Context: an optimization exercise on an open-source flow, tuned for small area and a short achievable clock period. The choices shown serve that exercise and are no tape-out recipe. RTL that was checked went through simulation tests only; none was proved equivalent to the original. The series may have gaps, and a smaller design here may also do less where the tests do not look. Only the layout flow was run in runs 1 to 7; the RTL was not checked for function there. No activity file was given, so power comes from the tool's default toggle rates.

### run.sh
#!/bin/bash
# synth_recipe.tcl (not shown) runs the flow's synth.tcl, then flattens the netlist and writes it again
# the make line also repeats each setting of config.mk as NAME=value (left out here)
make -C /OpenROAD-flow-scripts/flow DESIGN_CONFIG=/design/flow/config.mk WORK_HOME=/design/flow/orfs CLKGATE_MAP_FILE= SYNTH_SCRIPT=/design/flow/synth_recipe.tcl finish
### config.mk
export PLATFORM = sky130hd
export DESIGN_NAME = neurona_capa_1
export DESIGN_NICKNAME = neurona_capa_1
export VERILOG_FILES = /design/flow/design.v
export SDC_FILE = /design/flow/constraint.sdc
export NUM_CORES = 4
export LEC_CHECK = 0
export CAP_MARGIN = 20
export CORE_MARGIN = 2
export CORE_UTILIZATION = 40
export SLEW_MARGIN = 20
### constraint.sdc
create_clock -name core_clock -period 8.0 [get_ports {clk}]
set_input_delay 1.6000 -clock core_clock [delete_from_list [all_inputs] [get_ports {clk}]]
set_output_delay 1.6000 -clock core_clock [all_outputs]
set_load 0.01 [all_outputs]
### design.v
module neurona_capa_1(
    weight_0, weight_1, weight_2, weight_3, weight_4, weight_5, weight_6, weight_7, weight_8, weight_9, weight_10, weight_11, weight_12, weight_13, weight_14, weight_15, weight_16, weight_17, weight_18, weight_19, weight_20, weight_21, weight_22, weight_23, weight_24, weight_25, weight_26, weight_27, weight_28, weight_29, weight_30, weight_31, weight_32, weight_33, weight_34, weight_35, weight_36, weight_37, weight_38, weight_39, weight_40, weight_41, weight_42, weight_43, weight_44, weight_45, weight_46, weight_47, weight_48,
    pixel_0, pixel_1, pixel_2, pixel_3, pixel_4, pixel_5, pixel_6, pixel_7, pixel_8, pixel_9, pixel_10, pixel_11, pixel_12, pixel_13, pixel_14, pixel_15, pixel_16, pixel_17, pixel_18, pixel_19, pixel_20, pixel_21, pixel_22, pixel_23, pixel_24, pixel_25, pixel_26, pixel_27, pixel_28, pixel_29, pixel_30, pixel_31, pixel_32, pixel_33, pixel_34, pixel_35, pixel_36, pixel_37, pixel_38, pixel_39, pixel_40, pixel_41, pixel_42, pixel_43, pixel_44, pixel_45, pixel_46, pixel_47, pixel_48,
    clk, out
);
    input wire clk;
    input wire pixel_0;
    input wire pixel_1;
    input wire pixel_2;
    input wire pixel_3;
    input wire pixel_4;
    input wire pixel_5;
    input wire pixel_6;
    input wire pixel_7;
    input wire pixel_8;
    input wire pixel_9;
    input wire pixel_10;
    input wire pixel_11;
    input wire pixel_12;
    input wire pixel_13;
    input wire pixel_14;
    input wire pixel_15;
    input wire pixel_16;
    input wire pixel_17;
    input wire pixel_18;
    input wire pixel_19;
    input wire pixel_20;
    input wire pixel_21;
    input wire pixel_22;
    input wire pixel_23;
    input wire pixel_24;
    input wire pixel_25;
    input wire pixel_26;
    input wire pixel_27;
    input wire pixel_28;
    input wire pixel_29;
    input wire pixel_30;
    input wire pixel_31;
    input wire pixel_32;
    input wire pixel_33;
    input wire pixel_34;
    input wire pixel_35;
    input wire pixel_36;
    input wire pixel_37;
    input wire pixel_38;
    input wire pixel_39;
    input wire pixel_40;
    input wire pixel_41;
    input wire pixel_42;
    input wire pixel_43;
    input wire pixel_44;
    input wire pixel_45;
    input wire pixel_46;
    input wire pixel_47;
    input wire pixel_48;
    input wire [7:0] weight_0;
    input wire [7:0] weight_1;
    input wire [7:0] weight_2;
    input wire [7:0] weight_3;
    input wire [7:0] weight_4;
    input wire [7:0] weight_5;
    input wire [7:0] weight_6;
    input wire [7:0] weight_7;
    input wire [7:0] weight_8;
    input wire [7:0] weight_9;
    input wire [7:0] weight_10;
    input wire [7:0] weight_11;
    input wire [7:0] weight_12;
    input wire [7:0] weight_13;
    input wire [7:0] weight_14;
    input wire [7:0] weight_15;
    input wire [7:0] weight_16;
    input wire [7:0] weight_17;
    input wire [7:0] weight_18;
    input wire [7:0] weight_19;
    input wire [7:0] weight_20;
    input wire [7:0] weight_21;
    input wire [7:0] weight_22;
    input wire [7:0] weight_23;
    input wire [7:0] weight_24;
    input wire [7:0] weight_25;
    input wire [7:0] weight_26;
    input wire [7:0] weight_27;
    input wire [7:0] weight_28;
    input wire [7:0] weight_29;
    input wire [7:0] weight_30;
    input wire [7:0] weight_31;
    input wire [7:0] weight_32;
    input wire [7:0] weight_33;
    input wire [7:0] weight_34;
    input wire [7:0] weight_35;
    input wire [7:0] weight_36;
    input wire [7:0] weight_37;
    input wire [7:0] weight_38;
    input wire [7:0] weight_39;
    input wire [7:0] weight_40;
    input wire [7:0] weight_41;
    input wire [7:0] weight_42;
    input wire [7:0] weight_43;
    input wire [7:0] weight_44;
    input wire [7:0] weight_45;
    input wire [7:0] weight_46;
    input wire [7:0] weight_47;
    input wire [7:0] weight_48;
    output wire [7:0] out;
    wire [7:0] nb_0 = ~({8{pixel_0}} & weight_0);
    wire [7:0] nb_1 = ~({8{pixel_1}} & weight_1);
    wire [7:0] nb_2 = ~({8{pixel_2}} & weight_2);
    wire [7:0] nb_3 = ~({8{pixel_3}} & weight_3);
    wire [7:0] nb_4 = ~({8{pixel_4}} & weight_4);
    wire [7:0] nb_5 = ~({8{pixel_5}} & weight_5);
    wire [7:0] nb_6 = ~({8{pixel_6}} & weight_6);
    wire [7:0] nb_7 = ~({8{pixel_7}} & weight_7);
    wire [7:0] nb_8 = ~({8{pixel_8}} & weight_8);
    wire [7:0] nb_9 = ~({8{pixel_9}} & weight_9);
    wire [7:0] nb_10 = ~({8{pixel_10}} & weight_10);
    wire [7:0] nb_11 = ~({8{pixel_11}} & weight_11);
    wire [7:0] nb_12 = ~({8{pixel_12}} & weight_12);
    wire [7:0] nb_13 = ~({8{pixel_13}} & weight_13);
    wire [7:0] nb_14 = ~({8{pixel_14}} & weight_14);
    wire [7:0] nb_15 = ~({8{pixel_15}} & weight_15);
    wire [7:0] nb_16 = ~({8{pixel_16}} & weight_16);
    wire [7:0] nb_17 = ~({8{pixel_17}} & weight_17);
    wire [7:0] nb_18 = ~({8{pixel_18}} & weight_18);
    wire [7:0] nb_19 = ~({8{pixel_19}} & weight_19);
    wire [7:0] nb_20 = ~({8{pixel_20}} & weight_20);
    wire [7:0] nb_21 = ~({8{pixel_21}} & weight_21);
    wire [7:0] nb_22 = ~({8{pixel_22}} & weight_22);
    wire [7:0] nb_23 = ~({8{pixel_23}} & weight_23);
    wire [7:0] nb_24 = ~({8{pixel_24}} & weight_24);
    wire [7:0] nb_25 = ~({8{pixel_25}} & weight_25);
    wire [7:0] nb_26 = ~({8{pixel_26}} & weight_26);
    wire [7:0] nb_27 = ~({8{pixel_27}} & weight_27);
    wire [7:0] nb_28 = ~({8{pixel_28}} & weight_28);
    wire [7:0] nb_29 = ~({8{pixel_29}} & weight_29);
    wire [7:0] nb_30 = ~({8{pixel_30}} & weight_30);
    wire [7:0] nb_31 = ~({8{pixel_31}} & weight_31);
    wire [7:0] nb_32 = ~({8{pixel_32}} & weight_32);
    wire [7:0] nb_33 = ~({8{pixel_33}} & weight_33);
    wire [7:0] nb_34 = ~({8{pixel_34}} & weight_34);
    wire [7:0] nb_35 = ~({8{pixel_35}} & weight_35);
    wire [7:0] nb_36 = ~({8{pixel_36}} & weight_36);
    wire [7:0] nb_37 = ~({8{pixel_37}} & weight_37);
    wire [7:0] nb_38 = ~({8{pixel_38}} & weight_38);
    wire [7:0] nb_39 = ~({8{pixel_39}} & weight_39);
    wire [7:0] nb_40 = ~({8{pixel_40}} & weight_40);
    wire [7:0] nb_41 = ~({8{pixel_41}} & weight_41);
    wire [7:0] nb_42 = ~({8{pixel_42}} & weight_42);
    wire [7:0] nb_43 = ~({8{pixel_43}} & weight_43);
    wire [7:0] nb_44 = ~({8{pixel_44}} & weight_44);
    wire [7:0] nb_45 = ~({8{pixel_45}} & weight_45);
    wire [7:0] nb_46 = ~({8{pixel_46}} & weight_46);
    wire [7:0] nb_47 = ~({8{pixel_47}} & weight_47);
    wire [7:0] nb_48 = ~({8{pixel_48}} & weight_48);
    wire s1;
    wire c2;
    wire s3;
    wire c4;
    wire s5;
    wire c6;
    wire s7;
    wire c8;
    wire s9;
    wire c10;
    wire s11;
    wire c12;
    wire s13;
    wire c14;
    wire s15;
    wire c16;
    wire s17;
    wire c18;
    wire s19;
    wire c20;
    wire s21;
    wire c22;
    wire s23;
    wire c24;
    wire s25;
    wire c26;
    wire s27;
    wire c28;
    wire s29;
    wire c30;
    wire s31;
    wire c32;
    wire s33;
    wire c34;
    wire s35;
    wire c36;
    wire s37;
    wire c38;
    wire s39;
    wire c40;
    wire s41;
    wire c42;
    wire s43;
    wire c44;
    wire s45;
    wire c46;
    wire s47;
    wire c48;
    wire s49;
    wire c50;
    wire s51;
    wire c52;
    wire s53;
    wire c54;
    wire s55;
    wire c56;
    wire s57;
    wire c58;
    wire s59;
    wire c60;
    wire s61;
    wire c62;
    wire s63;
    wire c64;
    wire s65;
    wire c66;
    wire s67;
    wire c68;
    wire s69;
    wire c70;
    wire s71;
    wire c72;
    wire s73;
    wire c74;
    wire s75;
    wire c76;
    wire s77;
    wire c78;
    wire s79;
    wire c80;
    wire s81;
    wire c82;
    wire s83;
    wire c84;
    wire s85;
    wire c86;
    wire s87;
    wire c88;
    wire s89;
    wire c90;
    wire s91;
    wire c92;
    wire s93;
    wire c94;
    wire s95;
    wire c96;
    wire s97;
    wire c98;
    wire s99;
    wire c100;
    wire s101;
    wire c102;
    wire s103;
    wire c104;
    wire s105;
    wire c106;
    wire s107;
    wire c108;
    wire s109;
    wire c110;
    wire s111;
    wire c112;
    wire s113;
    wire c114;
    wire s115;
    wire c116;
    wire s117;
    wire c118;
    wire s119;
    wire c120;
    wire s121;
    wire c122;
    wire s123;
    wire c124;
    wire s125;
    wire c126;
    wire s127;
    wire c128;
    wire s129;
    wire c130;
    wire s131;
    wire c132;
    wire s133;
    wire c134;
    wire s135;
    wire c136;
    wire s137;
    wire c138;
    wire s139;
    wire c140;
    wire s141;
    wire c142;
    wire s143;
    wire c144;
    wire s145;
    wire c146;
    wire s147;
    wire c148;
    wire s149;
    wire c150;
    wire s151;
    wire c152;
    wire s153;
    wire c154;
    wire s155;
    wire c156;
    wire s157;
    wire c158;
    wire s159;
    wire c160;
    wire s161;
    wire c162;
    wire s163;
    wire c164;
    wire s165;
    wire c166;
    wire s167;
    wire c168;
    wire s169;
    wire c170;
    wire s171;
    wire c172;
    wire s173;
    wire c174;
    wire s175;
    wire c176;
    wire s177;
    wire c178;
    wire s179;
    wire c180;
    wire s181;
    wire c182;
    wire s183;
    wire c184;
    wire s185;
    wire c186;
    wire s187;
    wire c188;
    wire s189;
    wire c190;
    wire s191;
    wire c192;
    wire s193;
    wire c194;
    wire s195;
    wire c196;
    wire s197;
    wire c198;
    wire s199;
    wire c200;
    wire s201;
    wire c202;
    wire s203;
    wire c204;
    wire s205;
    wire c206;
    wire s207;
    wire c208;
    wire s209;
    wire c210;
    wire s211;
    wire c212;
    wire s213;
    wire c214;
    wire s215;
    wire c216;
    wire s217;
    wire c218;
    wire s219;
    wire c220;
    wire s221;
    wire c222;
    wire s223;
    wire c224;
    wire s225;
    wire c226;
    wire s227;
    wire c228;
    wire s229;
    wire c230;
    wire s231;
    wire c232;
    wire s233;
    wire c234;
    wire s235;
    wire c236;
    wire s237;
    wire c238;
    wire s239;
    wire c240;
    wire s241;
    wire c242;
    wire s243;
    wire c244;
    wire s245;
    wire c246;
    wire s247;
    wire c248;
    wire s249;
    wire c250;
    wire s251;
    wire c252;
    wire s253;
    wire c254;
    wire s255;
    wire c256;
    wire s257;
    wire c258;
    wire s259;
    wire c260;
    wire s261;
    wire c262;
    wire s263;
    wire c264;
    wire s265;
    wire c266;
    wire s267;
    wire c268;
    wire s269;
    wire c270;
    wire s271;
    wire c272;
    wire s273;
    wire c274;
    wire s275;
    wire c276;
    wire s277;
    wire c278;
    wire s279;
    wire c280;
    wire s281;
    wire c282;
    wire s283;
    wire c284;
    wire s285;
    wire c286;
    wire s287;
    wire c288;
    wire s289;
    wire c290;
    wire s291;
    wire c292;
    wire s293;
    wire c294;
    wire s295;
    wire c296;
    wire s297;
    wire c298;
    wire s299;
    wire c300;
    wire s301;
    wire c302;
    wire s303;
    wire c304;
    wire s305;
    wire c306;
    wire s307;
    wire c308;
    wire s309;
    wire c310;
    wire s311;
    wire c312;
    wire s313;
    wire c314;
    wire s315;
    wire c316;
    wire s317;
    wire c318;
    wire s319;
    wire c320;
    wire s321;
    wire c322;
    wire s323;
    wire c324;
    wire s325;
    wire c326;
    wire s327;
    wire c328;
    wire s329;
    wire c330;
    wire s331;
    wire c332;
    wire s333;
    wire c334;
    wire s335;
    wire c336;
    wire s337;
    wire c338;
    wire s339;
    wire c340;
    wire s341;
    wire c342;
    wire s343;
    wire c344;
    wire s345;
    wire c346;
    wire s347;
    wire c348;
    wire s349;
    wire c350;
    wire s351;
    wire c352;
    wire s353;
    wire c354;
    wire s355;
    wire c356;
    wire s357;
    wire c358;
    wire s359;
    wire c360;
    wire s361;
    wire c362;
    wire s363;
    wire c364;
    wire s365;
    wire c366;
    wire s367;
    wire c368;
    wire s369;
    wire c370;
    wire s371;
    wire c372;
    wire s373;
    wire c374;
    wire s375;
    wire c376;
    wire s377;
    wire c378;
    wire s379;
    wire c380;
    wire s381;
    wire c382;
    wire s383;
    wire c384;
    wire s385;
    wire c386;
    wire s387;
    wire c388;
    wire s389;
    wire c390;
    wire s391;
    wire c392;
    wire s393;
    wire c394;
    wire s395;
    wire c396;
    wire s397;
    wire c398;
    wire s399;
    wire c400;
    wire s401;
    wire c402;
    wire s403;
    wire c404;
    wire s405;
    wire c406;
    wire s407;
    wire c408;
    wire s409;
    wire c410;
    wire s411;
    wire c412;
    wire s413;
    wire c414;
    wire s415;
    wire c416;
    wire s417;
    wire c418;
    wire s419;
    wire c420;
    wire s421;
    wire c422;
    wire s423;
    wire c424;
    wire s425;
    wire c426;
    wire s427;
    wire c428;
    wire s429;
    wire c430;
    wire s431;
    wire c432;
    wire s433;
    wire c434;
    wire s435;
    wire c436;
    wire s437;
    wire c438;
    wire s439;
    wire c440;
    wire s441;
    wire c442;
    wire s443;
    wire c444;
    wire s445;
    wire c446;
    wire s447;
    wire c448;
    wire s449;
    wire c450;
    wire x451;
    wire x452;
    wire x453;
    wire x454;
    wire x455;
    wire x456;
    wire x457;
    wire x458;
    wire x459;
    wire x460;
    wire x461;
    wire x462;
    wire x463;
    wire x464;
    wire x465;
    wire x466;
    wire x467;
    wire x468;
    wire x469;
    wire x470;
    wire x471;
    wire x472;
    wire x473;
    wire x474;
    wire x475;
    wire x476;
    wire x477;
    wire x478;
    wire x479;
    wire x480;
    wire x481;
    wire x482;
    wire x483;
    wire x484;
    wire x485;
    wire x486;
    wire x487;
    wire x488;
    wire x489;
    wire x490;
    wire x491;
    wire x492;
    wire x493;
    wire x494;
    wire x495;
    wire x496;
    wire x497;
    wire x498;
    wire x499;
    wire x500;
    wire x501;
    wire x502;
    wire x503;
    wire x504;
    wire x505;
    wire x506;
    wire x507;
    wire x508;
    wire x509;
    wire x510;
    wire x511;
    wire x512;
    wire x513;
    wire x514;
    wire x515;
    wire x516;
    wire x517;
    wire x518;
    wire x519;
    wire x520;
    wire x521;
    wire s522;
    wire c523;
    wire s524;
    wire c525;
    wire s526;
    wire c527;
    wire s528;
    wire c529;
    wire s530;
    wire c531;
    wire s532;
    wire c533;
    wire s534;
    wire c535;
    wire s536;
    wire c537;
    wire s538;
    wire c539;
    wire s540;
    wire c541;
    wire s542;
    wire c543;
    wire s544;
    wire c545;
    wire s546;
    wire c547;
    wire s548;
    wire c549;
    wire s550;
    wire c551;
    wire s552;
    wire c553;
    wire s554;
    wire c555;
    wire s556;
    wire c557;
    wire s558;
    wire c559;
    wire s560;
    wire c561;
    wire s562;
    wire c563;
    wire s564;
    wire c565;
    wire s566;
    wire c567;
    wire s568;
    wire c569;
    wire s570;
    wire c571;
    wire s572;
    wire c573;
    wire s574;
    wire c575;
    wire s576;
    wire c577;
    wire s578;
    wire c579;
    wire s580;
    wire c581;
    wire s582;
    wire c583;
    wire s584;
    wire c585;
    wire s586;
    wire c587;
    wire s588;
    wire c589;
    wire s590;
    wire c591;
    wire s592;
    wire c593;
    wire s594;
    wire c595;
    wire s596;
    wire c597;
    wire s598;
    wire c599;
    wire s600;
    wire c601;
    wire s602;
    wire c603;
    wire s604;
    wire c605;
    wire s606;
    wire c607;
    wire s608;
    wire c609;
    wire s610;
    wire c611;
    wire s612;
    wire c613;
    wire s614;
    wire c615;
    wire s616;
    wire c617;
    wire s618;
    wire c619;
    wire s620;
    wire c621;
    wire s622;
    wire c623;
    wire s624;
    wire c625;
    wire s626;
    wire c627;
    wire s628;
    wire c629;
    wire s630;
    wire c631;
    wire s632;
    wire c633;
    wire s634;
    wire c635;
    wire s636;
    wire c637;
    wire s638;
    wire c639;
    wire s640;
    wire c641;
    wire s642;
    wire c643;
    wire s644;
    wire c645;
    wire s646;
    wire c647;
    wire s648;
    wire c649;
    wire s650;
    wire c651;
    wire x652;
    wire x653;
    wire x654;
    wire x655;
    wire x656;
    wire x657;
    wire x658;
    wire x659;
    wire x660;
    wire x661;
    wire x662;
    wire x663;
    wire x664;
    wire x665;
    wire x666;
    wire x667;
    wire x668;
    wire x669;
    wire x670;
    wire x671;
    wire x672;
    wire x673;
    wire x674;
    wire x675;
    wire x676;
    assign s1 = ~(nb_0[4] ^ nb_10[4]);
    assign c2 = nb_0[4] | nb_10[4];
    assign s3 = ~(nb_0[5] ^ nb_10[5]);
    assign c4 = nb_0[5] | nb_10[5];
    assign s5 = nb_0[0] ^ nb_10[0] ^ nb_11[0];
    assign c6 = (nb_0[0] & nb_10[0]) | (nb_0[0] & nb_11[0]) | (nb_10[0] & nb_11[0]);
    assign s7 = nb_12[0] ^ nb_13[0] ^ nb_14[0];
    assign c8 = (nb_12[0] & nb_13[0]) | (nb_12[0] & nb_14[0]) | (nb_13[0] & nb_14[0]);
    assign s9 = nb_15[0] ^ nb_16[0] ^ nb_17[0];
    assign c10 = (nb_15[0] & nb_16[0]) | (nb_15[0] & nb_17[0]) | (nb_16[0] & nb_17[0]);
    assign s11 = nb_18[0] ^ nb_19[0] ^ nb_1[0];
    assign c12 = (nb_18[0] & nb_19[0]) | (nb_18[0] & nb_1[0]) | (nb_19[0] & nb_1[0]);
    assign s13 = nb_20[0] ^ nb_21[0] ^ nb_22[0];
    assign c14 = (nb_20[0] & nb_21[0]) | (nb_20[0] & nb_22[0]) | (nb_21[0] & nb_22[0]);
    assign s15 = nb_23[0] ^ nb_24[0] ^ nb_25[0];
    assign c16 = (nb_23[0] & nb_24[0]) | (nb_23[0] & nb_25[0]) | (nb_24[0] & nb_25[0]);
    assign s17 = nb_26[0] ^ nb_27[0] ^ nb_28[0];
    assign c18 = (nb_26[0] & nb_27[0]) | (nb_26[0] & nb_28[0]) | (nb_27[0] & nb_28[0]);
    assign s19 = nb_29[0] ^ nb_2[0] ^ nb_30[0];
    assign c20 = (nb_29[0] & nb_2[0]) | (nb_29[0] & nb_30[0]) | (nb_2[0] & nb_30[0]);
    assign s21 = nb_31[0] ^ nb_32[0] ^ nb_33[0];
    assign c22 = (nb_31[0] & nb_32[0]) | (nb_31[0] & nb_33[0]) | (nb_32[0] & nb_33[0]);
    assign s23 = nb_34[0] ^ nb_35[0] ^ nb_36[0];
    assign c24 = (nb_34[0] & nb_35[0]) | (nb_34[0] & nb_36[0]) | (nb_35[0] & nb_36[0]);
    assign s25 = nb_37[0] ^ nb_38[0] ^ nb_39[0];
    assign c26 = (nb_37[0] & nb_38[0]) | (nb_37[0] & nb_39[0]) | (nb_38[0] & nb_39[0]);
    assign s27 = nb_3[0] ^ nb_40[0] ^ nb_41[0];
    assign c28 = (nb_3[0] & nb_40[0]) | (nb_3[0] & nb_41[0]) | (nb_40[0] & nb_41[0]);
    assign s29 = nb_42[0] ^ nb_43[0] ^ nb_44[0];
    assign c30 = (nb_42[0] & nb_43[0]) | (nb_42[0] & nb_44[0]) | (nb_43[0] & nb_44[0]);
    assign s31 = nb_45[0] ^ nb_46[0] ^ nb_47[0];
    assign c32 = (nb_45[0] & nb_46[0]) | (nb_45[0] & nb_47[0]) | (nb_46[0] & nb_47[0]);
    assign s33 = nb_48[0] ^ nb_4[0] ^ nb_5[0];
    assign c34 = (nb_48[0] & nb_4[0]) | (nb_48[0] & nb_5[0]) | (nb_4[0] & nb_5[0]);
    assign s35 = nb_6[0] ^ nb_7[0] ^ nb_8[0];
    assign c36 = (nb_6[0] & nb_7[0]) | (nb_6[0] & nb_8[0]) | (nb_7[0] & nb_8[0]);
    assign s37 = nb_9[0] ^ s11 ^ s13;
    assign c38 = (nb_9[0] & s11) | (nb_9[0] & s13) | (s11 & s13);
    assign s39 = s15 ^ s17 ^ s19;
    assign c40 = (s15 & s17) | (s15 & s19) | (s17 & s19);
    assign s41 = s21 ^ s23 ^ s25;
    assign c42 = (s21 & s23) | (s21 & s25) | (s23 & s25);
    assign s43 = s27 ^ s29 ^ s31;
    assign c44 = (s27 & s29) | (s27 & s31) | (s29 & s31);
    assign s45 = s33 ^ s35 ^ s5;
    assign c46 = (s33 & s35) | (s33 & s5) | (s35 & s5);
    assign s47 = s7 ^ s9 ^ s37;
    assign c48 = (s7 & s9) | (s7 & s37) | (s9 & s37);
    assign s49 = s39 ^ s41 ^ s43;
    assign c50 = (s39 & s41) | (s39 & s43) | (s41 & s43);
    assign s51 = nb_0[1] ^ nb_10[1] ^ nb_11[1];
    assign c52 = (nb_0[1] & nb_10[1]) | (nb_0[1] & nb_11[1]) | (nb_10[1] & nb_11[1]);
    assign s53 = nb_12[1] ^ nb_13[1] ^ nb_14[1];
    assign c54 = (nb_12[1] & nb_13[1]) | (nb_12[1] & nb_14[1]) | (nb_13[1] & nb_14[1]);
    assign s55 = nb_15[1] ^ nb_16[1] ^ nb_17[1];
    assign c56 = (nb_15[1] & nb_16[1]) | (nb_15[1] & nb_17[1]) | (nb_16[1] & nb_17[1]);
    assign s57 = nb_18[1] ^ nb_19[1] ^ nb_1[1];
    assign c58 = (nb_18[1] & nb_19[1]) | (nb_18[1] & nb_1[1]) | (nb_19[1] & nb_1[1]);
    assign s59 = nb_20[1] ^ nb_21[1] ^ nb_22[1];
    assign c60 = (nb_20[1] & nb_21[1]) | (nb_20[1] & nb_22[1]) | (nb_21[1] & nb_22[1]);
    assign s61 = nb_23[1] ^ nb_24[1] ^ nb_25[1];
    assign c62 = (nb_23[1] & nb_24[1]) | (nb_23[1] & nb_25[1]) | (nb_24[1] & nb_25[1]);
    assign s63 = nb_26[1] ^ nb_27[1] ^ nb_28[1];
    assign c64 = (nb_26[1] & nb_27[1]) | (nb_26[1] & nb_28[1]) | (nb_27[1] & nb_28[1]);
    assign s65 = nb_29[1] ^ nb_2[1] ^ nb_30[1];
    assign c66 = (nb_29[1] & nb_2[1]) | (nb_29[1] & nb_30[1]) | (nb_2[1] & nb_30[1]);
    assign s67 = nb_31[1] ^ nb_32[1] ^ nb_33[1];
    assign c68 = (nb_31[1] & nb_32[1]) | (nb_31[1] & nb_33[1]) | (nb_32[1] & nb_33[1]);
    assign s69 = nb_34[1] ^ nb_35[1] ^ nb_36[1];
    assign c70 = (nb_34[1] & nb_35[1]) | (nb_34[1] & nb_36[1]) | (nb_35[1] & nb_36[1]);
    assign s71 = nb_37[1] ^ nb_38[1] ^ nb_39[1];
    assign c72 = (nb_37[1] & nb_38[1]) | (nb_37[1] & nb_39[1]) | (nb_38[1] & nb_39[1]);
    assign s73 = nb_3[1] ^ nb_40[1] ^ nb_41[1];
    assign c74 = (nb_3[1] & nb_40[1]) | (nb_3[1] & nb_41[1]) | (nb_40[1] & nb_41[1]);
    assign s75 = nb_42[1] ^ nb_43[1] ^ nb_44[1];
    assign c76 = (nb_42[1] & nb_43[1]) | (nb_42[1] & nb_44[1]) | (nb_43[1] & nb_44[1]);
    assign s77 = nb_45[1] ^ nb_46[1] ^ nb_47[1];
    assign c78 = (nb_45[1] & nb_46[1]) | (nb_45[1] & nb_47[1]) | (nb_46[1] & nb_47[1]);
    assign s79 = nb_48[1] ^ nb_4[1] ^ nb_5[1];
    assign c80 = (nb_48[1] & nb_4[1]) | (nb_48[1] & nb_5[1]) | (nb_4[1] & nb_5[1]);
    assign s81 = nb_6[1] ^ nb_7[1] ^ nb_8[1];
    assign c82 = (nb_6[1] & nb_7[1]) | (nb_6[1] & nb_8[1]) | (nb_7[1] & nb_8[1]);
    assign s83 = nb_9[1] ^ c10 ^ c12;
    assign c84 = (nb_9[1] & c10) | (nb_9[1] & c12) | (c10 & c12);
    assign s85 = c14 ^ c16 ^ c18;
    assign c86 = (c14 & c16) | (c14 & c18) | (c16 & c18);
    assign s87 = c20 ^ c22 ^ c24;
    assign c88 = (c20 & c22) | (c20 & c24) | (c22 & c24);
    assign s89 = c26 ^ c28 ^ c30;
    assign c90 = (c26 & c28) | (c26 & c30) | (c28 & c30);
    assign s91 = c32 ^ c34 ^ c36;
    assign c92 = (c32 & c34) | (c32 & c36) | (c34 & c36);
    assign s93 = c6 ^ c8 ^ s51;
    assign c94 = (c6 & c8) | (c6 & s51) | (c8 & s51);
    assign s95 = s53 ^ s55 ^ s57;
    assign c96 = (s53 & s55) | (s53 & s57) | (s55 & s57);
    assign s97 = s59 ^ s61 ^ s63;
    assign c98 = (s59 & s61) | (s59 & s63) | (s61 & s63);
    assign s99 = s65 ^ s67 ^ s69;
    assign c100 = (s65 & s67) | (s65 & s69) | (s67 & s69);
    assign s101 = s71 ^ s73 ^ s75;
    assign c102 = (s71 & s73) | (s71 & s75) | (s73 & s75);
    assign s103 = s77 ^ s79 ^ s81;
    assign c104 = (s77 & s79) | (s77 & s81) | (s79 & s81);
    assign s105 = c38 ^ c40 ^ c42;
    assign c106 = (c38 & c40) | (c38 & c42) | (c40 & c42);
    assign s107 = c44 ^ c46 ^ s101;
    assign c108 = (c44 & c46) | (c44 & s101) | (c46 & s101);
    assign s109 = s103 ^ s83 ^ s85;
    assign c110 = (s103 & s83) | (s103 & s85) | (s83 & s85);
    assign s111 = s87 ^ s89 ^ s91;
    assign c112 = (s87 & s89) | (s87 & s91) | (s89 & s91);
    assign s113 = s93 ^ s95 ^ s97;
    assign c114 = (s93 & s95) | (s93 & s97) | (s95 & s97);
    assign s115 = nb_0[2] ^ nb_10[2] ^ nb_11[2];
    assign c116 = (nb_0[2] & nb_10[2]) | (nb_0[2] & nb_11[2]) | (nb_10[2] & nb_11[2]);
    assign s117 = nb_12[2] ^ nb_13[2] ^ nb_14[2];
    assign c118 = (nb_12[2] & nb_13[2]) | (nb_12[2] & nb_14[2]) | (nb_13[2] & nb_14[2]);
    assign s119 = nb_15[2] ^ nb_16[2] ^ nb_17[2];
    assign c120 = (nb_15[2] & nb_16[2]) | (nb_15[2] & nb_17[2]) | (nb_16[2] & nb_17[2]);
    assign s121 = nb_18[2] ^ nb_19[2] ^ nb_1[2];
    assign c122 = (nb_18[2] & nb_19[2]) | (nb_18[2] & nb_1[2]) | (nb_19[2] & nb_1[2]);
    assign s123 = nb_20[2] ^ nb_21[2] ^ nb_22[2];
    assign c124 = (nb_20[2] & nb_21[2]) | (nb_20[2] & nb_22[2]) | (nb_21[2] & nb_22[2]);
    assign s125 = nb_23[2] ^ nb_24[2] ^ nb_25[2];
    assign c126 = (nb_23[2] & nb_24[2]) | (nb_23[2] & nb_25[2]) | (nb_24[2] & nb_25[2]);
    assign s127 = nb_26[2] ^ nb_27[2] ^ nb_28[2];
    assign c128 = (nb_26[2] & nb_27[2]) | (nb_26[2] & nb_28[2]) | (nb_27[2] & nb_28[2]);
    assign s129 = nb_29[2] ^ nb_2[2] ^ nb_30[2];
    assign c130 = (nb_29[2] & nb_2[2]) | (nb_29[2] & nb_30[2]) | (nb_2[2] & nb_30[2]);
    assign s131 = nb_31[2] ^ nb_32[2] ^ nb_33[2];
    assign c132 = (nb_31[2] & nb_32[2]) | (nb_31[2] & nb_33[2]) | (nb_32[2] & nb_33[2]);
    assign s133 = nb_34[2] ^ nb_35[2] ^ nb_36[2];
    assign c134 = (nb_34[2] & nb_35[2]) | (nb_34[2] & nb_36[2]) | (nb_35[2] & nb_36[2]);
    assign s135 = nb_37[2] ^ nb_38[2] ^ nb_39[2];
    assign c136 = (nb_37[2] & nb_38[2]) | (nb_37[2] & nb_39[2]) | (nb_38[2] & nb_39[2]);
    assign s137 = nb_3[2] ^ nb_40[2] ^ nb_41[2];
    assign c138 = (nb_3[2] & nb_40[2]) | (nb_3[2] & nb_41[2]) | (nb_40[2] & nb_41[2]);
    assign s139 = nb_42[2] ^ nb_43[2] ^ nb_44[2];
    assign c140 = (nb_42[2] & nb_43[2]) | (nb_42[2] & nb_44[2]) | (nb_43[2] & nb_44[2]);
    assign s141 = nb_45[2] ^ nb_46[2] ^ nb_47[2];
    assign c142 = (nb_45[2] & nb_46[2]) | (nb_45[2] & nb_47[2]) | (nb_46[2] & nb_47[2]);
    assign s143 = nb_48[2] ^ nb_4[2] ^ nb_5[2];
    assign c144 = (nb_48[2] & nb_4[2]) | (nb_48[2] & nb_5[2]) | (nb_4[2] & nb_5[2]);
    assign s145 = nb_6[2] ^ nb_7[2] ^ nb_8[2];
    assign c146 = (nb_6[2] & nb_7[2]) | (nb_6[2] & nb_8[2]) | (nb_7[2] & nb_8[2]);
    assign s147 = nb_9[2] ^ c52 ^ c54;
    assign c148 = (nb_9[2] & c52) | (nb_9[2] & c54) | (c52 & c54);
    assign s149 = c56 ^ c58 ^ c60;
    assign c150 = (c56 & c58) | (c56 & c60) | (c58 & c60);
    assign s151 = c62 ^ c64 ^ c66;
    assign c152 = (c62 & c64) | (c62 & c66) | (c64 & c66);
    assign s153 = c68 ^ c70 ^ c72;
    assign c154 = (c68 & c70) | (c68 & c72) | (c70 & c72);
    assign s155 = c74 ^ c76 ^ c78;
    assign c156 = (c74 & c76) | (c74 & c78) | (c76 & c78);
    assign s157 = c80 ^ c82 ^ s115;
    assign c158 = (c80 & c82) | (c80 & s115) | (c82 & s115);
    assign s159 = s117 ^ s119 ^ s121;
    assign c160 = (s117 & s119) | (s117 & s121) | (s119 & s121);
    assign s161 = s123 ^ s125 ^ s127;
    assign c162 = (s123 & s125) | (s123 & s127) | (s125 & s127);
    assign s163 = s129 ^ s131 ^ s133;
    assign c164 = (s129 & s131) | (s129 & s133) | (s131 & s133);
    assign s165 = s135 ^ s137 ^ s139;
    assign c166 = (s135 & s137) | (s135 & s139) | (s137 & s139);
    assign s167 = s141 ^ s143 ^ s145;
    assign c168 = (s141 & s143) | (s141 & s145) | (s143 & s145);
    assign s169 = c100 ^ c102 ^ c104;
    assign c170 = (c100 & c102) | (c100 & c104) | (c102 & c104);
    assign s171 = c84 ^ c86 ^ c88;
    assign c172 = (c84 & c86) | (c84 & c88) | (c86 & c88);
    assign s173 = c90 ^ c92 ^ c94;
    assign c174 = (c90 & c92) | (c90 & c94) | (c92 & c94);
    assign s175 = c96 ^ c98 ^ s147;
    assign c176 = (c96 & c98) | (c96 & s147) | (c98 & s147);
    assign s177 = s149 ^ s151 ^ s153;
    assign c178 = (s149 & s151) | (s149 & s153) | (s151 & s153);
    assign s179 = s155 ^ s157 ^ s159;
    assign c180 = (s155 & s157) | (s155 & s159) | (s157 & s159);
    assign s181 = s161 ^ s163 ^ s165;
    assign c182 = (s161 & s163) | (s161 & s165) | (s163 & s165);
    assign s183 = nb_0[3] ^ nb_10[3] ^ nb_11[3];
    assign c184 = (nb_0[3] & nb_10[3]) | (nb_0[3] & nb_11[3]) | (nb_10[3] & nb_11[3]);
    assign s185 = nb_12[3] ^ nb_13[3] ^ nb_14[3];
    assign c186 = (nb_12[3] & nb_13[3]) | (nb_12[3] & nb_14[3]) | (nb_13[3] & nb_14[3]);
    assign s187 = nb_15[3] ^ nb_16[3] ^ nb_17[3];
    assign c188 = (nb_15[3] & nb_16[3]) | (nb_15[3] & nb_17[3]) | (nb_16[3] & nb_17[3]);
    assign s189 = nb_18[3] ^ nb_19[3] ^ nb_1[3];
    assign c190 = (nb_18[3] & nb_19[3]) | (nb_18[3] & nb_1[3]) | (nb_19[3] & nb_1[3]);
    assign s191 = nb_20[3] ^ nb_21[3] ^ nb_22[3];
    assign c192 = (nb_20[3] & nb_21[3]) | (nb_20[3] & nb_22[3]) | (nb_21[3] & nb_22[3]);
    assign s193 = nb_23[3] ^ nb_24[3] ^ nb_25[3];
    assign c194 = (nb_23[3] & nb_24[3]) | (nb_23[3] & nb_25[3]) | (nb_24[3] & nb_25[3]);
    assign s195 = nb_26[3] ^ nb_27[3] ^ nb_28[3];
    assign c196 = (nb_26[3] & nb_27[3]) | (nb_26[3] & nb_28[3]) | (nb_27[3] & nb_28[3]);
    assign s197 = nb_29[3] ^ nb_2[3] ^ nb_30[3];
    assign c198 = (nb_29[3] & nb_2[3]) | (nb_29[3] & nb_30[3]) | (nb_2[3] & nb_30[3]);
    assign s199 = nb_31[3] ^ nb_32[3] ^ nb_33[3];
    assign c200 = (nb_31[3] & nb_32[3]) | (nb_31[3] & nb_33[3]) | (nb_32[3] & nb_33[3]);
    assign s201 = nb_34[3] ^ nb_35[3] ^ nb_36[3];
    assign c202 = (nb_34[3] & nb_35[3]) | (nb_34[3] & nb_36[3]) | (nb_35[3] & nb_36[3]);
    assign s203 = nb_37[3] ^ nb_38[3] ^ nb_39[3];
    assign c204 = (nb_37[3] & nb_38[3]) | (nb_37[3] & nb_39[3]) | (nb_38[3] & nb_39[3]);
    assign s205 = nb_3[3] ^ nb_40[3] ^ nb_41[3];
    assign c206 = (nb_3[3] & nb_40[3]) | (nb_3[3] & nb_41[3]) | (nb_40[3] & nb_41[3]);
    assign s207 = nb_42[3] ^ nb_43[3] ^ nb_44[3];
    assign c208 = (nb_42[3] & nb_43[3]) | (nb_42[3] & nb_44[3]) | (nb_43[3] & nb_44[3]);
    assign s209 = nb_45[3] ^ nb_46[3] ^ nb_47[3];
    assign c210 = (nb_45[3] & nb_46[3]) | (nb_45[3] & nb_47[3]) | (nb_46[3] & nb_47[3]);
    assign s211 = nb_48[3] ^ nb_4[3] ^ nb_5[3];
    assign c212 = (nb_48[3] & nb_4[3]) | (nb_48[3] & nb_5[3]) | (nb_4[3] & nb_5[3]);
    assign s213 = nb_6[3] ^ nb_7[3] ^ nb_8[3];
    assign c214 = (nb_6[3] & nb_7[3]) | (nb_6[3] & nb_8[3]) | (nb_7[3] & nb_8[3]);
    assign s215 = nb_9[3] ^ c116 ^ c118;
    assign c216 = (nb_9[3] & c116) | (nb_9[3] & c118) | (c116 & c118);
    assign s217 = c120 ^ c122 ^ c124;
    assign c218 = (c120 & c122) | (c120 & c124) | (c122 & c124);
    assign s219 = c126 ^ c128 ^ c130;
    assign c220 = (c126 & c128) | (c126 & c130) | (c128 & c130);
    assign s221 = c132 ^ c134 ^ c136;
    assign c222 = (c132 & c134) | (c132 & c136) | (c134 & c136);
    assign s223 = c138 ^ c140 ^ c142;
    assign c224 = (c138 & c140) | (c138 & c142) | (c140 & c142);
    assign s225 = c144 ^ c146 ^ s183;
    assign c226 = (c144 & c146) | (c144 & s183) | (c146 & s183);
    assign s227 = s185 ^ s187 ^ s189;
    assign c228 = (s185 & s187) | (s185 & s189) | (s187 & s189);
    assign s229 = s191 ^ s193 ^ s195;
    assign c230 = (s191 & s193) | (s191 & s195) | (s193 & s195);
    assign s231 = s197 ^ s199 ^ s201;
    assign c232 = (s197 & s199) | (s197 & s201) | (s199 & s201);
    assign s233 = s203 ^ s205 ^ s207;
    assign c234 = (s203 & s205) | (s203 & s207) | (s205 & s207);
    assign s235 = s209 ^ s211 ^ s213;
    assign c236 = (s209 & s211) | (s209 & s213) | (s211 & s213);
    assign s237 = c148 ^ c150 ^ c152;
    assign c238 = (c148 & c150) | (c148 & c152) | (c150 & c152);
    assign s239 = c154 ^ c156 ^ c158;
    assign c240 = (c154 & c156) | (c154 & c158) | (c156 & c158);
    assign s241 = c160 ^ c162 ^ c164;
    assign c242 = (c160 & c162) | (c160 & c164) | (c162 & c164);
    assign s243 = c166 ^ c168 ^ s215;
    assign c244 = (c166 & c168) | (c166 & s215) | (c168 & s215);
    assign s245 = s217 ^ s219 ^ s221;
    assign c246 = (s217 & s219) | (s217 & s221) | (s219 & s221);
    assign s247 = s223 ^ s225 ^ s227;
    assign c248 = (s223 & s225) | (s223 & s227) | (s225 & s227);
    assign s249 = s229 ^ s231 ^ s233;
    assign c250 = (s229 & s231) | (s229 & s233) | (s231 & s233);
    assign s251 = nb_11[4] ^ nb_12[4] ^ nb_13[4];
    assign c252 = (nb_11[4] & nb_12[4]) | (nb_11[4] & nb_13[4]) | (nb_12[4] & nb_13[4]);
    assign s253 = nb_14[4] ^ nb_15[4] ^ nb_16[4];
    assign c254 = (nb_14[4] & nb_15[4]) | (nb_14[4] & nb_16[4]) | (nb_15[4] & nb_16[4]);
    assign s255 = nb_17[4] ^ nb_18[4] ^ nb_19[4];
    assign c256 = (nb_17[4] & nb_18[4]) | (nb_17[4] & nb_19[4]) | (nb_18[4] & nb_19[4]);
    assign s257 = nb_1[4] ^ nb_20[4] ^ nb_21[4];
    assign c258 = (nb_1[4] & nb_20[4]) | (nb_1[4] & nb_21[4]) | (nb_20[4] & nb_21[4]);
    assign s259 = nb_22[4] ^ nb_23[4] ^ nb_24[4];
    assign c260 = (nb_22[4] & nb_23[4]) | (nb_22[4] & nb_24[4]) | (nb_23[4] & nb_24[4]);
    assign s261 = nb_25[4] ^ nb_26[4] ^ nb_27[4];
    assign c262 = (nb_25[4] & nb_26[4]) | (nb_25[4] & nb_27[4]) | (nb_26[4] & nb_27[4]);
    assign s263 = nb_28[4] ^ nb_29[4] ^ nb_2[4];
    assign c264 = (nb_28[4] & nb_29[4]) | (nb_28[4] & nb_2[4]) | (nb_29[4] & nb_2[4]);
    assign s265 = nb_30[4] ^ nb_31[4] ^ nb_32[4];
    assign c266 = (nb_30[4] & nb_31[4]) | (nb_30[4] & nb_32[4]) | (nb_31[4] & nb_32[4]);
    assign s267 = nb_33[4] ^ nb_34[4] ^ nb_35[4];
    assign c268 = (nb_33[4] & nb_34[4]) | (nb_33[4] & nb_35[4]) | (nb_34[4] & nb_35[4]);
    assign s269 = nb_36[4] ^ nb_37[4] ^ nb_38[4];
    assign c270 = (nb_36[4] & nb_37[4]) | (nb_36[4] & nb_38[4]) | (nb_37[4] & nb_38[4]);
    assign s271 = nb_39[4] ^ nb_3[4] ^ nb_40[4];
    assign c272 = (nb_39[4] & nb_3[4]) | (nb_39[4] & nb_40[4]) | (nb_3[4] & nb_40[4]);
    assign s273 = nb_41[4] ^ nb_42[4] ^ nb_43[4];
    assign c274 = (nb_41[4] & nb_42[4]) | (nb_41[4] & nb_43[4]) | (nb_42[4] & nb_43[4]);
    assign s275 = nb_44[4] ^ nb_45[4] ^ nb_46[4];
    assign c276 = (nb_44[4] & nb_45[4]) | (nb_44[4] & nb_46[4]) | (nb_45[4] & nb_46[4]);
    assign s277 = nb_47[4] ^ nb_48[4] ^ nb_4[4];
    assign c278 = (nb_47[4] & nb_48[4]) | (nb_47[4] & nb_4[4]) | (nb_48[4] & nb_4[4]);
    assign s279 = nb_5[4] ^ nb_6[4] ^ nb_7[4];
    assign c280 = (nb_5[4] & nb_6[4]) | (nb_5[4] & nb_7[4]) | (nb_6[4] & nb_7[4]);
    assign s281 = nb_8[4] ^ nb_9[4] ^ s1;
    assign c282 = (nb_8[4] & nb_9[4]) | (nb_8[4] & s1) | (nb_9[4] & s1);
    assign s283 = c184 ^ c186 ^ c188;
    assign c284 = (c184 & c186) | (c184 & c188) | (c186 & c188);
    assign s285 = c190 ^ c192 ^ c194;
    assign c286 = (c190 & c192) | (c190 & c194) | (c192 & c194);
    assign s287 = c196 ^ c198 ^ c200;
    assign c288 = (c196 & c198) | (c196 & c200) | (c198 & c200);
    assign s289 = c202 ^ c204 ^ c206;
    assign c290 = (c202 & c204) | (c202 & c206) | (c204 & c206);
    assign s291 = c208 ^ c210 ^ c212;
    assign c292 = (c208 & c210) | (c208 & c212) | (c210 & c212);
    assign s293 = c214 ^ s251 ^ s253;
    assign c294 = (c214 & s251) | (c214 & s253) | (s251 & s253);
    assign s295 = s255 ^ s257 ^ s259;
    assign c296 = (s255 & s257) | (s255 & s259) | (s257 & s259);
    assign s297 = s261 ^ s263 ^ s265;
    assign c298 = (s261 & s263) | (s261 & s265) | (s263 & s265);
    assign s299 = s267 ^ s269 ^ s271;
    assign c300 = (s267 & s269) | (s267 & s271) | (s269 & s271);
    assign s301 = s273 ^ s275 ^ s277;
    assign c302 = (s273 & s275) | (s273 & s277) | (s275 & s277);
    assign s303 = s279 ^ s281 ^ c216;
    assign c304 = (s279 & s281) | (s279 & c216) | (s281 & c216);
    assign s305 = c218 ^ c220 ^ c222;
    assign c306 = (c218 & c220) | (c218 & c222) | (c220 & c222);
    assign s307 = c224 ^ c226 ^ c228;
    assign c308 = (c224 & c226) | (c224 & c228) | (c226 & c228);
    assign s309 = c230 ^ c232 ^ c234;
    assign c310 = (c230 & c232) | (c230 & c234) | (c232 & c234);
    assign s311 = c236 ^ s283 ^ s285;
    assign c312 = (c236 & s283) | (c236 & s285) | (s283 & s285);
    assign s313 = s287 ^ s289 ^ s291;
    assign c314 = (s287 & s289) | (s287 & s291) | (s289 & s291);
    assign s315 = s293 ^ s295 ^ s297;
    assign c316 = (s293 & s295) | (s293 & s297) | (s295 & s297);
    assign s317 = nb_11[5] ^ nb_12[5] ^ nb_13[5];
    assign c318 = (nb_11[5] & nb_12[5]) | (nb_11[5] & nb_13[5]) | (nb_12[5] & nb_13[5]);
    assign s319 = nb_14[5] ^ nb_15[5] ^ nb_16[5];
    assign c320 = (nb_14[5] & nb_15[5]) | (nb_14[5] & nb_16[5]) | (nb_15[5] & nb_16[5]);
    assign s321 = nb_17[5] ^ nb_18[5] ^ nb_19[5];
    assign c322 = (nb_17[5] & nb_18[5]) | (nb_17[5] & nb_19[5]) | (nb_18[5] & nb_19[5]);
    assign s323 = nb_1[5] ^ nb_20[5] ^ nb_21[5];
    assign c324 = (nb_1[5] & nb_20[5]) | (nb_1[5] & nb_21[5]) | (nb_20[5] & nb_21[5]);
    assign s325 = nb_22[5] ^ nb_23[5] ^ nb_24[5];
    assign c326 = (nb_22[5] & nb_23[5]) | (nb_22[5] & nb_24[5]) | (nb_23[5] & nb_24[5]);
    assign s327 = nb_25[5] ^ nb_26[5] ^ nb_27[5];
    assign c328 = (nb_25[5] & nb_26[5]) | (nb_25[5] & nb_27[5]) | (nb_26[5] & nb_27[5]);
    assign s329 = nb_28[5] ^ nb_29[5] ^ nb_2[5];
    assign c330 = (nb_28[5] & nb_29[5]) | (nb_28[5] & nb_2[5]) | (nb_29[5] & nb_2[5]);
    assign s331 = nb_30[5] ^ nb_31[5] ^ nb_32[5];
    assign c332 = (nb_30[5] & nb_31[5]) | (nb_30[5] & nb_32[5]) | (nb_31[5] & nb_32[5]);
    assign s333 = nb_33[5] ^ nb_34[5] ^ nb_35[5];
    assign c334 = (nb_33[5] & nb_34[5]) | (nb_33[5] & nb_35[5]) | (nb_34[5] & nb_35[5]);
    assign s335 = nb_36[5] ^ nb_37[5] ^ nb_38[5];
    assign c336 = (nb_36[5] & nb_37[5]) | (nb_36[5] & nb_38[5]) | (nb_37[5] & nb_38[5]);
    assign s337 = nb_39[5] ^ nb_3[5] ^ nb_40[5];
    assign c338 = (nb_39[5] & nb_3[5]) | (nb_39[5] & nb_40[5]) | (nb_3[5] & nb_40[5]);
    assign s339 = nb_41[5] ^ nb_42[5] ^ nb_43[5];
    assign c340 = (nb_41[5] & nb_42[5]) | (nb_41[5] & nb_43[5]) | (nb_42[5] & nb_43[5]);
    assign s341 = nb_44[5] ^ nb_45[5] ^ nb_46[5];
    assign c342 = (nb_44[5] & nb_45[5]) | (nb_44[5] & nb_46[5]) | (nb_45[5] & nb_46[5]);
    assign s343 = nb_47[5] ^ nb_48[5] ^ nb_4[5];
    assign c344 = (nb_47[5] & nb_48[5]) | (nb_47[5] & nb_4[5]) | (nb_48[5] & nb_4[5]);
    assign s345 = nb_5[5] ^ nb_6[5] ^ nb_7[5];
    assign c346 = (nb_5[5] & nb_6[5]) | (nb_5[5] & nb_7[5]) | (nb_6[5] & nb_7[5]);
    assign s347 = nb_8[5] ^ nb_9[5] ^ c2;
    assign c348 = (nb_8[5] & nb_9[5]) | (nb_8[5] & c2) | (nb_9[5] & c2);
    assign s349 = s3 ^ c252 ^ c254;
    assign c350 = (s3 & c252) | (s3 & c254) | (c252 & c254);
    assign s351 = c256 ^ c258 ^ c260;
    assign c352 = (c256 & c258) | (c256 & c260) | (c258 & c260);
    assign s353 = c262 ^ c264 ^ c266;
    assign c354 = (c262 & c264) | (c262 & c266) | (c264 & c266);
    assign s355 = c268 ^ c270 ^ c272;
    assign c356 = (c268 & c270) | (c268 & c272) | (c270 & c272);
    assign s357 = c274 ^ c276 ^ c278;
    assign c358 = (c274 & c276) | (c274 & c278) | (c276 & c278);
    assign s359 = c280 ^ s317 ^ s319;
    assign c360 = (c280 & s317) | (c280 & s319) | (s317 & s319);
    assign s361 = s321 ^ s323 ^ s325;
    assign c362 = (s321 & s323) | (s321 & s325) | (s323 & s325);
    assign s363 = s327 ^ s329 ^ s331;
    assign c364 = (s327 & s329) | (s327 & s331) | (s329 & s331);
    assign s365 = s333 ^ s335 ^ s337;
    assign c366 = (s333 & s335) | (s333 & s337) | (s335 & s337);
    assign s367 = s339 ^ s341 ^ s343;
    assign c368 = (s339 & s341) | (s339 & s343) | (s341 & s343);
    assign s369 = s345 ^ c282 ^ s347;
    assign c370 = (s345 & c282) | (s345 & s347) | (c282 & s347);
    assign s371 = c284 ^ c286 ^ c288;
    assign c372 = (c284 & c286) | (c284 & c288) | (c286 & c288);
    assign s373 = c290 ^ c292 ^ c294;
    assign c374 = (c290 & c292) | (c290 & c294) | (c292 & c294);
    assign s375 = c296 ^ c298 ^ c300;
    assign c376 = (c296 & c298) | (c296 & c300) | (c298 & c300);
    assign s377 = c302 ^ s349 ^ s351;
    assign c378 = (c302 & s349) | (c302 & s351) | (s349 & s351);
    assign s379 = s353 ^ s355 ^ s357;
    assign c380 = (s353 & s355) | (s353 & s357) | (s355 & s357);
    assign s381 = s359 ^ s361 ^ s363;
    assign c382 = (s359 & s361) | (s359 & s363) | (s361 & s363);
    assign s383 = nb_0[6] ^ nb_10[6] ^ nb_11[6];
    assign c384 = (nb_0[6] & nb_10[6]) | (nb_0[6] & nb_11[6]) | (nb_10[6] & nb_11[6]);
    assign s385 = nb_12[6] ^ nb_13[6] ^ nb_14[6];
    assign c386 = (nb_12[6] & nb_13[6]) | (nb_12[6] & nb_14[6]) | (nb_13[6] & nb_14[6]);
    assign s387 = nb_15[6] ^ nb_16[6] ^ nb_17[6];
    assign c388 = (nb_15[6] & nb_16[6]) | (nb_15[6] & nb_17[6]) | (nb_16[6] & nb_17[6]);
    assign s389 = nb_18[6] ^ nb_19[6] ^ nb_1[6];
    assign c390 = (nb_18[6] & nb_19[6]) | (nb_18[6] & nb_1[6]) | (nb_19[6] & nb_1[6]);
    assign s391 = nb_20[6] ^ nb_21[6] ^ nb_22[6];
    assign c392 = (nb_20[6] & nb_21[6]) | (nb_20[6] & nb_22[6]) | (nb_21[6] & nb_22[6]);
    assign s393 = nb_23[6] ^ nb_24[6] ^ nb_25[6];
    assign c394 = (nb_23[6] & nb_24[6]) | (nb_23[6] & nb_25[6]) | (nb_24[6] & nb_25[6]);
    assign s395 = nb_26[6] ^ nb_27[6] ^ nb_28[6];
    assign c396 = (nb_26[6] & nb_27[6]) | (nb_26[6] & nb_28[6]) | (nb_27[6] & nb_28[6]);
    assign s397 = nb_29[6] ^ nb_2[6] ^ nb_30[6];
    assign c398 = (nb_29[6] & nb_2[6]) | (nb_29[6] & nb_30[6]) | (nb_2[6] & nb_30[6]);
    assign s399 = nb_31[6] ^ nb_32[6] ^ nb_33[6];
    assign c400 = (nb_31[6] & nb_32[6]) | (nb_31[6] & nb_33[6]) | (nb_32[6] & nb_33[6]);
    assign s401 = nb_34[6] ^ nb_35[6] ^ nb_36[6];
    assign c402 = (nb_34[6] & nb_35[6]) | (nb_34[6] & nb_36[6]) | (nb_35[6] & nb_36[6]);
    assign s403 = nb_37[6] ^ nb_38[6] ^ nb_39[6];
    assign c404 = (nb_37[6] & nb_38[6]) | (nb_37[6] & nb_39[6]) | (nb_38[6] & nb_39[6]);
    assign s405 = nb_3[6] ^ nb_40[6] ^ nb_41[6];
    assign c406 = (nb_3[6] & nb_40[6]) | (nb_3[6] & nb_41[6]) | (nb_40[6] & nb_41[6]);
    assign s407 = nb_42[6] ^ nb_43[6] ^ nb_44[6];
    assign c408 = (nb_42[6] & nb_43[6]) | (nb_42[6] & nb_44[6]) | (nb_43[6] & nb_44[6]);
    assign s409 = nb_45[6] ^ nb_46[6] ^ nb_47[6];
    assign c410 = (nb_45[6] & nb_46[6]) | (nb_45[6] & nb_47[6]) | (nb_46[6] & nb_47[6]);
    assign s411 = nb_48[6] ^ nb_4[6] ^ nb_5[6];
    assign c412 = (nb_48[6] & nb_4[6]) | (nb_48[6] & nb_5[6]) | (nb_4[6] & nb_5[6]);
    assign s413 = nb_6[6] ^ nb_7[6] ^ nb_8[6];
    assign c414 = (nb_6[6] & nb_7[6]) | (nb_6[6] & nb_8[6]) | (nb_7[6] & nb_8[6]);
    assign s415 = nb_9[6] ^ c4 ^ c318;
    assign c416 = (nb_9[6] & c4) | (nb_9[6] & c318) | (c4 & c318);
    assign s417 = c320 ^ c322 ^ c324;
    assign c418 = (c320 & c322) | (c320 & c324) | (c322 & c324);
    assign s419 = c326 ^ c328 ^ c330;
    assign c420 = (c326 & c328) | (c326 & c330) | (c328 & c330);
    assign s421 = c332 ^ c334 ^ c336;
    assign c422 = (c332 & c334) | (c332 & c336) | (c334 & c336);
    assign s423 = c338 ^ c340 ^ c342;
    assign c424 = (c338 & c340) | (c338 & c342) | (c340 & c342);
    assign s425 = c344 ^ c346 ^ s383;
    assign c426 = (c344 & c346) | (c344 & s383) | (c346 & s383);
    assign s427 = s385 ^ s387 ^ s389;
    assign c428 = (s385 & s387) | (s385 & s389) | (s387 & s389);
    assign s429 = s391 ^ s393 ^ s395;
    assign c430 = (s391 & s393) | (s391 & s395) | (s393 & s395);
    assign s431 = s397 ^ s399 ^ s401;
    assign c432 = (s397 & s399) | (s397 & s401) | (s399 & s401);
    assign s433 = s403 ^ s405 ^ s407;
    assign c434 = (s403 & s405) | (s403 & s407) | (s405 & s407);
    assign s435 = s409 ^ s411 ^ s413;
    assign c436 = (s409 & s411) | (s409 & s413) | (s411 & s413);
    assign s437 = c348 ^ c350 ^ c352;
    assign c438 = (c348 & c350) | (c348 & c352) | (c350 & c352);
    assign s439 = c354 ^ c356 ^ c358;
    assign c440 = (c354 & c356) | (c354 & c358) | (c356 & c358);
    assign s441 = c360 ^ c362 ^ c364;
    assign c442 = (c360 & c362) | (c360 & c364) | (c362 & c364);
    assign s443 = c366 ^ c368 ^ s415;
    assign c444 = (c366 & c368) | (c366 & s415) | (c368 & s415);
    assign s445 = s417 ^ s419 ^ s421;
    assign c446 = (s417 & s419) | (s417 & s421) | (s419 & s421);
    assign s447 = s423 ^ s425 ^ s427;
    assign c448 = (s423 & s425) | (s423 & s427) | (s425 & s427);
    assign s449 = s429 ^ s431 ^ s433;
    assign c450 = (s429 & s431) | (s429 & s433) | (s431 & s433);
    assign x451 = nb_0[7] ^ nb_10[7];
    assign x452 = nb_11[7] ^ nb_12[7];
    assign x453 = nb_13[7] ^ nb_14[7];
    assign x454 = nb_15[7] ^ nb_16[7];
    assign x455 = nb_17[7] ^ nb_18[7];
    assign x456 = nb_19[7] ^ nb_1[7];
    assign x457 = nb_20[7] ^ nb_21[7];
    assign x458 = nb_22[7] ^ nb_23[7];
    assign x459 = nb_24[7] ^ nb_25[7];
    assign x460 = nb_26[7] ^ nb_27[7];
    assign x461 = nb_28[7] ^ nb_29[7];
    assign x462 = nb_2[7] ^ nb_30[7];
    assign x463 = nb_31[7] ^ nb_32[7];
    assign x464 = nb_33[7] ^ nb_34[7];
    assign x465 = nb_35[7] ^ nb_36[7];
    assign x466 = nb_37[7] ^ nb_38[7];
    assign x467 = nb_39[7] ^ nb_3[7];
    assign x468 = nb_40[7] ^ nb_41[7];
    assign x469 = nb_42[7] ^ nb_43[7];
    assign x470 = nb_44[7] ^ nb_45[7];
    assign x471 = nb_46[7] ^ nb_47[7];
    assign x472 = nb_48[7] ^ nb_4[7];
    assign x473 = nb_5[7] ^ nb_6[7];
    assign x474 = nb_7[7] ^ nb_8[7];
    assign x475 = nb_9[7] ^ x451;
    assign x476 = x452 ^ x453;
    assign x477 = x454 ^ x455;
    assign x478 = x456 ^ x457;
    assign x479 = x458 ^ x459;
    assign x480 = x460 ^ x461;
    assign x481 = x462 ^ x463;
    assign x482 = x464 ^ x465;
    assign x483 = x466 ^ x467;
    assign x484 = x468 ^ x469;
    assign x485 = x470 ^ x471;
    assign x486 = x472 ^ x473;
    assign x487 = x474 ^ x475;
    assign x488 = x476 ^ x477;
    assign x489 = x478 ^ x479;
    assign x490 = x480 ^ x481;
    assign x491 = x482 ^ x483;
    assign x492 = x484 ^ x485;
    assign x493 = x486 ^ c384;
    assign x494 = c386 ^ c388;
    assign x495 = c390 ^ c392;
    assign x496 = c394 ^ c396;
    assign x497 = c398 ^ c400;
    assign x498 = c402 ^ c404;
    assign x499 = c406 ^ c408;
    assign x500 = c410 ^ c412;
    assign x501 = c414 ^ x487;
    assign x502 = x488 ^ x489;
    assign x503 = x490 ^ x491;
    assign x504 = x492 ^ x493;
    assign x505 = x494 ^ x495;
    assign x506 = x496 ^ x497;
    assign x507 = x498 ^ x499;
    assign x508 = x500 ^ x501;
    assign x509 = x502 ^ x503;
    assign x510 = x504 ^ x505;
    assign x511 = x506 ^ x507;
    assign x512 = c416 ^ c418;
    assign x513 = c420 ^ c422;
    assign x514 = c424 ^ c426;
    assign x515 = c428 ^ c430;
    assign x516 = c432 ^ c434;
    assign x517 = c436 ^ x508;
    assign x518 = x509 ^ x510;
    assign x519 = x511 ^ x512;
    assign x520 = x513 ^ x514;
    assign x521 = x515 ^ x516;
    reg [97:0] r1;
    always @(posedge clk)
        r1 <= {c450, c448, c446, c444, c442, c440, c438, x521, x520, x519, x518, x517, s449, s447, s445, s443, s441, s439, s437, c382, c380, c378, c376, c374, c372, c370, s435, s381, s379, s377, s375, s373, s371, c316, c314, c312, c310, c308, c306, c304, s369, s367, s365, s315, s313, s311, s309, s307, s305, s303, c250, c248, c246, c244, c242, c240, c238, s301, s299, s249, s247, s245, s243, s241, s239, s237, c182, c180, c178, c176, c174, c172, c170, s235, s181, s179, s177, s175, s173, s171, s169, c114, c112, c110, c108, c106, s167, s113, s111, s109, s107, s105, c50, c48, s99, s49, s47, s45};
    assign s522 = r1[0] ^ r1[1] ^ r1[2];
    assign c523 = (r1[0] & r1[1]) | (r1[0] & r1[2]) | (r1[1] & r1[2]);
    assign s524 = r1[10] ^ r1[3] ^ r1[4];
    assign c525 = (r1[10] & r1[3]) | (r1[10] & r1[4]) | (r1[3] & r1[4]);
    assign s526 = r1[5] ^ r1[6] ^ r1[7];
    assign c527 = (r1[5] & r1[6]) | (r1[5] & r1[7]) | (r1[6] & r1[7]);
    assign s528 = r1[8] ^ r1[9] ^ c523;
    assign c529 = (r1[8] & r1[9]) | (r1[8] & c523) | (r1[9] & c523);
    assign s530 = s524 ^ s526 ^ s528;
    assign c531 = (s524 & s526) | (s524 & s528) | (s526 & s528);
    assign s532 = r1[11] ^ r1[12] ^ r1[13];
    assign c533 = (r1[11] & r1[12]) | (r1[11] & r1[13]) | (r1[12] & r1[13]);
    assign s534 = r1[14] ^ r1[15] ^ r1[16];
    assign c535 = (r1[14] & r1[15]) | (r1[14] & r1[16]) | (r1[15] & r1[16]);
    assign s536 = r1[17] ^ r1[18] ^ r1[19];
    assign c537 = (r1[17] & r1[18]) | (r1[17] & r1[19]) | (r1[18] & r1[19]);
    assign s538 = r1[20] ^ r1[21] ^ r1[22];
    assign c539 = (r1[20] & r1[21]) | (r1[20] & r1[22]) | (r1[21] & r1[22]);
    assign s540 = r1[23] ^ c525 ^ c527;
    assign c541 = (r1[23] & c525) | (r1[23] & c527) | (c525 & c527);
    assign s542 = s532 ^ s534 ^ s536;
    assign c543 = (s532 & s534) | (s532 & s536) | (s534 & s536);
    assign s544 = s538 ^ c529 ^ s540;
    assign c545 = (s538 & c529) | (s538 & s540) | (c529 & s540);
    assign s546 = s542 ^ c531 ^ s544;
    assign c547 = (s542 & c531) | (s542 & s544) | (c531 & s544);
    assign s548 = r1[24] ^ r1[25] ^ r1[26];
    assign c549 = (r1[24] & r1[25]) | (r1[24] & r1[26]) | (r1[25] & r1[26]);
    assign s550 = r1[27] ^ r1[28] ^ r1[29];
    assign c551 = (r1[27] & r1[28]) | (r1[27] & r1[29]) | (r1[28] & r1[29]);
    assign s552 = r1[30] ^ r1[31] ^ r1[32];
    assign c553 = (r1[30] & r1[31]) | (r1[30] & r1[32]) | (r1[31] & r1[32]);
    assign s554 = r1[33] ^ r1[34] ^ r1[35];
    assign c555 = (r1[33] & r1[34]) | (r1[33] & r1[35]) | (r1[34] & r1[35]);
    assign s556 = r1[36] ^ r1[37] ^ r1[38];
    assign c557 = (r1[36] & r1[37]) | (r1[36] & r1[38]) | (r1[37] & r1[38]);
    assign s558 = c533 ^ c535 ^ c537;
    assign c559 = (c533 & c535) | (c533 & c537) | (c535 & c537);
    assign s560 = c539 ^ s548 ^ s550;
    assign c561 = (c539 & s548) | (c539 & s550) | (s548 & s550);
    assign s562 = s552 ^ s554 ^ s556;
    assign c563 = (s552 & s554) | (s552 & s556) | (s554 & s556);
    assign s564 = c541 ^ c543 ^ s558;
    assign c565 = (c541 & c543) | (c541 & s558) | (c543 & s558);
    assign s566 = s560 ^ s562 ^ c545;
    assign c567 = (s560 & s562) | (s560 & c545) | (s562 & c545);
    assign s568 = s564 ^ c547 ^ s566;
    assign c569 = (s564 & c547) | (s564 & s566) | (c547 & s566);
    assign s570 = r1[39] ^ r1[40] ^ r1[41];
    assign c571 = (r1[39] & r1[40]) | (r1[39] & r1[41]) | (r1[40] & r1[41]);
    assign s572 = r1[42] ^ r1[43] ^ r1[44];
    assign c573 = (r1[42] & r1[43]) | (r1[42] & r1[44]) | (r1[43] & r1[44]);
    assign s574 = r1[45] ^ r1[46] ^ r1[47];
    assign c575 = (r1[45] & r1[46]) | (r1[45] & r1[47]) | (r1[46] & r1[47]);
    assign s576 = r1[48] ^ r1[49] ^ r1[50];
    assign c577 = (r1[48] & r1[49]) | (r1[48] & r1[50]) | (r1[49] & r1[50]);
    assign s578 = r1[51] ^ r1[52] ^ r1[53];
    assign c579 = (r1[51] & r1[52]) | (r1[51] & r1[53]) | (r1[52] & r1[53]);
    assign s580 = r1[54] ^ c549 ^ c551;
    assign c581 = (r1[54] & c549) | (r1[54] & c551) | (c549 & c551);
    assign s582 = c553 ^ c555 ^ c557;
    assign c583 = (c553 & c555) | (c553 & c557) | (c555 & c557);
    assign s584 = s570 ^ s572 ^ s574;
    assign c585 = (s570 & s572) | (s570 & s574) | (s572 & s574);
    assign s586 = s576 ^ s578 ^ c559;
    assign c587 = (s576 & s578) | (s576 & c559) | (s578 & c559);
    assign s588 = c561 ^ c563 ^ s580;
    assign c589 = (c561 & c563) | (c561 & s580) | (c563 & s580);
    assign s590 = s582 ^ s584 ^ c565;
    assign c591 = (s582 & s584) | (s582 & c565) | (s584 & c565);
    assign s592 = s586 ^ s588 ^ c567;
    assign c593 = (s586 & s588) | (s586 & c567) | (s588 & c567);
    assign s594 = s590 ^ c569 ^ s592;
    assign c595 = (s590 & c569) | (s590 & s592) | (c569 & s592);
    assign s596 = r1[55] ^ r1[56] ^ r1[57];
    assign c597 = (r1[55] & r1[56]) | (r1[55] & r1[57]) | (r1[56] & r1[57]);
    assign s598 = r1[58] ^ r1[59] ^ r1[60];
    assign c599 = (r1[58] & r1[59]) | (r1[58] & r1[60]) | (r1[59] & r1[60]);
    assign s600 = r1[61] ^ r1[62] ^ r1[63];
    assign c601 = (r1[61] & r1[62]) | (r1[61] & r1[63]) | (r1[62] & r1[63]);
    assign s602 = r1[64] ^ r1[65] ^ r1[66];
    assign c603 = (r1[64] & r1[65]) | (r1[64] & r1[66]) | (r1[65] & r1[66]);
    assign s604 = r1[67] ^ r1[68] ^ r1[69];
    assign c605 = (r1[67] & r1[68]) | (r1[67] & r1[69]) | (r1[68] & r1[69]);
    assign s606 = r1[70] ^ c571 ^ c573;
    assign c607 = (r1[70] & c571) | (r1[70] & c573) | (c571 & c573);
    assign s608 = c575 ^ c577 ^ c579;
    assign c609 = (c575 & c577) | (c575 & c579) | (c577 & c579);
    assign s610 = s596 ^ s598 ^ s600;
    assign c611 = (s596 & s598) | (s596 & s600) | (s598 & s600);
    assign s612 = s602 ^ s604 ^ c581;
    assign c613 = (s602 & s604) | (s602 & c581) | (s604 & c581);
    assign s614 = c583 ^ c585 ^ s606;
    assign c615 = (c583 & c585) | (c583 & s606) | (c585 & s606);
    assign s616 = s608 ^ s610 ^ c587;
    assign c617 = (s608 & s610) | (s608 & c587) | (s610 & c587);
    assign s618 = c589 ^ s612 ^ s614;
    assign c619 = (c589 & s612) | (c589 & s614) | (s612 & s614);
    assign s620 = c591 ^ s616 ^ s618;
    assign c621 = (c591 & s616) | (c591 & s618) | (s616 & s618);
    assign s622 = c593 ^ s620 ^ c595;
    assign c623 = (c593 & s620) | (c593 & c595) | (s620 & c595);
    assign s624 = r1[71] ^ r1[72] ^ r1[73];
    assign c625 = (r1[71] & r1[72]) | (r1[71] & r1[73]) | (r1[72] & r1[73]);
    assign s626 = r1[74] ^ r1[75] ^ r1[76];
    assign c627 = (r1[74] & r1[75]) | (r1[74] & r1[76]) | (r1[75] & r1[76]);
    assign s628 = r1[77] ^ r1[78] ^ r1[79];
    assign c629 = (r1[77] & r1[78]) | (r1[77] & r1[79]) | (r1[78] & r1[79]);
    assign s630 = r1[80] ^ r1[81] ^ r1[82];
    assign c631 = (r1[80] & r1[81]) | (r1[80] & r1[82]) | (r1[81] & r1[82]);
    assign s632 = r1[83] ^ r1[84] ^ r1[85];
    assign c633 = (r1[83] & r1[84]) | (r1[83] & r1[85]) | (r1[84] & r1[85]);
    assign s634 = c597 ^ c599 ^ c601;
    assign c635 = (c597 & c599) | (c597 & c601) | (c599 & c601);
    assign s636 = c603 ^ c605 ^ s624;
    assign c637 = (c603 & c605) | (c603 & s624) | (c605 & s624);
    assign s638 = s626 ^ s628 ^ s630;
    assign c639 = (s626 & s628) | (s626 & s630) | (s628 & s630);
    assign s640 = s632 ^ c607 ^ c609;
    assign c641 = (s632 & c607) | (s632 & c609) | (c607 & c609);
    assign s642 = c611 ^ s634 ^ s636;
    assign c643 = (c611 & s634) | (c611 & s636) | (s634 & s636);
    assign s644 = s638 ^ c613 ^ c615;
    assign c645 = (s638 & c613) | (s638 & c615) | (c613 & c615);
    assign s646 = s640 ^ s642 ^ c617;
    assign c647 = (s640 & s642) | (s640 & c617) | (s642 & c617);
    assign s648 = c619 ^ s644 ^ c621;
    assign c649 = (c619 & s644) | (c619 & c621) | (s644 & c621);
    assign s650 = s646 ^ s648 ^ c623;
    assign c651 = (s646 & s648) | (s646 & c623) | (s648 & c623);
    assign x652 = r1[86] ^ r1[87];
    assign x653 = r1[88] ^ r1[89];
    assign x654 = r1[90] ^ r1[91];
    assign x655 = r1[92] ^ r1[93];
    assign x656 = r1[94] ^ r1[95];
    assign x657 = r1[96] ^ r1[97];
    assign x658 = x652 ^ x653;
    assign x659 = x654 ^ x655;
    assign x660 = x656 ^ x657;
    assign x661 = x658 ^ x659;
    assign x662 = x660 ^ c625;
    assign x663 = c627 ^ c629;
    assign x664 = c631 ^ c633;
    assign x665 = x661 ^ x662;
    assign x666 = x663 ^ x664;
    assign x667 = x665 ^ x666;
    assign x668 = c635 ^ c637;
    assign x669 = c639 ^ x667;
    assign x670 = x668 ^ x669;
    assign x671 = c641 ^ c643;
    assign x672 = x670 ^ x671;
    assign x673 = x672 ^ c645;
    assign x674 = x673 ^ c647;
    assign x675 = x674 ^ c649;
    assign x676 = x675 ^ c651;
    wire [7:0] row_a = {x676, s650, s622, s594, s568, s546, s530, s522};
    wire [7:0] row_b = {1'b0, 1'b0, 1'b0, 1'b0, 1'b0, 1'b0, 1'b0, 1'b0};
    reg [7:0] r2a, r2b;
    always @(posedge clk) begin
        r2a <= row_a;
        r2b <= row_b;
    end
    assign out = ~(r2a + r2b);
endmodule
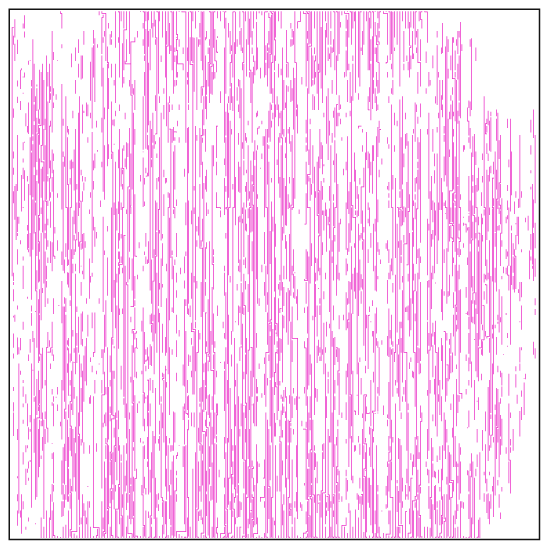
Fig. 1. M2 wires (run 1).
(3 px per micron)
wire length on this layer: 24.3 mm
nets with wire on the layer: 1993
share of all routed wire: 55%

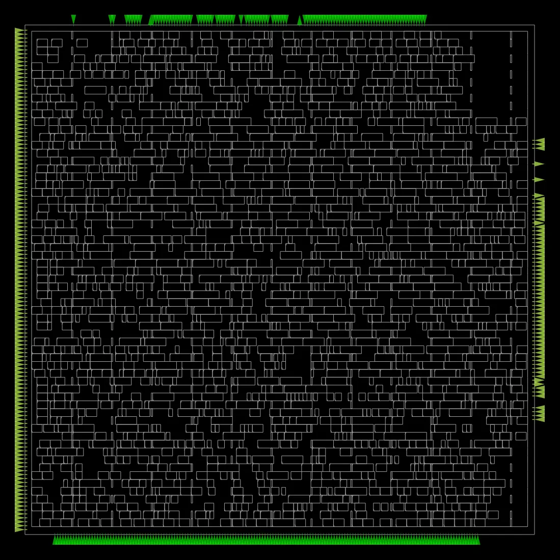
Fig. 2. Placement view (run 1).
# Taps: 390
final instance count without filler cells: 2000
Seq cells: 106

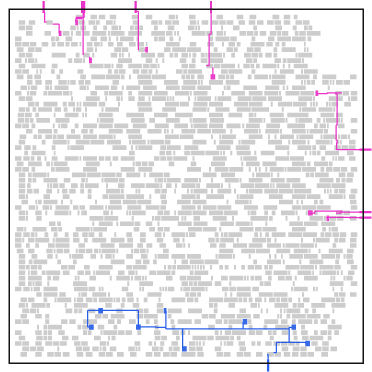
Fig. 3. Port wiring (run 1).
(2 px per micron)
legend:
  magenta:
    port: weight_9
    direction: input
    edge: 5 top, 3 right
    end_cells: 8
    buffers: 8
    wire: 213 microns
  blue:
    port: pixel_38
    direction: input
    edge: bottom
    end_cells: 8
    buffers: 1
    wire: 175 microns

==> run 1: cells by family after synthesis <==
kind of cell	after synthesis
adders and majority gates	290
xor gates and xnor gates	95
DFF	106
and+or+nand+nor	392
buffers and inverters	254
==> run 1: placed cells by master, fill, tap and decap left out, types with 5 or more instances in the layout <==
cell / instances
nand2_2: 5
clkbuf_16: 9
xor2_1: 15
nand2_1: 129
dfxtp_1: 106
inv_1: 254
xnor2_1: 76
fa_1: 288
and2_1: 255
clkdlybuf4s50_1: 449
diode_2: 8
==> run 1: path summary, 6_finish.rpt <==
check                                      end          start  slack [ns]  cells after the start
worst max-delay path            r2a[7]$_DFF_P_  r1[5]$_DFF_P_        3.15                     17
worst min register to register  r2a[0]$_DFF_P_  r1[2]$_DFF_P_        0.65                      3
worst min-delay path            r2a[0]$_DFF_P_  r1[2]$_DFF_P_        0.65                      3
worst max register to register  r2a[7]$_DFF_P_  r1[5]$_DFF_P_        3.15                     17
==> run 1: routing by layer <==
layer	GRT usage	vias up
met5	0	-
li1	-	4101
met2	0.564	322
met1	0.339	4506
met3	0.0553	60
met4	0.0919	4
==> run 1: state kept, by name, summed over array words and instances (netlist names) <==
name	count
r1	98
r2a	8
==> impl_results.md, run 1 <==
- Via count: between 8000 and 9000
- Top sig layer: met5
- TritonCTS Buffers: 9
- Most frequent cell after synthesis: fa_1
- Cell Count Post-Placement: 1976
- Worst path arrival time: just over 5 ns
- DR vias/cell: about 4.5
- Hold Violations, Final: 0
- # diodes: 8
- Power share of the clock group: 0.069
- Total Power: between 6 and 7 mW
- Tcrit/Tclk final: 0.606
- Max_slew headroom: 0.539
- Worst path required time: 8.29 ns
- Largest family of logic cells by synthesized area: adder cells
- Critical-path cell list: fa_1 > inv_1 > fa_1 > fa_1 > fa_1 > inv_1 > fa_1 > fa_1 > inv_1 > fa_1 > inv_1 > fa_1 > xor2_1 > xnor2_1 > xnor2_1 > xnor2_1 > xnor2_1
- M1 wire length: ~16000 microns
- Root Driver: clkbuf_16
- Final non-filler cell area: 17200 sq um
- Final GP Congestion: just over 0.9
- Resized Gates After CTS: 0
- Fraction of area in multi-input gates: 0.512
- DP Area: about 17000 sq um
- DRC violation count after routing: 0
- Nets: between 2000 and 2500
- First-pass GRT wire length: around 64000 microns
- Post-synth EDFFs: 0
- Initial DRC Count: ~360
- Post-Synth Adder-Cell Area: 0.488
- CLK BUF: 11
- Setup TNS: 0 ns
- VDD IR max: between 1 and 1.5 mV
- Detailed placement HPWL: between 40000 and 50000 microns
- RSZ-0062 raised after global routing: false
- Hold crit path type: reg2reg
- Top-Level Pins: 450
- Die ar.: 31100 sq um
- Mux cell area share after synthesis: 0
- Fraction of area in registers: 0.123
- Slew Viols, Final: 0
- Synth Area in Compound Gates: 0
- Clk pwr: 475 uW
- Status: no timing/DRC/antenna violations
- Top power group: combinational cells
- Layout cells sized above 1: 0.0169
Fig. 4: run 1, clock network drawn from the DEF
(3 px per micron)
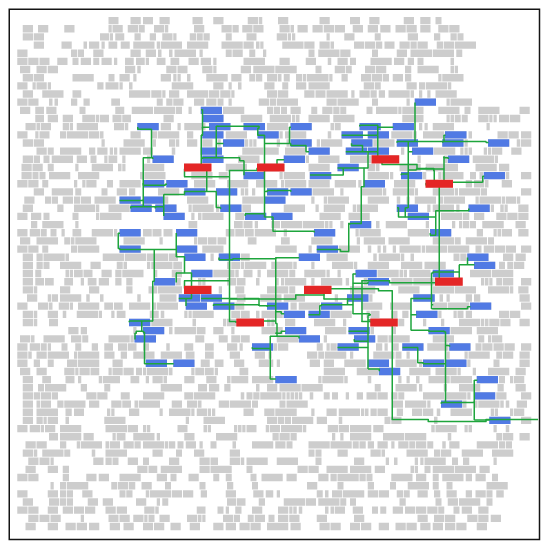

## Run 2: files that changed since run 1, shown whole
==> design.v <==
module neurona_capa_1(
    weight_0, weight_1, weight_2, weight_3, weight_4, weight_5, weight_6, weight_7, weight_8, weight_9, weight_10, weight_11, weight_12, weight_13, weight_14, weight_15, weight_16, weight_17, weight_18, weight_19, weight_20, weight_21, weight_22, weight_23, weight_24, weight_25, weight_26, weight_27, weight_28, weight_29, weight_30, weight_31, weight_32, weight_33, weight_34, weight_35, weight_36, weight_37, weight_38, weight_39, weight_40, weight_41, weight_42, weight_43, weight_44, weight_45, weight_46, weight_47, weight_48,
    pixel_0, pixel_1, pixel_2, pixel_3, pixel_4, pixel_5, pixel_6, pixel_7, pixel_8, pixel_9, pixel_10, pixel_11, pixel_12, pixel_13, pixel_14, pixel_15, pixel_16, pixel_17, pixel_18, pixel_19, pixel_20, pixel_21, pixel_22, pixel_23, pixel_24, pixel_25, pixel_26, pixel_27, pixel_28, pixel_29, pixel_30, pixel_31, pixel_32, pixel_33, pixel_34, pixel_35, pixel_36, pixel_37, pixel_38, pixel_39, pixel_40, pixel_41, pixel_42, pixel_43, pixel_44, pixel_45, pixel_46, pixel_47, pixel_48,
    clk, out
);
    input wire clk;
    input wire pixel_0;
    input wire pixel_1;
    input wire pixel_2;
    input wire pixel_3;
    input wire pixel_4;
    input wire pixel_5;
    input wire pixel_6;
    input wire pixel_7;
    input wire pixel_8;
    input wire pixel_9;
    input wire pixel_10;
    input wire pixel_11;
    input wire pixel_12;
    input wire pixel_13;
    input wire pixel_14;
    input wire pixel_15;
    input wire pixel_16;
    input wire pixel_17;
    input wire pixel_18;
    input wire pixel_19;
    input wire pixel_20;
    input wire pixel_21;
    input wire pixel_22;
    input wire pixel_23;
    input wire pixel_24;
    input wire pixel_25;
    input wire pixel_26;
    input wire pixel_27;
    input wire pixel_28;
    input wire pixel_29;
    input wire pixel_30;
    input wire pixel_31;
    input wire pixel_32;
    input wire pixel_33;
    input wire pixel_34;
    input wire pixel_35;
    input wire pixel_36;
    input wire pixel_37;
    input wire pixel_38;
    input wire pixel_39;
    input wire pixel_40;
    input wire pixel_41;
    input wire pixel_42;
    input wire pixel_43;
    input wire pixel_44;
    input wire pixel_45;
    input wire pixel_46;
    input wire pixel_47;
    input wire pixel_48;
    input wire [7:0] weight_0;
    input wire [7:0] weight_1;
    input wire [7:0] weight_2;
    input wire [7:0] weight_3;
    input wire [7:0] weight_4;
    input wire [7:0] weight_5;
    input wire [7:0] weight_6;
    input wire [7:0] weight_7;
    input wire [7:0] weight_8;
    input wire [7:0] weight_9;
    input wire [7:0] weight_10;
    input wire [7:0] weight_11;
    input wire [7:0] weight_12;
    input wire [7:0] weight_13;
    input wire [7:0] weight_14;
    input wire [7:0] weight_15;
    input wire [7:0] weight_16;
    input wire [7:0] weight_17;
    input wire [7:0] weight_18;
    input wire [7:0] weight_19;
    input wire [7:0] weight_20;
    input wire [7:0] weight_21;
    input wire [7:0] weight_22;
    input wire [7:0] weight_23;
    input wire [7:0] weight_24;
    input wire [7:0] weight_25;
    input wire [7:0] weight_26;
    input wire [7:0] weight_27;
    input wire [7:0] weight_28;
    input wire [7:0] weight_29;
    input wire [7:0] weight_30;
    input wire [7:0] weight_31;
    input wire [7:0] weight_32;
    input wire [7:0] weight_33;
    input wire [7:0] weight_34;
    input wire [7:0] weight_35;
    input wire [7:0] weight_36;
    input wire [7:0] weight_37;
    input wire [7:0] weight_38;
    input wire [7:0] weight_39;
    input wire [7:0] weight_40;
    input wire [7:0] weight_41;
    input wire [7:0] weight_42;
    input wire [7:0] weight_43;
    input wire [7:0] weight_44;
    input wire [7:0] weight_45;
    input wire [7:0] weight_46;
    input wire [7:0] weight_47;
    input wire [7:0] weight_48;
    output wire [7:0] out;
    wire [7:0] nb_0 = ~({8{pixel_0}} & weight_0);
    wire [7:0] nb_1 = ~({8{pixel_1}} & weight_1);
    wire [7:0] nb_2 = ~({8{pixel_2}} & weight_2);
    wire [7:0] nb_3 = ~({8{pixel_3}} & weight_3);
    wire [7:0] nb_4 = ~({8{pixel_4}} & weight_4);
    wire [7:0] nb_5 = ~({8{pixel_5}} & weight_5);
    wire [7:0] nb_6 = ~({8{pixel_6}} & weight_6);
    wire [7:0] nb_7 = ~({8{pixel_7}} & weight_7);
    wire [7:0] nb_8 = ~({8{pixel_8}} & weight_8);
    wire [7:0] nb_9 = ~({8{pixel_9}} & weight_9);
    wire [7:0] nb_10 = ~({8{pixel_10}} & weight_10);
    wire [7:0] nb_11 = ~({8{pixel_11}} & weight_11);
    wire [7:0] nb_12 = ~({8{pixel_12}} & weight_12);
    wire [7:0] nb_13 = ~({8{pixel_13}} & weight_13);
    wire [7:0] nb_14 = ~({8{pixel_14}} & weight_14);
    wire [7:0] nb_15 = ~({8{pixel_15}} & weight_15);
    wire [7:0] nb_16 = ~({8{pixel_16}} & weight_16);
    wire [7:0] nb_17 = ~({8{pixel_17}} & weight_17);
    wire [7:0] nb_18 = ~({8{pixel_18}} & weight_18);
    wire [7:0] nb_19 = ~({8{pixel_19}} & weight_19);
    wire [7:0] nb_20 = ~({8{pixel_20}} & weight_20);
    wire [7:0] nb_21 = ~({8{pixel_21}} & weight_21);
    wire [7:0] nb_22 = ~({8{pixel_22}} & weight_22);
    wire [7:0] nb_23 = ~({8{pixel_23}} & weight_23);
    wire [7:0] nb_24 = ~({8{pixel_24}} & weight_24);
    wire [7:0] nb_25 = ~({8{pixel_25}} & weight_25);
    wire [7:0] nb_26 = ~({8{pixel_26}} & weight_26);
    wire [7:0] nb_27 = ~({8{pixel_27}} & weight_27);
    wire [7:0] nb_28 = ~({8{pixel_28}} & weight_28);
    wire [7:0] nb_29 = ~({8{pixel_29}} & weight_29);
    wire [7:0] nb_30 = ~({8{pixel_30}} & weight_30);
    wire [7:0] nb_31 = ~({8{pixel_31}} & weight_31);
    wire [7:0] nb_32 = ~({8{pixel_32}} & weight_32);
    wire [7:0] nb_33 = ~({8{pixel_33}} & weight_33);
    wire [7:0] nb_34 = ~({8{pixel_34}} & weight_34);
    wire [7:0] nb_35 = ~({8{pixel_35}} & weight_35);
    wire [7:0] nb_36 = ~({8{pixel_36}} & weight_36);
    wire [7:0] nb_37 = ~({8{pixel_37}} & weight_37);
    wire [7:0] nb_38 = ~({8{pixel_38}} & weight_38);
    wire [7:0] nb_39 = ~({8{pixel_39}} & weight_39);
    wire [7:0] nb_40 = ~({8{pixel_40}} & weight_40);
    wire [7:0] nb_41 = ~({8{pixel_41}} & weight_41);
    wire [7:0] nb_42 = ~({8{pixel_42}} & weight_42);
    wire [7:0] nb_43 = ~({8{pixel_43}} & weight_43);
    wire [7:0] nb_44 = ~({8{pixel_44}} & weight_44);
    wire [7:0] nb_45 = ~({8{pixel_45}} & weight_45);
    wire [7:0] nb_46 = ~({8{pixel_46}} & weight_46);
    wire [7:0] nb_47 = ~({8{pixel_47}} & weight_47);
    wire [7:0] nb_48 = ~({8{pixel_48}} & weight_48);
    wire s1;
    wire c2;
    wire s3;
    wire c4;
    wire s5;
    wire c6;
    wire s7;
    wire c8;
    wire s9;
    wire c10;
    wire s11;
    wire c12;
    wire s13;
    wire c14;
    wire s15;
    wire c16;
    wire s17;
    wire c18;
    wire s19;
    wire c20;
    wire s21;
    wire c22;
    wire s23;
    wire c24;
    wire s25;
    wire c26;
    wire s27;
    wire c28;
    wire s29;
    wire c30;
    wire s31;
    wire c32;
    wire s33;
    wire c34;
    wire s35;
    wire c36;
    wire s37;
    wire c38;
    wire s39;
    wire c40;
    wire s41;
    wire c42;
    wire s43;
    wire c44;
    wire s45;
    wire c46;
    wire s47;
    wire c48;
    wire s49;
    wire c50;
    wire s51;
    wire c52;
    wire s53;
    wire c54;
    wire s55;
    wire c56;
    wire s57;
    wire c58;
    wire s59;
    wire c60;
    wire s61;
    wire c62;
    wire s63;
    wire c64;
    wire s65;
    wire c66;
    wire s67;
    wire c68;
    wire s69;
    wire c70;
    wire s71;
    wire c72;
    wire s73;
    wire c74;
    wire s75;
    wire c76;
    wire s77;
    wire c78;
    wire s79;
    wire c80;
    wire s81;
    wire c82;
    wire s83;
    wire c84;
    wire s85;
    wire c86;
    wire s87;
    wire c88;
    wire s89;
    wire c90;
    wire s91;
    wire c92;
    wire s93;
    wire c94;
    wire s95;
    wire c96;
    wire s97;
    wire c98;
    wire s99;
    wire c100;
    wire s101;
    wire c102;
    wire s103;
    wire c104;
    wire s105;
    wire c106;
    wire s107;
    wire c108;
    wire s109;
    wire c110;
    wire s111;
    wire c112;
    wire s113;
    wire c114;
    wire s115;
    wire c116;
    wire s117;
    wire c118;
    wire s119;
    wire c120;
    wire s121;
    wire c122;
    wire s123;
    wire c124;
    wire s125;
    wire c126;
    wire s127;
    wire c128;
    wire s129;
    wire c130;
    wire s131;
    wire c132;
    wire s133;
    wire c134;
    wire s135;
    wire c136;
    wire s137;
    wire c138;
    wire s139;
    wire c140;
    wire s141;
    wire c142;
    wire s143;
    wire c144;
    wire s145;
    wire c146;
    wire s147;
    wire c148;
    wire s149;
    wire c150;
    wire s151;
    wire c152;
    wire s153;
    wire c154;
    wire s155;
    wire c156;
    wire s157;
    wire c158;
    wire s159;
    wire c160;
    wire s161;
    wire c162;
    wire s163;
    wire c164;
    wire s165;
    wire c166;
    wire s167;
    wire c168;
    wire s169;
    wire c170;
    wire s171;
    wire c172;
    wire s173;
    wire c174;
    wire s175;
    wire c176;
    wire s177;
    wire c178;
    wire s179;
    wire c180;
    wire s181;
    wire c182;
    wire s183;
    wire c184;
    wire s185;
    wire c186;
    wire s187;
    wire c188;
    wire s189;
    wire c190;
    wire s191;
    wire c192;
    wire s193;
    wire c194;
    wire s195;
    wire c196;
    wire s197;
    wire c198;
    wire s199;
    wire c200;
    wire s201;
    wire c202;
    wire s203;
    wire c204;
    wire s205;
    wire c206;
    wire s207;
    wire c208;
    wire s209;
    wire c210;
    wire s211;
    wire c212;
    wire s213;
    wire c214;
    wire s215;
    wire c216;
    wire s217;
    wire c218;
    wire s219;
    wire c220;
    wire s221;
    wire c222;
    wire s223;
    wire c224;
    wire s225;
    wire c226;
    wire s227;
    wire c228;
    wire s229;
    wire c230;
    wire s231;
    wire c232;
    wire s233;
    wire c234;
    wire s235;
    wire c236;
    wire s237;
    wire c238;
    wire s239;
    wire c240;
    wire s241;
    wire c242;
    wire s243;
    wire c244;
    wire s245;
    wire c246;
    wire s247;
    wire c248;
    wire s249;
    wire c250;
    wire s251;
    wire c252;
    wire s253;
    wire c254;
    wire s255;
    wire c256;
    wire s257;
    wire c258;
    wire s259;
    wire c260;
    wire s261;
    wire c262;
    wire s263;
    wire c264;
    wire s265;
    wire c266;
    wire s267;
    wire c268;
    wire s269;
    wire c270;
    wire s271;
    wire c272;
    wire s273;
    wire c274;
    wire s275;
    wire c276;
    wire s277;
    wire c278;
    wire s279;
    wire c280;
    wire s281;
    wire c282;
    wire s283;
    wire c284;
    wire s285;
    wire c286;
    wire s287;
    wire c288;
    wire s289;
    wire c290;
    wire s291;
    wire c292;
    wire s293;
    wire c294;
    wire s295;
    wire c296;
    wire s297;
    wire c298;
    wire s299;
    wire c300;
    wire s301;
    wire c302;
    wire s303;
    wire c304;
    wire s305;
    wire c306;
    wire s307;
    wire c308;
    wire s309;
    wire c310;
    wire s311;
    wire c312;
    wire s313;
    wire c314;
    wire s315;
    wire c316;
    wire s317;
    wire c318;
    wire s319;
    wire c320;
    wire s321;
    wire c322;
    wire s323;
    wire c324;
    wire s325;
    wire c326;
    wire s327;
    wire c328;
    wire s329;
    wire c330;
    wire s331;
    wire c332;
    wire s333;
    wire c334;
    wire s335;
    wire c336;
    wire s337;
    wire c338;
    wire s339;
    wire c340;
    wire s341;
    wire c342;
    wire s343;
    wire c344;
    wire s345;
    wire c346;
    wire s347;
    wire c348;
    wire s349;
    wire c350;
    wire s351;
    wire c352;
    wire s353;
    wire c354;
    wire s355;
    wire c356;
    wire s357;
    wire c358;
    wire s359;
    wire c360;
    wire s361;
    wire c362;
    wire s363;
    wire c364;
    wire s365;
    wire c366;
    wire s367;
    wire c368;
    wire s369;
    wire c370;
    wire s371;
    wire c372;
    wire s373;
    wire c374;
    wire s375;
    wire c376;
    wire s377;
    wire c378;
    wire s379;
    wire c380;
    wire s381;
    wire c382;
    wire s383;
    wire c384;
    wire s385;
    wire c386;
    wire s387;
    wire c388;
    wire s389;
    wire c390;
    wire s391;
    wire c392;
    wire s393;
    wire c394;
    wire s395;
    wire c396;
    wire s397;
    wire c398;
    wire s399;
    wire c400;
    wire s401;
    wire c402;
    wire s403;
    wire c404;
    wire s405;
    wire c406;
    wire s407;
    wire c408;
    wire s409;
    wire c410;
    wire s411;
    wire c412;
    wire s413;
    wire c414;
    wire s415;
    wire c416;
    wire s417;
    wire c418;
    wire s419;
    wire c420;
    wire s421;
    wire c422;
    wire s423;
    wire c424;
    wire s425;
    wire c426;
    wire s427;
    wire c428;
    wire s429;
    wire c430;
    wire s431;
    wire c432;
    wire s433;
    wire c434;
    wire s435;
    wire c436;
    wire s437;
    wire c438;
    wire s439;
    wire c440;
    wire s441;
    wire c442;
    wire s443;
    wire c444;
    wire s445;
    wire c446;
    wire s447;
    wire c448;
    wire s449;
    wire c450;
    wire s451;
    wire c452;
    wire s453;
    wire c454;
    wire s455;
    wire c456;
    wire s457;
    wire c458;
    wire s459;
    wire c460;
    wire s461;
    wire c462;
    wire s463;
    wire c464;
    wire s465;
    wire c466;
    wire s467;
    wire c468;
    wire s469;
    wire c470;
    wire s471;
    wire c472;
    wire s473;
    wire c474;
    wire s475;
    wire c476;
    wire s477;
    wire c478;
    wire s479;
    wire c480;
    wire s481;
    wire c482;
    wire s483;
    wire c484;
    wire s485;
    wire c486;
    wire s487;
    wire c488;
    wire s489;
    wire c490;
    wire s491;
    wire c492;
    wire s493;
    wire c494;
    wire s495;
    wire c496;
    wire s497;
    wire c498;
    wire s499;
    wire c500;
    wire s501;
    wire c502;
    wire s503;
    wire c504;
    wire x505;
    wire x506;
    wire x507;
    wire x508;
    wire x509;
    wire x510;
    wire x511;
    wire x512;
    wire x513;
    wire x514;
    wire x515;
    wire x516;
    wire x517;
    wire x518;
    wire x519;
    wire x520;
    wire x521;
    wire x522;
    wire x523;
    wire x524;
    wire x525;
    wire x526;
    wire x527;
    wire x528;
    wire x529;
    wire x530;
    wire x531;
    wire x532;
    wire x533;
    wire x534;
    wire x535;
    wire x536;
    wire x537;
    wire x538;
    wire x539;
    wire x540;
    wire x541;
    wire x542;
    wire x543;
    wire x544;
    wire x545;
    wire x546;
    wire x547;
    wire x548;
    wire x549;
    wire x550;
    wire x551;
    wire x552;
    wire x553;
    wire x554;
    wire x555;
    wire x556;
    wire x557;
    wire x558;
    wire x559;
    wire x560;
    wire x561;
    wire x562;
    wire x563;
    wire x564;
    wire x565;
    wire x566;
    wire x567;
    wire x568;
    wire x569;
    wire x570;
    wire x571;
    wire x572;
    wire x573;
    wire x574;
    wire x575;
    wire x576;
    wire x577;
    wire x578;
    wire x579;
    wire x580;
    wire x581;
    wire x582;
    wire x583;
    wire x584;
    wire s585;
    wire c586;
    wire s587;
    wire c588;
    wire s589;
    wire c590;
    wire s591;
    wire c592;
    wire s593;
    wire c594;
    wire s595;
    wire c596;
    wire s597;
    wire c598;
    wire s599;
    wire c600;
    wire s601;
    wire c602;
    wire s603;
    wire c604;
    wire s605;
    wire c606;
    wire s607;
    wire c608;
    wire s609;
    wire c610;
    wire s611;
    wire c612;
    wire s613;
    wire c614;
    wire s615;
    wire c616;
    wire s617;
    wire c618;
    wire s619;
    wire c620;
    wire s621;
    wire c622;
    wire s623;
    wire c624;
    wire s625;
    wire c626;
    wire s627;
    wire c628;
    wire s629;
    wire c630;
    wire s631;
    wire c632;
    wire s633;
    wire c634;
    wire s635;
    wire c636;
    wire s637;
    wire c638;
    wire s639;
    wire c640;
    wire s641;
    wire c642;
    wire s643;
    wire c644;
    wire s645;
    wire c646;
    wire s647;
    wire c648;
    wire s649;
    wire c650;
    wire s651;
    wire c652;
    wire s653;
    wire c654;
    wire s655;
    wire c656;
    wire s657;
    wire c658;
    wire s659;
    wire c660;
    wire x661;
    wire x662;
    wire x663;
    wire x664;
    wire x665;
    wire x666;
    wire x667;
    wire x668;
    wire x669;
    wire x670;
    wire x671;
    wire x672;
    wire x673;
    wire x674;
    wire x675;
    wire x676;
    assign s1 = ~(nb_0[4] ^ nb_10[4]);
    assign c2 = nb_0[4] | nb_10[4];
    assign s3 = ~(nb_0[5] ^ nb_10[5]);
    assign c4 = nb_0[5] | nb_10[5];
    assign s5 = nb_0[0] ^ nb_10[0] ^ nb_11[0];
    assign c6 = (nb_0[0] & nb_10[0]) | (nb_0[0] & nb_11[0]) | (nb_10[0] & nb_11[0]);
    assign s7 = nb_12[0] ^ nb_13[0] ^ nb_14[0];
    assign c8 = (nb_12[0] & nb_13[0]) | (nb_12[0] & nb_14[0]) | (nb_13[0] & nb_14[0]);
    assign s9 = nb_15[0] ^ nb_16[0] ^ nb_17[0];
    assign c10 = (nb_15[0] & nb_16[0]) | (nb_15[0] & nb_17[0]) | (nb_16[0] & nb_17[0]);
    assign s11 = nb_18[0] ^ nb_19[0] ^ nb_1[0];
    assign c12 = (nb_18[0] & nb_19[0]) | (nb_18[0] & nb_1[0]) | (nb_19[0] & nb_1[0]);
    assign s13 = nb_20[0] ^ nb_21[0] ^ nb_22[0];
    assign c14 = (nb_20[0] & nb_21[0]) | (nb_20[0] & nb_22[0]) | (nb_21[0] & nb_22[0]);
    assign s15 = nb_23[0] ^ nb_24[0] ^ nb_25[0];
    assign c16 = (nb_23[0] & nb_24[0]) | (nb_23[0] & nb_25[0]) | (nb_24[0] & nb_25[0]);
    assign s17 = nb_26[0] ^ nb_27[0] ^ nb_28[0];
    assign c18 = (nb_26[0] & nb_27[0]) | (nb_26[0] & nb_28[0]) | (nb_27[0] & nb_28[0]);
    assign s19 = nb_29[0] ^ nb_2[0] ^ nb_30[0];
    assign c20 = (nb_29[0] & nb_2[0]) | (nb_29[0] & nb_30[0]) | (nb_2[0] & nb_30[0]);
    assign s21 = nb_31[0] ^ nb_32[0] ^ nb_33[0];
    assign c22 = (nb_31[0] & nb_32[0]) | (nb_31[0] & nb_33[0]) | (nb_32[0] & nb_33[0]);
    assign s23 = nb_34[0] ^ nb_35[0] ^ nb_36[0];
    assign c24 = (nb_34[0] & nb_35[0]) | (nb_34[0] & nb_36[0]) | (nb_35[0] & nb_36[0]);
    assign s25 = nb_37[0] ^ nb_38[0] ^ nb_39[0];
    assign c26 = (nb_37[0] & nb_38[0]) | (nb_37[0] & nb_39[0]) | (nb_38[0] & nb_39[0]);
    assign s27 = nb_3[0] ^ nb_40[0] ^ nb_41[0];
    assign c28 = (nb_3[0] & nb_40[0]) | (nb_3[0] & nb_41[0]) | (nb_40[0] & nb_41[0]);
    assign s29 = nb_42[0] ^ nb_43[0] ^ nb_44[0];
    assign c30 = (nb_42[0] & nb_43[0]) | (nb_42[0] & nb_44[0]) | (nb_43[0] & nb_44[0]);
    assign s31 = nb_45[0] ^ nb_46[0] ^ nb_47[0];
    assign c32 = (nb_45[0] & nb_46[0]) | (nb_45[0] & nb_47[0]) | (nb_46[0] & nb_47[0]);
    assign s33 = nb_48[0] ^ nb_4[0] ^ nb_5[0];
    assign c34 = (nb_48[0] & nb_4[0]) | (nb_48[0] & nb_5[0]) | (nb_4[0] & nb_5[0]);
    assign s35 = nb_6[0] ^ nb_7[0] ^ nb_8[0];
    assign c36 = (nb_6[0] & nb_7[0]) | (nb_6[0] & nb_8[0]) | (nb_7[0] & nb_8[0]);
    assign s37 = nb_9[0] ^ s11 ^ s13;
    assign c38 = (nb_9[0] & s11) | (nb_9[0] & s13) | (s11 & s13);
    assign s39 = s15 ^ s17 ^ s19;
    assign c40 = (s15 & s17) | (s15 & s19) | (s17 & s19);
    assign s41 = s21 ^ s23 ^ s25;
    assign c42 = (s21 & s23) | (s21 & s25) | (s23 & s25);
    assign s43 = s27 ^ s29 ^ s31;
    assign c44 = (s27 & s29) | (s27 & s31) | (s29 & s31);
    assign s45 = s33 ^ s35 ^ s5;
    assign c46 = (s33 & s35) | (s33 & s5) | (s35 & s5);
    assign s47 = s7 ^ s9 ^ s37;
    assign c48 = (s7 & s9) | (s7 & s37) | (s9 & s37);
    assign s49 = s39 ^ s41 ^ s43;
    assign c50 = (s39 & s41) | (s39 & s43) | (s41 & s43);
    assign s51 = s45 ^ s47 ^ s49;
    assign c52 = (s45 & s47) | (s45 & s49) | (s47 & s49);
    assign s53 = nb_0[1] ^ nb_10[1] ^ nb_11[1];
    assign c54 = (nb_0[1] & nb_10[1]) | (nb_0[1] & nb_11[1]) | (nb_10[1] & nb_11[1]);
    assign s55 = nb_12[1] ^ nb_13[1] ^ nb_14[1];
    assign c56 = (nb_12[1] & nb_13[1]) | (nb_12[1] & nb_14[1]) | (nb_13[1] & nb_14[1]);
    assign s57 = nb_15[1] ^ nb_16[1] ^ nb_17[1];
    assign c58 = (nb_15[1] & nb_16[1]) | (nb_15[1] & nb_17[1]) | (nb_16[1] & nb_17[1]);
    assign s59 = nb_18[1] ^ nb_19[1] ^ nb_1[1];
    assign c60 = (nb_18[1] & nb_19[1]) | (nb_18[1] & nb_1[1]) | (nb_19[1] & nb_1[1]);
    assign s61 = nb_20[1] ^ nb_21[1] ^ nb_22[1];
    assign c62 = (nb_20[1] & nb_21[1]) | (nb_20[1] & nb_22[1]) | (nb_21[1] & nb_22[1]);
    assign s63 = nb_23[1] ^ nb_24[1] ^ nb_25[1];
    assign c64 = (nb_23[1] & nb_24[1]) | (nb_23[1] & nb_25[1]) | (nb_24[1] & nb_25[1]);
    assign s65 = nb_26[1] ^ nb_27[1] ^ nb_28[1];
    assign c66 = (nb_26[1] & nb_27[1]) | (nb_26[1] & nb_28[1]) | (nb_27[1] & nb_28[1]);
    assign s67 = nb_29[1] ^ nb_2[1] ^ nb_30[1];
    assign c68 = (nb_29[1] & nb_2[1]) | (nb_29[1] & nb_30[1]) | (nb_2[1] & nb_30[1]);
    assign s69 = nb_31[1] ^ nb_32[1] ^ nb_33[1];
    assign c70 = (nb_31[1] & nb_32[1]) | (nb_31[1] & nb_33[1]) | (nb_32[1] & nb_33[1]);
    assign s71 = nb_34[1] ^ nb_35[1] ^ nb_36[1];
    assign c72 = (nb_34[1] & nb_35[1]) | (nb_34[1] & nb_36[1]) | (nb_35[1] & nb_36[1]);
    assign s73 = nb_37[1] ^ nb_38[1] ^ nb_39[1];
    assign c74 = (nb_37[1] & nb_38[1]) | (nb_37[1] & nb_39[1]) | (nb_38[1] & nb_39[1]);
    assign s75 = nb_3[1] ^ nb_40[1] ^ nb_41[1];
    assign c76 = (nb_3[1] & nb_40[1]) | (nb_3[1] & nb_41[1]) | (nb_40[1] & nb_41[1]);
    assign s77 = nb_42[1] ^ nb_43[1] ^ nb_44[1];
    assign c78 = (nb_42[1] & nb_43[1]) | (nb_42[1] & nb_44[1]) | (nb_43[1] & nb_44[1]);
    assign s79 = nb_45[1] ^ nb_46[1] ^ nb_47[1];
    assign c80 = (nb_45[1] & nb_46[1]) | (nb_45[1] & nb_47[1]) | (nb_46[1] & nb_47[1]);
    assign s81 = nb_48[1] ^ nb_4[1] ^ nb_5[1];
    assign c82 = (nb_48[1] & nb_4[1]) | (nb_48[1] & nb_5[1]) | (nb_4[1] & nb_5[1]);
    assign s83 = nb_6[1] ^ nb_7[1] ^ nb_8[1];
    assign c84 = (nb_6[1] & nb_7[1]) | (nb_6[1] & nb_8[1]) | (nb_7[1] & nb_8[1]);
    assign s85 = nb_9[1] ^ c10 ^ c12;
    assign c86 = (nb_9[1] & c10) | (nb_9[1] & c12) | (c10 & c12);
    assign s87 = c14 ^ c16 ^ c18;
    assign c88 = (c14 & c16) | (c14 & c18) | (c16 & c18);
    assign s89 = c20 ^ c22 ^ c24;
    assign c90 = (c20 & c22) | (c20 & c24) | (c22 & c24);
    assign s91 = c26 ^ c28 ^ c30;
    assign c92 = (c26 & c28) | (c26 & c30) | (c28 & c30);
    assign s93 = c32 ^ c34 ^ c36;
    assign c94 = (c32 & c34) | (c32 & c36) | (c34 & c36);
    assign s95 = c6 ^ c8 ^ s53;
    assign c96 = (c6 & c8) | (c6 & s53) | (c8 & s53);
    assign s97 = s55 ^ s57 ^ s59;
    assign c98 = (s55 & s57) | (s55 & s59) | (s57 & s59);
    assign s99 = s61 ^ s63 ^ s65;
    assign c100 = (s61 & s63) | (s61 & s65) | (s63 & s65);
    assign s101 = s67 ^ s69 ^ s71;
    assign c102 = (s67 & s69) | (s67 & s71) | (s69 & s71);
    assign s103 = s73 ^ s75 ^ s77;
    assign c104 = (s73 & s75) | (s73 & s77) | (s75 & s77);
    assign s105 = s79 ^ s81 ^ s83;
    assign c106 = (s79 & s81) | (s79 & s83) | (s81 & s83);
    assign s107 = c38 ^ c40 ^ c42;
    assign c108 = (c38 & c40) | (c38 & c42) | (c40 & c42);
    assign s109 = c44 ^ c46 ^ s101;
    assign c110 = (c44 & c46) | (c44 & s101) | (c46 & s101);
    assign s111 = s103 ^ s105 ^ s85;
    assign c112 = (s103 & s105) | (s103 & s85) | (s105 & s85);
    assign s113 = s87 ^ s89 ^ s91;
    assign c114 = (s87 & s89) | (s87 & s91) | (s89 & s91);
    assign s115 = s93 ^ s95 ^ s97;
    assign c116 = (s93 & s95) | (s93 & s97) | (s95 & s97);
    assign s117 = s99 ^ c48 ^ c50;
    assign c118 = (s99 & c48) | (s99 & c50) | (c48 & c50);
    assign s119 = s107 ^ s109 ^ s111;
    assign c120 = (s107 & s109) | (s107 & s111) | (s109 & s111);
    assign s121 = nb_0[2] ^ nb_10[2] ^ nb_11[2];
    assign c122 = (nb_0[2] & nb_10[2]) | (nb_0[2] & nb_11[2]) | (nb_10[2] & nb_11[2]);
    assign s123 = nb_12[2] ^ nb_13[2] ^ nb_14[2];
    assign c124 = (nb_12[2] & nb_13[2]) | (nb_12[2] & nb_14[2]) | (nb_13[2] & nb_14[2]);
    assign s125 = nb_15[2] ^ nb_16[2] ^ nb_17[2];
    assign c126 = (nb_15[2] & nb_16[2]) | (nb_15[2] & nb_17[2]) | (nb_16[2] & nb_17[2]);
    assign s127 = nb_18[2] ^ nb_19[2] ^ nb_1[2];
    assign c128 = (nb_18[2] & nb_19[2]) | (nb_18[2] & nb_1[2]) | (nb_19[2] & nb_1[2]);
    assign s129 = nb_20[2] ^ nb_21[2] ^ nb_22[2];
    assign c130 = (nb_20[2] & nb_21[2]) | (nb_20[2] & nb_22[2]) | (nb_21[2] & nb_22[2]);
    assign s131 = nb_23[2] ^ nb_24[2] ^ nb_25[2];
    assign c132 = (nb_23[2] & nb_24[2]) | (nb_23[2] & nb_25[2]) | (nb_24[2] & nb_25[2]);
    assign s133 = nb_26[2] ^ nb_27[2] ^ nb_28[2];
    assign c134 = (nb_26[2] & nb_27[2]) | (nb_26[2] & nb_28[2]) | (nb_27[2] & nb_28[2]);
    assign s135 = nb_29[2] ^ nb_2[2] ^ nb_30[2];
    assign c136 = (nb_29[2] & nb_2[2]) | (nb_29[2] & nb_30[2]) | (nb_2[2] & nb_30[2]);
    assign s137 = nb_31[2] ^ nb_32[2] ^ nb_33[2];
    assign c138 = (nb_31[2] & nb_32[2]) | (nb_31[2] & nb_33[2]) | (nb_32[2] & nb_33[2]);
    assign s139 = nb_34[2] ^ nb_35[2] ^ nb_36[2];
    assign c140 = (nb_34[2] & nb_35[2]) | (nb_34[2] & nb_36[2]) | (nb_35[2] & nb_36[2]);
    assign s141 = nb_37[2] ^ nb_38[2] ^ nb_39[2];
    assign c142 = (nb_37[2] & nb_38[2]) | (nb_37[2] & nb_39[2]) | (nb_38[2] & nb_39[2]);
    assign s143 = nb_3[2] ^ nb_40[2] ^ nb_41[2];
    assign c144 = (nb_3[2] & nb_40[2]) | (nb_3[2] & nb_41[2]) | (nb_40[2] & nb_41[2]);
    assign s145 = nb_42[2] ^ nb_43[2] ^ nb_44[2];
    assign c146 = (nb_42[2] & nb_43[2]) | (nb_42[2] & nb_44[2]) | (nb_43[2] & nb_44[2]);
    assign s147 = nb_45[2] ^ nb_46[2] ^ nb_47[2];
    assign c148 = (nb_45[2] & nb_46[2]) | (nb_45[2] & nb_47[2]) | (nb_46[2] & nb_47[2]);
    assign s149 = nb_48[2] ^ nb_4[2] ^ nb_5[2];
    assign c150 = (nb_48[2] & nb_4[2]) | (nb_48[2] & nb_5[2]) | (nb_4[2] & nb_5[2]);
    assign s151 = nb_6[2] ^ nb_7[2] ^ nb_8[2];
    assign c152 = (nb_6[2] & nb_7[2]) | (nb_6[2] & nb_8[2]) | (nb_7[2] & nb_8[2]);
    assign s153 = nb_9[2] ^ c54 ^ c56;
    assign c154 = (nb_9[2] & c54) | (nb_9[2] & c56) | (c54 & c56);
    assign s155 = c58 ^ c60 ^ c62;
    assign c156 = (c58 & c60) | (c58 & c62) | (c60 & c62);
    assign s157 = c64 ^ c66 ^ c68;
    assign c158 = (c64 & c66) | (c64 & c68) | (c66 & c68);
    assign s159 = c70 ^ c72 ^ c74;
    assign c160 = (c70 & c72) | (c70 & c74) | (c72 & c74);
    assign s161 = c76 ^ c78 ^ c80;
    assign c162 = (c76 & c78) | (c76 & c80) | (c78 & c80);
    assign s163 = c82 ^ c84 ^ s121;
    assign c164 = (c82 & c84) | (c82 & s121) | (c84 & s121);
    assign s165 = s123 ^ s125 ^ s127;
    assign c166 = (s123 & s125) | (s123 & s127) | (s125 & s127);
    assign s167 = s129 ^ s131 ^ s133;
    assign c168 = (s129 & s131) | (s129 & s133) | (s131 & s133);
    assign s169 = s135 ^ s137 ^ s139;
    assign c170 = (s135 & s137) | (s135 & s139) | (s137 & s139);
    assign s171 = s141 ^ s143 ^ s145;
    assign c172 = (s141 & s143) | (s141 & s145) | (s143 & s145);
    assign s173 = s147 ^ s149 ^ s151;
    assign c174 = (s147 & s149) | (s147 & s151) | (s149 & s151);
    assign s175 = c100 ^ c102 ^ c104;
    assign c176 = (c100 & c102) | (c100 & c104) | (c102 & c104);
    assign s177 = c106 ^ c86 ^ c88;
    assign c178 = (c106 & c86) | (c106 & c88) | (c86 & c88);
    assign s179 = c90 ^ c92 ^ c94;
    assign c180 = (c90 & c92) | (c90 & c94) | (c92 & c94);
    assign s181 = c96 ^ c98 ^ s153;
    assign c182 = (c96 & c98) | (c96 & s153) | (c98 & s153);
    assign s183 = s155 ^ s157 ^ s159;
    assign c184 = (s155 & s157) | (s155 & s159) | (s157 & s159);
    assign s185 = s161 ^ s163 ^ s165;
    assign c186 = (s161 & s163) | (s161 & s165) | (s163 & s165);
    assign s187 = s167 ^ s169 ^ s171;
    assign c188 = (s167 & s169) | (s167 & s171) | (s169 & s171);
    assign s189 = s173 ^ c108 ^ c110;
    assign c190 = (s173 & c108) | (s173 & c110) | (c108 & c110);
    assign s191 = c112 ^ c114 ^ c116;
    assign c192 = (c112 & c114) | (c112 & c116) | (c114 & c116);
    assign s193 = s175 ^ s177 ^ s179;
    assign c194 = (s175 & s177) | (s175 & s179) | (s177 & s179);
    assign s195 = s181 ^ s183 ^ s185;
    assign c196 = (s181 & s183) | (s181 & s185) | (s183 & s185);
    assign s197 = nb_0[3] ^ nb_10[3] ^ nb_11[3];
    assign c198 = (nb_0[3] & nb_10[3]) | (nb_0[3] & nb_11[3]) | (nb_10[3] & nb_11[3]);
    assign s199 = nb_12[3] ^ nb_13[3] ^ nb_14[3];
    assign c200 = (nb_12[3] & nb_13[3]) | (nb_12[3] & nb_14[3]) | (nb_13[3] & nb_14[3]);
    assign s201 = nb_15[3] ^ nb_16[3] ^ nb_17[3];
    assign c202 = (nb_15[3] & nb_16[3]) | (nb_15[3] & nb_17[3]) | (nb_16[3] & nb_17[3]);
    assign s203 = nb_18[3] ^ nb_19[3] ^ nb_1[3];
    assign c204 = (nb_18[3] & nb_19[3]) | (nb_18[3] & nb_1[3]) | (nb_19[3] & nb_1[3]);
    assign s205 = nb_20[3] ^ nb_21[3] ^ nb_22[3];
    assign c206 = (nb_20[3] & nb_21[3]) | (nb_20[3] & nb_22[3]) | (nb_21[3] & nb_22[3]);
    assign s207 = nb_23[3] ^ nb_24[3] ^ nb_25[3];
    assign c208 = (nb_23[3] & nb_24[3]) | (nb_23[3] & nb_25[3]) | (nb_24[3] & nb_25[3]);
    assign s209 = nb_26[3] ^ nb_27[3] ^ nb_28[3];
    assign c210 = (nb_26[3] & nb_27[3]) | (nb_26[3] & nb_28[3]) | (nb_27[3] & nb_28[3]);
    assign s211 = nb_29[3] ^ nb_2[3] ^ nb_30[3];
    assign c212 = (nb_29[3] & nb_2[3]) | (nb_29[3] & nb_30[3]) | (nb_2[3] & nb_30[3]);
    assign s213 = nb_31[3] ^ nb_32[3] ^ nb_33[3];
    assign c214 = (nb_31[3] & nb_32[3]) | (nb_31[3] & nb_33[3]) | (nb_32[3] & nb_33[3]);
    assign s215 = nb_34[3] ^ nb_35[3] ^ nb_36[3];
    assign c216 = (nb_34[3] & nb_35[3]) | (nb_34[3] & nb_36[3]) | (nb_35[3] & nb_36[3]);
    assign s217 = nb_37[3] ^ nb_38[3] ^ nb_39[3];
    assign c218 = (nb_37[3] & nb_38[3]) | (nb_37[3] & nb_39[3]) | (nb_38[3] & nb_39[3]);
    assign s219 = nb_3[3] ^ nb_40[3] ^ nb_41[3];
    assign c220 = (nb_3[3] & nb_40[3]) | (nb_3[3] & nb_41[3]) | (nb_40[3] & nb_41[3]);
    assign s221 = nb_42[3] ^ nb_43[3] ^ nb_44[3];
    assign c222 = (nb_42[3] & nb_43[3]) | (nb_42[3] & nb_44[3]) | (nb_43[3] & nb_44[3]);
    assign s223 = nb_45[3] ^ nb_46[3] ^ nb_47[3];
    assign c224 = (nb_45[3] & nb_46[3]) | (nb_45[3] & nb_47[3]) | (nb_46[3] & nb_47[3]);
    assign s225 = nb_48[3] ^ nb_4[3] ^ nb_5[3];
    assign c226 = (nb_48[3] & nb_4[3]) | (nb_48[3] & nb_5[3]) | (nb_4[3] & nb_5[3]);
    assign s227 = nb_6[3] ^ nb_7[3] ^ nb_8[3];
    assign c228 = (nb_6[3] & nb_7[3]) | (nb_6[3] & nb_8[3]) | (nb_7[3] & nb_8[3]);
    assign s229 = nb_9[3] ^ c122 ^ c124;
    assign c230 = (nb_9[3] & c122) | (nb_9[3] & c124) | (c122 & c124);
    assign s231 = c126 ^ c128 ^ c130;
    assign c232 = (c126 & c128) | (c126 & c130) | (c128 & c130);
    assign s233 = c132 ^ c134 ^ c136;
    assign c234 = (c132 & c134) | (c132 & c136) | (c134 & c136);
    assign s235 = c138 ^ c140 ^ c142;
    assign c236 = (c138 & c140) | (c138 & c142) | (c140 & c142);
    assign s237 = c144 ^ c146 ^ c148;
    assign c238 = (c144 & c146) | (c144 & c148) | (c146 & c148);
    assign s239 = c150 ^ c152 ^ s197;
    assign c240 = (c150 & c152) | (c150 & s197) | (c152 & s197);
    assign s241 = s199 ^ s201 ^ s203;
    assign c242 = (s199 & s201) | (s199 & s203) | (s201 & s203);
    assign s243 = s205 ^ s207 ^ s209;
    assign c244 = (s205 & s207) | (s205 & s209) | (s207 & s209);
    assign s245 = s211 ^ s213 ^ s215;
    assign c246 = (s211 & s213) | (s211 & s215) | (s213 & s215);
    assign s247 = s217 ^ s219 ^ s221;
    assign c248 = (s217 & s219) | (s217 & s221) | (s219 & s221);
    assign s249 = s223 ^ s225 ^ s227;
    assign c250 = (s223 & s225) | (s223 & s227) | (s225 & s227);
    assign s251 = c154 ^ c156 ^ c158;
    assign c252 = (c154 & c156) | (c154 & c158) | (c156 & c158);
    assign s253 = c160 ^ c162 ^ c164;
    assign c254 = (c160 & c162) | (c160 & c164) | (c162 & c164);
    assign s255 = c166 ^ c168 ^ c170;
    assign c256 = (c166 & c168) | (c166 & c170) | (c168 & c170);
    assign s257 = c172 ^ c174 ^ s229;
    assign c258 = (c172 & c174) | (c172 & s229) | (c174 & s229);
    assign s259 = s231 ^ s233 ^ s235;
    assign c260 = (s231 & s233) | (s231 & s235) | (s233 & s235);
    assign s261 = s237 ^ s239 ^ s241;
    assign c262 = (s237 & s239) | (s237 & s241) | (s239 & s241);
    assign s263 = s243 ^ s245 ^ s247;
    assign c264 = (s243 & s245) | (s243 & s247) | (s245 & s247);
    assign s265 = s249 ^ c176 ^ c178;
    assign c266 = (s249 & c176) | (s249 & c178) | (c176 & c178);
    assign s267 = c180 ^ c182 ^ c184;
    assign c268 = (c180 & c182) | (c180 & c184) | (c182 & c184);
    assign s269 = c186 ^ c188 ^ s251;
    assign c270 = (c186 & c188) | (c186 & s251) | (c188 & s251);
    assign s271 = s253 ^ s255 ^ s257;
    assign c272 = (s253 & s255) | (s253 & s257) | (s255 & s257);
    assign s273 = s259 ^ s261 ^ s263;
    assign c274 = (s259 & s261) | (s259 & s263) | (s261 & s263);
    assign s275 = nb_11[4] ^ nb_12[4] ^ nb_13[4];
    assign c276 = (nb_11[4] & nb_12[4]) | (nb_11[4] & nb_13[4]) | (nb_12[4] & nb_13[4]);
    assign s277 = nb_14[4] ^ nb_15[4] ^ nb_16[4];
    assign c278 = (nb_14[4] & nb_15[4]) | (nb_14[4] & nb_16[4]) | (nb_15[4] & nb_16[4]);
    assign s279 = nb_17[4] ^ nb_18[4] ^ nb_19[4];
    assign c280 = (nb_17[4] & nb_18[4]) | (nb_17[4] & nb_19[4]) | (nb_18[4] & nb_19[4]);
    assign s281 = nb_1[4] ^ nb_20[4] ^ nb_21[4];
    assign c282 = (nb_1[4] & nb_20[4]) | (nb_1[4] & nb_21[4]) | (nb_20[4] & nb_21[4]);
    assign s283 = nb_22[4] ^ nb_23[4] ^ nb_24[4];
    assign c284 = (nb_22[4] & nb_23[4]) | (nb_22[4] & nb_24[4]) | (nb_23[4] & nb_24[4]);
    assign s285 = nb_25[4] ^ nb_26[4] ^ nb_27[4];
    assign c286 = (nb_25[4] & nb_26[4]) | (nb_25[4] & nb_27[4]) | (nb_26[4] & nb_27[4]);
    assign s287 = nb_28[4] ^ nb_29[4] ^ nb_2[4];
    assign c288 = (nb_28[4] & nb_29[4]) | (nb_28[4] & nb_2[4]) | (nb_29[4] & nb_2[4]);
    assign s289 = nb_30[4] ^ nb_31[4] ^ nb_32[4];
    assign c290 = (nb_30[4] & nb_31[4]) | (nb_30[4] & nb_32[4]) | (nb_31[4] & nb_32[4]);
    assign s291 = nb_33[4] ^ nb_34[4] ^ nb_35[4];
    assign c292 = (nb_33[4] & nb_34[4]) | (nb_33[4] & nb_35[4]) | (nb_34[4] & nb_35[4]);
    assign s293 = nb_36[4] ^ nb_37[4] ^ nb_38[4];
    assign c294 = (nb_36[4] & nb_37[4]) | (nb_36[4] & nb_38[4]) | (nb_37[4] & nb_38[4]);
    assign s295 = nb_39[4] ^ nb_3[4] ^ nb_40[4];
    assign c296 = (nb_39[4] & nb_3[4]) | (nb_39[4] & nb_40[4]) | (nb_3[4] & nb_40[4]);
    assign s297 = nb_41[4] ^ nb_42[4] ^ nb_43[4];
    assign c298 = (nb_41[4] & nb_42[4]) | (nb_41[4] & nb_43[4]) | (nb_42[4] & nb_43[4]);
    assign s299 = nb_44[4] ^ nb_45[4] ^ nb_46[4];
    assign c300 = (nb_44[4] & nb_45[4]) | (nb_44[4] & nb_46[4]) | (nb_45[4] & nb_46[4]);
    assign s301 = nb_47[4] ^ nb_48[4] ^ nb_4[4];
    assign c302 = (nb_47[4] & nb_48[4]) | (nb_47[4] & nb_4[4]) | (nb_48[4] & nb_4[4]);
    assign s303 = nb_5[4] ^ nb_6[4] ^ nb_7[4];
    assign c304 = (nb_5[4] & nb_6[4]) | (nb_5[4] & nb_7[4]) | (nb_6[4] & nb_7[4]);
    assign s305 = nb_8[4] ^ nb_9[4] ^ s1;
    assign c306 = (nb_8[4] & nb_9[4]) | (nb_8[4] & s1) | (nb_9[4] & s1);
    assign s307 = c198 ^ c200 ^ c202;
    assign c308 = (c198 & c200) | (c198 & c202) | (c200 & c202);
    assign s309 = c204 ^ c206 ^ c208;
    assign c310 = (c204 & c206) | (c204 & c208) | (c206 & c208);
    assign s311 = c210 ^ c212 ^ c214;
    assign c312 = (c210 & c212) | (c210 & c214) | (c212 & c214);
    assign s313 = c216 ^ c218 ^ c220;
    assign c314 = (c216 & c218) | (c216 & c220) | (c218 & c220);
    assign s315 = c222 ^ c224 ^ c226;
    assign c316 = (c222 & c224) | (c222 & c226) | (c224 & c226);
    assign s317 = c228 ^ s275 ^ s277;
    assign c318 = (c228 & s275) | (c228 & s277) | (s275 & s277);
    assign s319 = s279 ^ s281 ^ s283;
    assign c320 = (s279 & s281) | (s279 & s283) | (s281 & s283);
    assign s321 = s285 ^ s287 ^ s289;
    assign c322 = (s285 & s287) | (s285 & s289) | (s287 & s289);
    assign s323 = s291 ^ s293 ^ s295;
    assign c324 = (s291 & s293) | (s291 & s295) | (s293 & s295);
    assign s325 = s297 ^ s299 ^ s301;
    assign c326 = (s297 & s299) | (s297 & s301) | (s299 & s301);
    assign s327 = s303 ^ s305 ^ c230;
    assign c328 = (s303 & s305) | (s303 & c230) | (s305 & c230);
    assign s329 = c232 ^ c234 ^ c236;
    assign c330 = (c232 & c234) | (c232 & c236) | (c234 & c236);
    assign s331 = c238 ^ c240 ^ c242;
    assign c332 = (c238 & c240) | (c238 & c242) | (c240 & c242);
    assign s333 = c244 ^ c246 ^ c248;
    assign c334 = (c244 & c246) | (c244 & c248) | (c246 & c248);
    assign s335 = c250 ^ s307 ^ s309;
    assign c336 = (c250 & s307) | (c250 & s309) | (s307 & s309);
    assign s337 = s311 ^ s313 ^ s315;
    assign c338 = (s311 & s313) | (s311 & s315) | (s313 & s315);
    assign s339 = s317 ^ s319 ^ s321;
    assign c340 = (s317 & s319) | (s317 & s321) | (s319 & s321);
    assign s341 = s323 ^ s325 ^ c252;
    assign c342 = (s323 & s325) | (s323 & c252) | (s325 & c252);
    assign s343 = c254 ^ c256 ^ c258;
    assign c344 = (c254 & c256) | (c254 & c258) | (c256 & c258);
    assign s345 = c260 ^ c262 ^ c264;
    assign c346 = (c260 & c262) | (c260 & c264) | (c262 & c264);
    assign s347 = s327 ^ s329 ^ s331;
    assign c348 = (s327 & s329) | (s327 & s331) | (s329 & s331);
    assign s349 = s333 ^ s335 ^ s337;
    assign c350 = (s333 & s335) | (s333 & s337) | (s335 & s337);
    assign s351 = nb_11[5] ^ nb_12[5] ^ nb_13[5];
    assign c352 = (nb_11[5] & nb_12[5]) | (nb_11[5] & nb_13[5]) | (nb_12[5] & nb_13[5]);
    assign s353 = nb_14[5] ^ nb_15[5] ^ nb_16[5];
    assign c354 = (nb_14[5] & nb_15[5]) | (nb_14[5] & nb_16[5]) | (nb_15[5] & nb_16[5]);
    assign s355 = nb_17[5] ^ nb_18[5] ^ nb_19[5];
    assign c356 = (nb_17[5] & nb_18[5]) | (nb_17[5] & nb_19[5]) | (nb_18[5] & nb_19[5]);
    assign s357 = nb_1[5] ^ nb_20[5] ^ nb_21[5];
    assign c358 = (nb_1[5] & nb_20[5]) | (nb_1[5] & nb_21[5]) | (nb_20[5] & nb_21[5]);
    assign s359 = nb_22[5] ^ nb_23[5] ^ nb_24[5];
    assign c360 = (nb_22[5] & nb_23[5]) | (nb_22[5] & nb_24[5]) | (nb_23[5] & nb_24[5]);
    assign s361 = nb_25[5] ^ nb_26[5] ^ nb_27[5];
    assign c362 = (nb_25[5] & nb_26[5]) | (nb_25[5] & nb_27[5]) | (nb_26[5] & nb_27[5]);
    assign s363 = nb_28[5] ^ nb_29[5] ^ nb_2[5];
    assign c364 = (nb_28[5] & nb_29[5]) | (nb_28[5] & nb_2[5]) | (nb_29[5] & nb_2[5]);
    assign s365 = nb_30[5] ^ nb_31[5] ^ nb_32[5];
    assign c366 = (nb_30[5] & nb_31[5]) | (nb_30[5] & nb_32[5]) | (nb_31[5] & nb_32[5]);
    assign s367 = nb_33[5] ^ nb_34[5] ^ nb_35[5];
    assign c368 = (nb_33[5] & nb_34[5]) | (nb_33[5] & nb_35[5]) | (nb_34[5] & nb_35[5]);
    assign s369 = nb_36[5] ^ nb_37[5] ^ nb_38[5];
    assign c370 = (nb_36[5] & nb_37[5]) | (nb_36[5] & nb_38[5]) | (nb_37[5] & nb_38[5]);
    assign s371 = nb_39[5] ^ nb_3[5] ^ nb_40[5];
    assign c372 = (nb_39[5] & nb_3[5]) | (nb_39[5] & nb_40[5]) | (nb_3[5] & nb_40[5]);
    assign s373 = nb_41[5] ^ nb_42[5] ^ nb_43[5];
    assign c374 = (nb_41[5] & nb_42[5]) | (nb_41[5] & nb_43[5]) | (nb_42[5] & nb_43[5]);
    assign s375 = nb_44[5] ^ nb_45[5] ^ nb_46[5];
    assign c376 = (nb_44[5] & nb_45[5]) | (nb_44[5] & nb_46[5]) | (nb_45[5] & nb_46[5]);
    assign s377 = nb_47[5] ^ nb_48[5] ^ nb_4[5];
    assign c378 = (nb_47[5] & nb_48[5]) | (nb_47[5] & nb_4[5]) | (nb_48[5] & nb_4[5]);
    assign s379 = nb_5[5] ^ nb_6[5] ^ nb_7[5];
    assign c380 = (nb_5[5] & nb_6[5]) | (nb_5[5] & nb_7[5]) | (nb_6[5] & nb_7[5]);
    assign s381 = nb_8[5] ^ nb_9[5] ^ c2;
    assign c382 = (nb_8[5] & nb_9[5]) | (nb_8[5] & c2) | (nb_9[5] & c2);
    assign s383 = s3 ^ c276 ^ c278;
    assign c384 = (s3 & c276) | (s3 & c278) | (c276 & c278);
    assign s385 = c280 ^ c282 ^ c284;
    assign c386 = (c280 & c282) | (c280 & c284) | (c282 & c284);
    assign s387 = c286 ^ c288 ^ c290;
    assign c388 = (c286 & c288) | (c286 & c290) | (c288 & c290);
    assign s389 = c292 ^ c294 ^ c296;
    assign c390 = (c292 & c294) | (c292 & c296) | (c294 & c296);
    assign s391 = c298 ^ c300 ^ c302;
    assign c392 = (c298 & c300) | (c298 & c302) | (c300 & c302);
    assign s393 = c304 ^ s351 ^ s353;
    assign c394 = (c304 & s351) | (c304 & s353) | (s351 & s353);
    assign s395 = s355 ^ s357 ^ s359;
    assign c396 = (s355 & s357) | (s355 & s359) | (s357 & s359);
    assign s397 = s361 ^ s363 ^ s365;
    assign c398 = (s361 & s363) | (s361 & s365) | (s363 & s365);
    assign s399 = s367 ^ s369 ^ s371;
    assign c400 = (s367 & s369) | (s367 & s371) | (s369 & s371);
    assign s401 = s373 ^ s375 ^ s377;
    assign c402 = (s373 & s375) | (s373 & s377) | (s375 & s377);
    assign s403 = s379 ^ c306 ^ s381;
    assign c404 = (s379 & c306) | (s379 & s381) | (c306 & s381);
    assign s405 = c308 ^ c310 ^ c312;
    assign c406 = (c308 & c310) | (c308 & c312) | (c310 & c312);
    assign s407 = c314 ^ c316 ^ c318;
    assign c408 = (c314 & c316) | (c314 & c318) | (c316 & c318);
    assign s409 = c320 ^ c322 ^ c324;
    assign c410 = (c320 & c322) | (c320 & c324) | (c322 & c324);
    assign s411 = c326 ^ s383 ^ s385;
    assign c412 = (c326 & s383) | (c326 & s385) | (s383 & s385);
    assign s413 = s387 ^ s389 ^ s391;
    assign c414 = (s387 & s389) | (s387 & s391) | (s389 & s391);
    assign s415 = s393 ^ s395 ^ s397;
    assign c416 = (s393 & s395) | (s393 & s397) | (s395 & s397);
    assign s417 = s399 ^ s401 ^ s403;
    assign c418 = (s399 & s401) | (s399 & s403) | (s401 & s403);
    assign s419 = c328 ^ c330 ^ c332;
    assign c420 = (c328 & c330) | (c328 & c332) | (c330 & c332);
    assign s421 = c334 ^ c336 ^ c338;
    assign c422 = (c334 & c336) | (c334 & c338) | (c336 & c338);
    assign s423 = c340 ^ s405 ^ s407;
    assign c424 = (c340 & s405) | (c340 & s407) | (s405 & s407);
    assign s425 = s409 ^ s411 ^ s413;
    assign c426 = (s409 & s411) | (s409 & s413) | (s411 & s413);
    assign s427 = nb_0[6] ^ nb_10[6] ^ nb_11[6];
    assign c428 = (nb_0[6] & nb_10[6]) | (nb_0[6] & nb_11[6]) | (nb_10[6] & nb_11[6]);
    assign s429 = nb_12[6] ^ nb_13[6] ^ nb_14[6];
    assign c430 = (nb_12[6] & nb_13[6]) | (nb_12[6] & nb_14[6]) | (nb_13[6] & nb_14[6]);
    assign s431 = nb_15[6] ^ nb_16[6] ^ nb_17[6];
    assign c432 = (nb_15[6] & nb_16[6]) | (nb_15[6] & nb_17[6]) | (nb_16[6] & nb_17[6]);
    assign s433 = nb_18[6] ^ nb_19[6] ^ nb_1[6];
    assign c434 = (nb_18[6] & nb_19[6]) | (nb_18[6] & nb_1[6]) | (nb_19[6] & nb_1[6]);
    assign s435 = nb_20[6] ^ nb_21[6] ^ nb_22[6];
    assign c436 = (nb_20[6] & nb_21[6]) | (nb_20[6] & nb_22[6]) | (nb_21[6] & nb_22[6]);
    assign s437 = nb_23[6] ^ nb_24[6] ^ nb_25[6];
    assign c438 = (nb_23[6] & nb_24[6]) | (nb_23[6] & nb_25[6]) | (nb_24[6] & nb_25[6]);
    assign s439 = nb_26[6] ^ nb_27[6] ^ nb_28[6];
    assign c440 = (nb_26[6] & nb_27[6]) | (nb_26[6] & nb_28[6]) | (nb_27[6] & nb_28[6]);
    assign s441 = nb_29[6] ^ nb_2[6] ^ nb_30[6];
    assign c442 = (nb_29[6] & nb_2[6]) | (nb_29[6] & nb_30[6]) | (nb_2[6] & nb_30[6]);
    assign s443 = nb_31[6] ^ nb_32[6] ^ nb_33[6];
    assign c444 = (nb_31[6] & nb_32[6]) | (nb_31[6] & nb_33[6]) | (nb_32[6] & nb_33[6]);
    assign s445 = nb_34[6] ^ nb_35[6] ^ nb_36[6];
    assign c446 = (nb_34[6] & nb_35[6]) | (nb_34[6] & nb_36[6]) | (nb_35[6] & nb_36[6]);
    assign s447 = nb_37[6] ^ nb_38[6] ^ nb_39[6];
    assign c448 = (nb_37[6] & nb_38[6]) | (nb_37[6] & nb_39[6]) | (nb_38[6] & nb_39[6]);
    assign s449 = nb_3[6] ^ nb_40[6] ^ nb_41[6];
    assign c450 = (nb_3[6] & nb_40[6]) | (nb_3[6] & nb_41[6]) | (nb_40[6] & nb_41[6]);
    assign s451 = nb_42[6] ^ nb_43[6] ^ nb_44[6];
    assign c452 = (nb_42[6] & nb_43[6]) | (nb_42[6] & nb_44[6]) | (nb_43[6] & nb_44[6]);
    assign s453 = nb_45[6] ^ nb_46[6] ^ nb_47[6];
    assign c454 = (nb_45[6] & nb_46[6]) | (nb_45[6] & nb_47[6]) | (nb_46[6] & nb_47[6]);
    assign s455 = nb_48[6] ^ nb_4[6] ^ nb_5[6];
    assign c456 = (nb_48[6] & nb_4[6]) | (nb_48[6] & nb_5[6]) | (nb_4[6] & nb_5[6]);
    assign s457 = nb_6[6] ^ nb_7[6] ^ nb_8[6];
    assign c458 = (nb_6[6] & nb_7[6]) | (nb_6[6] & nb_8[6]) | (nb_7[6] & nb_8[6]);
    assign s459 = nb_9[6] ^ c4 ^ c352;
    assign c460 = (nb_9[6] & c4) | (nb_9[6] & c352) | (c4 & c352);
    assign s461 = c354 ^ c356 ^ c358;
    assign c462 = (c354 & c356) | (c354 & c358) | (c356 & c358);
    assign s463 = c360 ^ c362 ^ c364;
    assign c464 = (c360 & c362) | (c360 & c364) | (c362 & c364);
    assign s465 = c366 ^ c368 ^ c370;
    assign c466 = (c366 & c368) | (c366 & c370) | (c368 & c370);
    assign s467 = c372 ^ c374 ^ c376;
    assign c468 = (c372 & c374) | (c372 & c376) | (c374 & c376);
    assign s469 = c378 ^ c380 ^ s427;
    assign c470 = (c378 & c380) | (c378 & s427) | (c380 & s427);
    assign s471 = s429 ^ s431 ^ s433;
    assign c472 = (s429 & s431) | (s429 & s433) | (s431 & s433);
    assign s473 = s435 ^ s437 ^ s439;
    assign c474 = (s435 & s437) | (s435 & s439) | (s437 & s439);
    assign s475 = s441 ^ s443 ^ s445;
    assign c476 = (s441 & s443) | (s441 & s445) | (s443 & s445);
    assign s477 = s447 ^ s449 ^ s451;
    assign c478 = (s447 & s449) | (s447 & s451) | (s449 & s451);
    assign s479 = s453 ^ s455 ^ s457;
    assign c480 = (s453 & s455) | (s453 & s457) | (s455 & s457);
    assign s481 = c382 ^ c384 ^ c386;
    assign c482 = (c382 & c384) | (c382 & c386) | (c384 & c386);
    assign s483 = c388 ^ c390 ^ c392;
    assign c484 = (c388 & c390) | (c388 & c392) | (c390 & c392);
    assign s485 = c394 ^ c396 ^ c398;
    assign c486 = (c394 & c396) | (c394 & c398) | (c396 & c398);
    assign s487 = c400 ^ c402 ^ s459;
    assign c488 = (c400 & c402) | (c400 & s459) | (c402 & s459);
    assign s489 = s461 ^ s463 ^ s465;
    assign c490 = (s461 & s463) | (s461 & s465) | (s463 & s465);
    assign s491 = s467 ^ s469 ^ s471;
    assign c492 = (s467 & s469) | (s467 & s471) | (s469 & s471);
    assign s493 = s473 ^ s475 ^ s477;
    assign c494 = (s473 & s475) | (s473 & s477) | (s475 & s477);
    assign s495 = s479 ^ c404 ^ c406;
    assign c496 = (s479 & c404) | (s479 & c406) | (c404 & c406);
    assign s497 = c408 ^ c410 ^ c412;
    assign c498 = (c408 & c410) | (c408 & c412) | (c410 & c412);
    assign s499 = c414 ^ c416 ^ s481;
    assign c500 = (c414 & c416) | (c414 & s481) | (c416 & s481);
    assign s501 = s483 ^ s485 ^ s487;
    assign c502 = (s483 & s485) | (s483 & s487) | (s485 & s487);
    assign s503 = s489 ^ s491 ^ s493;
    assign c504 = (s489 & s491) | (s489 & s493) | (s491 & s493);
    assign x505 = nb_0[7] ^ nb_10[7];
    assign x506 = nb_11[7] ^ nb_12[7];
    assign x507 = nb_13[7] ^ nb_14[7];
    assign x508 = nb_15[7] ^ nb_16[7];
    assign x509 = nb_17[7] ^ nb_18[7];
    assign x510 = nb_19[7] ^ nb_1[7];
    assign x511 = nb_20[7] ^ nb_21[7];
    assign x512 = nb_22[7] ^ nb_23[7];
    assign x513 = nb_24[7] ^ nb_25[7];
    assign x514 = nb_26[7] ^ nb_27[7];
    assign x515 = nb_28[7] ^ nb_29[7];
    assign x516 = nb_2[7] ^ nb_30[7];
    assign x517 = nb_31[7] ^ nb_32[7];
    assign x518 = nb_33[7] ^ nb_34[7];
    assign x519 = nb_35[7] ^ nb_36[7];
    assign x520 = nb_37[7] ^ nb_38[7];
    assign x521 = nb_39[7] ^ nb_3[7];
    assign x522 = nb_40[7] ^ nb_41[7];
    assign x523 = nb_42[7] ^ nb_43[7];
    assign x524 = nb_44[7] ^ nb_45[7];
    assign x525 = nb_46[7] ^ nb_47[7];
    assign x526 = nb_48[7] ^ nb_4[7];
    assign x527 = nb_5[7] ^ nb_6[7];
    assign x528 = nb_7[7] ^ nb_8[7];
    assign x529 = nb_9[7] ^ x505;
    assign x530 = x506 ^ x507;
    assign x531 = x508 ^ x509;
    assign x532 = x510 ^ x511;
    assign x533 = x512 ^ x513;
    assign x534 = x514 ^ x515;
    assign x535 = x516 ^ x517;
    assign x536 = x518 ^ x519;
    assign x537 = x520 ^ x521;
    assign x538 = x522 ^ x523;
    assign x539 = x524 ^ x525;
    assign x540 = x526 ^ x527;
    assign x541 = x528 ^ x529;
    assign x542 = x530 ^ x531;
    assign x543 = x532 ^ x533;
    assign x544 = x534 ^ x535;
    assign x545 = x536 ^ x537;
    assign x546 = x538 ^ x539;
    assign x547 = x540 ^ c428;
    assign x548 = c430 ^ c432;
    assign x549 = c434 ^ c436;
    assign x550 = c438 ^ c440;
    assign x551 = c442 ^ c444;
    assign x552 = c446 ^ c448;
    assign x553 = c450 ^ c452;
    assign x554 = c454 ^ c456;
    assign x555 = c458 ^ x541;
    assign x556 = x542 ^ x543;
    assign x557 = x544 ^ x545;
    assign x558 = x546 ^ x547;
    assign x559 = x548 ^ x549;
    assign x560 = x550 ^ x551;
    assign x561 = x552 ^ x553;
    assign x562 = x554 ^ x555;
    assign x563 = x556 ^ x557;
    assign x564 = x558 ^ x559;
    assign x565 = x560 ^ x561;
    assign x566 = c460 ^ c462;
    assign x567 = c464 ^ c466;
    assign x568 = c468 ^ c470;
    assign x569 = c472 ^ c474;
    assign x570 = c476 ^ c478;
    assign x571 = c480 ^ x562;
    assign x572 = x563 ^ x564;
    assign x573 = x565 ^ x566;
    assign x574 = x567 ^ x568;
    assign x575 = x569 ^ x570;
    assign x576 = x571 ^ x572;
    assign x577 = x573 ^ x574;
    assign x578 = x575 ^ c482;
    assign x579 = c484 ^ c486;
    assign x580 = c488 ^ c490;
    assign x581 = c492 ^ c494;
    assign x582 = x576 ^ x577;
    assign x583 = x578 ^ x579;
    assign x584 = x580 ^ x581;
    reg [61:0] r1;
    always @(posedge clk)
        r1 <= {c504, c502, c500, c498, c496, x584, x583, x582, s503, s501, s499, s497, s495, c426, c424, c422, c420, c418, s425, s423, s421, s419, c350, c348, c346, c344, c342, s417, s415, s349, s347, s345, s343, s341, c274, c272, c270, c268, c266, s339, s273, s271, s269, s267, s265, c196, c194, c192, c190, s195, s193, s191, s189, c120, c118, s187, s119, s117, c52, s115, s113, s51};
    assign s585 = r1[1] ^ r1[2] ^ r1[3];
    assign c586 = (r1[1] & r1[2]) | (r1[1] & r1[3]) | (r1[2] & r1[3]);
    assign s587 = r1[4] ^ r1[5] ^ s585;
    assign c588 = (r1[4] & r1[5]) | (r1[4] & s585) | (r1[5] & s585);
    assign s589 = r1[10] ^ r1[11] ^ r1[12];
    assign c590 = (r1[10] & r1[11]) | (r1[10] & r1[12]) | (r1[11] & r1[12]);
    assign s591 = r1[6] ^ r1[7] ^ r1[8];
    assign c592 = (r1[6] & r1[7]) | (r1[6] & r1[8]) | (r1[7] & r1[8]);
    assign s593 = r1[9] ^ c586 ^ s589;
    assign c594 = (r1[9] & c586) | (r1[9] & s589) | (c586 & s589);
    assign s595 = s591 ^ c588 ^ s593;
    assign c596 = (s591 & c588) | (s591 & s593) | (c588 & s593);
    assign s597 = r1[13] ^ r1[14] ^ r1[15];
    assign c598 = (r1[13] & r1[14]) | (r1[13] & r1[15]) | (r1[14] & r1[15]);
    assign s599 = r1[16] ^ r1[17] ^ r1[18];
    assign c600 = (r1[16] & r1[17]) | (r1[16] & r1[18]) | (r1[17] & r1[18]);
    assign s601 = r1[19] ^ r1[20] ^ r1[21];
    assign c602 = (r1[19] & r1[20]) | (r1[19] & r1[21]) | (r1[20] & r1[21]);
    assign s603 = c590 ^ c592 ^ s597;
    assign c604 = (c590 & c592) | (c590 & s597) | (c592 & s597);
    assign s605 = s599 ^ s601 ^ c594;
    assign c606 = (s599 & s601) | (s599 & c594) | (s601 & c594);
    assign s607 = s603 ^ c596 ^ s605;
    assign c608 = (s603 & c596) | (s603 & s605) | (c596 & s605);
    assign s609 = r1[22] ^ r1[23] ^ r1[24];
    assign c610 = (r1[22] & r1[23]) | (r1[22] & r1[24]) | (r1[23] & r1[24]);
    assign s611 = r1[25] ^ r1[26] ^ r1[27];
    assign c612 = (r1[25] & r1[26]) | (r1[25] & r1[27]) | (r1[26] & r1[27]);
    assign s613 = r1[28] ^ r1[29] ^ r1[30];
    assign c614 = (r1[28] & r1[29]) | (r1[28] & r1[30]) | (r1[29] & r1[30]);
    assign s615 = r1[31] ^ r1[32] ^ c598;
    assign c616 = (r1[31] & r1[32]) | (r1[31] & c598) | (r1[32] & c598);
    assign s617 = c600 ^ c602 ^ s609;
    assign c618 = (c600 & c602) | (c600 & s609) | (c602 & s609);
    assign s619 = s611 ^ s613 ^ c604;
    assign c620 = (s611 & s613) | (s611 & c604) | (s613 & c604);
    assign s621 = s615 ^ s617 ^ c606;
    assign c622 = (s615 & s617) | (s615 & c606) | (s617 & c606);
    assign s623 = s619 ^ c608 ^ s621;
    assign c624 = (s619 & c608) | (s619 & s621) | (c608 & s621);
    assign s625 = r1[33] ^ r1[34] ^ r1[35];
    assign c626 = (r1[33] & r1[34]) | (r1[33] & r1[35]) | (r1[34] & r1[35]);
    assign s627 = r1[36] ^ r1[37] ^ r1[38];
    assign c628 = (r1[36] & r1[37]) | (r1[36] & r1[38]) | (r1[37] & r1[38]);
    assign s629 = r1[39] ^ r1[40] ^ r1[41];
    assign c630 = (r1[39] & r1[40]) | (r1[39] & r1[41]) | (r1[40] & r1[41]);
    assign s631 = r1[42] ^ r1[43] ^ c610;
    assign c632 = (r1[42] & r1[43]) | (r1[42] & c610) | (r1[43] & c610);
    assign s633 = c612 ^ c614 ^ s625;
    assign c634 = (c612 & c614) | (c612 & s625) | (c614 & s625);
    assign s635 = s627 ^ s629 ^ c616;
    assign c636 = (s627 & s629) | (s627 & c616) | (s629 & c616);
    assign s637 = c618 ^ s631 ^ s633;
    assign c638 = (c618 & s631) | (c618 & s633) | (s631 & s633);
    assign s639 = c620 ^ s635 ^ s637;
    assign c640 = (c620 & s635) | (c620 & s637) | (s635 & s637);
    assign s641 = c622 ^ s639 ^ c624;
    assign c642 = (c622 & s639) | (c622 & c624) | (s639 & c624);
    assign s643 = r1[44] ^ r1[45] ^ r1[46];
    assign c644 = (r1[44] & r1[45]) | (r1[44] & r1[46]) | (r1[45] & r1[46]);
    assign s645 = r1[47] ^ r1[48] ^ r1[49];
    assign c646 = (r1[47] & r1[48]) | (r1[47] & r1[49]) | (r1[48] & r1[49]);
    assign s647 = r1[50] ^ r1[51] ^ r1[52];
    assign c648 = (r1[50] & r1[51]) | (r1[50] & r1[52]) | (r1[51] & r1[52]);
    assign s649 = r1[53] ^ c626 ^ c628;
    assign c650 = (r1[53] & c626) | (r1[53] & c628) | (c626 & c628);
    assign s651 = c630 ^ s643 ^ s645;
    assign c652 = (c630 & s643) | (c630 & s645) | (s643 & s645);
    assign s653 = s647 ^ c632 ^ c634;
    assign c654 = (s647 & c632) | (s647 & c634) | (c632 & c634);
    assign s655 = s649 ^ s651 ^ c636;
    assign c656 = (s649 & s651) | (s649 & c636) | (s651 & c636);
    assign s657 = c638 ^ s653 ^ c640;
    assign c658 = (c638 & s653) | (c638 & c640) | (s653 & c640);
    assign s659 = s655 ^ s657 ^ c642;
    assign c660 = (s655 & s657) | (s655 & c642) | (s657 & c642);
    assign x661 = r1[54] ^ r1[55];
    assign x662 = r1[56] ^ r1[57];
    assign x663 = r1[58] ^ r1[59];
    assign x664 = r1[60] ^ r1[61];
    assign x665 = x661 ^ x662;
    assign x666 = x663 ^ x664;
    assign x667 = x665 ^ x666;
    assign x668 = c644 ^ c646;
    assign x669 = c648 ^ x667;
    assign x670 = x668 ^ x669;
    assign x671 = c650 ^ c652;
    assign x672 = x670 ^ x671;
    assign x673 = x672 ^ c654;
    assign x674 = x673 ^ c656;
    assign x675 = x674 ^ c658;
    assign x676 = x675 ^ c660;
    wire [7:0] row_a = {x676, s659, s641, s623, s607, s595, s587, r1[0]};
    wire [7:0] row_b = {1'b0, 1'b0, 1'b0, 1'b0, 1'b0, 1'b0, 1'b0, 1'b0};
    reg [7:0] r2a, r2b;
    always @(posedge clk) begin
        r2a <= row_a;
        r2b <= row_b;
    end
    assign out = ~(r2a + r2b);
endmodule
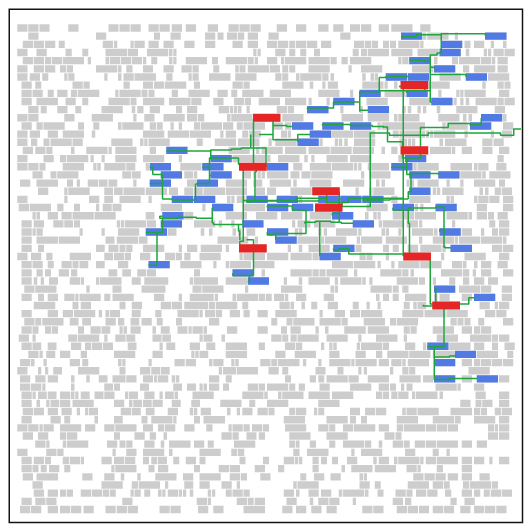
Fig. 5. Clock network drawn from the DEF (run 2).
(3 px per micron)
legend:
  red:
    item: clock drivers
    count: 9
  blue:
    item: flip-flops
    count: 70
  green:
    item: clock wires
    length: 1100 microns
routed clock nets: 10

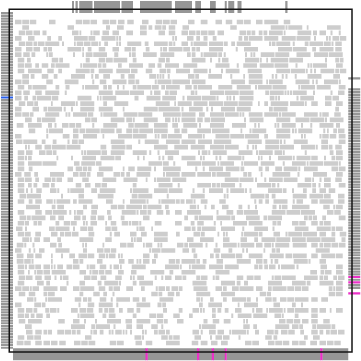
Fig. 6. Ports around the boundary (run 2).
(2 px per micron) Pins as bars across the die edge, other pins in gray.
legend:
  blue:
    port: pixel_38
    pins: 1
    direction: input
    edge: left
  magenta:
    port: weight_9
    pins: 8
    direction: input
    edge: 5 bottom, 3 right

==> run 2 against run 1 <==
Effect of this change: still clean on timing, DRC and antenna; first-iteration DRC count increased by 27%; sequential share of layout area decreased by 3.8 points; core utilization up 2.1 points; area after synthesis down 6.5%; largest cell class unchanged; largest power group unchanged.
==> impl_results.md, run 2 <==
- Tcrit/Tclk final: 0.653 (was 0.606)
- Hold crit path type: reg2reg (unchanged)
- CTS tree: built (unchanged)
- Worst path required time: 8.22 ns (was 8.29 ns)
- Post-Synth Simple-Gate Area: 0.195 (was 0.180)
- Most common cell after layout, fill and taps aside: clkdlybuf4s50_1 (unchanged)
- Detailed placement HPWL: 42100 microns (was 40300 microns)
- Fraction of area in multi-input gates: 0.537 (was 0.512)
- Max FFs per register: 62 (was 98)
- DR vias/cell: 4.65 (was 4.50)
- Gr busiest metal: met2 (unchanged)
- CLK BUF: 9 (was 11)
- Final instance count without filler cells: 1932 (was 2000)
- Mux cell area share after synthesis: 0 (unchanged)
- Register area: 1400 sq um (was 2120 sq um)
- Via count: 8975 (was 8993)
- RSZ-0062 raised after global routing: false (unchanged)
- Initial DRC Count: 453 (was 356)
- Hold Violations, Final: 0 (unchanged)
- Met3 Use GR: 0.0687 (was 0.0553)
- # diodes: 18 (was 8)
- Worst path arrival time: 5.44 ns (was 5.14 ns)
- Seq cells: 70 (was 106)
- Post-synth top flop: dfxtp_1 (unchanged)
- Status: no timing/DRC/antenna violations (unchanged)
- Sink Count: 70 (was 106)
- Most flop-heavy register: r1 (unchanged)
- Die ar.: 29100 sq um (was 31100 sq um)
- Max_slew headroom: 0.456 (was 0.539)
- Post-synth EDFFs: 0 (unchanged)
- Top-Level Pins: 450 (unchanged)
- Synth Area in Compound Gates: 0 (unchanged)
- Most frequent cells in the layout: clkdlybuf4s50_1 (449), fa_1 (288), and2_1 (276) (was clkdlybuf4s50_1 (449), fa_1 (288), and2_1 (255))
- Largest regs: r1: 62 flops, r2a: 8 flops (was r1: 98 flops, r2a: 8 flops)
- Cell Count Post-Placement: 1898 (was 1976)
- TritonCTS Buffers: 9 (unchanged)
- Root Driver: clkbuf_16 (unchanged)
- Nets: 2269 (was 2329)
- GR Layer Usage met2: 0.611 (was 0.564)
- Largest family of logic cells by synthesized area: adder cells (unchanged)
- Most frequent cell after synthesis: fa_1 (unchanged)
- # Taps: 372 (was 390)
- Top sig layer: met5 (unchanged)
- Layout cells sized above 1: 0.0104 (was 0.0169)
- DRC violation count after routing: 0 (unchanged)
- Slew Viols, Final: 0 (unchanged)
- Final GP Congestion: 0.930 (was 0.924)
- M1 wire length: 17900 microns (was 15900 microns)
- Post-synthesis xor/xnor area fraction: 0.0780 (was 0.0732)
- M1 GR Usage: 0.390 (was 0.339)
- Resized Gates After CTS: 0 (unchanged)
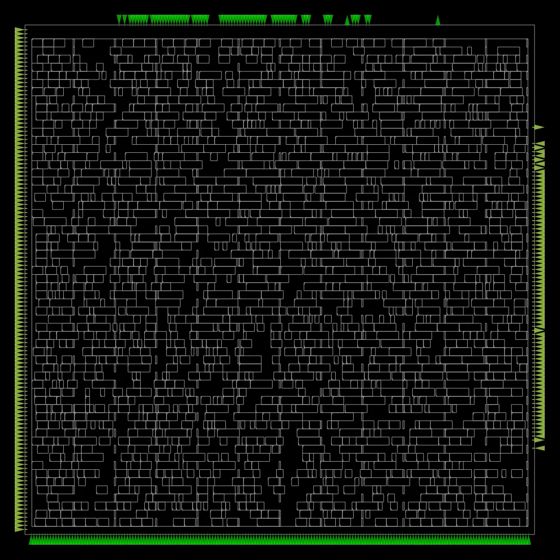
Fig. 7. Placement view (run 2).
# fillers: 2427
Core Area: 27100 sq um
FP Rows: 60

[run 2: power breakdown]
group	switching (mW)	internal, mW	total [mW]
Combinational	2.09	1.93	4.03
Sequential	0.0747	0.611	0.686
Clock	0.181	0.249	0.431
Total	2.35	2.79	5.14
[run 2: final timing paths]
path / slack [ns] / from / depth (start not counted) / to
max: 2.78 / pixel_21 / 10 / r1[54]$_DFF_P_
min: 0.34 / r1[0]$_DFF_P_ / 0 / r2a[0]$_DFF_P_
max reg2reg: 3.54 / r1[33]$_DFF_P_ / 13 / r2a[7]$_DFF_P_
min reg2reg: 0.34 / r1[0]$_DFF_P_ / 0 / r2a[0]$_DFF_P_
[run 2: logic make-up after synthesis]
group | count (synthesis)
flip-flops | 70
AND/OR/NAND/NOR | 392
XOR/XNOR | 91
adder cells (fa/ha/maj) | 290
buffers and inverters | 234
[run 2: per-stage QoR]
stage	total power, mW	util	instance area (sq um)	hold slack (ns)
global placement	4.66	0.593	16100	0.313
finish	5.14	0.606	16400	0.335
global route	5.67	0.605	16400	0.344
CTS	5.21	0.604	16400	0.339
floorplan	3.29	-	11100	0.310
detailed placement	4.75	0.593	16100	0.325
Fig. 8: run 2, M2 wires
(3 px per micron)
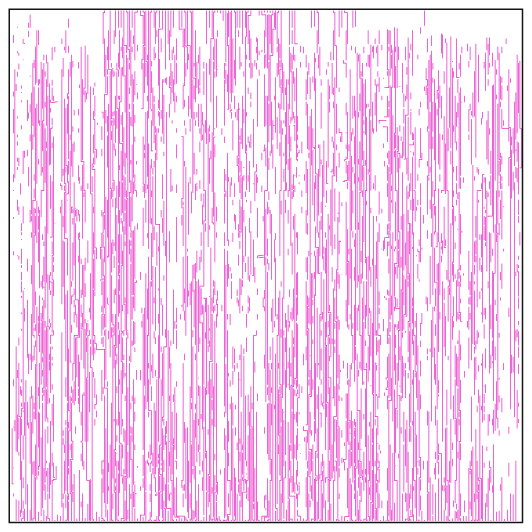

--- run 3: outline of the changes from run 2 ---
design.v: 1518 -> 1550 lines; modules unchanged: 0
  neurona_capa_1: edited, 1518 -> 1530 lines
  nfa: new, 4 lines
  nha: new, 4 lines
  nx2: new, 3 lines
  nmx: new, 3 lines
  nmj: new, 3 lines
  nxn2: new, 3 lines
==> module nx2 as of run 3 <==
module nx2(input wire a, input wire b, output wire y);
    assign y = a ^ b;
endmodule
==> module nmx as of run 3 <==
module nmx(input wire s, input wire a, input wire b, output wire y);
    assign y = s ? b : a;
endmodule
==> module nmj as of run 3 <==
module nmj(input wire a, input wire b, input wire c, output wire y);
    assign y = (a & b) | (a & c) | (b & c);
endmodule
==> module nha as of run 3 <==
module nha(input wire a, input wire b, output wire s, output wire co);
    assign s = a ^ b;
    assign co = a & b;
endmodule
==> module nfa as of run 3 <==
module nfa(input wire a, input wire b, input wire ci, output wire s, output wire co);
    assign s = a ^ b ^ ci;
    assign co = (a & b) | (a & ci) | (b & ci);
endmodule
==> module nxn2 as of run 3 <==
module nxn2(input wire a, input wire b, output wire y);
    assign y = ~(a ^ b);
endmodule
==> flow/run.sh (new file) <==
#!/bin/bash
# Own layout flow: the standard flow (standard.sh, unchanged synthesis),
# except that the port buffers buffer_ports inserts are buf_1 cells rather
# than the default it picks; timing repair resizes them where needed.
set -euo pipefail
export BUFFER_PORTS_ARGS="-buffer_cell sky130_fd_sc_hd__buf_1"
bash standard.sh > standard.log 2>&1
==> standard.sh (new file) <==
#!/bin/bash
# synth_recipe.tcl (not shown) runs the flow's synth.tcl, then flattens the netlist and writes it again
# the make line also repeats each setting of config.mk as NAME=value (left out here)
make -C /OpenROAD-flow-scripts/flow DESIGN_CONFIG=/design/flow/config.mk WORK_HOME=/design/flow/orfs CLKGATE_MAP_FILE= SYNTH_SCRIPT=/design/flow/synth_recipe.tcl "${@:-finish}"
--- a/config.mk
+++ b/config.mk
@@ -9,3 +9,6 @@
 export CORE_MARGIN = 2
 export CORE_UTILIZATION = 40
+export SETUP_SLACK_MARGIN = 4.7
 export SLEW_MARGIN = 20
+export SYNTH_HIERARCHICAL = 1
+export SYNTH_MINIMUM_KEEP_SIZE = 0
removed: run.sh
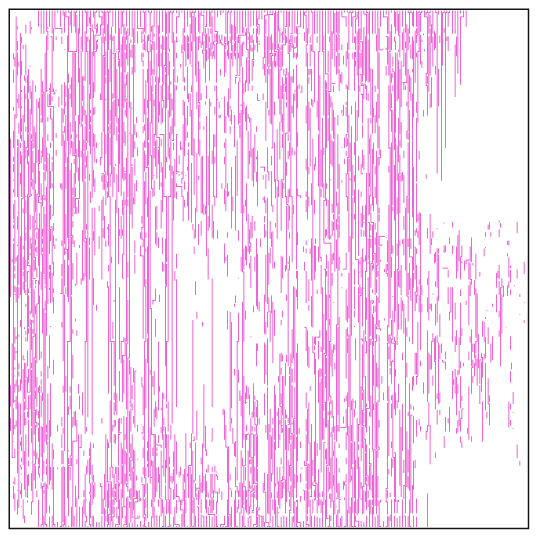
Fig. 9. M2 wires (run 3).
(3 px per micron)
share of all routed wire: 51%
main direction: vertical
wire length on this layer: 23.2 mm
final wirelength: 45000 microns
via count: 9474
GR Layer Usage met2: 0.539

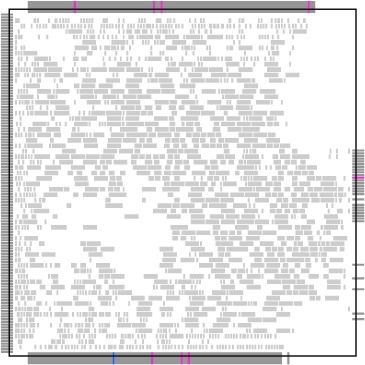
Fig. 10. Ports around the boundary (run 3).
(2 px per micron) Pins as bars across the die edge, other pins in gray.
legend:
  magenta:
    port: weight_9
    pins: 8
    direction: input
    edge: 4 top, 3 bottom, 1 right
  blue:
    port: pixel_38
    pins: 1
    direction: input
    edge: bottom
all pins by edge: 156 top, 139 bottom, 125 left, 30 right

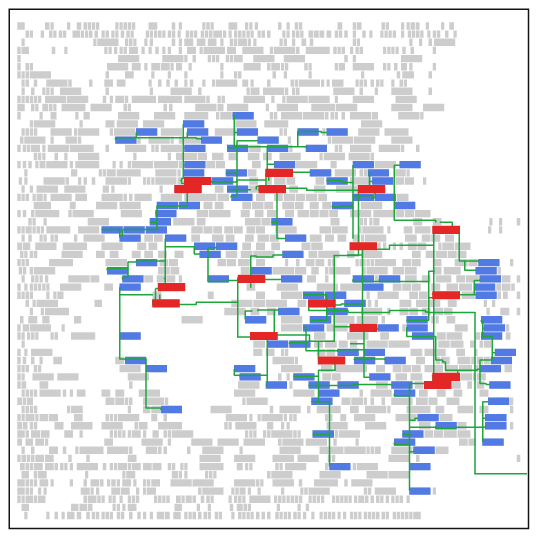
Fig. 11. Clock network drawn from the DEF (run 3).
(3 px per micron)
legend:
  green:
    item: clock wires
    length: 1580 microns
  red:
    item: clock drivers
    count: 17
  blue:
    item: flip-flops
    count: 114
routed clock nets: 18

==> run 3 against run 2 <==
Effect of this change: still clean; clock skew down 0.00056 ns; clock power up 73%; core utilization down 9.5 points; critical path depth down 5; global-route usage down 4.0 points; die area up 2.4%; first-iteration DRC count up 45%; clock-buffer cell count up 8; synthesized cell count up 2.1%; total power up 56%; non-clock buffer count up 1; maximum frequency up 56%; largest cell class unchanged.
==> impl_results.md, run 3 <==
- Worst path arrival time: 3.63 ns (was 5.44 ns)
- M1 wire length: 16800 microns (was 17900 microns)
- Logic pwr share: 0.765 (was 0.783)
- Slew Viols, Final: 0 (unchanged)
- Resized Gates After CTS: 108 (was 0)
- Max FFs per register: 97 (was 62)
- Post-synthesis xor/xnor area fraction: 0.170 (was 0.0780)
- Final Hold Slack: 0.513 ns (was 0.335 ns)
- Most flop-heavy register: r1 (unchanged)
- Post-Synth Adder-Cell Area: 0.458 (was 0.522)
- Post-synth EDFFs: 0 (unchanged)
- FP Rows: 61 (was 60)
- Gr busiest metal: met2 (unchanged)
- Max_slew headroom: 0.511 (was 0.456)
- Initial DRC Count: 657 (was 453)
- TritonCTS Buffers: 17 (was 9)
- CLK BUF: 17 (was 9)
- Power share of the clock group: 0.093 (was 0.084)
- RSZ-0062 raised after global routing: true (was false)
- Switching Share: 0.461 (was 0.457)
- Post-Synth Simple-Gate Area: 0.133 (was 0.195)
- Met3 Use GR: 0.0532 (was 0.0687)
- Status: no timing/DRC/antenna violations (unchanged)
- Register area: 2280 sq um (was 1400 sq um)
- Hold Violations, Final: 0 (unchanged)
- Root Driver: clkbuf_16 (unchanged)
- Top sig layer: met4 (was met5)
- Fraction of area in registers: 0.160 (was 0.0854)
==> run 3: cell types whose count changed in the layout (fill, tap and decap cells not counted), sizes merged, moves of 16 or more <==
cell	before	now
diode	18	2
maj3	0	50
nand2	116	395
fa	288	223
buf	0	441
inv	239	5
xor2	16	212
clkdlybuf4s50	449	0
and2	276	1
xnor2	70	9
dfxtp	70	114
clkbuf	9	26
==> run 3: power by group through the flow <==
stage	Clock [mW]	Combinational, mW	Sequential, mW
6_report	0.747	6.13	1.14
3_5_place_dp	0	6.08	1.15
3_3_place_gp	0	5.99	1.15
5_1_grt	0.788	6.94	1.16
4_1_cts	0.758	6.14	1.14
2_1_floorplan	0	4.90	1.10
==> run 3: path summary, 6_finish.rpt <==
kind,from,end,slack [ns],cells after the start
hold reg to reg,r1[2]$_DFF_P_,r2_p776$_DFF_P_,0.51,2
setup reg to reg,r1[42]$_DFF_P_,r2_h747$_DFF_P_,4.88,10
setup / recovery,pixel_1,r1[37]$_DFF_P_,4.66,5
hold / removal,r1[2]$_DFF_P_,r2_p776$_DFF_P_,0.51,2
Fig. 12: run 3, port wiring
(2 px per micron)
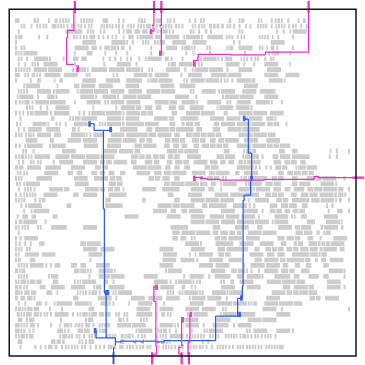

==> run 3 -> run 4 <==
--- a/design.v
+++ b/design.v
@@ -1458,6 +1458,10 @@
     assign p755 = h743 & h741;
     assign p756 = g746 | (h745 & g744);
     assign p757 = h745 & h743;
+    assign p758 = g748 | (h747 & g746);
+    assign p759 = h747 & h745;
+    assign p760 = x734 & g748;
+    assign p761 = x734 & h747;
     assign p762 = p750 | (p751 & g736);
     assign p763 = p752 | (p753 & p749);
     assign p764 = p754 | (p755 & p750);
@@ -1465,68 +1469,62 @@
     assign p766 = p756 | (p757 & p752);
     assign p767 = p757 & p753;
     assign p772 = p764 | (p765 & g736);
+    assign p773 = p766 | (p767 & p749);
     assign p776 = ~h735;
     nxn2 u_x777 (.a(h737), .b(g736), .y(x777));
     nxn2 u_x778 (.a(h739), .b(p749), .y(x778));
     nxn2 u_x779 (.a(h741), .b(p762), .y(x779));
     nxn2 u_x780 (.a(h743), .b(p763), .y(x780));
-    reg r2_g748;
-    reg r2_h747;
-    reg r2_g746;
-    reg r2_h745;
-    reg r2_x734;
+    nxn2 u_x781 (.a(h745), .b(p772), .y(x781));
+    reg r2_p758;
+    reg r2_p759;
     reg r2_p754;
     reg r2_p755;
+    reg r2_p760;
+    reg r2_p761;
     reg r2_p756;
     reg r2_p757;
-    reg r2_p766;
-    reg r2_p767;
-    reg r2_p749;
     reg r2_p762;
     reg r2_p763;
-    reg r2_p772;
+    reg r2_h747;
+    reg r2_p773;
+    reg r2_x734;
     reg r2_p776;
     reg r2_x777;
     reg r2_x778;
     reg r2_x779;
     reg r2_x780;
+    reg r2_x781;
     always @(posedge clk) begin
-        r2_g748 <= g748;
-        r2_h747 <= h747;
-        r2_g746 <= g746;
-        r2_h745 <= h745;
-        r2_x734 <= x734;
+        r2_p758 <= p758;
+        r2_p759 <= p759;
         r2_p754 <= p754;
         r2_p755 <= p755;
+        r2_p760 <= p760;
+        r2_p761 <= p761;
         r2_p756 <= p756;
         r2_p757 <= p757;
-        r2_p766 <= p766;
-        r2_p767 <= p767;
-        r2_p749 <= p749;
         r2_p762 <= p762;
         r2_p763 <= p763;
-        r2_p772 <= p772;
+        r2_h747 <= h747;
+        r2_p773 <= p773;
+        r2_x734 <= x734;
         r2_p776 <= p776;
         r2_x777 <= x777;
         r2_x778 <= x778;
         r2_x779 <= x779;
         r2_x780 <= x780;
+        r2_x781 <= x781;
     end
-    assign p758 = r2_g748 | (r2_h747 & r2_g746);
-    assign p759 = r2_h747 & r2_h745;
-    assign p760 = r2_x734 & r2_g748;
-    assign p761 = r2_x734 & r2_h747;
-    assign p768 = p758 | (p759 & r2_p754);
-    assign p769 = p759 & r2_p755;
-    assign p770 = p760 | (p761 & r2_p756);
-    assign p771 = p761 & r2_p757;
-    assign p773 = r2_p766 | (r2_p767 & r2_p749);
+    assign p768 = r2_p758 | (r2_p759 & r2_p754);
+    assign p769 = r2_p759 & r2_p755;
+    assign p770 = r2_p760 | (r2_p761 & r2_p756);
+    assign p771 = r2_p761 & r2_p757;
     assign p774 = p768 | (p769 & r2_p762);
     assign p775 = p770 | (p771 & r2_p763);
-    nxn2 u_x781 (.a(r2_h745), .b(r2_p772), .y(x781));
-    nxn2 u_x782 (.a(r2_h747), .b(p773), .y(x782));
+    nxn2 u_x782 (.a(r2_h747), .b(r2_p773), .y(x782));
     nxn2 u_x783 (.a(r2_x734), .b(p774), .y(x783));
-    assign out = {x783, x782, x781, r2_x780, r2_x779, r2_x778, r2_x777, r2_p776};
+    assign out = {x783, x782, r2_x781, r2_x780, r2_x779, r2_x778, r2_x777, r2_p776};
 endmodule
 module nfa(input wire a, input wire b, input wire ci, output wire s, output wire co);
     assign s = a ^ b ^ ci;
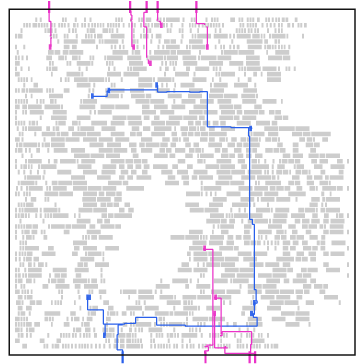
Fig. 13. Port wiring (run 4).
(2 px per micron)
Port Buf Inserts: 449
Top-Level Pins: 450

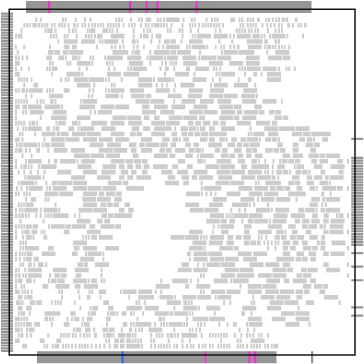
Fig. 14. Ports around the boundary (run 4).
(2 px per micron) Pins as bars across the die edge, other pins in gray.
legend:
  blue:
    port: pixel_38
    pins: 1
    direction: input
    edge: bottom
  magenta:
    port: weight_9
    pins: 8
    direction: input
    edge: 5 top, 3 bottom
all pins by edge: 155 top, 131 bottom, 125 left, 39 right
die extent in x: 172 microns
Die H: 172 microns

==> run 4 against run 3 <==
Effect of this change: still clean; wire length is 1.5% lower; sequential power is essentially flat; total power rose by 4.7%; highest routed layer unchanged; clock-buffer cell count shrank 7; global-route usage decreased by 0.16 points; cell count is 1.0% lower.
==> impl_results.md, run 4 <==
- Status: no timing/DRC/antenna violations (unchanged)
- Post-Synth Adder-Cell Area: 0.460 (was 0.458)
- Total Power: 8.39 mW (was 8.02 mW)
- Post-synthesis xor/xnor area fraction: 0.171 (was 0.170)
- Total Routing Usage GR: 0.301 (was 0.302)
- RSZ-0062 raised after global routing: true (unchanged)
- Resized Gates After CTS: 104 (was 108)
- Final GP Congestion: 0.952 (was 0.948)
- Most frequent cell after synthesis: nand2_1 (unchanged)
- Tcrit/Tclk final: 0.412 (was 0.418)
- Reg-to-reg endpoint: r2_p758$_DFF_P_ (was r2_h747$_DFF_P_)
- Setup TNS: 0 ns (unchanged)
- Critical-path cell list: buf_2 > nand2_1 > fa_1 > fa_1 > fa_1 (was buf_4 > nand2_2 > fa_1 > fa_1 > fa_1)
- Nets: 2178 (was 2191)
- Synth Area in Compound Gates: 0.00664 (was 0.00572)
- Mux cell area share after synthesis: 0.0106 (about the same)
- Crit path depth: 5 (unchanged)
- Logic power comb: 6.83 mW (was 6.13 mW)
- Die ar.: 29600 sq um (was 29800 sq um)
- Core Area: 27800 sq um (was 27900 sq um)
- Gr busiest metal: met2 (unchanged)
- Worst path arrival time: 3.53 ns (was 3.63 ns)
- M1 GR Usage: 0.355 (was 0.359)
- Critical Path Sink: r1[38]$_DFF_P_ (was r1[37]$_DFF_P_)
- Reg2Reg Setup Slack: 4.77 ns (was 4.88 ns)
- Top sig layer: met4 (unchanged)
- Cell Count Post-Placement: 1865 (was 1870)
- Post-synth EDFFs: 0 (unchanged)
- Final instance count without filler cells: 1886 (was 1905)
- Most common cell after layout, fill and taps aside: buf_1 (unchanged)
- First-pass GRT wire length: 61200 microns (was 63600 microns)
- Final wirelength: 44400 microns (was 45000 microns)
- Met3 Use GR: 0.0467 (was 0.0532)
- Worst path required time: 8.23 ns (was 8.29 ns)
- Root Driver: clkbuf_16 (unchanged)
- Final Hold Slack: 0.509 ns (was 0.513 ns)
- VDD IR max: 0.833 mV (was 0.640 mV)
- Max FFs per register: 97 (unchanged)
- Largest family of logic cells by synthesized area: adder cells (unchanged)
- Final core utilization: 0.503 (was 0.511)
- Psw: 3.88 mW (was 3.70 mW)
- Max_slew headroom: 0.679 (was 0.511)
- Clk pwr: 444 uW (was 747 uW)
- P_seq: 1.12 mW (was 1.14 mW)
- Layout cells sized above 1: 0.134 (was 0.135)
- FP Rows: 61 (unchanged)
- DRC violation count after routing: 0 (unchanged)
- Slew Viols, Final: 0 (unchanged)
- M1 wire length: 16700 microns (was 16800 microns)
- Post-synth top flop: dfxtp_1 (unchanged)
- Most flop-heavy register: r1 (unchanged)
- Logic pwr share: 0.813 (was 0.765)
- R2R cell count: 11 (was 10)
- CTS tree: built (unchanged)
- Power share of the clock group: 0.053 (was 0.093)
- Final non-filler cell area: 14000 sq um (was 14200 sq um)
- Initial DRC Count: 530 (was 657)
- Internal Power: 4.51 mW (was 4.32 mW)
- Switching Share: 0.463 (was 0.461)
- Top power group: combinational cells (unchanged)
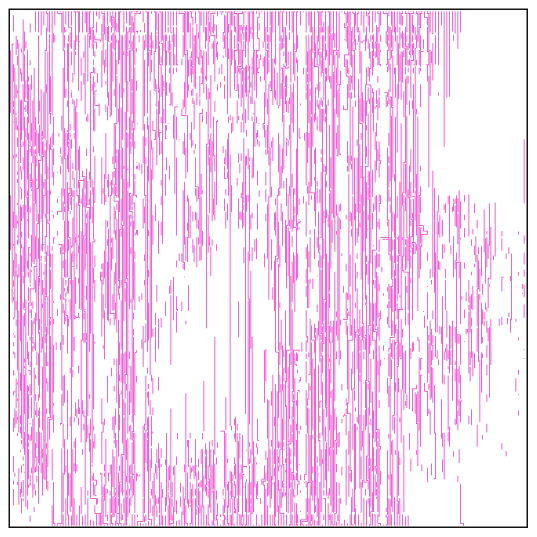
Fig. 15. M2 wires (run 4).
(3 px per micron)
share of all routed wire: 53%
wire length on this layer: 23.5 mm
nets with wire on the layer: 1902
via count: 9348
GR Layer Usage met2: 0.543

==> run 4: cell types whose count changed after synthesis, sizes merged <==
| cell | delta |
|---|---|
| dfxtp | -3 |
| nand2 | -2 |
| and3 | -1 |
| a21o | +3 |
| o21ai | -1 |
| and2 | +2 |
| a21oi | -3 |
| a21boi | +1 |
| nand3 | -1 |
==> run 4: worst min path at each step <==
stage	start	end	slack, ns	depth (start not counted)
6_report	r1[2]$_DFF_P_	r2_p776$_DFF_P_	0.51	2
5_1_grt	r1[2]$_DFF_P_	r2_p776$_DFF_P_	0.55	2
4_1_cts	r1[2]$_DFF_P_	r2_p776$_DFF_P_	0.52	2
3_5_place_dp	r1[2]$_DFF_P_	r2_p776$_DFF_P_	0.51	2
3_3_place_gp	r1[2]$_DFF_P_	r2_p776$_DFF_P_	0.50	2
2_1_floorplan	r1[2]$_DFF_P_	r2_p776$_DFF_P_	0.48	2
==> run 4: layout make-up <==
class	count	area, sq um
fillers	2700	13800
flip-flops and latches	111	2230
multi-input cells	925	9110
diodes	4	10.0
well taps	378	473
clock inverters	6	51.3
inverters	2	7.51
clock buffers	10	239
repair buffers	450	1850
Fig. 16: run 4, placement view
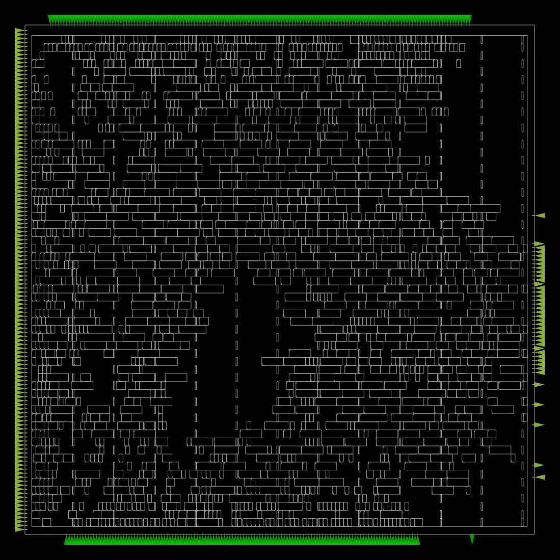

==> run 4 -> run 5 <==
--- a/config.mk
+++ b/config.mk
@@ -5,6 +5,7 @@
 export SDC_FILE = /design/flow/constraint.sdc
 export NUM_CORES = 4
 export LEC_CHECK = 0
+export ABC_AREA = 1
 export CAP_MARGIN = 20
 export CORE_MARGIN = 2
 export CORE_UTILIZATION = 40
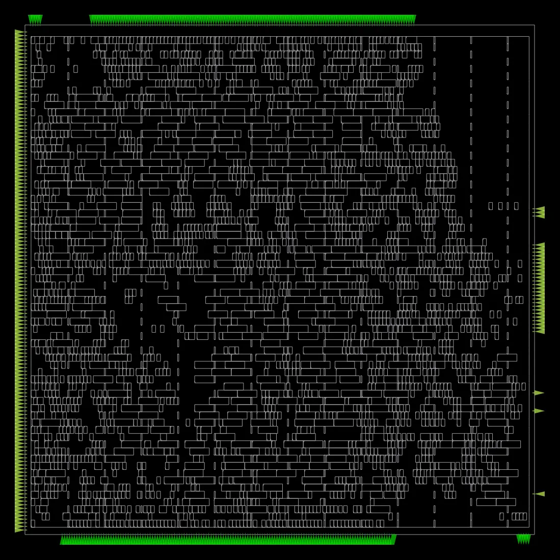
Fig. 17. Placement view (run 5).
final core utilization: 0.485
final instance count without filler cells: 3035
FP Rows: 68

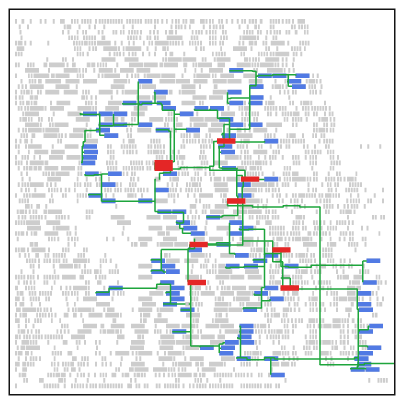
Fig. 18. Clock network drawn from the DEF (run 5).
(2 px per micron)
legend:
  green:
    item: clock wires
    length: 1530 microns
  red:
    item: clock drivers
    count: 9
  blue:
    item: flip-flops
    count: 111
routed clock nets: 10

==> run 5 against run 4 <==
Effect of this change: highest routed layer is now met5; sequential cell count unchanged; largest cell class unchanged; critical path type unchanged; core utilization shrank 1.8 points; die area is 24% higher; worst hold slack better by 0.023 ns; combinational power fell by 29%; wire length grew 25%; critical endpoint is now r1[23]$_DFF_P_; worst setup slack got worse by 0.0056 ns; register-to-register slack better by 0.41 ns; clock skew up 0.0060 ns; critical path depth unchanged; clock-buffer cell count unchanged.
==> impl_results.md, run 5 <==
- DRC violation count after routing: 0 (unchanged)
- Die extent in x: 192 microns (was 172 microns)
- Internal Power: 2.83 mW (was 4.51 mW)
- Top power group: combinational cells (unchanged)
- Crit path depth: 5 (unchanged)
- Crit Path Max Fanout: 8 (unchanged)
- Post-synth top flop: dfxtp_1 (unchanged)
- Critical-path cell list: buf_4 > nand2_2 > fa_1 > fa_1 > fa_1 (was buf_2 > nand2_1 > fa_1 > fa_1 > fa_1)
- # fillers: 3562 (was 2700)
- Status: no timing/DRC/antenna violations (unchanged)
- Layout cells sized above 1: 0.0795 (was 0.134)
- CTS tree: built (unchanged)
- Top-Level Pins: 450 (unchanged)
- Nets: 3254 (was 2178)
- Mux cell area share after synthesis: 0 (was 0.0106)
- Reg2Reg Setup Slack: 5.18 ns (was 4.77 ns)
- Worst hold start: r1[2]$_DFF_P_ (unchanged)
- Largest family of logic cells by synthesized area: simple AND/OR/NAND/NOR gates (was adder cells)
- Total Routing Usage GR: 0.302 (was 0.301)
- Critical Path Sink: r1[23]$_DFF_P_ (was r1[38]$_DFF_P_)
- Final Hold Slack: 0.531 ns (was 0.509 ns)
- DR vias/cell: 4.65 (was 4.96)
- Worst path required time: 8.22 ns (was 8.23 ns)
- Hold path cells: 2 (unchanged)
- Core Area: 34700 sq um (was 27800 sq um)
- Switching Share: 0.556 (was 0.463)
- Port Buf Inserts: 449 (unchanged)
- Tcrit/Tclk final: 0.412 (about the same)
- Hold Violations, Final: 0 (unchanged)
- Die H: 192 microns (was 172 microns)
- First-pass GRT wire length: 78800 microns (was 61200 microns)
- Detailed placement HPWL: 48500 microns (was 39000 microns)
- Initial DRC Count: 924 (was 530)
- Most frequent cell after synthesis: nand2_1 (unchanged)
- Hold crit path type: reg2reg (unchanged)
- Most flop-heavy register: r1 (unchanged)
- Seq pwr share: 0.164 (was 0.134)
- TritonCTS Buffers: 9 (unchanged)
- Hold EP: r2_p776$_DFF_P_ (unchanged)
- Setup TNS: 0 ns (unchanged)
- Footprint of the multi-input gates: 10200 sq um (was 9110 sq um)
- Psw: 3.55 mW (was 3.88 mW)
- Most common cell after layout, fill and taps aside: nand2_1 (was buf_1)
- Post-synth EDFFs: 0 (unchanged)
- Die ar.: 36900 sq um (was 29600 sq um)
- Worst path arrival time: 3.52 ns (was 3.53 ns)
- Post-Synth Adder-Cell Area: 0.328 (was 0.460)
- Root Driver: clkbuf_16 (unchanged)
- P_seq: 1.05 mW (was 1.12 mW)
- Final non-filler cell area: 16800 sq um (was 14000 sq um)
- Logic pwr share: 0.764 (was 0.813)
- Power share of the clock group: 0.072 (was 0.053)
- P_leak: 9.42 nW (was 5.08 nW)
- Slew Viols, Final: 0 (unchanged)
- Cell Count Post-Placement: 3019 (was 1865)
- DP Area: 16300 sq um (was 13400 sq um)
- Synth Area in Compound Gates: 0.00159 (was 0.00664)
- Sink Count: 111 (unchanged)
- Max FFs per register: 97 (unchanged)
- VDD IR max: 0.619 mV (was 0.833 mV)
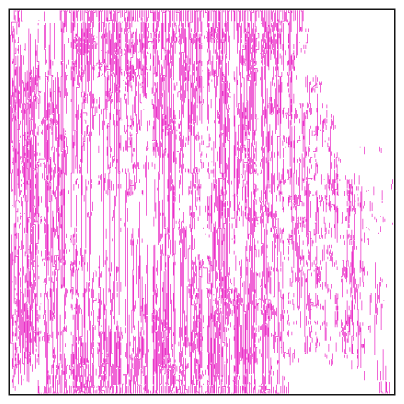
Fig. 19. M2 wires (run 5).
(2 px per micron)
wire length on this layer: 27.1 mm
longest straight run: 89.4 microns
main direction: vertical
final wirelength: 55400 microns
GR Layer Usage met2: 0.529
via count: 14126

[run 5: cell types whose count changed after synthesis, sizes merged, moves of 6 or more]
| cell | before | now |
|---|---|---|
| a21o | 7 | 1 |
| xor2 | 212 | 0 |
| mux2 | 8 | 0 |
| buf | 8 | 57 |
| maj3 | 50 | 0 |
| clkbuf | 49 | 0 |
| nand2 | 393 | 1244 |
| xnor2 | 9 | 0 |
| inv | 2 | 460 |
| nand3 | 0 | 54 |
[run 5: final cells by class]
cell class | instances | area share
timing repair buffer | 449 | 0.111
sequential | 111 | 0.132
multi-input combinational | 1544 | 0.603
clock inverter | 6 | 0.00364
inverter | 460 | 0.103
tap | 455 | 0.0338
clock buffer | 10 | 0.0142
[run 5: layer usage]
layer / up-vias / part of all wire / GRT usage
li1: 6907 / - / -
met1: 6498 / 0.39 / 0.369
met2: 595 / 0.49 / 0.529
met3: 122 / 0.072 / 0.0475
met4: 4 / 0.045 / 0.122
met5: - / 0.00054 / 0
[run 5: repair_timing]
item | CTS | global route
hold buffers | 0 | 0
resized for setup | 118 | 22
endpoints found under the setup margin | 92 | 19
setup buffers | 0 | 0
Fig. 20: run 5, port wiring
(2 px per micron)
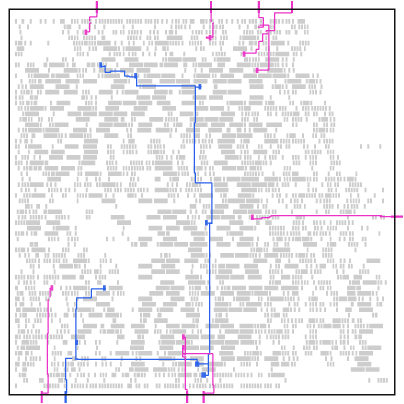

==> run 5 -> run 6 <==
--- a/design.v
+++ b/design.v
@@ -896,10 +896,10 @@
     wire g742;
     wire h743;
     wire g744;
-    wire h745;
-    wire g746;
-    wire h747;
-    wire g748;
+    wire p745;
+    wire p746;
+    wire p747;
+    wire p748;
     wire p749;
     wire p750;
     wire p751;
@@ -911,14 +911,14 @@
     wire p757;
     wire p758;
     wire p759;
-    wire p760;
-    wire p761;
-    wire p762;
-    wire p763;
-    wire p764;
-    wire p765;
-    wire p766;
-    wire p767;
+    wire x760;
+    wire x761;
+    wire x762;
+    wire x763;
+    wire h764;
+    wire g765;
+    wire h766;
+    wire g767;
     wire p768;
     wire p769;
     wire p770;
@@ -926,15 +926,9 @@
     wire p772;
     wire p773;
     wire p774;
-    wire p775;
-    wire p776;
+    wire x775;
+    wire x776;
     wire x777;
-    wire x778;
-    wire x779;
-    wire x780;
-    wire x781;
-    wire x782;
-    wire x783;
     nxn2 u_x1 (.a(nb_0[4]), .b(nb_10[4]), .y(x1));
     assign p2 = nb_0[4] | nb_10[4];
     nxn2 u_x3 (.a(nb_0[5]), .b(nb_10[5]), .y(x3));
@@ -1447,84 +1441,62 @@
     nha u_h739 (.a(s555), .b(h557), .s(h739), .co(g740));
     nha u_h741 (.a(s587), .b(h589), .s(h741), .co(g742));
     nha u_h743 (.a(s625), .b(h627), .s(h743), .co(g744));
-    nha u_h745 (.a(s666), .b(h668), .s(h745), .co(g746));
-    nha u_h747 (.a(s707), .b(h709), .s(h747), .co(g748));
-    assign p749 = g738 | (h737 & g736);
-    assign p750 = g740 | (h739 & g738);
-    assign p751 = h739 & h737;
-    assign p752 = g742 | (h741 & g740);
-    assign p753 = h741 & h739;
-    assign p754 = g744 | (h743 & g742);
-    assign p755 = h743 & h741;
-    assign p756 = g746 | (h745 & g744);
-    assign p757 = h745 & h743;
-    assign p758 = g748 | (h747 & g746);
-    assign p759 = h747 & h745;
-    assign p760 = x734 & g748;
-    assign p761 = x734 & h747;
-    assign p762 = p750 | (p751 & g736);
-    assign p763 = p752 | (p753 & p749);
-    assign p764 = p754 | (p755 & p750);
-    assign p765 = p755 & p751;
-    assign p766 = p756 | (p757 & p752);
-    assign p767 = p757 & p753;
-    assign p772 = p764 | (p765 & g736);
-    assign p773 = p766 | (p767 & p749);
-    assign p776 = ~h735;
-    nxn2 u_x777 (.a(h737), .b(g736), .y(x777));
-    nxn2 u_x778 (.a(h739), .b(p749), .y(x778));
-    nxn2 u_x779 (.a(h741), .b(p762), .y(x779));
-    nxn2 u_x780 (.a(h743), .b(p763), .y(x780));
-    nxn2 u_x781 (.a(h745), .b(p772), .y(x781));
+    assign p745 = g738 | (h737 & g736);
+    assign p746 = h737 & h735;
+    assign p747 = g740 | (h739 & g738);
+    assign p748 = h739 & h737;
+    assign p749 = g742 | (h741 & g740);
+    assign p750 = h741 & h739;
+    assign p751 = g744 | (h743 & g742);
+    assign p752 = h743 & h741;
+    assign p753 = p747 | (p748 & g736);
+    assign p754 = p749 | (p750 & p745);
+    assign p755 = p750 & p746;
+    assign p756 = p751 | (p752 & p747);
+    assign p757 = p752 & p748;
+    assign p758 = p756 | (p757 & g736);
+    assign p759 = ~h735;
+    nxn2 u_x760 (.a(h737), .b(g736), .y(x760));
+    nxn2 u_x761 (.a(h739), .b(p745), .y(x761));
+    nxn2 u_x762 (.a(h741), .b(p753), .y(x762));
+    nxn2 u_x763 (.a(h743), .b(p754), .y(x763));
+    nha u_h764 (.a(s666), .b(h668), .s(h764), .co(g765));
+    nha u_h766 (.a(s707), .b(h709), .s(h766), .co(g767));
+    reg r2_g765;
+    reg r2_h764;
     reg r2_p758;
-    reg r2_p759;
-    reg r2_p754;
-    reg r2_p755;
-    reg r2_p760;
-    reg r2_p761;
-    reg r2_p756;
-    reg r2_p757;
-    reg r2_p762;
-    reg r2_p763;
-    reg r2_h747;
-    reg r2_p773;
+    reg r2_g767;
+    reg r2_h766;
     reg r2_x734;
-    reg r2_p776;
-    reg r2_x777;
-    reg r2_x778;
-    reg r2_x779;
-    reg r2_x780;
-    reg r2_x781;
+    reg r2_p759;
+    reg r2_x760;
+    reg r2_x761;
+    reg r2_x762;
+    reg r2_x763;
     always @(posedge clk) begin
+        r2_g765 <= g765;
+        r2_h764 <= h764;
         r2_p758 <= p758;
-        r2_p759 <= p759;
-        r2_p754 <= p754;
-        r2_p755 <= p755;
-        r2_p760 <= p760;
-        r2_p761 <= p761;
-        r2_p756 <= p756;
-        r2_p757 <= p757;
-        r2_p762 <= p762;
-        r2_p763 <= p763;
-        r2_h747 <= h747;
-        r2_p773 <= p773;
+        r2_g767 <= g767;
+        r2_h766 <= h766;
         r2_x734 <= x734;
-        r2_p776 <= p776;
-        r2_x777 <= x777;
-        r2_x778 <= x778;
-        r2_x779 <= x779;
-        r2_x780 <= x780;
-        r2_x781 <= x781;
+        r2_p759 <= p759;
+        r2_x760 <= x760;
+        r2_x761 <= x761;
+        r2_x762 <= x762;
+        r2_x763 <= x763;
     end
-    assign p768 = r2_p758 | (r2_p759 & r2_p754);
-    assign p769 = r2_p759 & r2_p755;
-    assign p770 = r2_p760 | (r2_p761 & r2_p756);
-    assign p771 = r2_p761 & r2_p757;
-    assign p774 = p768 | (p769 & r2_p762);
-    assign p775 = p770 | (p771 & r2_p763);
-    nxn2 u_x782 (.a(r2_h747), .b(r2_p773), .y(x782));
-    nxn2 u_x783 (.a(r2_x734), .b(p774), .y(x783));
-    assign out = {x783, x782, r2_x781, r2_x780, r2_x779, r2_x778, r2_x777, r2_p776};
+    assign p768 = r2_g765 | (r2_h764 & r2_p758);
+    assign p769 = r2_g767 | (r2_h766 & r2_g765);
+    assign p770 = r2_h766 & r2_h764;
+    assign p771 = r2_x734 & r2_g767;
+    assign p772 = r2_x734 & r2_h766;
+    assign p773 = p769 | (p770 & r2_p758);
+    assign p774 = p771 | (p772 & p768);
+    nxn2 u_x775 (.a(r2_h764), .b(r2_p758), .y(x775));
+    nxn2 u_x776 (.a(r2_h766), .b(p768), .y(x776));
+    nxn2 u_x777 (.a(r2_x734), .b(p773), .y(x777));
+    assign out = {x777, x776, x775, r2_x763, r2_x762, r2_x761, r2_x760, r2_p759};
 endmodule
 module nfa(input wire a, input wire b, input wire ci, output wire s, output wire co);
     assign s = a ^ b ^ ci;
--- a/config.mk
+++ b/config.mk
@@ -5,10 +5,10 @@
 export SDC_FILE = /design/flow/constraint.sdc
 export NUM_CORES = 4
 export LEC_CHECK = 0
-export ABC_AREA = 1
 export CAP_MARGIN = 20
 export CORE_MARGIN = 2
 export CORE_UTILIZATION = 40
+export CTS_BUF_LIST = sky130_fd_sc_hd__clkbuf_4 sky130_fd_sc_hd__clkbuf_8
 export SETUP_SLACK_MARGIN = 4.7
 export SLEW_MARGIN = 20
 export SYNTH_HIERARCHICAL = 1
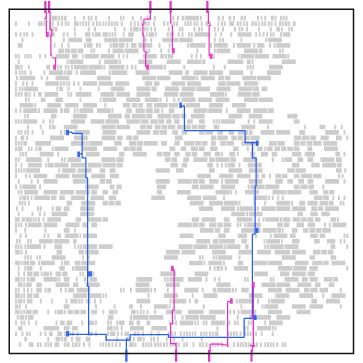
Fig. 21. Port wiring (run 6).
(2 px per micron)
legend:
  blue:
    port: pixel_38
    direction: input
    edge: bottom
    end_cells: 8
    buffers: 1
    wire: 381 microns
  magenta:
    port: weight_9
    direction: input
    edge: 5 top, 3 bottom
    end_cells: 8
    buffers: 8
    wire: 243 microns

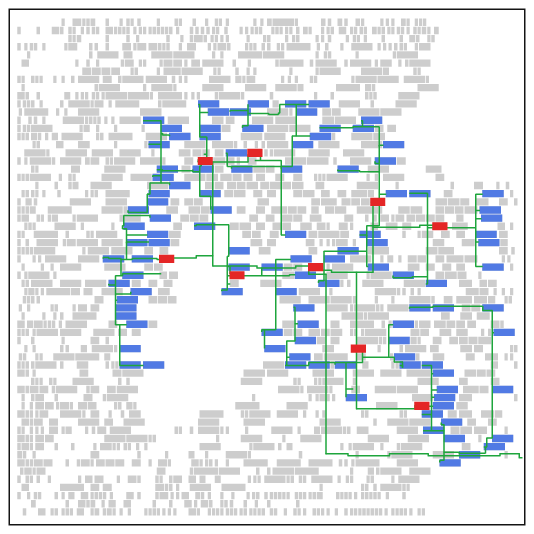
Fig. 22. Clock network drawn from the DEF (run 6).
(3 px per micron)
legend:
  red:
    item: clock drivers
    count: 9
  blue:
    item: flip-flops
    count: 108
  green:
    item: clock wires
    length: 1360 microns
routed clock nets: 10
Clk Latency, worst-skew pair: 0.39 ns
clk pwr: 323 uW
Clock Skews: 0.0117 ns
power share of the clock group: 0.047

==> run 6 against run 5 <==
Effect of this change: clock skew shrank 0.0022 ns; cell count shrank 38%; critical endpoint unchanged; critical path depth is the same; via count shrank 35%; clock-buffer cell count is 1 higher; first-iteration DRC count shrank 53%; synthesized cell count is 50% lower; global-route usage decreased by 0.70 points; clock power shrank about 30%.
==> impl_results.md, run 6 <==
- Post-synthesis xor/xnor area fraction: 0.173 (was 0)
- Die ar.: 29400 sq um (was 36900 sq um)
- Logic power comb: 5.53 mW (was 4.87 mW)
- Top power group: combinational cells (unchanged)
- # fillers: 2686 (was 3562)
- P_seq: 1.04 mW (was 1.05 mW)
- Detailed placement HPWL: 37900 microns (was 48500 microns)
- Critical Path Sink: r1[23]$_DFF_P_ (unchanged)
- P_leak: 4.97 nW (was 9.42 nW)
- Max_slew headroom: 0.693 (was 0.683)
- Via count: 9151 (was 14126)
- WL met2: 23000 microns (was 27100 microns)
- CP Launch Point: pixel_27 (was pixel_28)
- Top sig layer: met4 (was met5)
- DRC violation count after routing: 0 (unchanged)
- Critical-path cell list: buf_2 > nand2_1 > fa_1 > fa_2 > fa_1 (was buf_4 > nand2_2 > fa_1 > fa_1 > fa_1)
- R2R cell count: 10 (was 23)
- Layout cells sized above 1: 0.129 (was 0.0795)
- First-pass GRT wire length: 59400 microns (was 78800 microns)
- Initial DRC Count: 436 (was 924)
- Met3 Use GR: 0.0400 (was 0.0475)
- Tcrit/Tclk final: 0.417 (was 0.412)
- Register area: 2160 sq um (was 2220 sq um)
- TritonCTS Buffers: 9 (unchanged)
- Status: no timing/DRC/antenna violations (unchanged)
- Setup Buffers After CTS: 0 (unchanged)
- Top-Level Pins: 450 (unchanged)
- M1 GR Usage: 0.353 (was 0.369)
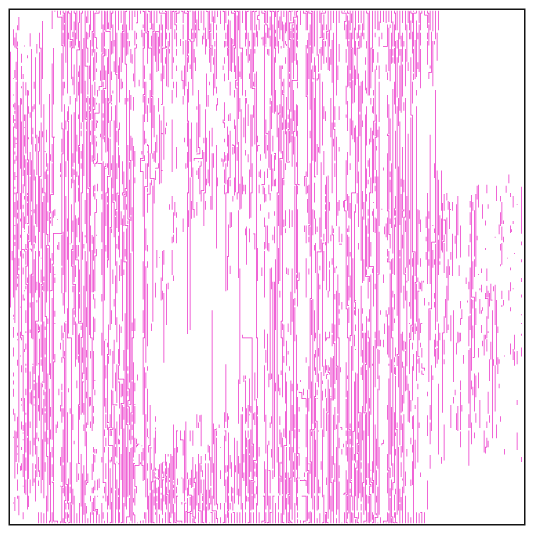
Fig. 23. M2 wires (run 6).
(3 px per micron)
longest straight run: 107 microns
share of all routed wire: 53%
wire length on this layer: 23.0 mm

[run 6: cell types whose count changed after synthesis, moves of 3 or more]
cell	before	now
xnor2_1	0	9
nand2_1	1243	392
a21oi_1	3	0
buf_2	49	0
nand3_2	51	0
a21o_1	1	6
maj3_2	0	50
mux2_4	0	8
clkbuf_1	0	49
nand3_1	3	0
dfxtp_1	111	108
inv_1	459	1
xor2_1	0	212
[run 6: layout make-up]
class,instances,share of cell area
Sequential cell,108,0.158
Clock buffer,11,0.0102
Tap cell,378,0.0346
Inverter,1,0.000275
Timing Repair Buffer,451,0.135
Multi-Input combinational cell,917,0.659
Clock inverter,5,0.00329
[run 6: tightest hold or removal path, cell delays in order, from the launching register on]
cell and delay [ns]:
dfxtp_1 0.33, ha_1 0.12, inv_1 0.03
[run 6: Yosys stat by module (local to each module, per instance)]
module / area (sq um) / cells inside / flip-flops and latches / times used
nmj: 11.3 / 1 / 0 / 50
nha: 12.5 / 1 / 0 / 14
nmx: 15.0 / 1 / 0 / 8
nx2: 8.76 / 1 / 0 / 212
nfa: 20.0 / 1 / 0 / 223
neurona_capa_1: 3950 / 567 / 108 / 1
nxn2: 8.76 / 1 / 0 / 9
Fig. 24: run 6, placement view
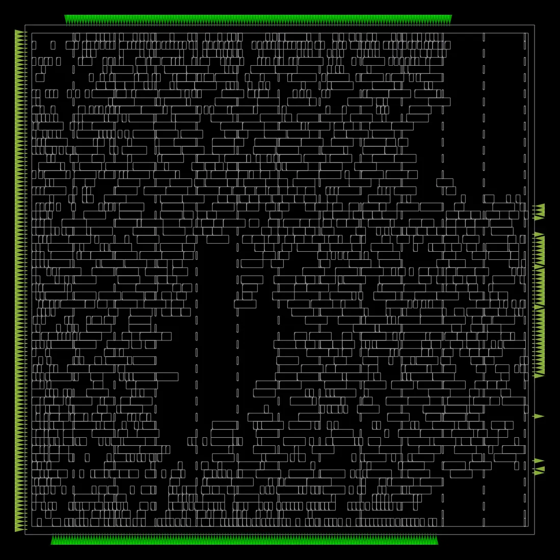

--- run 7: outline of the changes from run 6 ---
design.v: 1520 -> 1376 lines; modules unchanged: 4
  neurona_capa_1: edited, 1500 -> 1362 lines
  removed: nmx, nmj
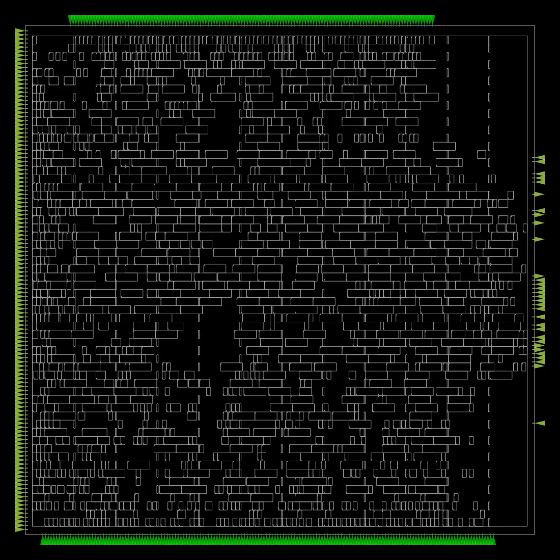
Fig. 25. Placement view (run 7).
# Taps: 341
Core Area: 26900 sq um
Seq cells: 115

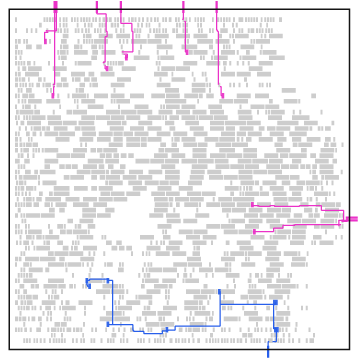
Fig. 26. Port wiring (run 7).
(2 px per micron)
legend:
  magenta:
    port: weight_9
    direction: input
    edge: 6 top, 2 right
    end_cells: 8
    buffers: 8
    wire: 316 microns
  blue:
    port: pixel_38
    direction: input
    edge: bottom
    end_cells: 8
    buffers: 1
    wire: 176 microns

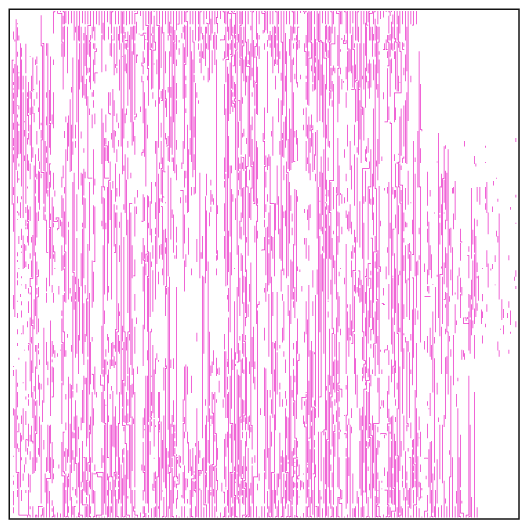
Fig. 27. M2 wires (run 7).
(3 px per micron)
nets with wire on the layer: 1866
wire length on this layer: 21.8 mm
share of all routed wire: 54%
longest straight run: 84.1 microns
main direction: vertical
via count: 8492
GR Layer Usage met2: 0.533
final wirelength: 40000 microns

==> run 7 against run 6 <==
Effect of this change: die area down 2.3%; critical path type is now reg2reg; critical endpoint is now r2_p698$_DFF_P_; combinational power down 3%; worst setup slack better by 0.027 ns; still clean; worst hold slack worse by 0.0081 ns; clock skew down 0.0033 ns; clock-buffer cell count up 11; core utilization up 1.6 points; critical path depth up 2; first-iteration DRC count down 10%.
==> impl_results.md, run 7 <==
- Status: no timing/DRC/antenna violations (unchanged)
- Fraction of area in multi-input gates: 0.637 (was 0.659)
- Setup Buffers After CTS: 0 (unchanged)
- Total Power: 7.12 mW (was 6.89 mW)
- Die ar.: 28700 sq um (was 29400 sq um)
- TritonCTS Buffers: 17 (was 9)
- FP Rows: 60 (was 61)
- Switching Share: 0.430 (was 0.463)
- Crit path depth: 7 (was 5)
- DP Area: 13100 sq um (was 13300 sq um)
- Most frequent cell after synthesis: nand2_1 (unchanged)
- Post-synthesis xor/xnor area fraction: 0.0840 (was 0.173)
- P_leak: 4.96 nW (was 4.97 nW)
- Most flop-heavy register: r1 (unchanged)
- Tcrit/Tclk final: 0.413 (was 0.417)
- Logic pwr share: 0.756 (was 0.802)
- Non-clk buf share: 0.130 (was 0.135)
- DR vias/cell: 4.84 (was 4.89)
- Root Driver: clkbuf_8 (unchanged)
- Clock-cell share: 0.0325 (was 0.0135)
- Layout cells sized above 1: 0.144 (was 0.129)
- Critical-path cell list: fa_2 > fa_1 > fa_1 > fa_1 > fa_1 > ha_4 > a21o_1 (was buf_2 > nand2_1 > fa_1 > fa_2 > fa_1)
- Post-Synth Simple-Gate Area: 0.139 (was 0.132)
- # fillers: 2551 (was 2686)
- Total Routing Usage GR: 0.286 (was 0.295)
- M1 GR Usage: 0.330 (was 0.353)
- Mux cell area share after synthesis: 0 (was 0.0107)
- Detailed placement HPWL: 35800 microns (was 37900 microns)
- Multi-input logic cell count: 814 (was 917)
- Post-Synth Adder-Cell Area: 0.530 (was 0.464)
- Hold Violations, Final: 0 (unchanged)
- Crit Path Max Fanout: 3 (was 8)
- Most frequent cells in the layout: buf_1 (400), nand2_1 (316), fa_1 (247) (was buf_1 (400), nand2_1 (354), xor2_1 (210))
- First-pass GRT wire length: 56800 microns (was 59400 microns)
- Die H: 169 microns (was 171 microns)
- Non-CTS buffers: 449 (was 451)
==> run 7: cell count changes after synthesis, sizes merged, moves of 2 or more <==
| cell | before | now |
|---|---|---|
| dfxtp | 108 | 115 |
| a21oi | 0 | 3 |
| fa | 223 | 281 |
| buf | 8 | 57 |
| mux2 | 8 | 0 |
| xor2 | 212 | 96 |
| a21o | 6 | 8 |
| clkbuf | 49 | 0 |
| and2 | 0 | 2 |
| maj3 | 50 | 0 |
| nand2 | 392 | 395 |
==> run 7: worst reg2reg max path, delay by kind of cell, from the launching register on <==
| family | cells | cell delay (ns) |
|---|---|---|
| adder cells (fa/ha/maj) | 6 | 2.74 |
| AO/OA/AOI/OAI | 1 | 0.15 |
| flip-flops | 1 | 0.33 |
==> run 7: power groups by stage <==
stage	clock network, mW	logic, mW	registers [mW]
after floorplan	0	3.57	1.09
after CTS	0.608	4.97	1.14
after detailed placement	0	4.71	1.15
after global placement	0	4.65	1.15
after global routing	0.636	6.04	1.16
final	0.601	5.39	1.14
==> run 7: timing repair <==
action / 4_1_cts / 5_1_grt
endpoints found under the setup margin: 83 / 18
pin swaps: 4 / 10
hold buffers: 0 / 0
resized for setup: 69 / 27
Fig. 28: run 7, clock network drawn from the DEF
(3 px per micron)
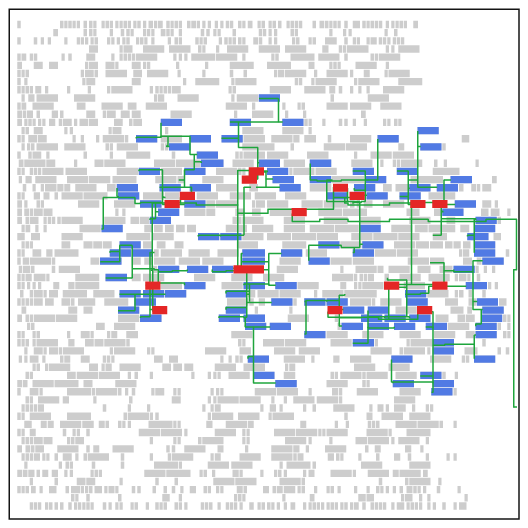

==> run 7 -> run 8 <==
--- a/design.v
+++ b/design.v
@@ -838,10 +838,10 @@
     wire g684;
     wire h685;
     wire g686;
-    wire h687;
-    wire g688;
-    wire h689;
-    wire g690;
+    wire p687;
+    wire p688;
+    wire p689;
+    wire p690;
     wire p691;
     wire p692;
     wire p693;
@@ -853,14 +853,14 @@
     wire p699;
     wire p700;
     wire p701;
-    wire p702;
-    wire p703;
-    wire p704;
-    wire p705;
-    wire p706;
-    wire p707;
-    wire p708;
-    wire p709;
+    wire x702;
+    wire x703;
+    wire x704;
+    wire x705;
+    wire h706;
+    wire g707;
+    wire h708;
+    wire g709;
     wire p710;
     wire p711;
     wire p712;
@@ -868,15 +868,9 @@
     wire p714;
     wire p715;
     wire p716;
-    wire p717;
-    wire p718;
+    wire x717;
+    wire x718;
     wire x719;
-    wire x720;
-    wire x721;
-    wire x722;
-    wire x723;
-    wire x724;
-    wire x725;
     nxn2 u_x1 (.a(nb_0[4]), .b(nb_10[4]), .y(x1));
     assign p2 = nb_0[4] | nb_10[4];
     nxn2 u_x3 (.a(nb_0[5]), .b(nb_10[5]), .y(x3));
@@ -1267,98 +1261,68 @@
     nx2 u_x673 (.a(c650), .b(x672), .y(x673));
     nx2 u_x674 (.a(x673), .b(c652), .y(x674));
     nx2 u_x675 (.a(x674), .b(g656), .y(x675));
+    nx2 u_x676 (.a(c654), .b(x675), .y(x676));
     nha u_h677 (.a(r1[2]), .b(h527), .s(h677), .co(g678));
     nha u_h679 (.a(s533), .b(h535), .s(h679), .co(g680));
     nha u_h681 (.a(s549), .b(h551), .s(h681), .co(g682));
     nha u_h683 (.a(s571), .b(h573), .s(h683), .co(g684));
     nha u_h685 (.a(s597), .b(h599), .s(h685), .co(g686));
-    nha u_h687 (.a(h627), .b(s625), .s(h687), .co(g688));
-    assign p691 = g680 | (h679 & g678);
-    assign p692 = g682 | (h681 & g680);
-    assign p693 = h681 & h679;
-    assign p694 = g684 | (h683 & g682);
-    assign p695 = h683 & h681;
-    assign p696 = g686 | (h685 & g684);
-    assign p697 = h685 & h683;
-    assign p698 = g688 | (h687 & g686);
-    assign p699 = h687 & h685;
-    assign p704 = p692 | (p693 & g678);
-    assign p705 = p694 | (p695 & p691);
-    assign p706 = p696 | (p697 & p692);
-    assign p707 = p697 & p693;
-    assign p718 = ~h677;
-    nxn2 u_x719 (.a(h679), .b(g678), .y(x719));
-    nxn2 u_x720 (.a(h681), .b(p691), .y(x720));
-    nxn2 u_x721 (.a(h683), .b(p704), .y(x721));
-    nxn2 u_x722 (.a(h685), .b(p705), .y(x722));
-    reg r2_c654;
-    reg r2_x675;
+    assign p687 = g680 | (h679 & g678);
+    assign p688 = h679 & h677;
+    assign p689 = g682 | (h681 & g680);
+    assign p690 = h681 & h679;
+    assign p691 = g684 | (h683 & g682);
+    assign p692 = h683 & h681;
+    assign p693 = g686 | (h685 & g684);
+    assign p694 = h685 & h683;
+    assign p695 = p689 | (p690 & g678);
+    assign p696 = p691 | (p692 & p687);
+    assign p697 = p692 & p688;
+    assign p698 = p693 | (p694 & p689);
+    assign p699 = p694 & p690;
+    assign p700 = p698 | (p699 & g678);
+    assign p701 = ~h677;
+    nxn2 u_x702 (.a(h679), .b(g678), .y(x702));
+    nxn2 u_x703 (.a(h681), .b(p687), .y(x703));
+    nxn2 u_x704 (.a(h683), .b(p695), .y(x704));
+    nxn2 u_x705 (.a(h685), .b(p696), .y(x705));
+    reg r2_h627;
+    reg r2_s625;
     reg r2_h655;
     reg r2_s653;
-    reg r2_g688;
-    reg r2_h687;
-    reg r2_p698;
-    reg r2_p699;
-    reg r2_p694;
-    reg r2_p695;
-    reg r2_p696;
-    reg r2_p697;
-    reg r2_p706;
-    reg r2_p707;
-    reg r2_g678;
-    reg r2_p691;
-    reg r2_p704;
-    reg r2_p705;
-    reg r2_p718;
-    reg r2_x719;
-    reg r2_x720;
-    reg r2_x721;
-    reg r2_x722;
+    reg r2_p700;
+    reg r2_x676;
+    reg r2_p701;
+    reg r2_x702;
+    reg r2_x703;
+    reg r2_x704;
+    reg r2_x705;
     always @(posedge clk) begin
-        r2_c654 <= c654;
-        r2_x675 <= x675;
+        r2_h627 <= h627;
+        r2_s625 <= s625;
         r2_h655 <= h655;
         r2_s653 <= s653;
-        r2_g688 <= g688;
-        r2_h687 <= h687;
-        r2_p698 <= p698;
-        r2_p699 <= p699;
-        r2_p694 <= p694;
-        r2_p695 <= p695;
-        r2_p696 <= p696;
-        r2_p697 <= p697;
-        r2_p706 <= p706;
-        r2_p707 <= p707;
-        r2_g678 <= g678;
-        r2_p691 <= p691;
-        r2_p704 <= p704;
-        r2_p705 <= p705;
-        r2_p718 <= p718;
-        r2_x719 <= x719;
-        r2_x720 <= x720;
-        r2_x721 <= x721;
-        r2_x722 <= x722;
+        r2_p700 <= p700;
+        r2_x676 <= x676;
+        r2_p701 <= p701;
+        r2_x702 <= x702;
+        r2_x703 <= x703;
+        r2_x704 <= x704;
+        r2_x705 <= x705;
     end
-    nx2 u_x676 (.a(r2_c654), .b(r2_x675), .y(x676));
-    nha u_h689 (.a(r2_h655), .b(r2_s653), .s(h689), .co(g690));
-    assign p700 = g690 | (h689 & r2_g688);
-    assign p701 = h689 & r2_h687;
-    assign p702 = x676 & g690;
-    assign p703 = x676 & h689;
-    assign p708 = r2_p698 | (r2_p699 & r2_p694);
-    assign p709 = r2_p699 & r2_p695;
-    assign p710 = p700 | (p701 & r2_p696);
-    assign p711 = p701 & r2_p697;
-    assign p712 = p702 | (p703 & r2_p698);
-    assign p713 = p703 & r2_p699;
-    assign p714 = r2_p706 | (r2_p707 & r2_g678);
-    assign p715 = p708 | (p709 & r2_p691);
-    assign p716 = p710 | (p711 & r2_p704);
-    assign p717 = p712 | (p713 & r2_p705);
-    nxn2 u_x723 (.a(r2_h687), .b(p714), .y(x723));
-    nxn2 u_x724 (.a(h689), .b(p715), .y(x724));
-    nxn2 u_x725 (.a(x676), .b(p716), .y(x725));
-    assign out = {x725, x724, x723, r2_x722, r2_x721, r2_x720, r2_x719, r2_p718};
+    nha u_h706 (.a(r2_h627), .b(r2_s625), .s(h706), .co(g707));
+    nha u_h708 (.a(r2_h655), .b(r2_s653), .s(h708), .co(g709));
+    assign p710 = g707 | (h706 & r2_p700);
+    assign p711 = g709 | (h708 & g707);
+    assign p712 = h708 & h706;
+    assign p713 = r2_x676 & g709;
+    assign p714 = r2_x676 & h708;
+    assign p715 = p711 | (p712 & r2_p700);
+    assign p716 = p713 | (p714 & p710);
+    nxn2 u_x717 (.a(h706), .b(r2_p700), .y(x717));
+    nxn2 u_x718 (.a(h708), .b(p710), .y(x718));
+    nxn2 u_x719 (.a(r2_x676), .b(p715), .y(x719));
+    assign out = {x719, x718, x717, r2_x705, r2_x704, r2_x703, r2_x702, r2_p701};
 endmodule
 module nfa(input wire a, input wire b, input wire ci, output wire s, output wire co);
     assign s = a ^ b ^ ci;
@@ -1371,6 +1335,12 @@
 module nx2(input wire a, input wire b, output wire y);
     assign y = a ^ b;
 endmodule
+module nmx(input wire s, input wire a, input wire b, output wire y);
+    assign y = s ? b : a;
+endmodule
+module nmj(input wire a, input wire b, input wire c, output wire y);
+    assign y = (a & b) | (a & c) | (b & c);
+endmodule
 module nxn2(input wire a, input wire b, output wire y);
     assign y = ~(a ^ b);
 endmodule
--- a/config.mk
+++ b/config.mk
@@ -9,7 +9,7 @@
 export CORE_MARGIN = 2
 export CORE_UTILIZATION = 40
 export CTS_BUF_LIST = sky130_fd_sc_hd__clkbuf_4 sky130_fd_sc_hd__clkbuf_8
-export SETUP_SLACK_MARGIN = 4.7
+export SETUP_SLACK_MARGIN = 4.8
 export SLEW_MARGIN = 20
 export SYNTH_HIERARCHICAL = 1
 export SYNTH_MINIMUM_KEEP_SIZE = 0
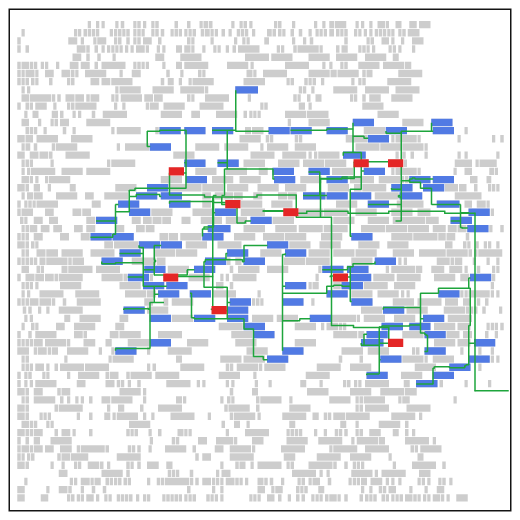
Fig. 29. Clock network drawn from the DEF (run 8).
(3 px per micron)
legend:
  red:
    item: clock drivers
    count: 9
  green:
    item: clock wires
    length: 1370 microns
  blue:
    item: flip-flops
    count: 104
routed clock nets: 10
clk pwr: 368 uW
Clock Skews: 0.0174 ns

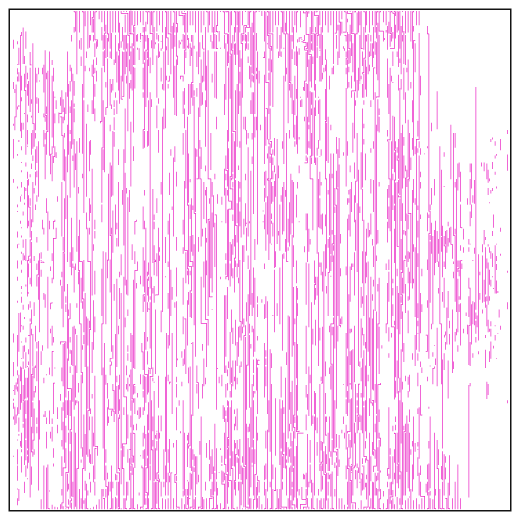
Fig. 30. M2 wires (run 8).
(3 px per micron)
nets with wire on the layer: 1836
share of all routed wire: 53%
wire length on this layer: 20.3 mm
via count: 8327
final wirelength: 38200 microns

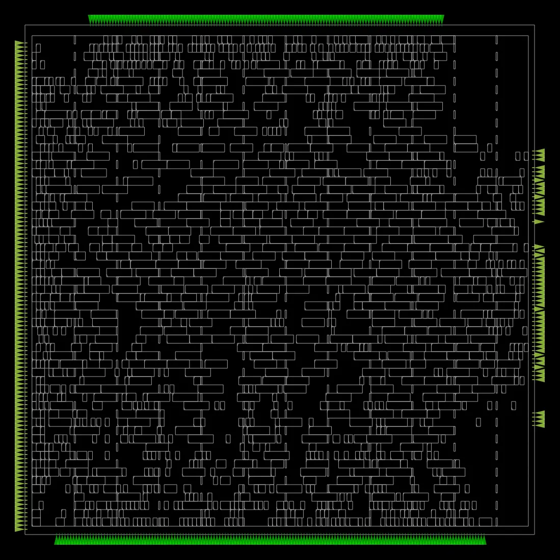
Fig. 31. Placement view (run 8).
final core utilization: 0.516
FP Rows: 59
Core Area: 26100 sq um
final instance count without filler cells: 1711
# fillers: 2495

==> run 8 against run 7 <==
Effect of this change: maximum frequency shrank 2.0%; die area is 3.2% lower; still clean; global-route usage fell by 0.85 points; worst hold slack better by 0.011 ns; combinational power fell by 17%.
==> impl_results.md, run 8 <==
- Resized Gates After CTS: 111 (was 69)
- Reg-to-reg endpoint: r2_x676$_DFF_P_ (was r2_p698$_DFF_P_)
- Total Routing Usage GR: 0.277 (was 0.286)
- Detailed placement HPWL: 34400 microns (was 35800 microns)
- DRC violation count after routing: 0 (unchanged)
- Mux cell area share after synthesis: 0 (unchanged)
- P_seq: 976 uW (was 1.14 mW)
- Gr busiest metal: met2 (unchanged)
- CP Launch Point: r1[40]$_DFF_P_ (was r1[41]$_DFF_P_)
- R2R cell count: 8 (was 7)
- Max FFs per register: 93 (unchanged)
- Worst hold start: r1[2]$_DFF_P_ (unchanged)
- P_leak: 4.77 nW (was 4.96 nW)
- Initial DRC Count: 345 (was 391)
- Top sig layer: met4 (unchanged)
- Internal Power: 3.25 mW (was 4.06 mW)
- Die ar.: 27800 sq um (was 28700 sq um)
- Hold Buf Count CTS: 0 (unchanged)
- Hold path cells: 2 (unchanged)
- Die extent in x: 167 microns (was 169 microns)
- Synth Area in Compound Gates: 0.00508 (was 0.00800)
- Top power group: combinational cells (unchanged)
- Most common cell after layout, fill and taps aside: buf_1 (unchanged)
- Hold Violations, Final: 0 (unchanged)
- Worst path arrival time: 3.65 ns (was 3.63 ns)
- Met3 Use GR: 0.0368 (was 0.0478)
- Critical Path Sink: r2_x676$_DFF_P_ (was r2_p698$_DFF_P_)
- Setup Buffers After CTS: 2 (was 0)
- Total Power: 5.82 mW (was 7.12 mW)
- Max_slew headroom: 0.773 (was 0.553)
- M1 GR Usage: 0.338 (was 0.330)
- Top-Level Pins: 450 (unchanged)
- Hold EP: r2_p701$_DFF_P_ (was r2_p718$_DFF_P_)
- Post-Synth Simple-Gate Area: 0.140 (was 0.139)
- Most frequent cells in the layout: buf_1 (398), nand2_1 (326), fa_1 (186) (was buf_1 (400), nand2_1 (316), fa_1 (247))
- Tcrit/Tclk final: 0.421 (was 0.413)
- Crit Path Max Fanout: 1 (was 3)
- Psw: 2.57 mW (was 3.06 mW)
- Worst path required time: 8.28 ns (was 8.32 ns)
- R2r startpoint: r1[40]$_DFF_P_ (was r1[41]$_DFF_P_)
- Largest family of logic cells by synthesized area: adder cells (unchanged)
- M1 wire length: 14400 microns (was 14700 microns)
- Layout cells sized above 1: 0.178 (was 0.144)
- Final non-filler cell area: 13500 sq um (was 13700 sq um)
- Final GP Congestion: 0.955 (was 0.976)
- RSZ-0062 raised after global routing: true (unchanged)
- DP Area: 12900 sq um (was 13100 sq um)
- Slew Viols, Final: 0 (unchanged)
- Hold crit path type: reg2reg (unchanged)
- Root Driver: clkbuf_8 (unchanged)
- Status: no timing/DRC/antenna violations (unchanged)
- Sink Count: 104 (was 115)
[run 8: cell count changes in the layout (fill, tap and decap cells not counted), moves of 7 or more]
cell	delta
nand2_4	+7
fa_1	-61
nand2_1	+10
fa_2	+61
nand2_2	-20
buf_4	+22
dfxtp_1	-15
buf_6	+7
clkbuf_8	-11
buf_2	-25
[run 8: stage by stage]
step / hold WS (ns) / instances / utilization
finish: 0.520 / 1711 / 0.516
CTS: 0.526 / 1708 / 0.511
floorplan: 0.483 / 963 / -
global route: 0.558 / 1711 / 0.516
global placement: 0.502 / 1690 / 0.495
detailed placement: 0.510 / 1690 / 0.495
[run 8: area by class of cell]
cell class / count / area [sq um] / area share
inverters: 1 / 3.75 / 0.000279
diodes: 3 / 7.51 / 0.000558
multi-input cells: 801 / 8820 / 0.655
repair buffers: 451 / 1900 / 0.141
well taps: 335 / 419 / 0.0312
clock buffers: 9 / 124 / 0.00921
flip-flops and latches: 104 / 2090 / 0.155
clock inverters: 7 / 96.3 / 0.00716
[run 8: per-module statistics from Yosys, one instance, submodules excluded]
module,cells inside,times used
neurona_capa_1,563,1
nfa,1,281
nha,1,14
nx2,1,96
nxn2,1,9
Fig. 32: run 8, port wiring
(2 px per micron)
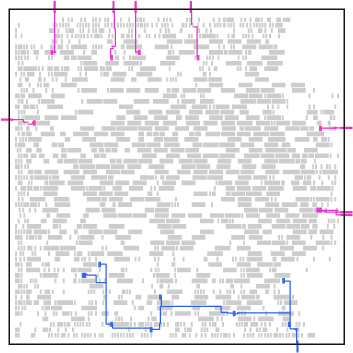

==> run 8 -> run 9 <==
--- a/config.mk
+++ b/config.mk
@@ -7,9 +7,9 @@
 export LEC_CHECK = 0
 export CAP_MARGIN = 20
 export CORE_MARGIN = 2
-export CORE_UTILIZATION = 40
+export CORE_UTILIZATION = 50
 export CTS_BUF_LIST = sky130_fd_sc_hd__clkbuf_4 sky130_fd_sc_hd__clkbuf_8
-export SETUP_SLACK_MARGIN = 4.8
+export SETUP_SLACK_MARGIN = 4.7
 export SLEW_MARGIN = 20
 export SYNTH_HIERARCHICAL = 1
 export SYNTH_MINIMUM_KEEP_SIZE = 0
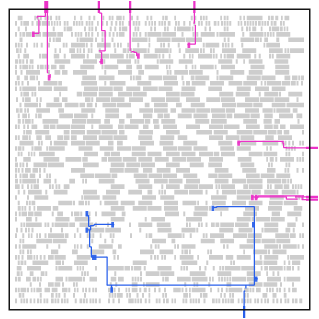
Fig. 33. Port wiring (run 9).
(2 px per micron)
legend:
  magenta:
    port: weight_9
    direction: input
    edge: 5 top, 3 right
    end_cells: 8
    buffers: 8
    wire: 231 microns
  blue:
    port: pixel_38
    direction: input
    edge: bottom
    end_cells: 8
    buffers: 1
    wire: 211 microns

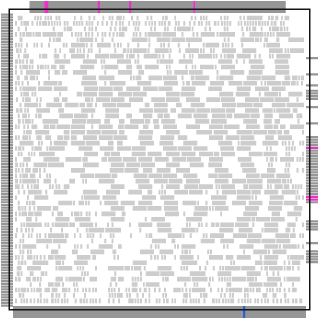
Fig. 34. Ports around the boundary (run 9).
(2 px per micron) Pins as bars across the die edge, other pins in gray.
die extent in x: 150 microns
Die H: 150 microns

==> run 9 against run 8 <==
Effect of this change: core utilization grew 10 points; worst setup slack gained 0.0011 ns; sequential share of layout area grew 0.52 points; critical path depth is the same; clock-buffer cell count grew 2; via count grew 0.26%; non-clock buffer count shrank 2; synthesized cell count is the same; wire length shrank 3.8%; global-route usage grew 6.3 points; critical endpoint unchanged; largest cell class unchanged.
==> impl_results.md, run 9 <==
- Die ar.: 22400 sq um (was 27800 sq um)
- Worst hold start: r1[2]$_DFF_P_ (unchanged)
- Largest family of logic cells by synthesized area: adder cells (unchanged)
- Status: no timing/DRC/antenna violations (unchanged)
- Core Area: 20900 sq um (was 26100 sq um)
- Total Power: 5.48 mW (was 5.82 mW)
- Top sig layer: met4 (unchanged)
- Tcrit/Tclk final: 0.421 (about the same)
- Nets: 2103 (was 2105)
- Final Hold Slack: 0.515 ns (was 0.520 ns)
- Critical Path Sink: r2_x676$_DFF_P_ (unchanged)
- Root Driver: clkbuf_8 (unchanged)
- Setup TNS: 0 ns (unchanged)
- # fillers: 1865 (was 2495)
- M1 wire length: 13700 microns (was 14400 microns)
- RSZ-0062 raised after global routing: true (unchanged)
- First-pass GRT wire length: 52700 microns (was 54600 microns)
- Cell Count Post-Placement: 1630 (was 1690)
- Synth Area in Compound Gates: 0.00508 (unchanged)
- Layout cells sized above 1: 0.115 (was 0.178)
- Most flop-heavy register: r1 (unchanged)
- Setup Buffers After CTS: 0 (was 2)
- Hold EP: r2_p701$_DFF_P_ (unchanged)
- Most common cell after layout, fill and taps aside: buf_1 (unchanged)
- CP Launch Point: r1[39]$_DFF_P_ (was r1[40]$_DFF_P_)
- Post-synthesis xor/xnor area fraction: 0.0869 (unchanged)
- Final core utilization: 0.621 (was 0.516)
- Final instance count without filler cells: 1649 (was 1711)
- Most frequent cell after synthesis: nand2_1 (unchanged)
- Post-Synth Adder-Cell Area: 0.548 (unchanged)
- Max FFs per register: 93 (unchanged)
- Initial DRC Count: 369 (was 345)
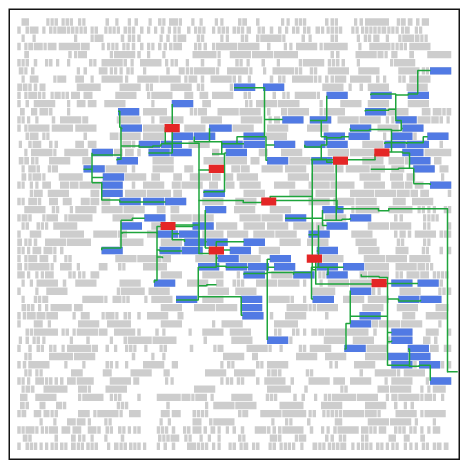
Fig. 35. Clock network drawn from the DEF (run 9).
(3 px per micron)
legend:
  blue:
    item: flip-flops
    count: 104
  green:
    item: clock wires
    length: 1220 microns
  red:
    item: clock drivers
    count: 9
routed clock nets: 10
clk pwr: 312 uW
power share of the clock group: 0.057
Clk Latency, worst-skew pair: 0.38 ns
Clock Skews: 0.00911 ns

[run 9: cell counts after synthesis]
Identical to the previous run, type by type.
[run 9: layout make-up]
cell class	count	area [sq um]	share of cell area
clock inverters	5	41.3	0.00318
diodes	3	7.51	0.000578
clock buffers	11	145	0.0112
inverters	1	3.75	0.000289
flip-flops and latches	104	2080	0.161
multi-input cells	801	8570	0.660
well taps	275	344	0.0265
repair buffers	449	1780	0.137
[run 9: routing by layer]
metal,up-vias,track usage
li1,3673,-
met2,358,0.606
met4,0,0.120
met3,67,0.0674
met1,4251,0.412
met5,-,0
[run 9: repair_timing]
action | CTS | global route
hold buffers | 0 | 0
pin swaps | 4 | 4
hold endpoints to repair | 0 | 0
resized for setup | 72 | 17
endpoints found under the setup margin | 87 | 16
[run 9: modules after synthesis, one instance, submodules excluded]
module,cell area (sq um),copies in the design
neurona_capa_1,3870,1
nfa,20.0,281
nha,12.5,14
nx2,8.76,96
nxn2,8.76,9
[run 9: power breakdown]
group	switching, mW	internal [mW]	leakage [nW]
clock	0.184	0.127	0.0896
sequential	0.138	0.839	0.873
combinational	2.15	2.04	3.71
Fig. 36: run 9, M2 wires
(3 px per micron)
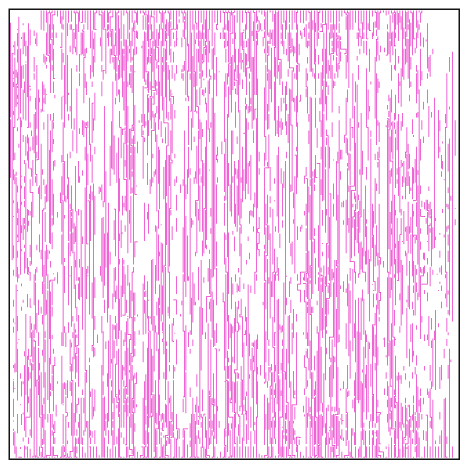

==> run 9 -> run 10 <==
--- a/config.mk
+++ b/config.mk
@@ -5,9 +5,10 @@
 export SDC_FILE = /design/flow/constraint.sdc
 export NUM_CORES = 4
 export LEC_CHECK = 0
+export ABC_CLOCK_PERIOD_IN_PS = 1500
 export CAP_MARGIN = 20
 export CORE_MARGIN = 2
-export CORE_UTILIZATION = 50
+export CORE_UTILIZATION = 40
 export CTS_BUF_LIST = sky130_fd_sc_hd__clkbuf_4 sky130_fd_sc_hd__clkbuf_8
 export SETUP_SLACK_MARGIN = 4.7
 export SLEW_MARGIN = 20
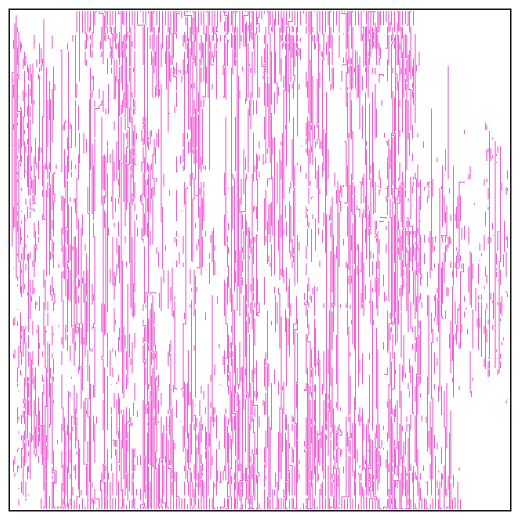
Fig. 37. M2 wires (run 10).
(3 px per micron)
final wirelength: 38400 microns
GR Layer Usage met2: 0.520
via count: 8263

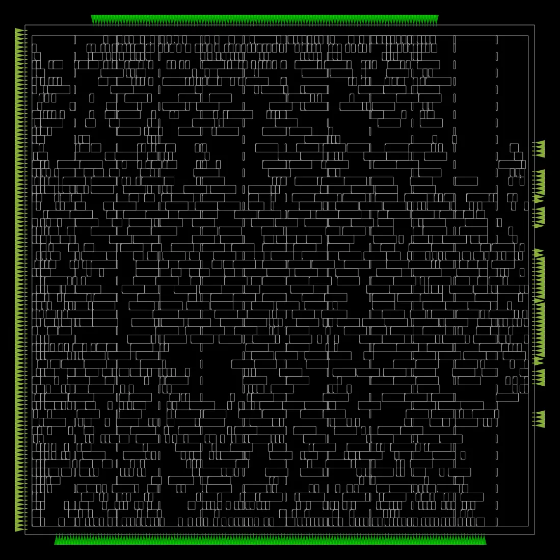
Fig. 38. Placement view (run 10).
fraction of area in registers: 0.159
final core utilization: 0.502
final instance count without filler cells: 1714

==> run 10 against run 9 <==
Effect of this change: still clean; non-clock buffer count grew 2; largest cell class unchanged; final area grew 0.87%; first-iteration DRC count shrank 3.3%; combinational power grew 2%; critical endpoint is now out[7]; wire length grew 4.5%.
==> impl_results.md, run 10 <==
- Status: no timing/DRC/antenna violations (unchanged)
- Switching Share: 0.438 (was 0.451)
- Post-synth top flop: dfxtp_1 (unchanged)
- Internal Power: 3.14 mW (was 3.00 mW)
- Hold Violations, Final: 0 (unchanged)
- RSZ-0062 raised after global routing: true (unchanged)
- Critical Path Sink: out[7] (was r2_x676$_DFF_P_)
- Synth Area in Compound Gates: 0.00508 (unchanged)
- Post-Synth Adder-Cell Area: 0.548 (unchanged)
- DRC violation count after routing: 0 (unchanged)
- Die extent in x: 167 microns (was 150 microns)
- Top sig layer: met4 (unchanged)
- Most common cell after layout, fill and taps aside: buf_1 (unchanged)
- Sink Count: 104 (unchanged)
- Met3 Use GR: 0.0421 (was 0.0674)
- # fillers: 2529 (was 1865)
- Met3 WL post-DR: 1870 microns (was 2430 microns)
- Clk pwr: 318 uW (was 312 uW)
- Total Power: 5.59 mW (was 5.48 mW)
- FP Rows: 59 (was 53)
- WL met2: 20700 microns (was 19300 microns)
- M1 GR Usage: 0.334 (was 0.412)
- Gr busiest metal: met2 (unchanged)
- Hold path cells: 2 (unchanged)
- Logic pwr share: 0.767 (was 0.765)
- Largest family of logic cells by synthesized area: adder cells (unchanged)
- First-pass GRT wire length: 55500 microns (was 52700 microns)
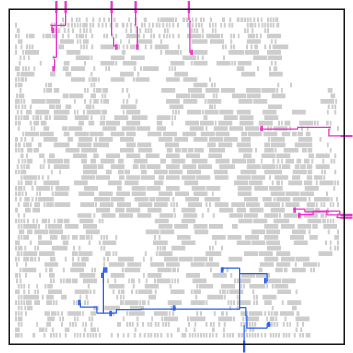
Fig. 39. Port wiring (run 10).
(2 px per micron)
legend:
  blue:
    port: pixel_38
    direction: input
    edge: bottom
    end_cells: 8
    buffers: 1
    wire: 194 microns
  magenta:
    port: weight_9
    direction: input
    edge: 5 top, 3 right
    end_cells: 8
    buffers: 8
    wire: 208 microns

-- run 10: cell types whose count changed in the layout (fill, tap and decap cells not counted), moves of 2 or more --
| cell | before | now |
|---|---|---|
| buf_2 | 35 | 27 |
| clkbuf_4 | 11 | 19 |
| dfxtp_1 | 102 | 100 |
| dfxtp_2 | 2 | 4 |
| diode_2 | 3 | 6 |
| fa_1 | 237 | 241 |
| fa_2 | 44 | 40 |
-- run 10: critical path, cell delays in order (launching register included) --
cell	delay [ns]
dfxtp_2	0.34
ha_4	0.23
a21o_1	0.20
a21o_1	0.17
xnor2_1	0.20
buf_2	0.17
-- run 10: Yosys stat by module (local to each module, per instance) --
module / flip-flops and latches / cells inside
nfa: 0 / 1
nx2: 0 / 1
nha: 0 / 1
neurona_capa_1: 104 / 563
nxn2: 0 / 1
-- run 10: layout make-up --
type | count | area, sq um | share of cell area
Inverter | 1 | 3.75 | 0.000287
Tap cell | 335 | 419 | 0.0320
Timing Repair Buffer | 451 | 1820 | 0.139
Antenna cell | 6 | 15.0 | 0.00115
Multi-Input combinational cell | 801 | 8560 | 0.654
Clock inverter | 6 | 51.3 | 0.00392
Sequential cell | 104 | 2090 | 0.159
Clock buffer | 10 | 138 | 0.0105
Fig. 40: run 10, ports around the boundary
(2 px per micron) Pins as bars across the die edge, other pins in gray.
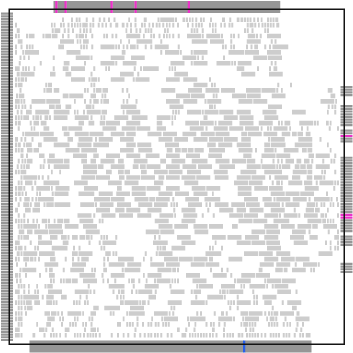

==> run 10 -> run 11 <==
--- a/config.mk
+++ b/config.mk
@@ -5,12 +5,11 @@
 export SDC_FILE = /design/flow/constraint.sdc
 export NUM_CORES = 4
 export LEC_CHECK = 0
-export ABC_CLOCK_PERIOD_IN_PS = 1500
 export CAP_MARGIN = 20
 export CORE_MARGIN = 2
 export CORE_UTILIZATION = 40
 export CTS_BUF_LIST = sky130_fd_sc_hd__clkbuf_4 sky130_fd_sc_hd__clkbuf_8
-export SETUP_SLACK_MARGIN = 4.7
+export SETUP_SLACK_MARGIN = 4.6
 export SLEW_MARGIN = 20
 export SYNTH_HIERARCHICAL = 1
 export SYNTH_MINIMUM_KEEP_SIZE = 0
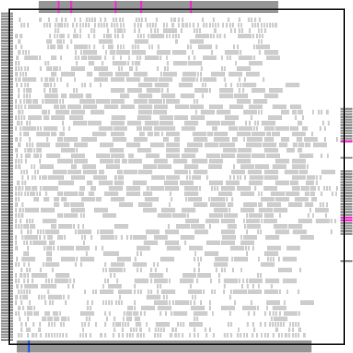
Fig. 41. Ports around the boundary (run 11).
(2 px per micron) Pins as bars across the die edge, other pins in gray.
die extent in x: 167 microns
Die H: 167 microns

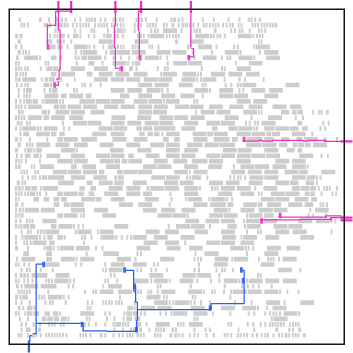
Fig. 42. Port wiring (run 11).
(2 px per micron)
legend:
  magenta:
    port: weight_9
    direction: input
    edge: 5 top, 3 right
    end_cells: 8
    buffers: 8
    wire: 287 microns
  blue:
    port: pixel_38
    direction: input
    edge: bottom
    end_cells: 8
    buffers: 1
    wire: 213 microns

==> run 11 against run 10 <==
Effect of this change: critical endpoint is now r1[35]$_DFF_P_; sequential power is 0.7% lower; area after synthesis stayed put; die area stayed put; total power is 3.6% lower; wire length is 3.2% higher; clock skew is 0.0092 ns lower; largest cell class unchanged; still clean on timing, DRC and antenna.
==> impl_results.md, run 11 <==
- Worst hold start: r1[2]$_DFF_P_ (unchanged)
- Most Frequent Cell on Critical Path: fa_1 (was a21o_1)
- Most common cell after layout, fill and taps aside: buf_1 (unchanged)
- Crit Path Max Fanout: 8 (was 2)
- Top-Level Pins: 450 (unchanged)
- Sink Count: 104 (unchanged)
- Core Area: 26100 sq um (unchanged)
- CP Launch Point: pixel_40 (was r2_h627$_DFF_P_)
- GR Layer Usage met2: 0.525 (was 0.520)
- Most frequent cell after synthesis: nand2_1 (unchanged)
- Max_slew headroom: 0.558 (was 0.539)
- Root Driver: clkbuf_8 (unchanged)
- Post-synthesis xor/xnor area fraction: 0.0869 (unchanged)
- TritonCTS Buffers: 9 (unchanged)
- Met3 Use GR: 0.0563 (was 0.0421)
- CP peak stage delay: 0.59 ns (was 0.34 ns)
- Reg2Reg Setup Slack: 4.64 ns (was 4.77 ns)
- Worst path slowest cell: fa_1 (was dfxtp_2)
- Power share of the clock group: 0.062 (was 0.057)
- Psw: 2.41 mW (was 2.45 mW)
- FP Rows: 59 (unchanged)
- P_leak: 4.61 nW (was 4.69 nW)
- Top sig layer: met4 (unchanged)
- M1 GR Usage: 0.340 (was 0.334)
- Most frequent cells in the layout: buf_1 (402), nand2_1 (392), fa_1 (265) (was buf_1 (400), nand2_1 (349), fa_1 (241))
- Setup TNS: 0 ns (unchanged)
- Critical Path Sink: r1[35]$_DFF_P_ (was out[7])
- Switching Share: 0.447 (was 0.438)
- Most flop-heavy register: r1 (unchanged)
- Status: no timing/DRC/antenna violations (unchanged)
- Logic pwr share: 0.756 (was 0.767)
- WL met2: 21200 microns (was 20700 microns)
- Hold EP: r2_p701$_DFF_P_ (unchanged)
- Hold path cells: 2 (unchanged)
- Seq pwr share: 0.182 (was 0.177)
- Final instance count without filler cells: 1710 (was 1714)
- Gr busiest metal: met2 (unchanged)
- Final non-filler cell area: 12800 sq um (was 13100 sq um)
- Hold Violations, Final: 0 (unchanged)
- Max FFs per register: 93 (unchanged)
- DR vias/cell: 4.92 (was 4.82)
- Initial DRC Count: 367 (was 357)
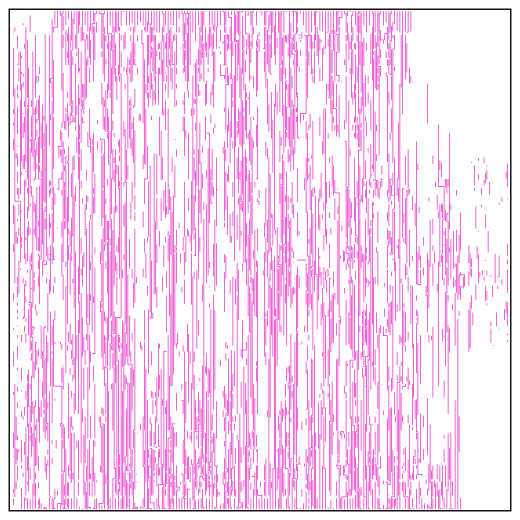
Fig. 43. M2 wires (run 11).
(3 px per micron)
longest straight run: 81.1 microns
nets with wire on the layer: 1863
main direction: vertical

==> run 11: cell counts after synthesis <==
Identical to the previous run, type by type.
==> run 11: kinds of logic after synthesis <==
family | Yosys count
compound gates | 7
xor+xnor | 105
fa+ha+maj | 295
buf+inv | 58
flops | 104
simple gates | 394
==> run 11: power by group through the flow <==
stage                     clock network (mW)  logic, mW  registers, mW
after floorplan                            0       3.07          0.940
after global placement                     0       3.98          0.996
after detailed placement                   0       4.07          0.999
after CTS                              0.344       4.11          0.986
after global routing                   0.366       4.59           1.00
final                                  0.335       4.07          0.979
==> run 11: final cells by class <==
| class | instances | area, sq um |
|---|---|---|
| diodes | 4 | 10.0 |
| clock buffers | 11 | 139 |
| clock inverters | 5 | 57.6 |
| fillers | 2577 | 13300 |
| inverters | 1 | 3.75 |
| multi-input cells | 801 | 8310 |
| flip-flops and latches | 104 | 2080 |
| well taps | 335 | 419 |
| repair buffers | 449 | 1750 |
==> run 11: tightest hold or removal path, delay by kind of cell (launching register included) <==
| kind | cells | cell delay [ns] |
|---|---|---|
| buffers and inverters | 1 | 0.03 |
| adders and majority gates | 1 | 0.13 |
| DFF | 1 | 0.34 |
Fig. 44: run 11, clock network drawn from the DEF
(3 px per micron)
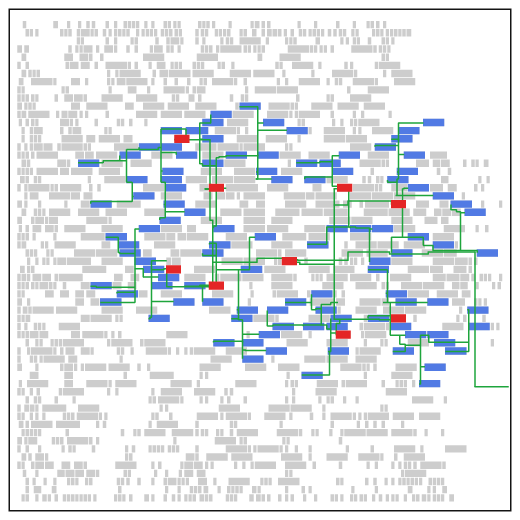

==> run 11 -> run 12 <==
--- a/config.mk
+++ b/config.mk
@@ -9,7 +9,7 @@
 export CORE_MARGIN = 2
 export CORE_UTILIZATION = 40
 export CTS_BUF_LIST = sky130_fd_sc_hd__clkbuf_4 sky130_fd_sc_hd__clkbuf_8
-export SETUP_SLACK_MARGIN = 4.6
+export SETUP_SLACK_MARGIN = 4.75
 export SLEW_MARGIN = 20
 export SYNTH_HIERARCHICAL = 1
 export SYNTH_MINIMUM_KEEP_SIZE = 0
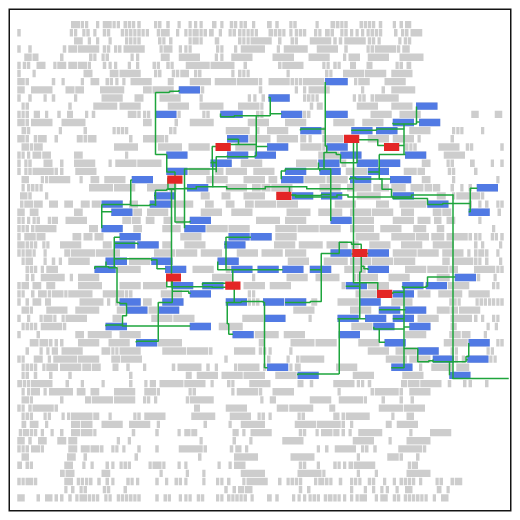
Fig. 45. Clock network drawn from the DEF (run 12).
(3 px per micron)
legend:
  blue:
    item: flip-flops
    count: 104
  green:
    item: clock wires
    length: 1340 microns
  red:
    item: clock drivers
    count: 9
routed clock nets: 10

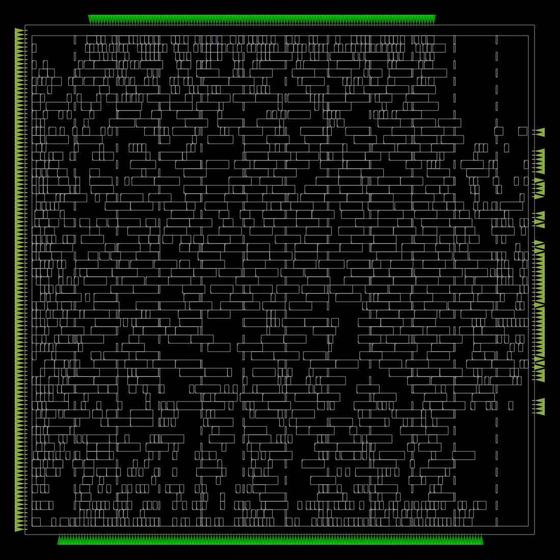
Fig. 46. Placement view (run 12).
final instance count without filler cells: 1709
# fillers: 2466
final core utilization: 0.506

==> run 12 against run 11 <==
Effect of this change: still clean on timing, DRC and antenna; clock-buffer cell count shrank 1; sequential cell count unchanged; cell count about the same; final area grew 3.3%; global-route usage down 0.73 points; via count is 3.3% lower; first-iteration DRC count fell by 20%; wire length shrank 4.0%; area after synthesis is the same; critical path depth increased by 3; worst setup slack better by 0.064 ns; sequential power hardly changed; largest cell class unchanged; largest power group unchanged.
==> impl_results.md, run 12 <==
- Status: no timing/DRC/antenna violations (unchanged)
- Most common cell after layout, fill and taps aside: buf_1 (unchanged)
- Port Buf Inserts: 449 (unchanged)
- P_leak: 4.69 nW (was 4.61 nW)
- Critical Path Sink: r2_x676$_DFF_P_ (was r1[35]$_DFF_P_)
- Largest family of logic cells by synthesized area: adder cells (unchanged)
- Most flop-heavy register: r1 (unchanged)
- Final wirelength: 38100 microns (was 39600 microns)
- Die extent in x: 167 microns (unchanged)
- Setup Buffers After CTS: 1 (was 0)
- Post-Synth Simple-Gate Area: 0.140 (unchanged)
- Synth Area in Compound Gates: 0.00508 (unchanged)
- Detailed placement HPWL: 34600 microns (was 35900 microns)
- Crit path depth: 8 (was 5)
- TritonCTS Buffers: 9 (unchanged)
- First-pass GRT wire length: 55900 microns (was 57100 microns)
- CTS tree: built (unchanged)
- Final non-filler cell area: 13200 sq um (was 12800 sq um)
- FP Rows: 59 (unchanged)
- Sink Count: 104 (unchanged)
- Hold Buf Count CTS: 0 (unchanged)
- Worst hold start: r1[2]$_DFF_P_ (unchanged)
- Reg-to-reg endpoint: r2_x676$_DFF_P_ (unchanged)
- Post-Synth Adder-Cell Area: 0.548 (unchanged)
- Root Driver: clkbuf_8 (unchanged)
- Core Area: 26100 sq um (unchanged)
- DRC violation count after routing: 0 (unchanged)
- Worst path arrival time: 3.58 ns (was 3.69 ns)
- Register area: 2090 sq um (was 2080 sq um)
- Total Routing Usage GR: 0.283 (was 0.290)
- Initial DRC Count: 294 (was 367)
- Die H: 167 microns (unchanged)
- Cell Count Post-Placement: 1690 (unchanged)
- Critical-path cell list: fa_2 > fa_2 > fa_1 > fa_1 > fa_2 > ha_2 > xor2_1 > xor2_1 (was buf_2 > nand2_1 > fa_1 > fa_1 > fa_1)
- Die ar.: 27800 sq um (unchanged)
- Hold Violations, Final: 0 (unchanged)
- Worst path slowest cell: fa_1 (unchanged)
- Clock Skews: 0.00669 ns (was 0.00981 ns)
- Reg2Reg Setup Slack: 4.70 ns (was 4.64 ns)
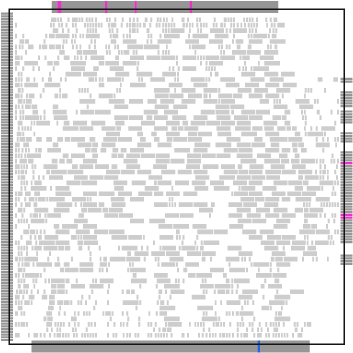
Fig. 47. Ports around the boundary (run 12).
(2 px per micron) Pins as bars across the die edge, other pins in gray.
legend:
  blue:
    port: pixel_38
    pins: 1
    direction: input
    edge: bottom
  magenta:
    port: weight_9
    pins: 8
    direction: input
    edge: 5 top, 3 right
all pins by edge: 151 bottom, 123 top, 121 left, 55 right

## run 12: cell types whose count changed in the layout (fill, tap and decap cells not counted), sizes merged
cell	delta
buf	-5
clkbuf	+5
clkinvlp	+2
bufinv	-1
clkinv	-1
diode	-1
## run 12: layer usage
metal,track usage,share of wire,wire length (microns)
met4,0.0648,0.019,732
met3,0.0440,0.064,2420
met1,0.338,0.37,13900
met2,0.534,0.55,21000
met5,0,0,0
## run 12: area by class of cell
type,instances,area share
Antenna cell,3,0.000569
Clock buffer,10,0.0104
Timing Repair Buffer,450,0.139
Tap cell,335,0.0318
Inverter,1,0.000285
Sequential cell,104,0.158
Clock inverter,5,0.00256
Multi-Input combinational cell,801,0.657
## run 12: worst reg2reg max path: stages (launching register included)
cell     delay [ns]
dfxtp_2        0.36
fa_2           0.46
fa_2           0.41
fa_1           0.53
fa_1           0.46
fa_2           0.36
ha_2           0.20
xor2_1         0.16
xor2_1         0.27
## run 12: power by group
group	internal, mW	switching [mW]
sequential	0.840	0.137
combinational	2.15	2.17
clock	0.120	0.185
## run 12: modules after synthesis (local to each module, per instance)
module          cell area [sq um]  cells inside
nfa                          20.0             1
nx2                          8.76             1
neurona_capa_1               3870           563
nxn2                         8.76             1
nha                          12.5             1
==> run 12 -> run 13 <==
--- a/config.mk
+++ b/config.mk
@@ -9,7 +9,7 @@
 export CORE_MARGIN = 2
 export CORE_UTILIZATION = 40
 export CTS_BUF_LIST = sky130_fd_sc_hd__clkbuf_4 sky130_fd_sc_hd__clkbuf_8
-export SETUP_SLACK_MARGIN = 4.75
+export SETUP_SLACK_MARGIN = 4.7
 export SLEW_MARGIN = 20
 export SYNTH_HIERARCHICAL = 1
 export SYNTH_MINIMUM_KEEP_SIZE = 0
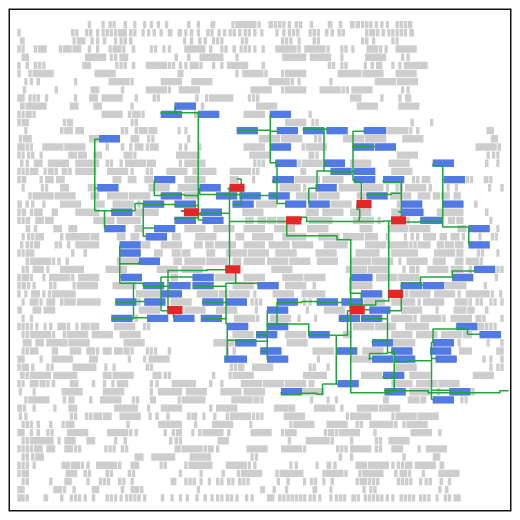
Fig. 48. Clock network drawn from the DEF (run 13).
(3 px per micron)
clk pwr: 318 uW
Clock Skews: 0.0190 ns

==> run 13 against run 12 <==
Effect of this change: sequential cell count did not move; worst hold slack better by 0.014 ns; area after synthesis is the same; maximum frequency up 0.89%; critical path depth is 3 lower; sequential power is 0.9% higher; largest power group unchanged; highest routed layer unchanged.
==> impl_results.md, run 13 <==
- Die extent in x: 167 microns (unchanged)
- Cell Count Post-Placement: 1690 (unchanged)
- Tcrit/Tclk final: 0.409 (was 0.413)
- Inverter count: 1 (unchanged)
- Slew Viols, Final: 0 (unchanged)
- # Taps: 335 (unchanged)
- Fraction of area in multi-input gates: 0.654 (was 0.657)
- Seq cells: 104 (unchanged)
- Post-synthesis xor/xnor area fraction: 0.0869 (unchanged)
- Final instance count without filler cells: 1714 (was 1709)
- Register area: 2090 sq um (unchanged)
- Die H: 167 microns (unchanged)
- R2r startpoint: r1[41]$_DFF_P_ (was r1[40]$_DFF_P_)
- Initial DRC Count: 357 (was 294)
- Post-synth top flop: dfxtp_1 (unchanged)
- Post-synth EDFFs: 0 (unchanged)
- M1 GR Usage: 0.334 (was 0.338)
- Nets: 2105 (was 2104)
- Most frequent cells in the layout: buf_1 (400), nand2_1 (349), fa_1 (241) (was buf_1 (400), nand2_1 (336), fa_1 (211))
- First-pass GRT wire length: 55500 microns (was 55900 microns)
- Via count: 8263 (was 8126)
- WL met2: 20700 microns (was 21000 microns)
- Final core utilization: 0.502 (was 0.506)
- DRC violation count after routing: 0 (unchanged)
- TritonCTS Buffers: 9 (unchanged)
- Post-Synth Adder-Cell Area: 0.548 (unchanged)
- RSZ-0062 raised after global routing: true (unchanged)
- Layout cells sized above 1: 0.114 (was 0.144)
- Synth Area in Compound Gates: 0.00508 (unchanged)
- Gr busiest metal: met2 (unchanged)
- Worst hold start: r1[2]$_DFF_P_ (unchanged)
- Setup TNS: 0 ns (unchanged)
- Hold path cells: 2 (unchanged)
- Max_slew headroom: 0.539 (was 0.534)
- Max FFs per register: 93 (unchanged)
- Final non-filler cell area: 13100 sq um (was 13200 sq um)
- FP Rows: 59 (unchanged)
- CLK BUF: 10 (unchanged)
- Final Hold Slack: 0.525 ns (was 0.511 ns)
- # fillers: 2529 (was 2466)
- Fraction of area in registers: 0.159 (was 0.158)
- Reg2Reg Setup Slack: 4.77 ns (was 4.70 ns)
- Sink Count: 104 (unchanged)
- Die ar.: 27800 sq um (unchanged)
- Met3 WL post-DR: 1870 microns (was 2420 microns)
- Worst path arrival time: 1.67 ns (was 3.58 ns)
- Reg-to-reg endpoint: r2_x676$_DFF_P_ (unchanged)
- Top-Level Pins: 450 (unchanged)
- Clock-cell share: 0.0144 (was 0.0130)
- Status: no timing/DRC/antenna violations (unchanged)
- P_leak: 4.69 nW (about the same)
- Footprint of the multi-input gates: 8560 sq um (was 8660 sq um)
- CP Launch Point: r2_h627$_DFF_P_ (was r1[40]$_DFF_P_)
- Post-Synth Simple-Gate Area: 0.140 (unchanged)
- Clk Latency, worst-skew pair: 0.38 ns (about the same)
- Hold EP: r2_p701$_DFF_P_ (unchanged)
==> run 13: cell count changes in the layout (fill, tap and decap cells not counted), moves of 2 or more <==
cell / change
clkinv_4: +2
nand2_2: -12
buf_2: +9
buf_4: -14
nand2_1: +13
clkbuf_4: +7
fa_2: -30
clkinv_2: -2
diode_2: +3
fa_1: +30
inv_6: +2
==> run 13: timing repair <==
| item | 4_1_cts | 5_1_grt |
|---|---|---|
| pin swaps | 4 | 5 |
| resized for setup | 69 | 26 |
| setup buffers | 1 | 1 |
| endpoints found under the setup margin | 84 | 21 |
==> run 13: power by group <==
part,switching (mW),internal (mW)
sequential,0.144,0.843
combinational,2.11,2.17
clock,0.192,0.126
total,2.45,3.14
==> run 13: worst max-delay path, stage by stage (launching register included) <==
cell and delay, ns:
dfxtp_2 0.34, ha_4 0.23, a21o_1 0.20, a21o_1 0.17
xnor2_1 0.20, buf_2 0.17
==> run 13: modules after synthesis, one instance, submodules excluded <==
module          times used  area (sq um)  cells
nx2                     96          8.76      1
nxn2                     9          8.76      1
nfa                    281          20.0      1
neurona_capa_1           1          3870    563
nha                     14          12.5      1
==> run 13 -> run 14 <==
==> flow/run.sh (replaced) <==
#!/bin/bash
# Own layout flow: the standard flow (standard.sh, unchanged synthesis),
# with two changes: the port buffers buffer_ports inserts are buf_1 cells
# (timing repair resizes them where needed), and the setup repair margin is
# 4.4 ns for the pre-placement repair in floorplan and 4.7 ns for the
# repairs after clock-tree synthesis and global routing, so that gates are
# upsized from placed timing rather than from the wire-less estimate.
set -euo pipefail
export BUFFER_PORTS_ARGS="-buffer_cell sky130_fd_sc_hd__buf_1"
SETUP_SLACK_MARGIN=4.4 bash standard.sh synth floorplan > standard_floorplan.log 2>&1
SETUP_SLACK_MARGIN=4.7 bash standard.sh > standard.log 2>&1
--- a/config.mk
+++ b/config.mk
@@ -9,7 +9,6 @@
 export CORE_MARGIN = 2
 export CORE_UTILIZATION = 40
 export CTS_BUF_LIST = sky130_fd_sc_hd__clkbuf_4 sky130_fd_sc_hd__clkbuf_8
-export SETUP_SLACK_MARGIN = 4.7
 export SLEW_MARGIN = 20
 export SYNTH_HIERARCHICAL = 1
 export SYNTH_MINIMUM_KEEP_SIZE = 0
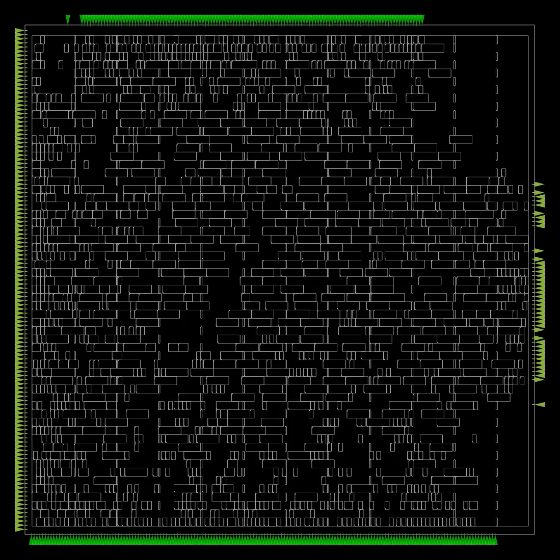
Fig. 49. Placement view (run 14).
# fillers: 2556
final instance count without filler cells: 1710
# Taps: 335
fraction of area in registers: 0.162

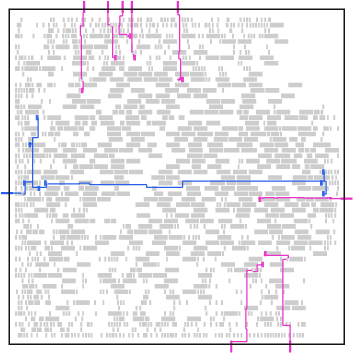
Fig. 50. Port wiring (run 14).
(2 px per micron)

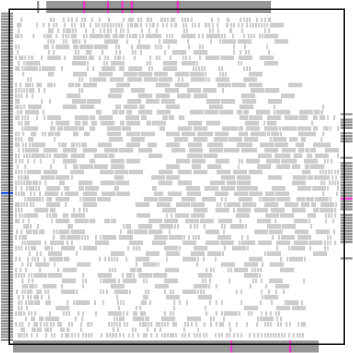
Fig. 51. Ports around the boundary (run 14).
(2 px per micron) Pins as bars across the die edge, other pins in gray.
legend:
  magenta:
    port: weight_9
    pins: 8
    direction: input
    edge: 5 top, 2 bottom, 1 right
  blue:
    port: pixel_38
    pins: 1
    direction: input
    edge: left

==> run 14 against run 13 <==
Effect of this change: non-clock buffer count shrank 2; final area shrank 1.6%; still clean; combinational power is 2% higher.
==> impl_results.md, run 14 <==
- CP peak stage delay: 0.65 ns (was 0.34 ns)
- Gr busiest metal: met2 (unchanged)
- Switching Share: 0.443 (was 0.438)
- Worst path required time: 8.26 ns (was 6.40 ns)
- Tcrit/Tclk final: 0.409 (about the same)
- Final non-filler cell area: 12900 sq um (was 13100 sq um)
- VDD IR max: 1.34 mV (was 1.18 mV)
- P_leak: 4.62 nW (was 4.69 nW)
- Met3 WL post-DR: 2070 microns (was 1870 microns)
- Hold Buf Count CTS: 0 (unchanged)
- Hold path cells: 2 (unchanged)
- CP Launch Point: pixel_37 (was r2_h627$_DFF_P_)
- Critical-path cell list: buf_4 > nand2_1 > fa_1 > fa_1 > fa_1 (was ha_4 > a21o_1 > a21o_1 > xnor2_1 > buf_2)
- Logic pwr share: 0.768 (was 0.767)
- First-pass GRT wire length: 56900 microns (was 55500 microns)
- M1 wire length: 14700 microns (was 14500 microns)
- Initial DRC Count: 408 (was 357)
- Seq pwr share: 0.173 (was 0.177)
- Reg2Reg Setup Slack: 4.74 ns (was 4.77 ns)
- Most Frequent Cell on Critical Path: fa_1 (was a21o_1)
- Worst hold start: r1[2]$_DFF_P_ (unchanged)
- TritonCTS Buffers: 9 (unchanged)
- Final wirelength: 39700 microns (was 38400 microns)
- Post-synth EDFFs: 0 (unchanged)
- Die ar.: 27800 sq um (unchanged)
- Nets: 2103 (was 2105)
- RSZ-0062 raised after global routing: true (unchanged)
- Total Routing Usage GR: 0.290 (was 0.281)
- Die extent in x: 167 microns (unchanged)
- Port Buf Inserts: 449 (unchanged)
- Detailed placement HPWL: 36400 microns (was 34800 microns)
- Most frequent cell after synthesis: nand2_1 (unchanged)
- Most flop-heavy register: r1 (unchanged)
- Cell Count Post-Placement: 1690 (unchanged)
- Setup Buffers After CTS: 0 (was 1)
- Crit path depth: 5 (unchanged)
- Reg-to-reg endpoint: r2_x676$_DFF_P_ (unchanged)
- Hold crit path type: reg2reg (unchanged)
- Status: no timing/DRC/antenna violations (unchanged)
- Core Area: 26100 sq um (unchanged)
- Worst path arrival time: 3.53 ns (was 1.67 ns)
- Most frequent cells in the layout: buf_1 (399), nand2_1 (392), fa_1 (269) (was buf_1 (400), nand2_1 (349), fa_1 (241))
- Via count: 8272 (was 8263)
- Root Driver: clkbuf_8 (unchanged)
- Buf/Inv on CP: 1 (unchanged)
- DRC violation count after routing: 0 (unchanged)
- Worst path slowest cell: fa_1 (was dfxtp_2)
- Top-Level Pins: 450 (unchanged)
- M1 GR Usage: 0.345 (was 0.334)
- Internal Power: 3.16 mW (was 3.14 mW)
- Clk Latency, worst-skew pair: 0.37 ns (was 0.38 ns)
- Final GP Congestion: 1.03 (was 0.943)
- Clock Skews: 0.00975 ns (was 0.0190 ns)
[run 14: cell counts after synthesis]
Identical to the previous run, type by type.
[run 14: power groups by stage]
stage,clock network [mW],logic (mW),registers (mW)
finish,0.337,4.36,0.979
global route,0.364,4.98,1.00
CTS,0.344,4.18,0.981
detailed placement,0,4.12,0.994
global placement,0,4.11,0.990
floorplan,0,3.06,0.940
[run 14: cell type report]
| cell class | instances | area (sq um) |
|---|---|---|
| flip-flops and latches | 104 | 2090 |
| clock buffers | 11 | 139 |
| well taps | 335 | 419 |
| repair buffers | 449 | 1830 |
| fillers | 2556 | 13200 |
| multi-input cells | 801 | 8330 |
| clock inverters | 5 | 57.6 |
| diodes | 4 | 10.0 |
| inverters | 1 | 3.75 |
[run 14: cell families after synthesis]
group	share of synthesized area
buffers and inverters	0.0234
AOI/OAI and AO/OA	0.00508
DFF	0.197
adders and majority gates	0.548
and+or+nand+nor	0.140
xor gates and xnor gates	0.0869
[run 14: what timing repair did]
| item | CTS | global route |
|---|---|---|
| gates cloned | 0 | 0 |
| gates resized for setup | 66 | 41 |
| endpoints found under the setup margin | 85 | 18 |
| pin swaps | 1 | 12 |
Fig. 52: run 14, clock network drawn from the DEF
(3 px per micron)
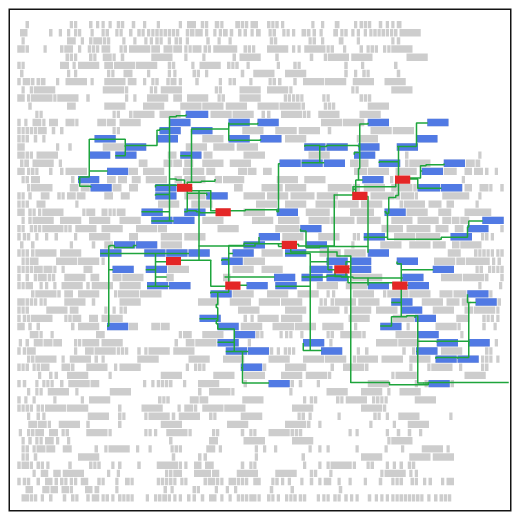

==> run 14 -> run 15 <==
==> flow/run.sh (replaced) <==
#!/bin/bash
# Own layout flow: the standard flow (standard.sh, unchanged synthesis),
# with two changes: the port buffers buffer_ports inserts are buf_1 cells
# (timing repair resizes them where needed), and the setup repair margin is
# 0 ns for the pre-placement repair in floorplan and 4.85 ns for the
# repairs after clock-tree synthesis and global routing, so that gates are
# upsized from placed timing rather than from the wire-less estimate.
set -euo pipefail
export BUFFER_PORTS_ARGS="-buffer_cell sky130_fd_sc_hd__buf_1"
SETUP_SLACK_MARGIN=0 bash standard.sh synth floorplan > standard_floorplan.log 2>&1
SETUP_SLACK_MARGIN=4.85 bash standard.sh > standard.log 2>&1
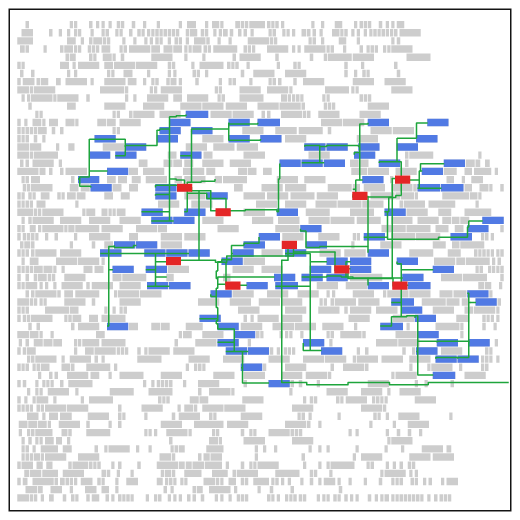
Fig. 53. Clock network drawn from the DEF (run 15).
(3 px per micron)
clk pwr: 337 uW
Clock Skews: 0.00905 ns
Clk Latency, worst-skew pair: 0.37 ns

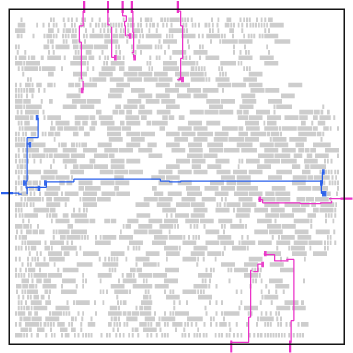
Fig. 54. Port wiring (run 15).
(2 px per micron)
legend:
  magenta:
    port: weight_9
    direction: input
    edge: 5 top, 2 bottom, 1 right
    end_cells: 8
    buffers: 8
    wire: 313 microns
  blue:
    port: pixel_38
    direction: input
    edge: left
    end_cells: 8
    buffers: 1
    wire: 220 microns

==> run 15 against run 14 <==
Effect of this change: largest power group unchanged; maximum frequency increased by 2.6%; worst hold slack improved by 0.0016 ns; synthesized cell count unchanged; combinational power increased by 4%; worst setup slack improved by 0.083 ns; highest routed layer unchanged; clock power about the same; sequential power increased by 0.5%; non-clock buffer count increased by 2; register-to-register slack improved by 0.07 ns; largest cell class unchanged.
==> impl_results.md, run 15 <==
- Total Routing Usage GR: 0.291 (was 0.290)
- # diodes: 1 (was 4)
- Total Power: 5.87 mW (was 5.67 mW)
- # Taps: 335 (unchanged)
- CP delay by family, top: adder cells (unchanged)
- WL met2: 22200 microns (was 21900 microns)
- Max_slew headroom: 0.781 (was 0.770)
- CP peak stage delay: 0.53 ns (was 0.65 ns)
- Reg2Reg Setup Slack: 4.81 ns (was 4.74 ns)
- First-pass GRT wire length: 57100 microns (was 56900 microns)
- Final instance count without filler cells: 1709 (was 1710)
- Core Area: 26100 sq um (unchanged)
- Top sig layer: met4 (unchanged)
- Multi-input logic cell count: 801 (unchanged)
- Crit Path Max Fanout: 1 (was 9)
- Worst path required time: 8.29 ns (was 8.26 ns)
- Initial DRC Count: 320 (was 408)
- Non-CTS buffers: 451 (was 449)
- M1 GR Usage: 0.347 (was 0.345)
- Status: no timing/DRC/antenna violations (unchanged)
- Die ar.: 27800 sq um (unchanged)
- Met3 Use GR: 0.0399 (was 0.0433)
- Port Buf Inserts: 449 (unchanged)
- Via count: 8269 (was 8272)
- Sink Count: 104 (unchanged)
- Worst path arrival time: 3.49 ns (was 3.53 ns)
- Hold Buf Count CTS: 0 (unchanged)
- DRC violation count after routing: 0 (unchanged)
- Most Frequent Cell on Critical Path: fa_1 (unchanged)
- Final Hold Slack: 0.532 ns (was 0.531 ns)
- Buf/Inv on CP: 0 (was 1)
- DP Area: 12400 sq um (unchanged)
- Resized Gates After CTS: 157 (was 66)
- Fraction of area in registers: 0.156 (was 0.162)
- Footprint of the multi-input gates: 8570 sq um (was 8330 sq um)
- Nets: 2105 (was 2103)
- Met3 WL post-DR: 1750 microns (was 2070 microns)
- # fillers: 2492 (was 2556)
- Root Driver: clkbuf_8 (unchanged)
- Detailed placement HPWL: 36400 microns (unchanged)
- Setup TNS: 0 ns (unchanged)
- Slew Viols, Final: 0 (unchanged)
- Fraction of area in multi-input gates: 0.640 (was 0.647)
- RSZ-0062 raised after global routing: true (unchanged)
- DR vias/cell: 4.84 (about the same)
- Inverter count: 1 (unchanged)
- Most frequent cells in the layout: buf_1 (388), nand2_1 (367), fa_1 (235) (was buf_1 (399), nand2_1 (392), fa_1 (269))
- VDD IR max: 1.35 mV (was 1.34 mV)
- Final non-filler cell area: 13400 sq um (was 12900 sq um)
- Worst path slowest cell: fa_1 (unchanged)
- Clock-cell share: 0.0147 (was 0.0153)
- Final core utilization: 0.514 (was 0.494)
- P_leak: 4.78 nW (was 4.62 nW)
- CLK BUF: 11 (unchanged)
- Tcrit/Tclk final: 0.399 (was 0.409)
- Most frequent cell after synthesis: nand2_1 (unchanged)
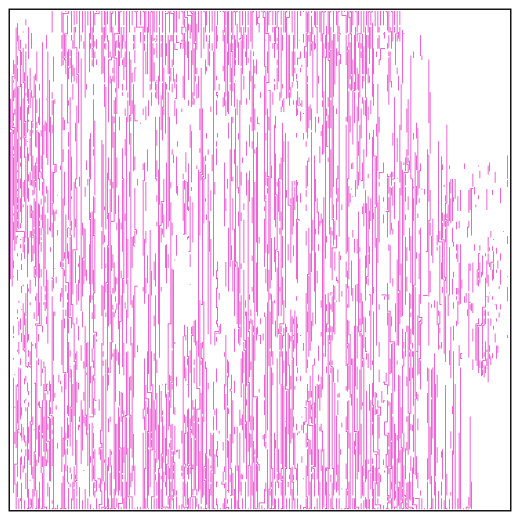
Fig. 55. M2 wires (run 15).
(3 px per micron)
longest straight run: 84.0 microns
share of all routed wire: 55%
nets with wire on the layer: 1848
GR Layer Usage met2: 0.555
final wirelength: 40100 microns

## run 15: cell families after synthesis
group                    synth area share
adder cells (fa/ha/maj)             0.548
AO/OA/AOI/OAI                     0.00508
flip-flops                          0.197
AND/OR/NAND/NOR                     0.140
XOR/XNOR                           0.0869
buffers and inverters              0.0234
## run 15: power by group
| part | total (mW) | internal (mW) | switching, mW |
|---|---|---|---|
| logic | 4.55 | 2.30 | 2.25 |
| clock network | 0.337 | 0.151 | 0.186 |
| registers | 0.984 | 0.845 | 0.139 |
| total | 5.87 | 3.30 | 2.57 |
## run 15: modules after synthesis (local to each module, per instance)
| module | cell area [sq um] | flip-flops and latches |
|---|---|---|
| nha | 12.5 | 0 |
| nfa | 20.0 | 0 |
| nxn2 | 8.76 | 0 |
| nx2 | 8.76 | 0 |
| neurona_capa_1 | 3870 | 104 |
## run 15: worst paths after layout
check,start,endpoint,cells past startpoint
max,r1[47]$_DFF_P_,r2_x676$_DFF_P_,8
min,r1[2]$_DFF_P_,r2_p701$_DFF_P_,2
max reg2reg,r1[47]$_DFF_P_,r2_x676$_DFF_P_,8
min reg2reg,r1[2]$_DFF_P_,r2_p701$_DFF_P_,2
Fig. 56: run 15, ports around the boundary
(2 px per micron) Pins as bars across the die edge, other pins in gray.
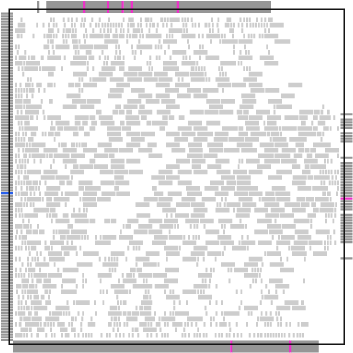

==> run 15 -> run 16 <==
==> flow/run.sh (replaced) <==
#!/bin/bash
# Own layout flow: the standard flow (standard.sh, unchanged synthesis),
# with two changes: the port buffers buffer_ports inserts are buf_1 cells
# (timing repair resizes them where needed), and the setup repair margin is
# 0 ns for the pre-placement repair in floorplan and 5.0 ns for the
# repairs after clock-tree synthesis and global routing, so that gates are
# upsized from placed timing rather than from the wire-less estimate.
set -euo pipefail
export BUFFER_PORTS_ARGS="-buffer_cell sky130_fd_sc_hd__buf_1"
SETUP_SLACK_MARGIN=0 bash standard.sh synth floorplan > standard_floorplan.log 2>&1
SETUP_SLACK_MARGIN=5.0 bash standard.sh > standard.log 2>&1
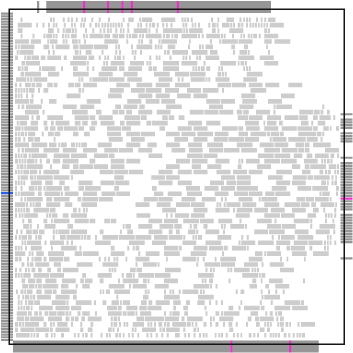
Fig. 57. Ports around the boundary (run 16).
(2 px per micron) Pins as bars across the die edge, other pins in gray.

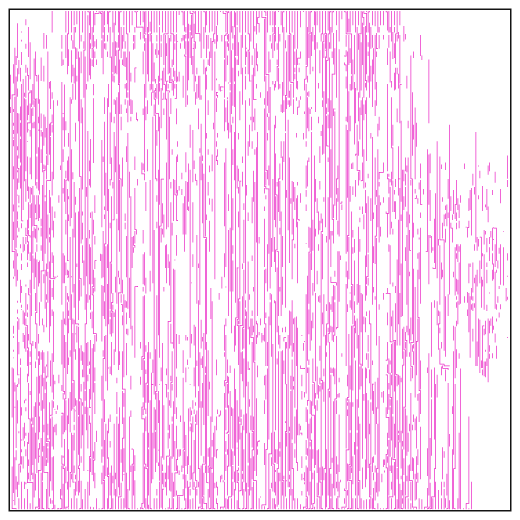
Fig. 58. M2 wires (run 16).
(3 px per micron)
longest straight run: 84.3 microns
main direction: vertical
nets with wire on the layer: 1894
share of all routed wire: 56%
via count: 8397
final wirelength: 40600 microns
GR Layer Usage met2: 0.561

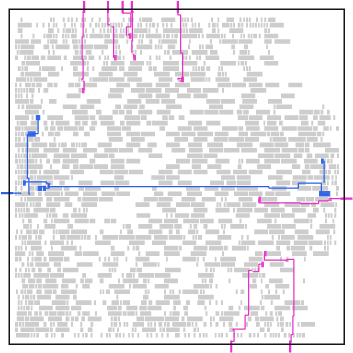
Fig. 59. Port wiring (run 16).
(2 px per micron)
legend:
  blue:
    port: pixel_38
    direction: input
    edge: left
    end_cells: 8
    buffers: 3
    wire: 233 microns
  magenta:
    port: weight_9
    direction: input
    edge: 5 top, 2 bottom, 1 right
    end_cells: 8
    buffers: 8
    wire: 315 microns

==> run 16 against run 15 <==
Effect of this change: area after synthesis unchanged; via count rose by 1.5%; combinational power up 9.7%; wire length increased by 1.2%; register-to-register slack is essentially flat; critical endpoint unchanged; core utilization increased by 4.7 points; total power up 7.5%; worst hold slack worse by 0.00082 ns.
==> impl_results.md, run 16 <==
- Status: no timing/DRC/antenna violations (unchanged)
- Clock Skews: 0.00960 ns (was 0.00905 ns)
- CLK BUF: 11 (unchanged)
- Die H: 167 microns (unchanged)
- Footprint of the multi-input gates: 9280 sq um (was 8570 sq um)
- Slew Viols, Final: 0 (unchanged)
- Worst hold start: r1[2]$_DFF_P_ (unchanged)
- Crit Path Max Fanout: 1 (unchanged)
- Non-CTS buffers: 459 (was 451)
- CTS tree: built (unchanged)
- Most flop-heavy register: r1 (unchanged)
- Non-clk buf share: 0.179 (was 0.157)
- Top-Level Pins: 450 (unchanged)
- Hold crit path type: reg2reg (unchanged)
- Layout cells sized above 1: 0.320 (was 0.125)
- Internal Power: 3.62 mW (was 3.30 mW)
- R2R cell count: 8 (unchanged)
- Most frequent cells in the layout: buf_1 (333), nand2_1 (244), fa_1 (156) (was buf_1 (388), nand2_1 (367), fa_1 (235))
- Gr busiest metal: met2 (unchanged)
- Most common cell after layout, fill and taps aside: buf_1 (unchanged)
- Final core utilization: 0.561 (was 0.514)
- Root Driver: clkbuf_8 (unchanged)
- Final instance count without filler cells: 1718 (was 1709)
- Buf/Inv on CP: 0 (unchanged)
- Cell Count Post-Placement: 1690 (unchanged)
- Max FFs per register: 93 (unchanged)
- M1 GR Usage: 0.344 (was 0.347)
- Clk Latency, worst-skew pair: 0.37 ns (about the same)
- Setup Buffers After CTS: 4 (was 2)
- Fraction of area in registers: 0.143 (was 0.156)
- CP peak stage delay: 0.53 ns (about the same)
- Power share of the clock group: 0.053 (was 0.057)
- # diodes: 2 (was 1)
- CP delay by family, top: adder cells (unchanged)
- Detailed placement HPWL: 36400 microns (unchanged)
- Met3 Use GR: 0.0452 (was 0.0399)
- Most Frequent Cell on Critical Path: fa_1 (unchanged)
- VDD IR max: 1.60 mV (was 1.35 mV)
- # Taps: 335 (unchanged)
- Total Power: 6.31 mW (was 5.87 mW)
- Worst path slowest cell: fa_1 (unchanged)
- Hold Buf Count CTS: 0 (unchanged)
- Top class by area: multi-input gates (unchanged)
- Fraction of area in multi-input gates: 0.635 (was 0.640)
- Hold path cells: 2 (unchanged)
- M1 wire length: 14700 microns (was 15200 microns)
- Port Buf Inserts: 449 (unchanged)
-- run 16: cell counts after synthesis --
No cell type changed its count.
-- run 16: worst max-delay path by stage --
stage	start	endpoint	slack [ns]	depth (start not counted)
6_report	r1[46]$_DFF_P_	r2_x676$_DFF_P_	4.80	8
5_1_grt	r1[47]$_DFF_P_	r2_x676$_DFF_P_	4.68	8
4_1_cts	r1[47]$_DFF_P_	r2_x676$_DFF_P_	4.80	8
3_5_place_dp	pixel_37	r1[23]$_DFF_P_	3.86	5
3_3_place_gp	pixel_37	r1[23]$_DFF_P_	3.86	5
2_1_floorplan	pixel_14	r1[92]$_DFF_P_	4.42	6
-- run 16: cell families after synthesis --
family,Yosys count,synth area share
compound gates,7,0.00508
xor+xnor,105,0.0869
fa+ha+maj,295,0.548
buf+inv,58,0.0234
flops,104,0.197
simple gates,394,0.140
-- run 16: power groups by stage --
stage	logic (mW)	clock network [mW]	registers, mW
finish	4.99	0.336	0.985
global route	5.61	0.364	1.01
CTS	4.77	0.344	0.989
detailed placement	4.12	0	0.994
global placement	4.11	0	0.990
floorplan	3.06	0	0.940

[afterwards: timing with drivers on the ports]
The flow's constraints put no driver on any port. The routed layouts listed below were extracted and timed again, unchanged, in two steps. Step 1 (the two cells are an assumption about what drives the block):
set clk [get_ports {clk}]
set_driving_cell -lib_cell sky130_fd_sc_hd__clkbuf_16 $clk
set_driving_cell -lib_cell sky130_fd_sc_hd__buf_2 [delete_from_list [all_inputs] $clk]
Step 2, shift: input delay + t, output delay - t, t = (earliest + latest rising clock arrival at the registers) / 2. This alone moves slack from input paths to output paths. Three values: no drivers, after step 1, after step 2; two values: the first two.
run | t, ns | setup slack, ns | hold slack, ns | slew at the worst register clock pin (ns) | pins driven straight from the clock port
run 1 | 0.399 | 3.152 / 3.152 / 3.152 | 0.645 / 0.645 / 0.645 | 0.08 / 0.08 | 1
run 2 | 0.379 | 2.780 / 2.798 / 2.419 | 0.335 / 0.335 / 0.335 | 0.07 / 0.07 | 1
run 3 | 0.458 | 4.656 / 4.680 / 4.222 | 0.513 / 0.513 / 0.513 | 0.06 / 0.06 | 1
run 4 | 0.403 | 4.707 / 4.723 / 4.320 | 0.509 / 0.509 / 0.509 | 0.08 / 0.08 | 1
run 5 | 0.399 | 4.702 / 4.726 / 4.327 | 0.531 / 0.531 / 0.531 | 0.08 / 0.08 | 1
run 6 | 0.424 | 4.667 / 4.689 / 4.265 | 0.517 / 0.517 / 0.517 | 0.11 / 0.11 | 1
run 7 | 0.466 | 4.694 / 4.694 / 4.251 | 0.509 / 0.509 / 0.509 | 0.07 / 0.07 | 1
run 8 | 0.428 | 4.628 / 4.628 / 4.420 | 0.520 / 0.520 / 0.520 | 0.11 / 0.11 | 1
run 9 | 0.413 | 4.629 / 4.629 / 4.311 | 0.515 / 0.515 / 0.515 | 0.10 / 0.10 | 1
run 10 | 0.412 | 4.727 / 4.684 / 4.330 | 0.525 / 0.525 / 0.525 | 0.11 / 0.11 | 1
run 11 | 0.414 | 4.634 / 4.642 / 4.239 | 0.536 / 0.536 / 0.536 | 0.10 / 0.10 | 1
run 12 | 0.417 | 4.698 / 4.698 / 4.369 | 0.511 / 0.511 / 0.511 | 0.10 / 0.10 | 1
run 13 | 0.412 | 4.727 / 4.684 / 4.330 | 0.525 / 0.525 / 0.525 | 0.11 / 0.11 | 1
run 14 | 0.407 | 4.725 / 4.736 / 4.329 | 0.531 / 0.531 / 0.531 | 0.10 / 0.10 | 1
run 15 | 0.410 | 4.808 / 4.800 / 4.441 | 0.532 / 0.532 / 0.532 | 0.10 / 0.10 | 1
run 16 | 0.406 | 4.799 / 4.799 / 4.434 | 0.532 / 0.532 / 0.532 | 0.10 / 0.10 | 1
After both steps setup and hold are still met in every run listed. The setup slack of run 7, which loses most, moves by 0.000 ns with the drivers and by -0.443 ns with both steps.
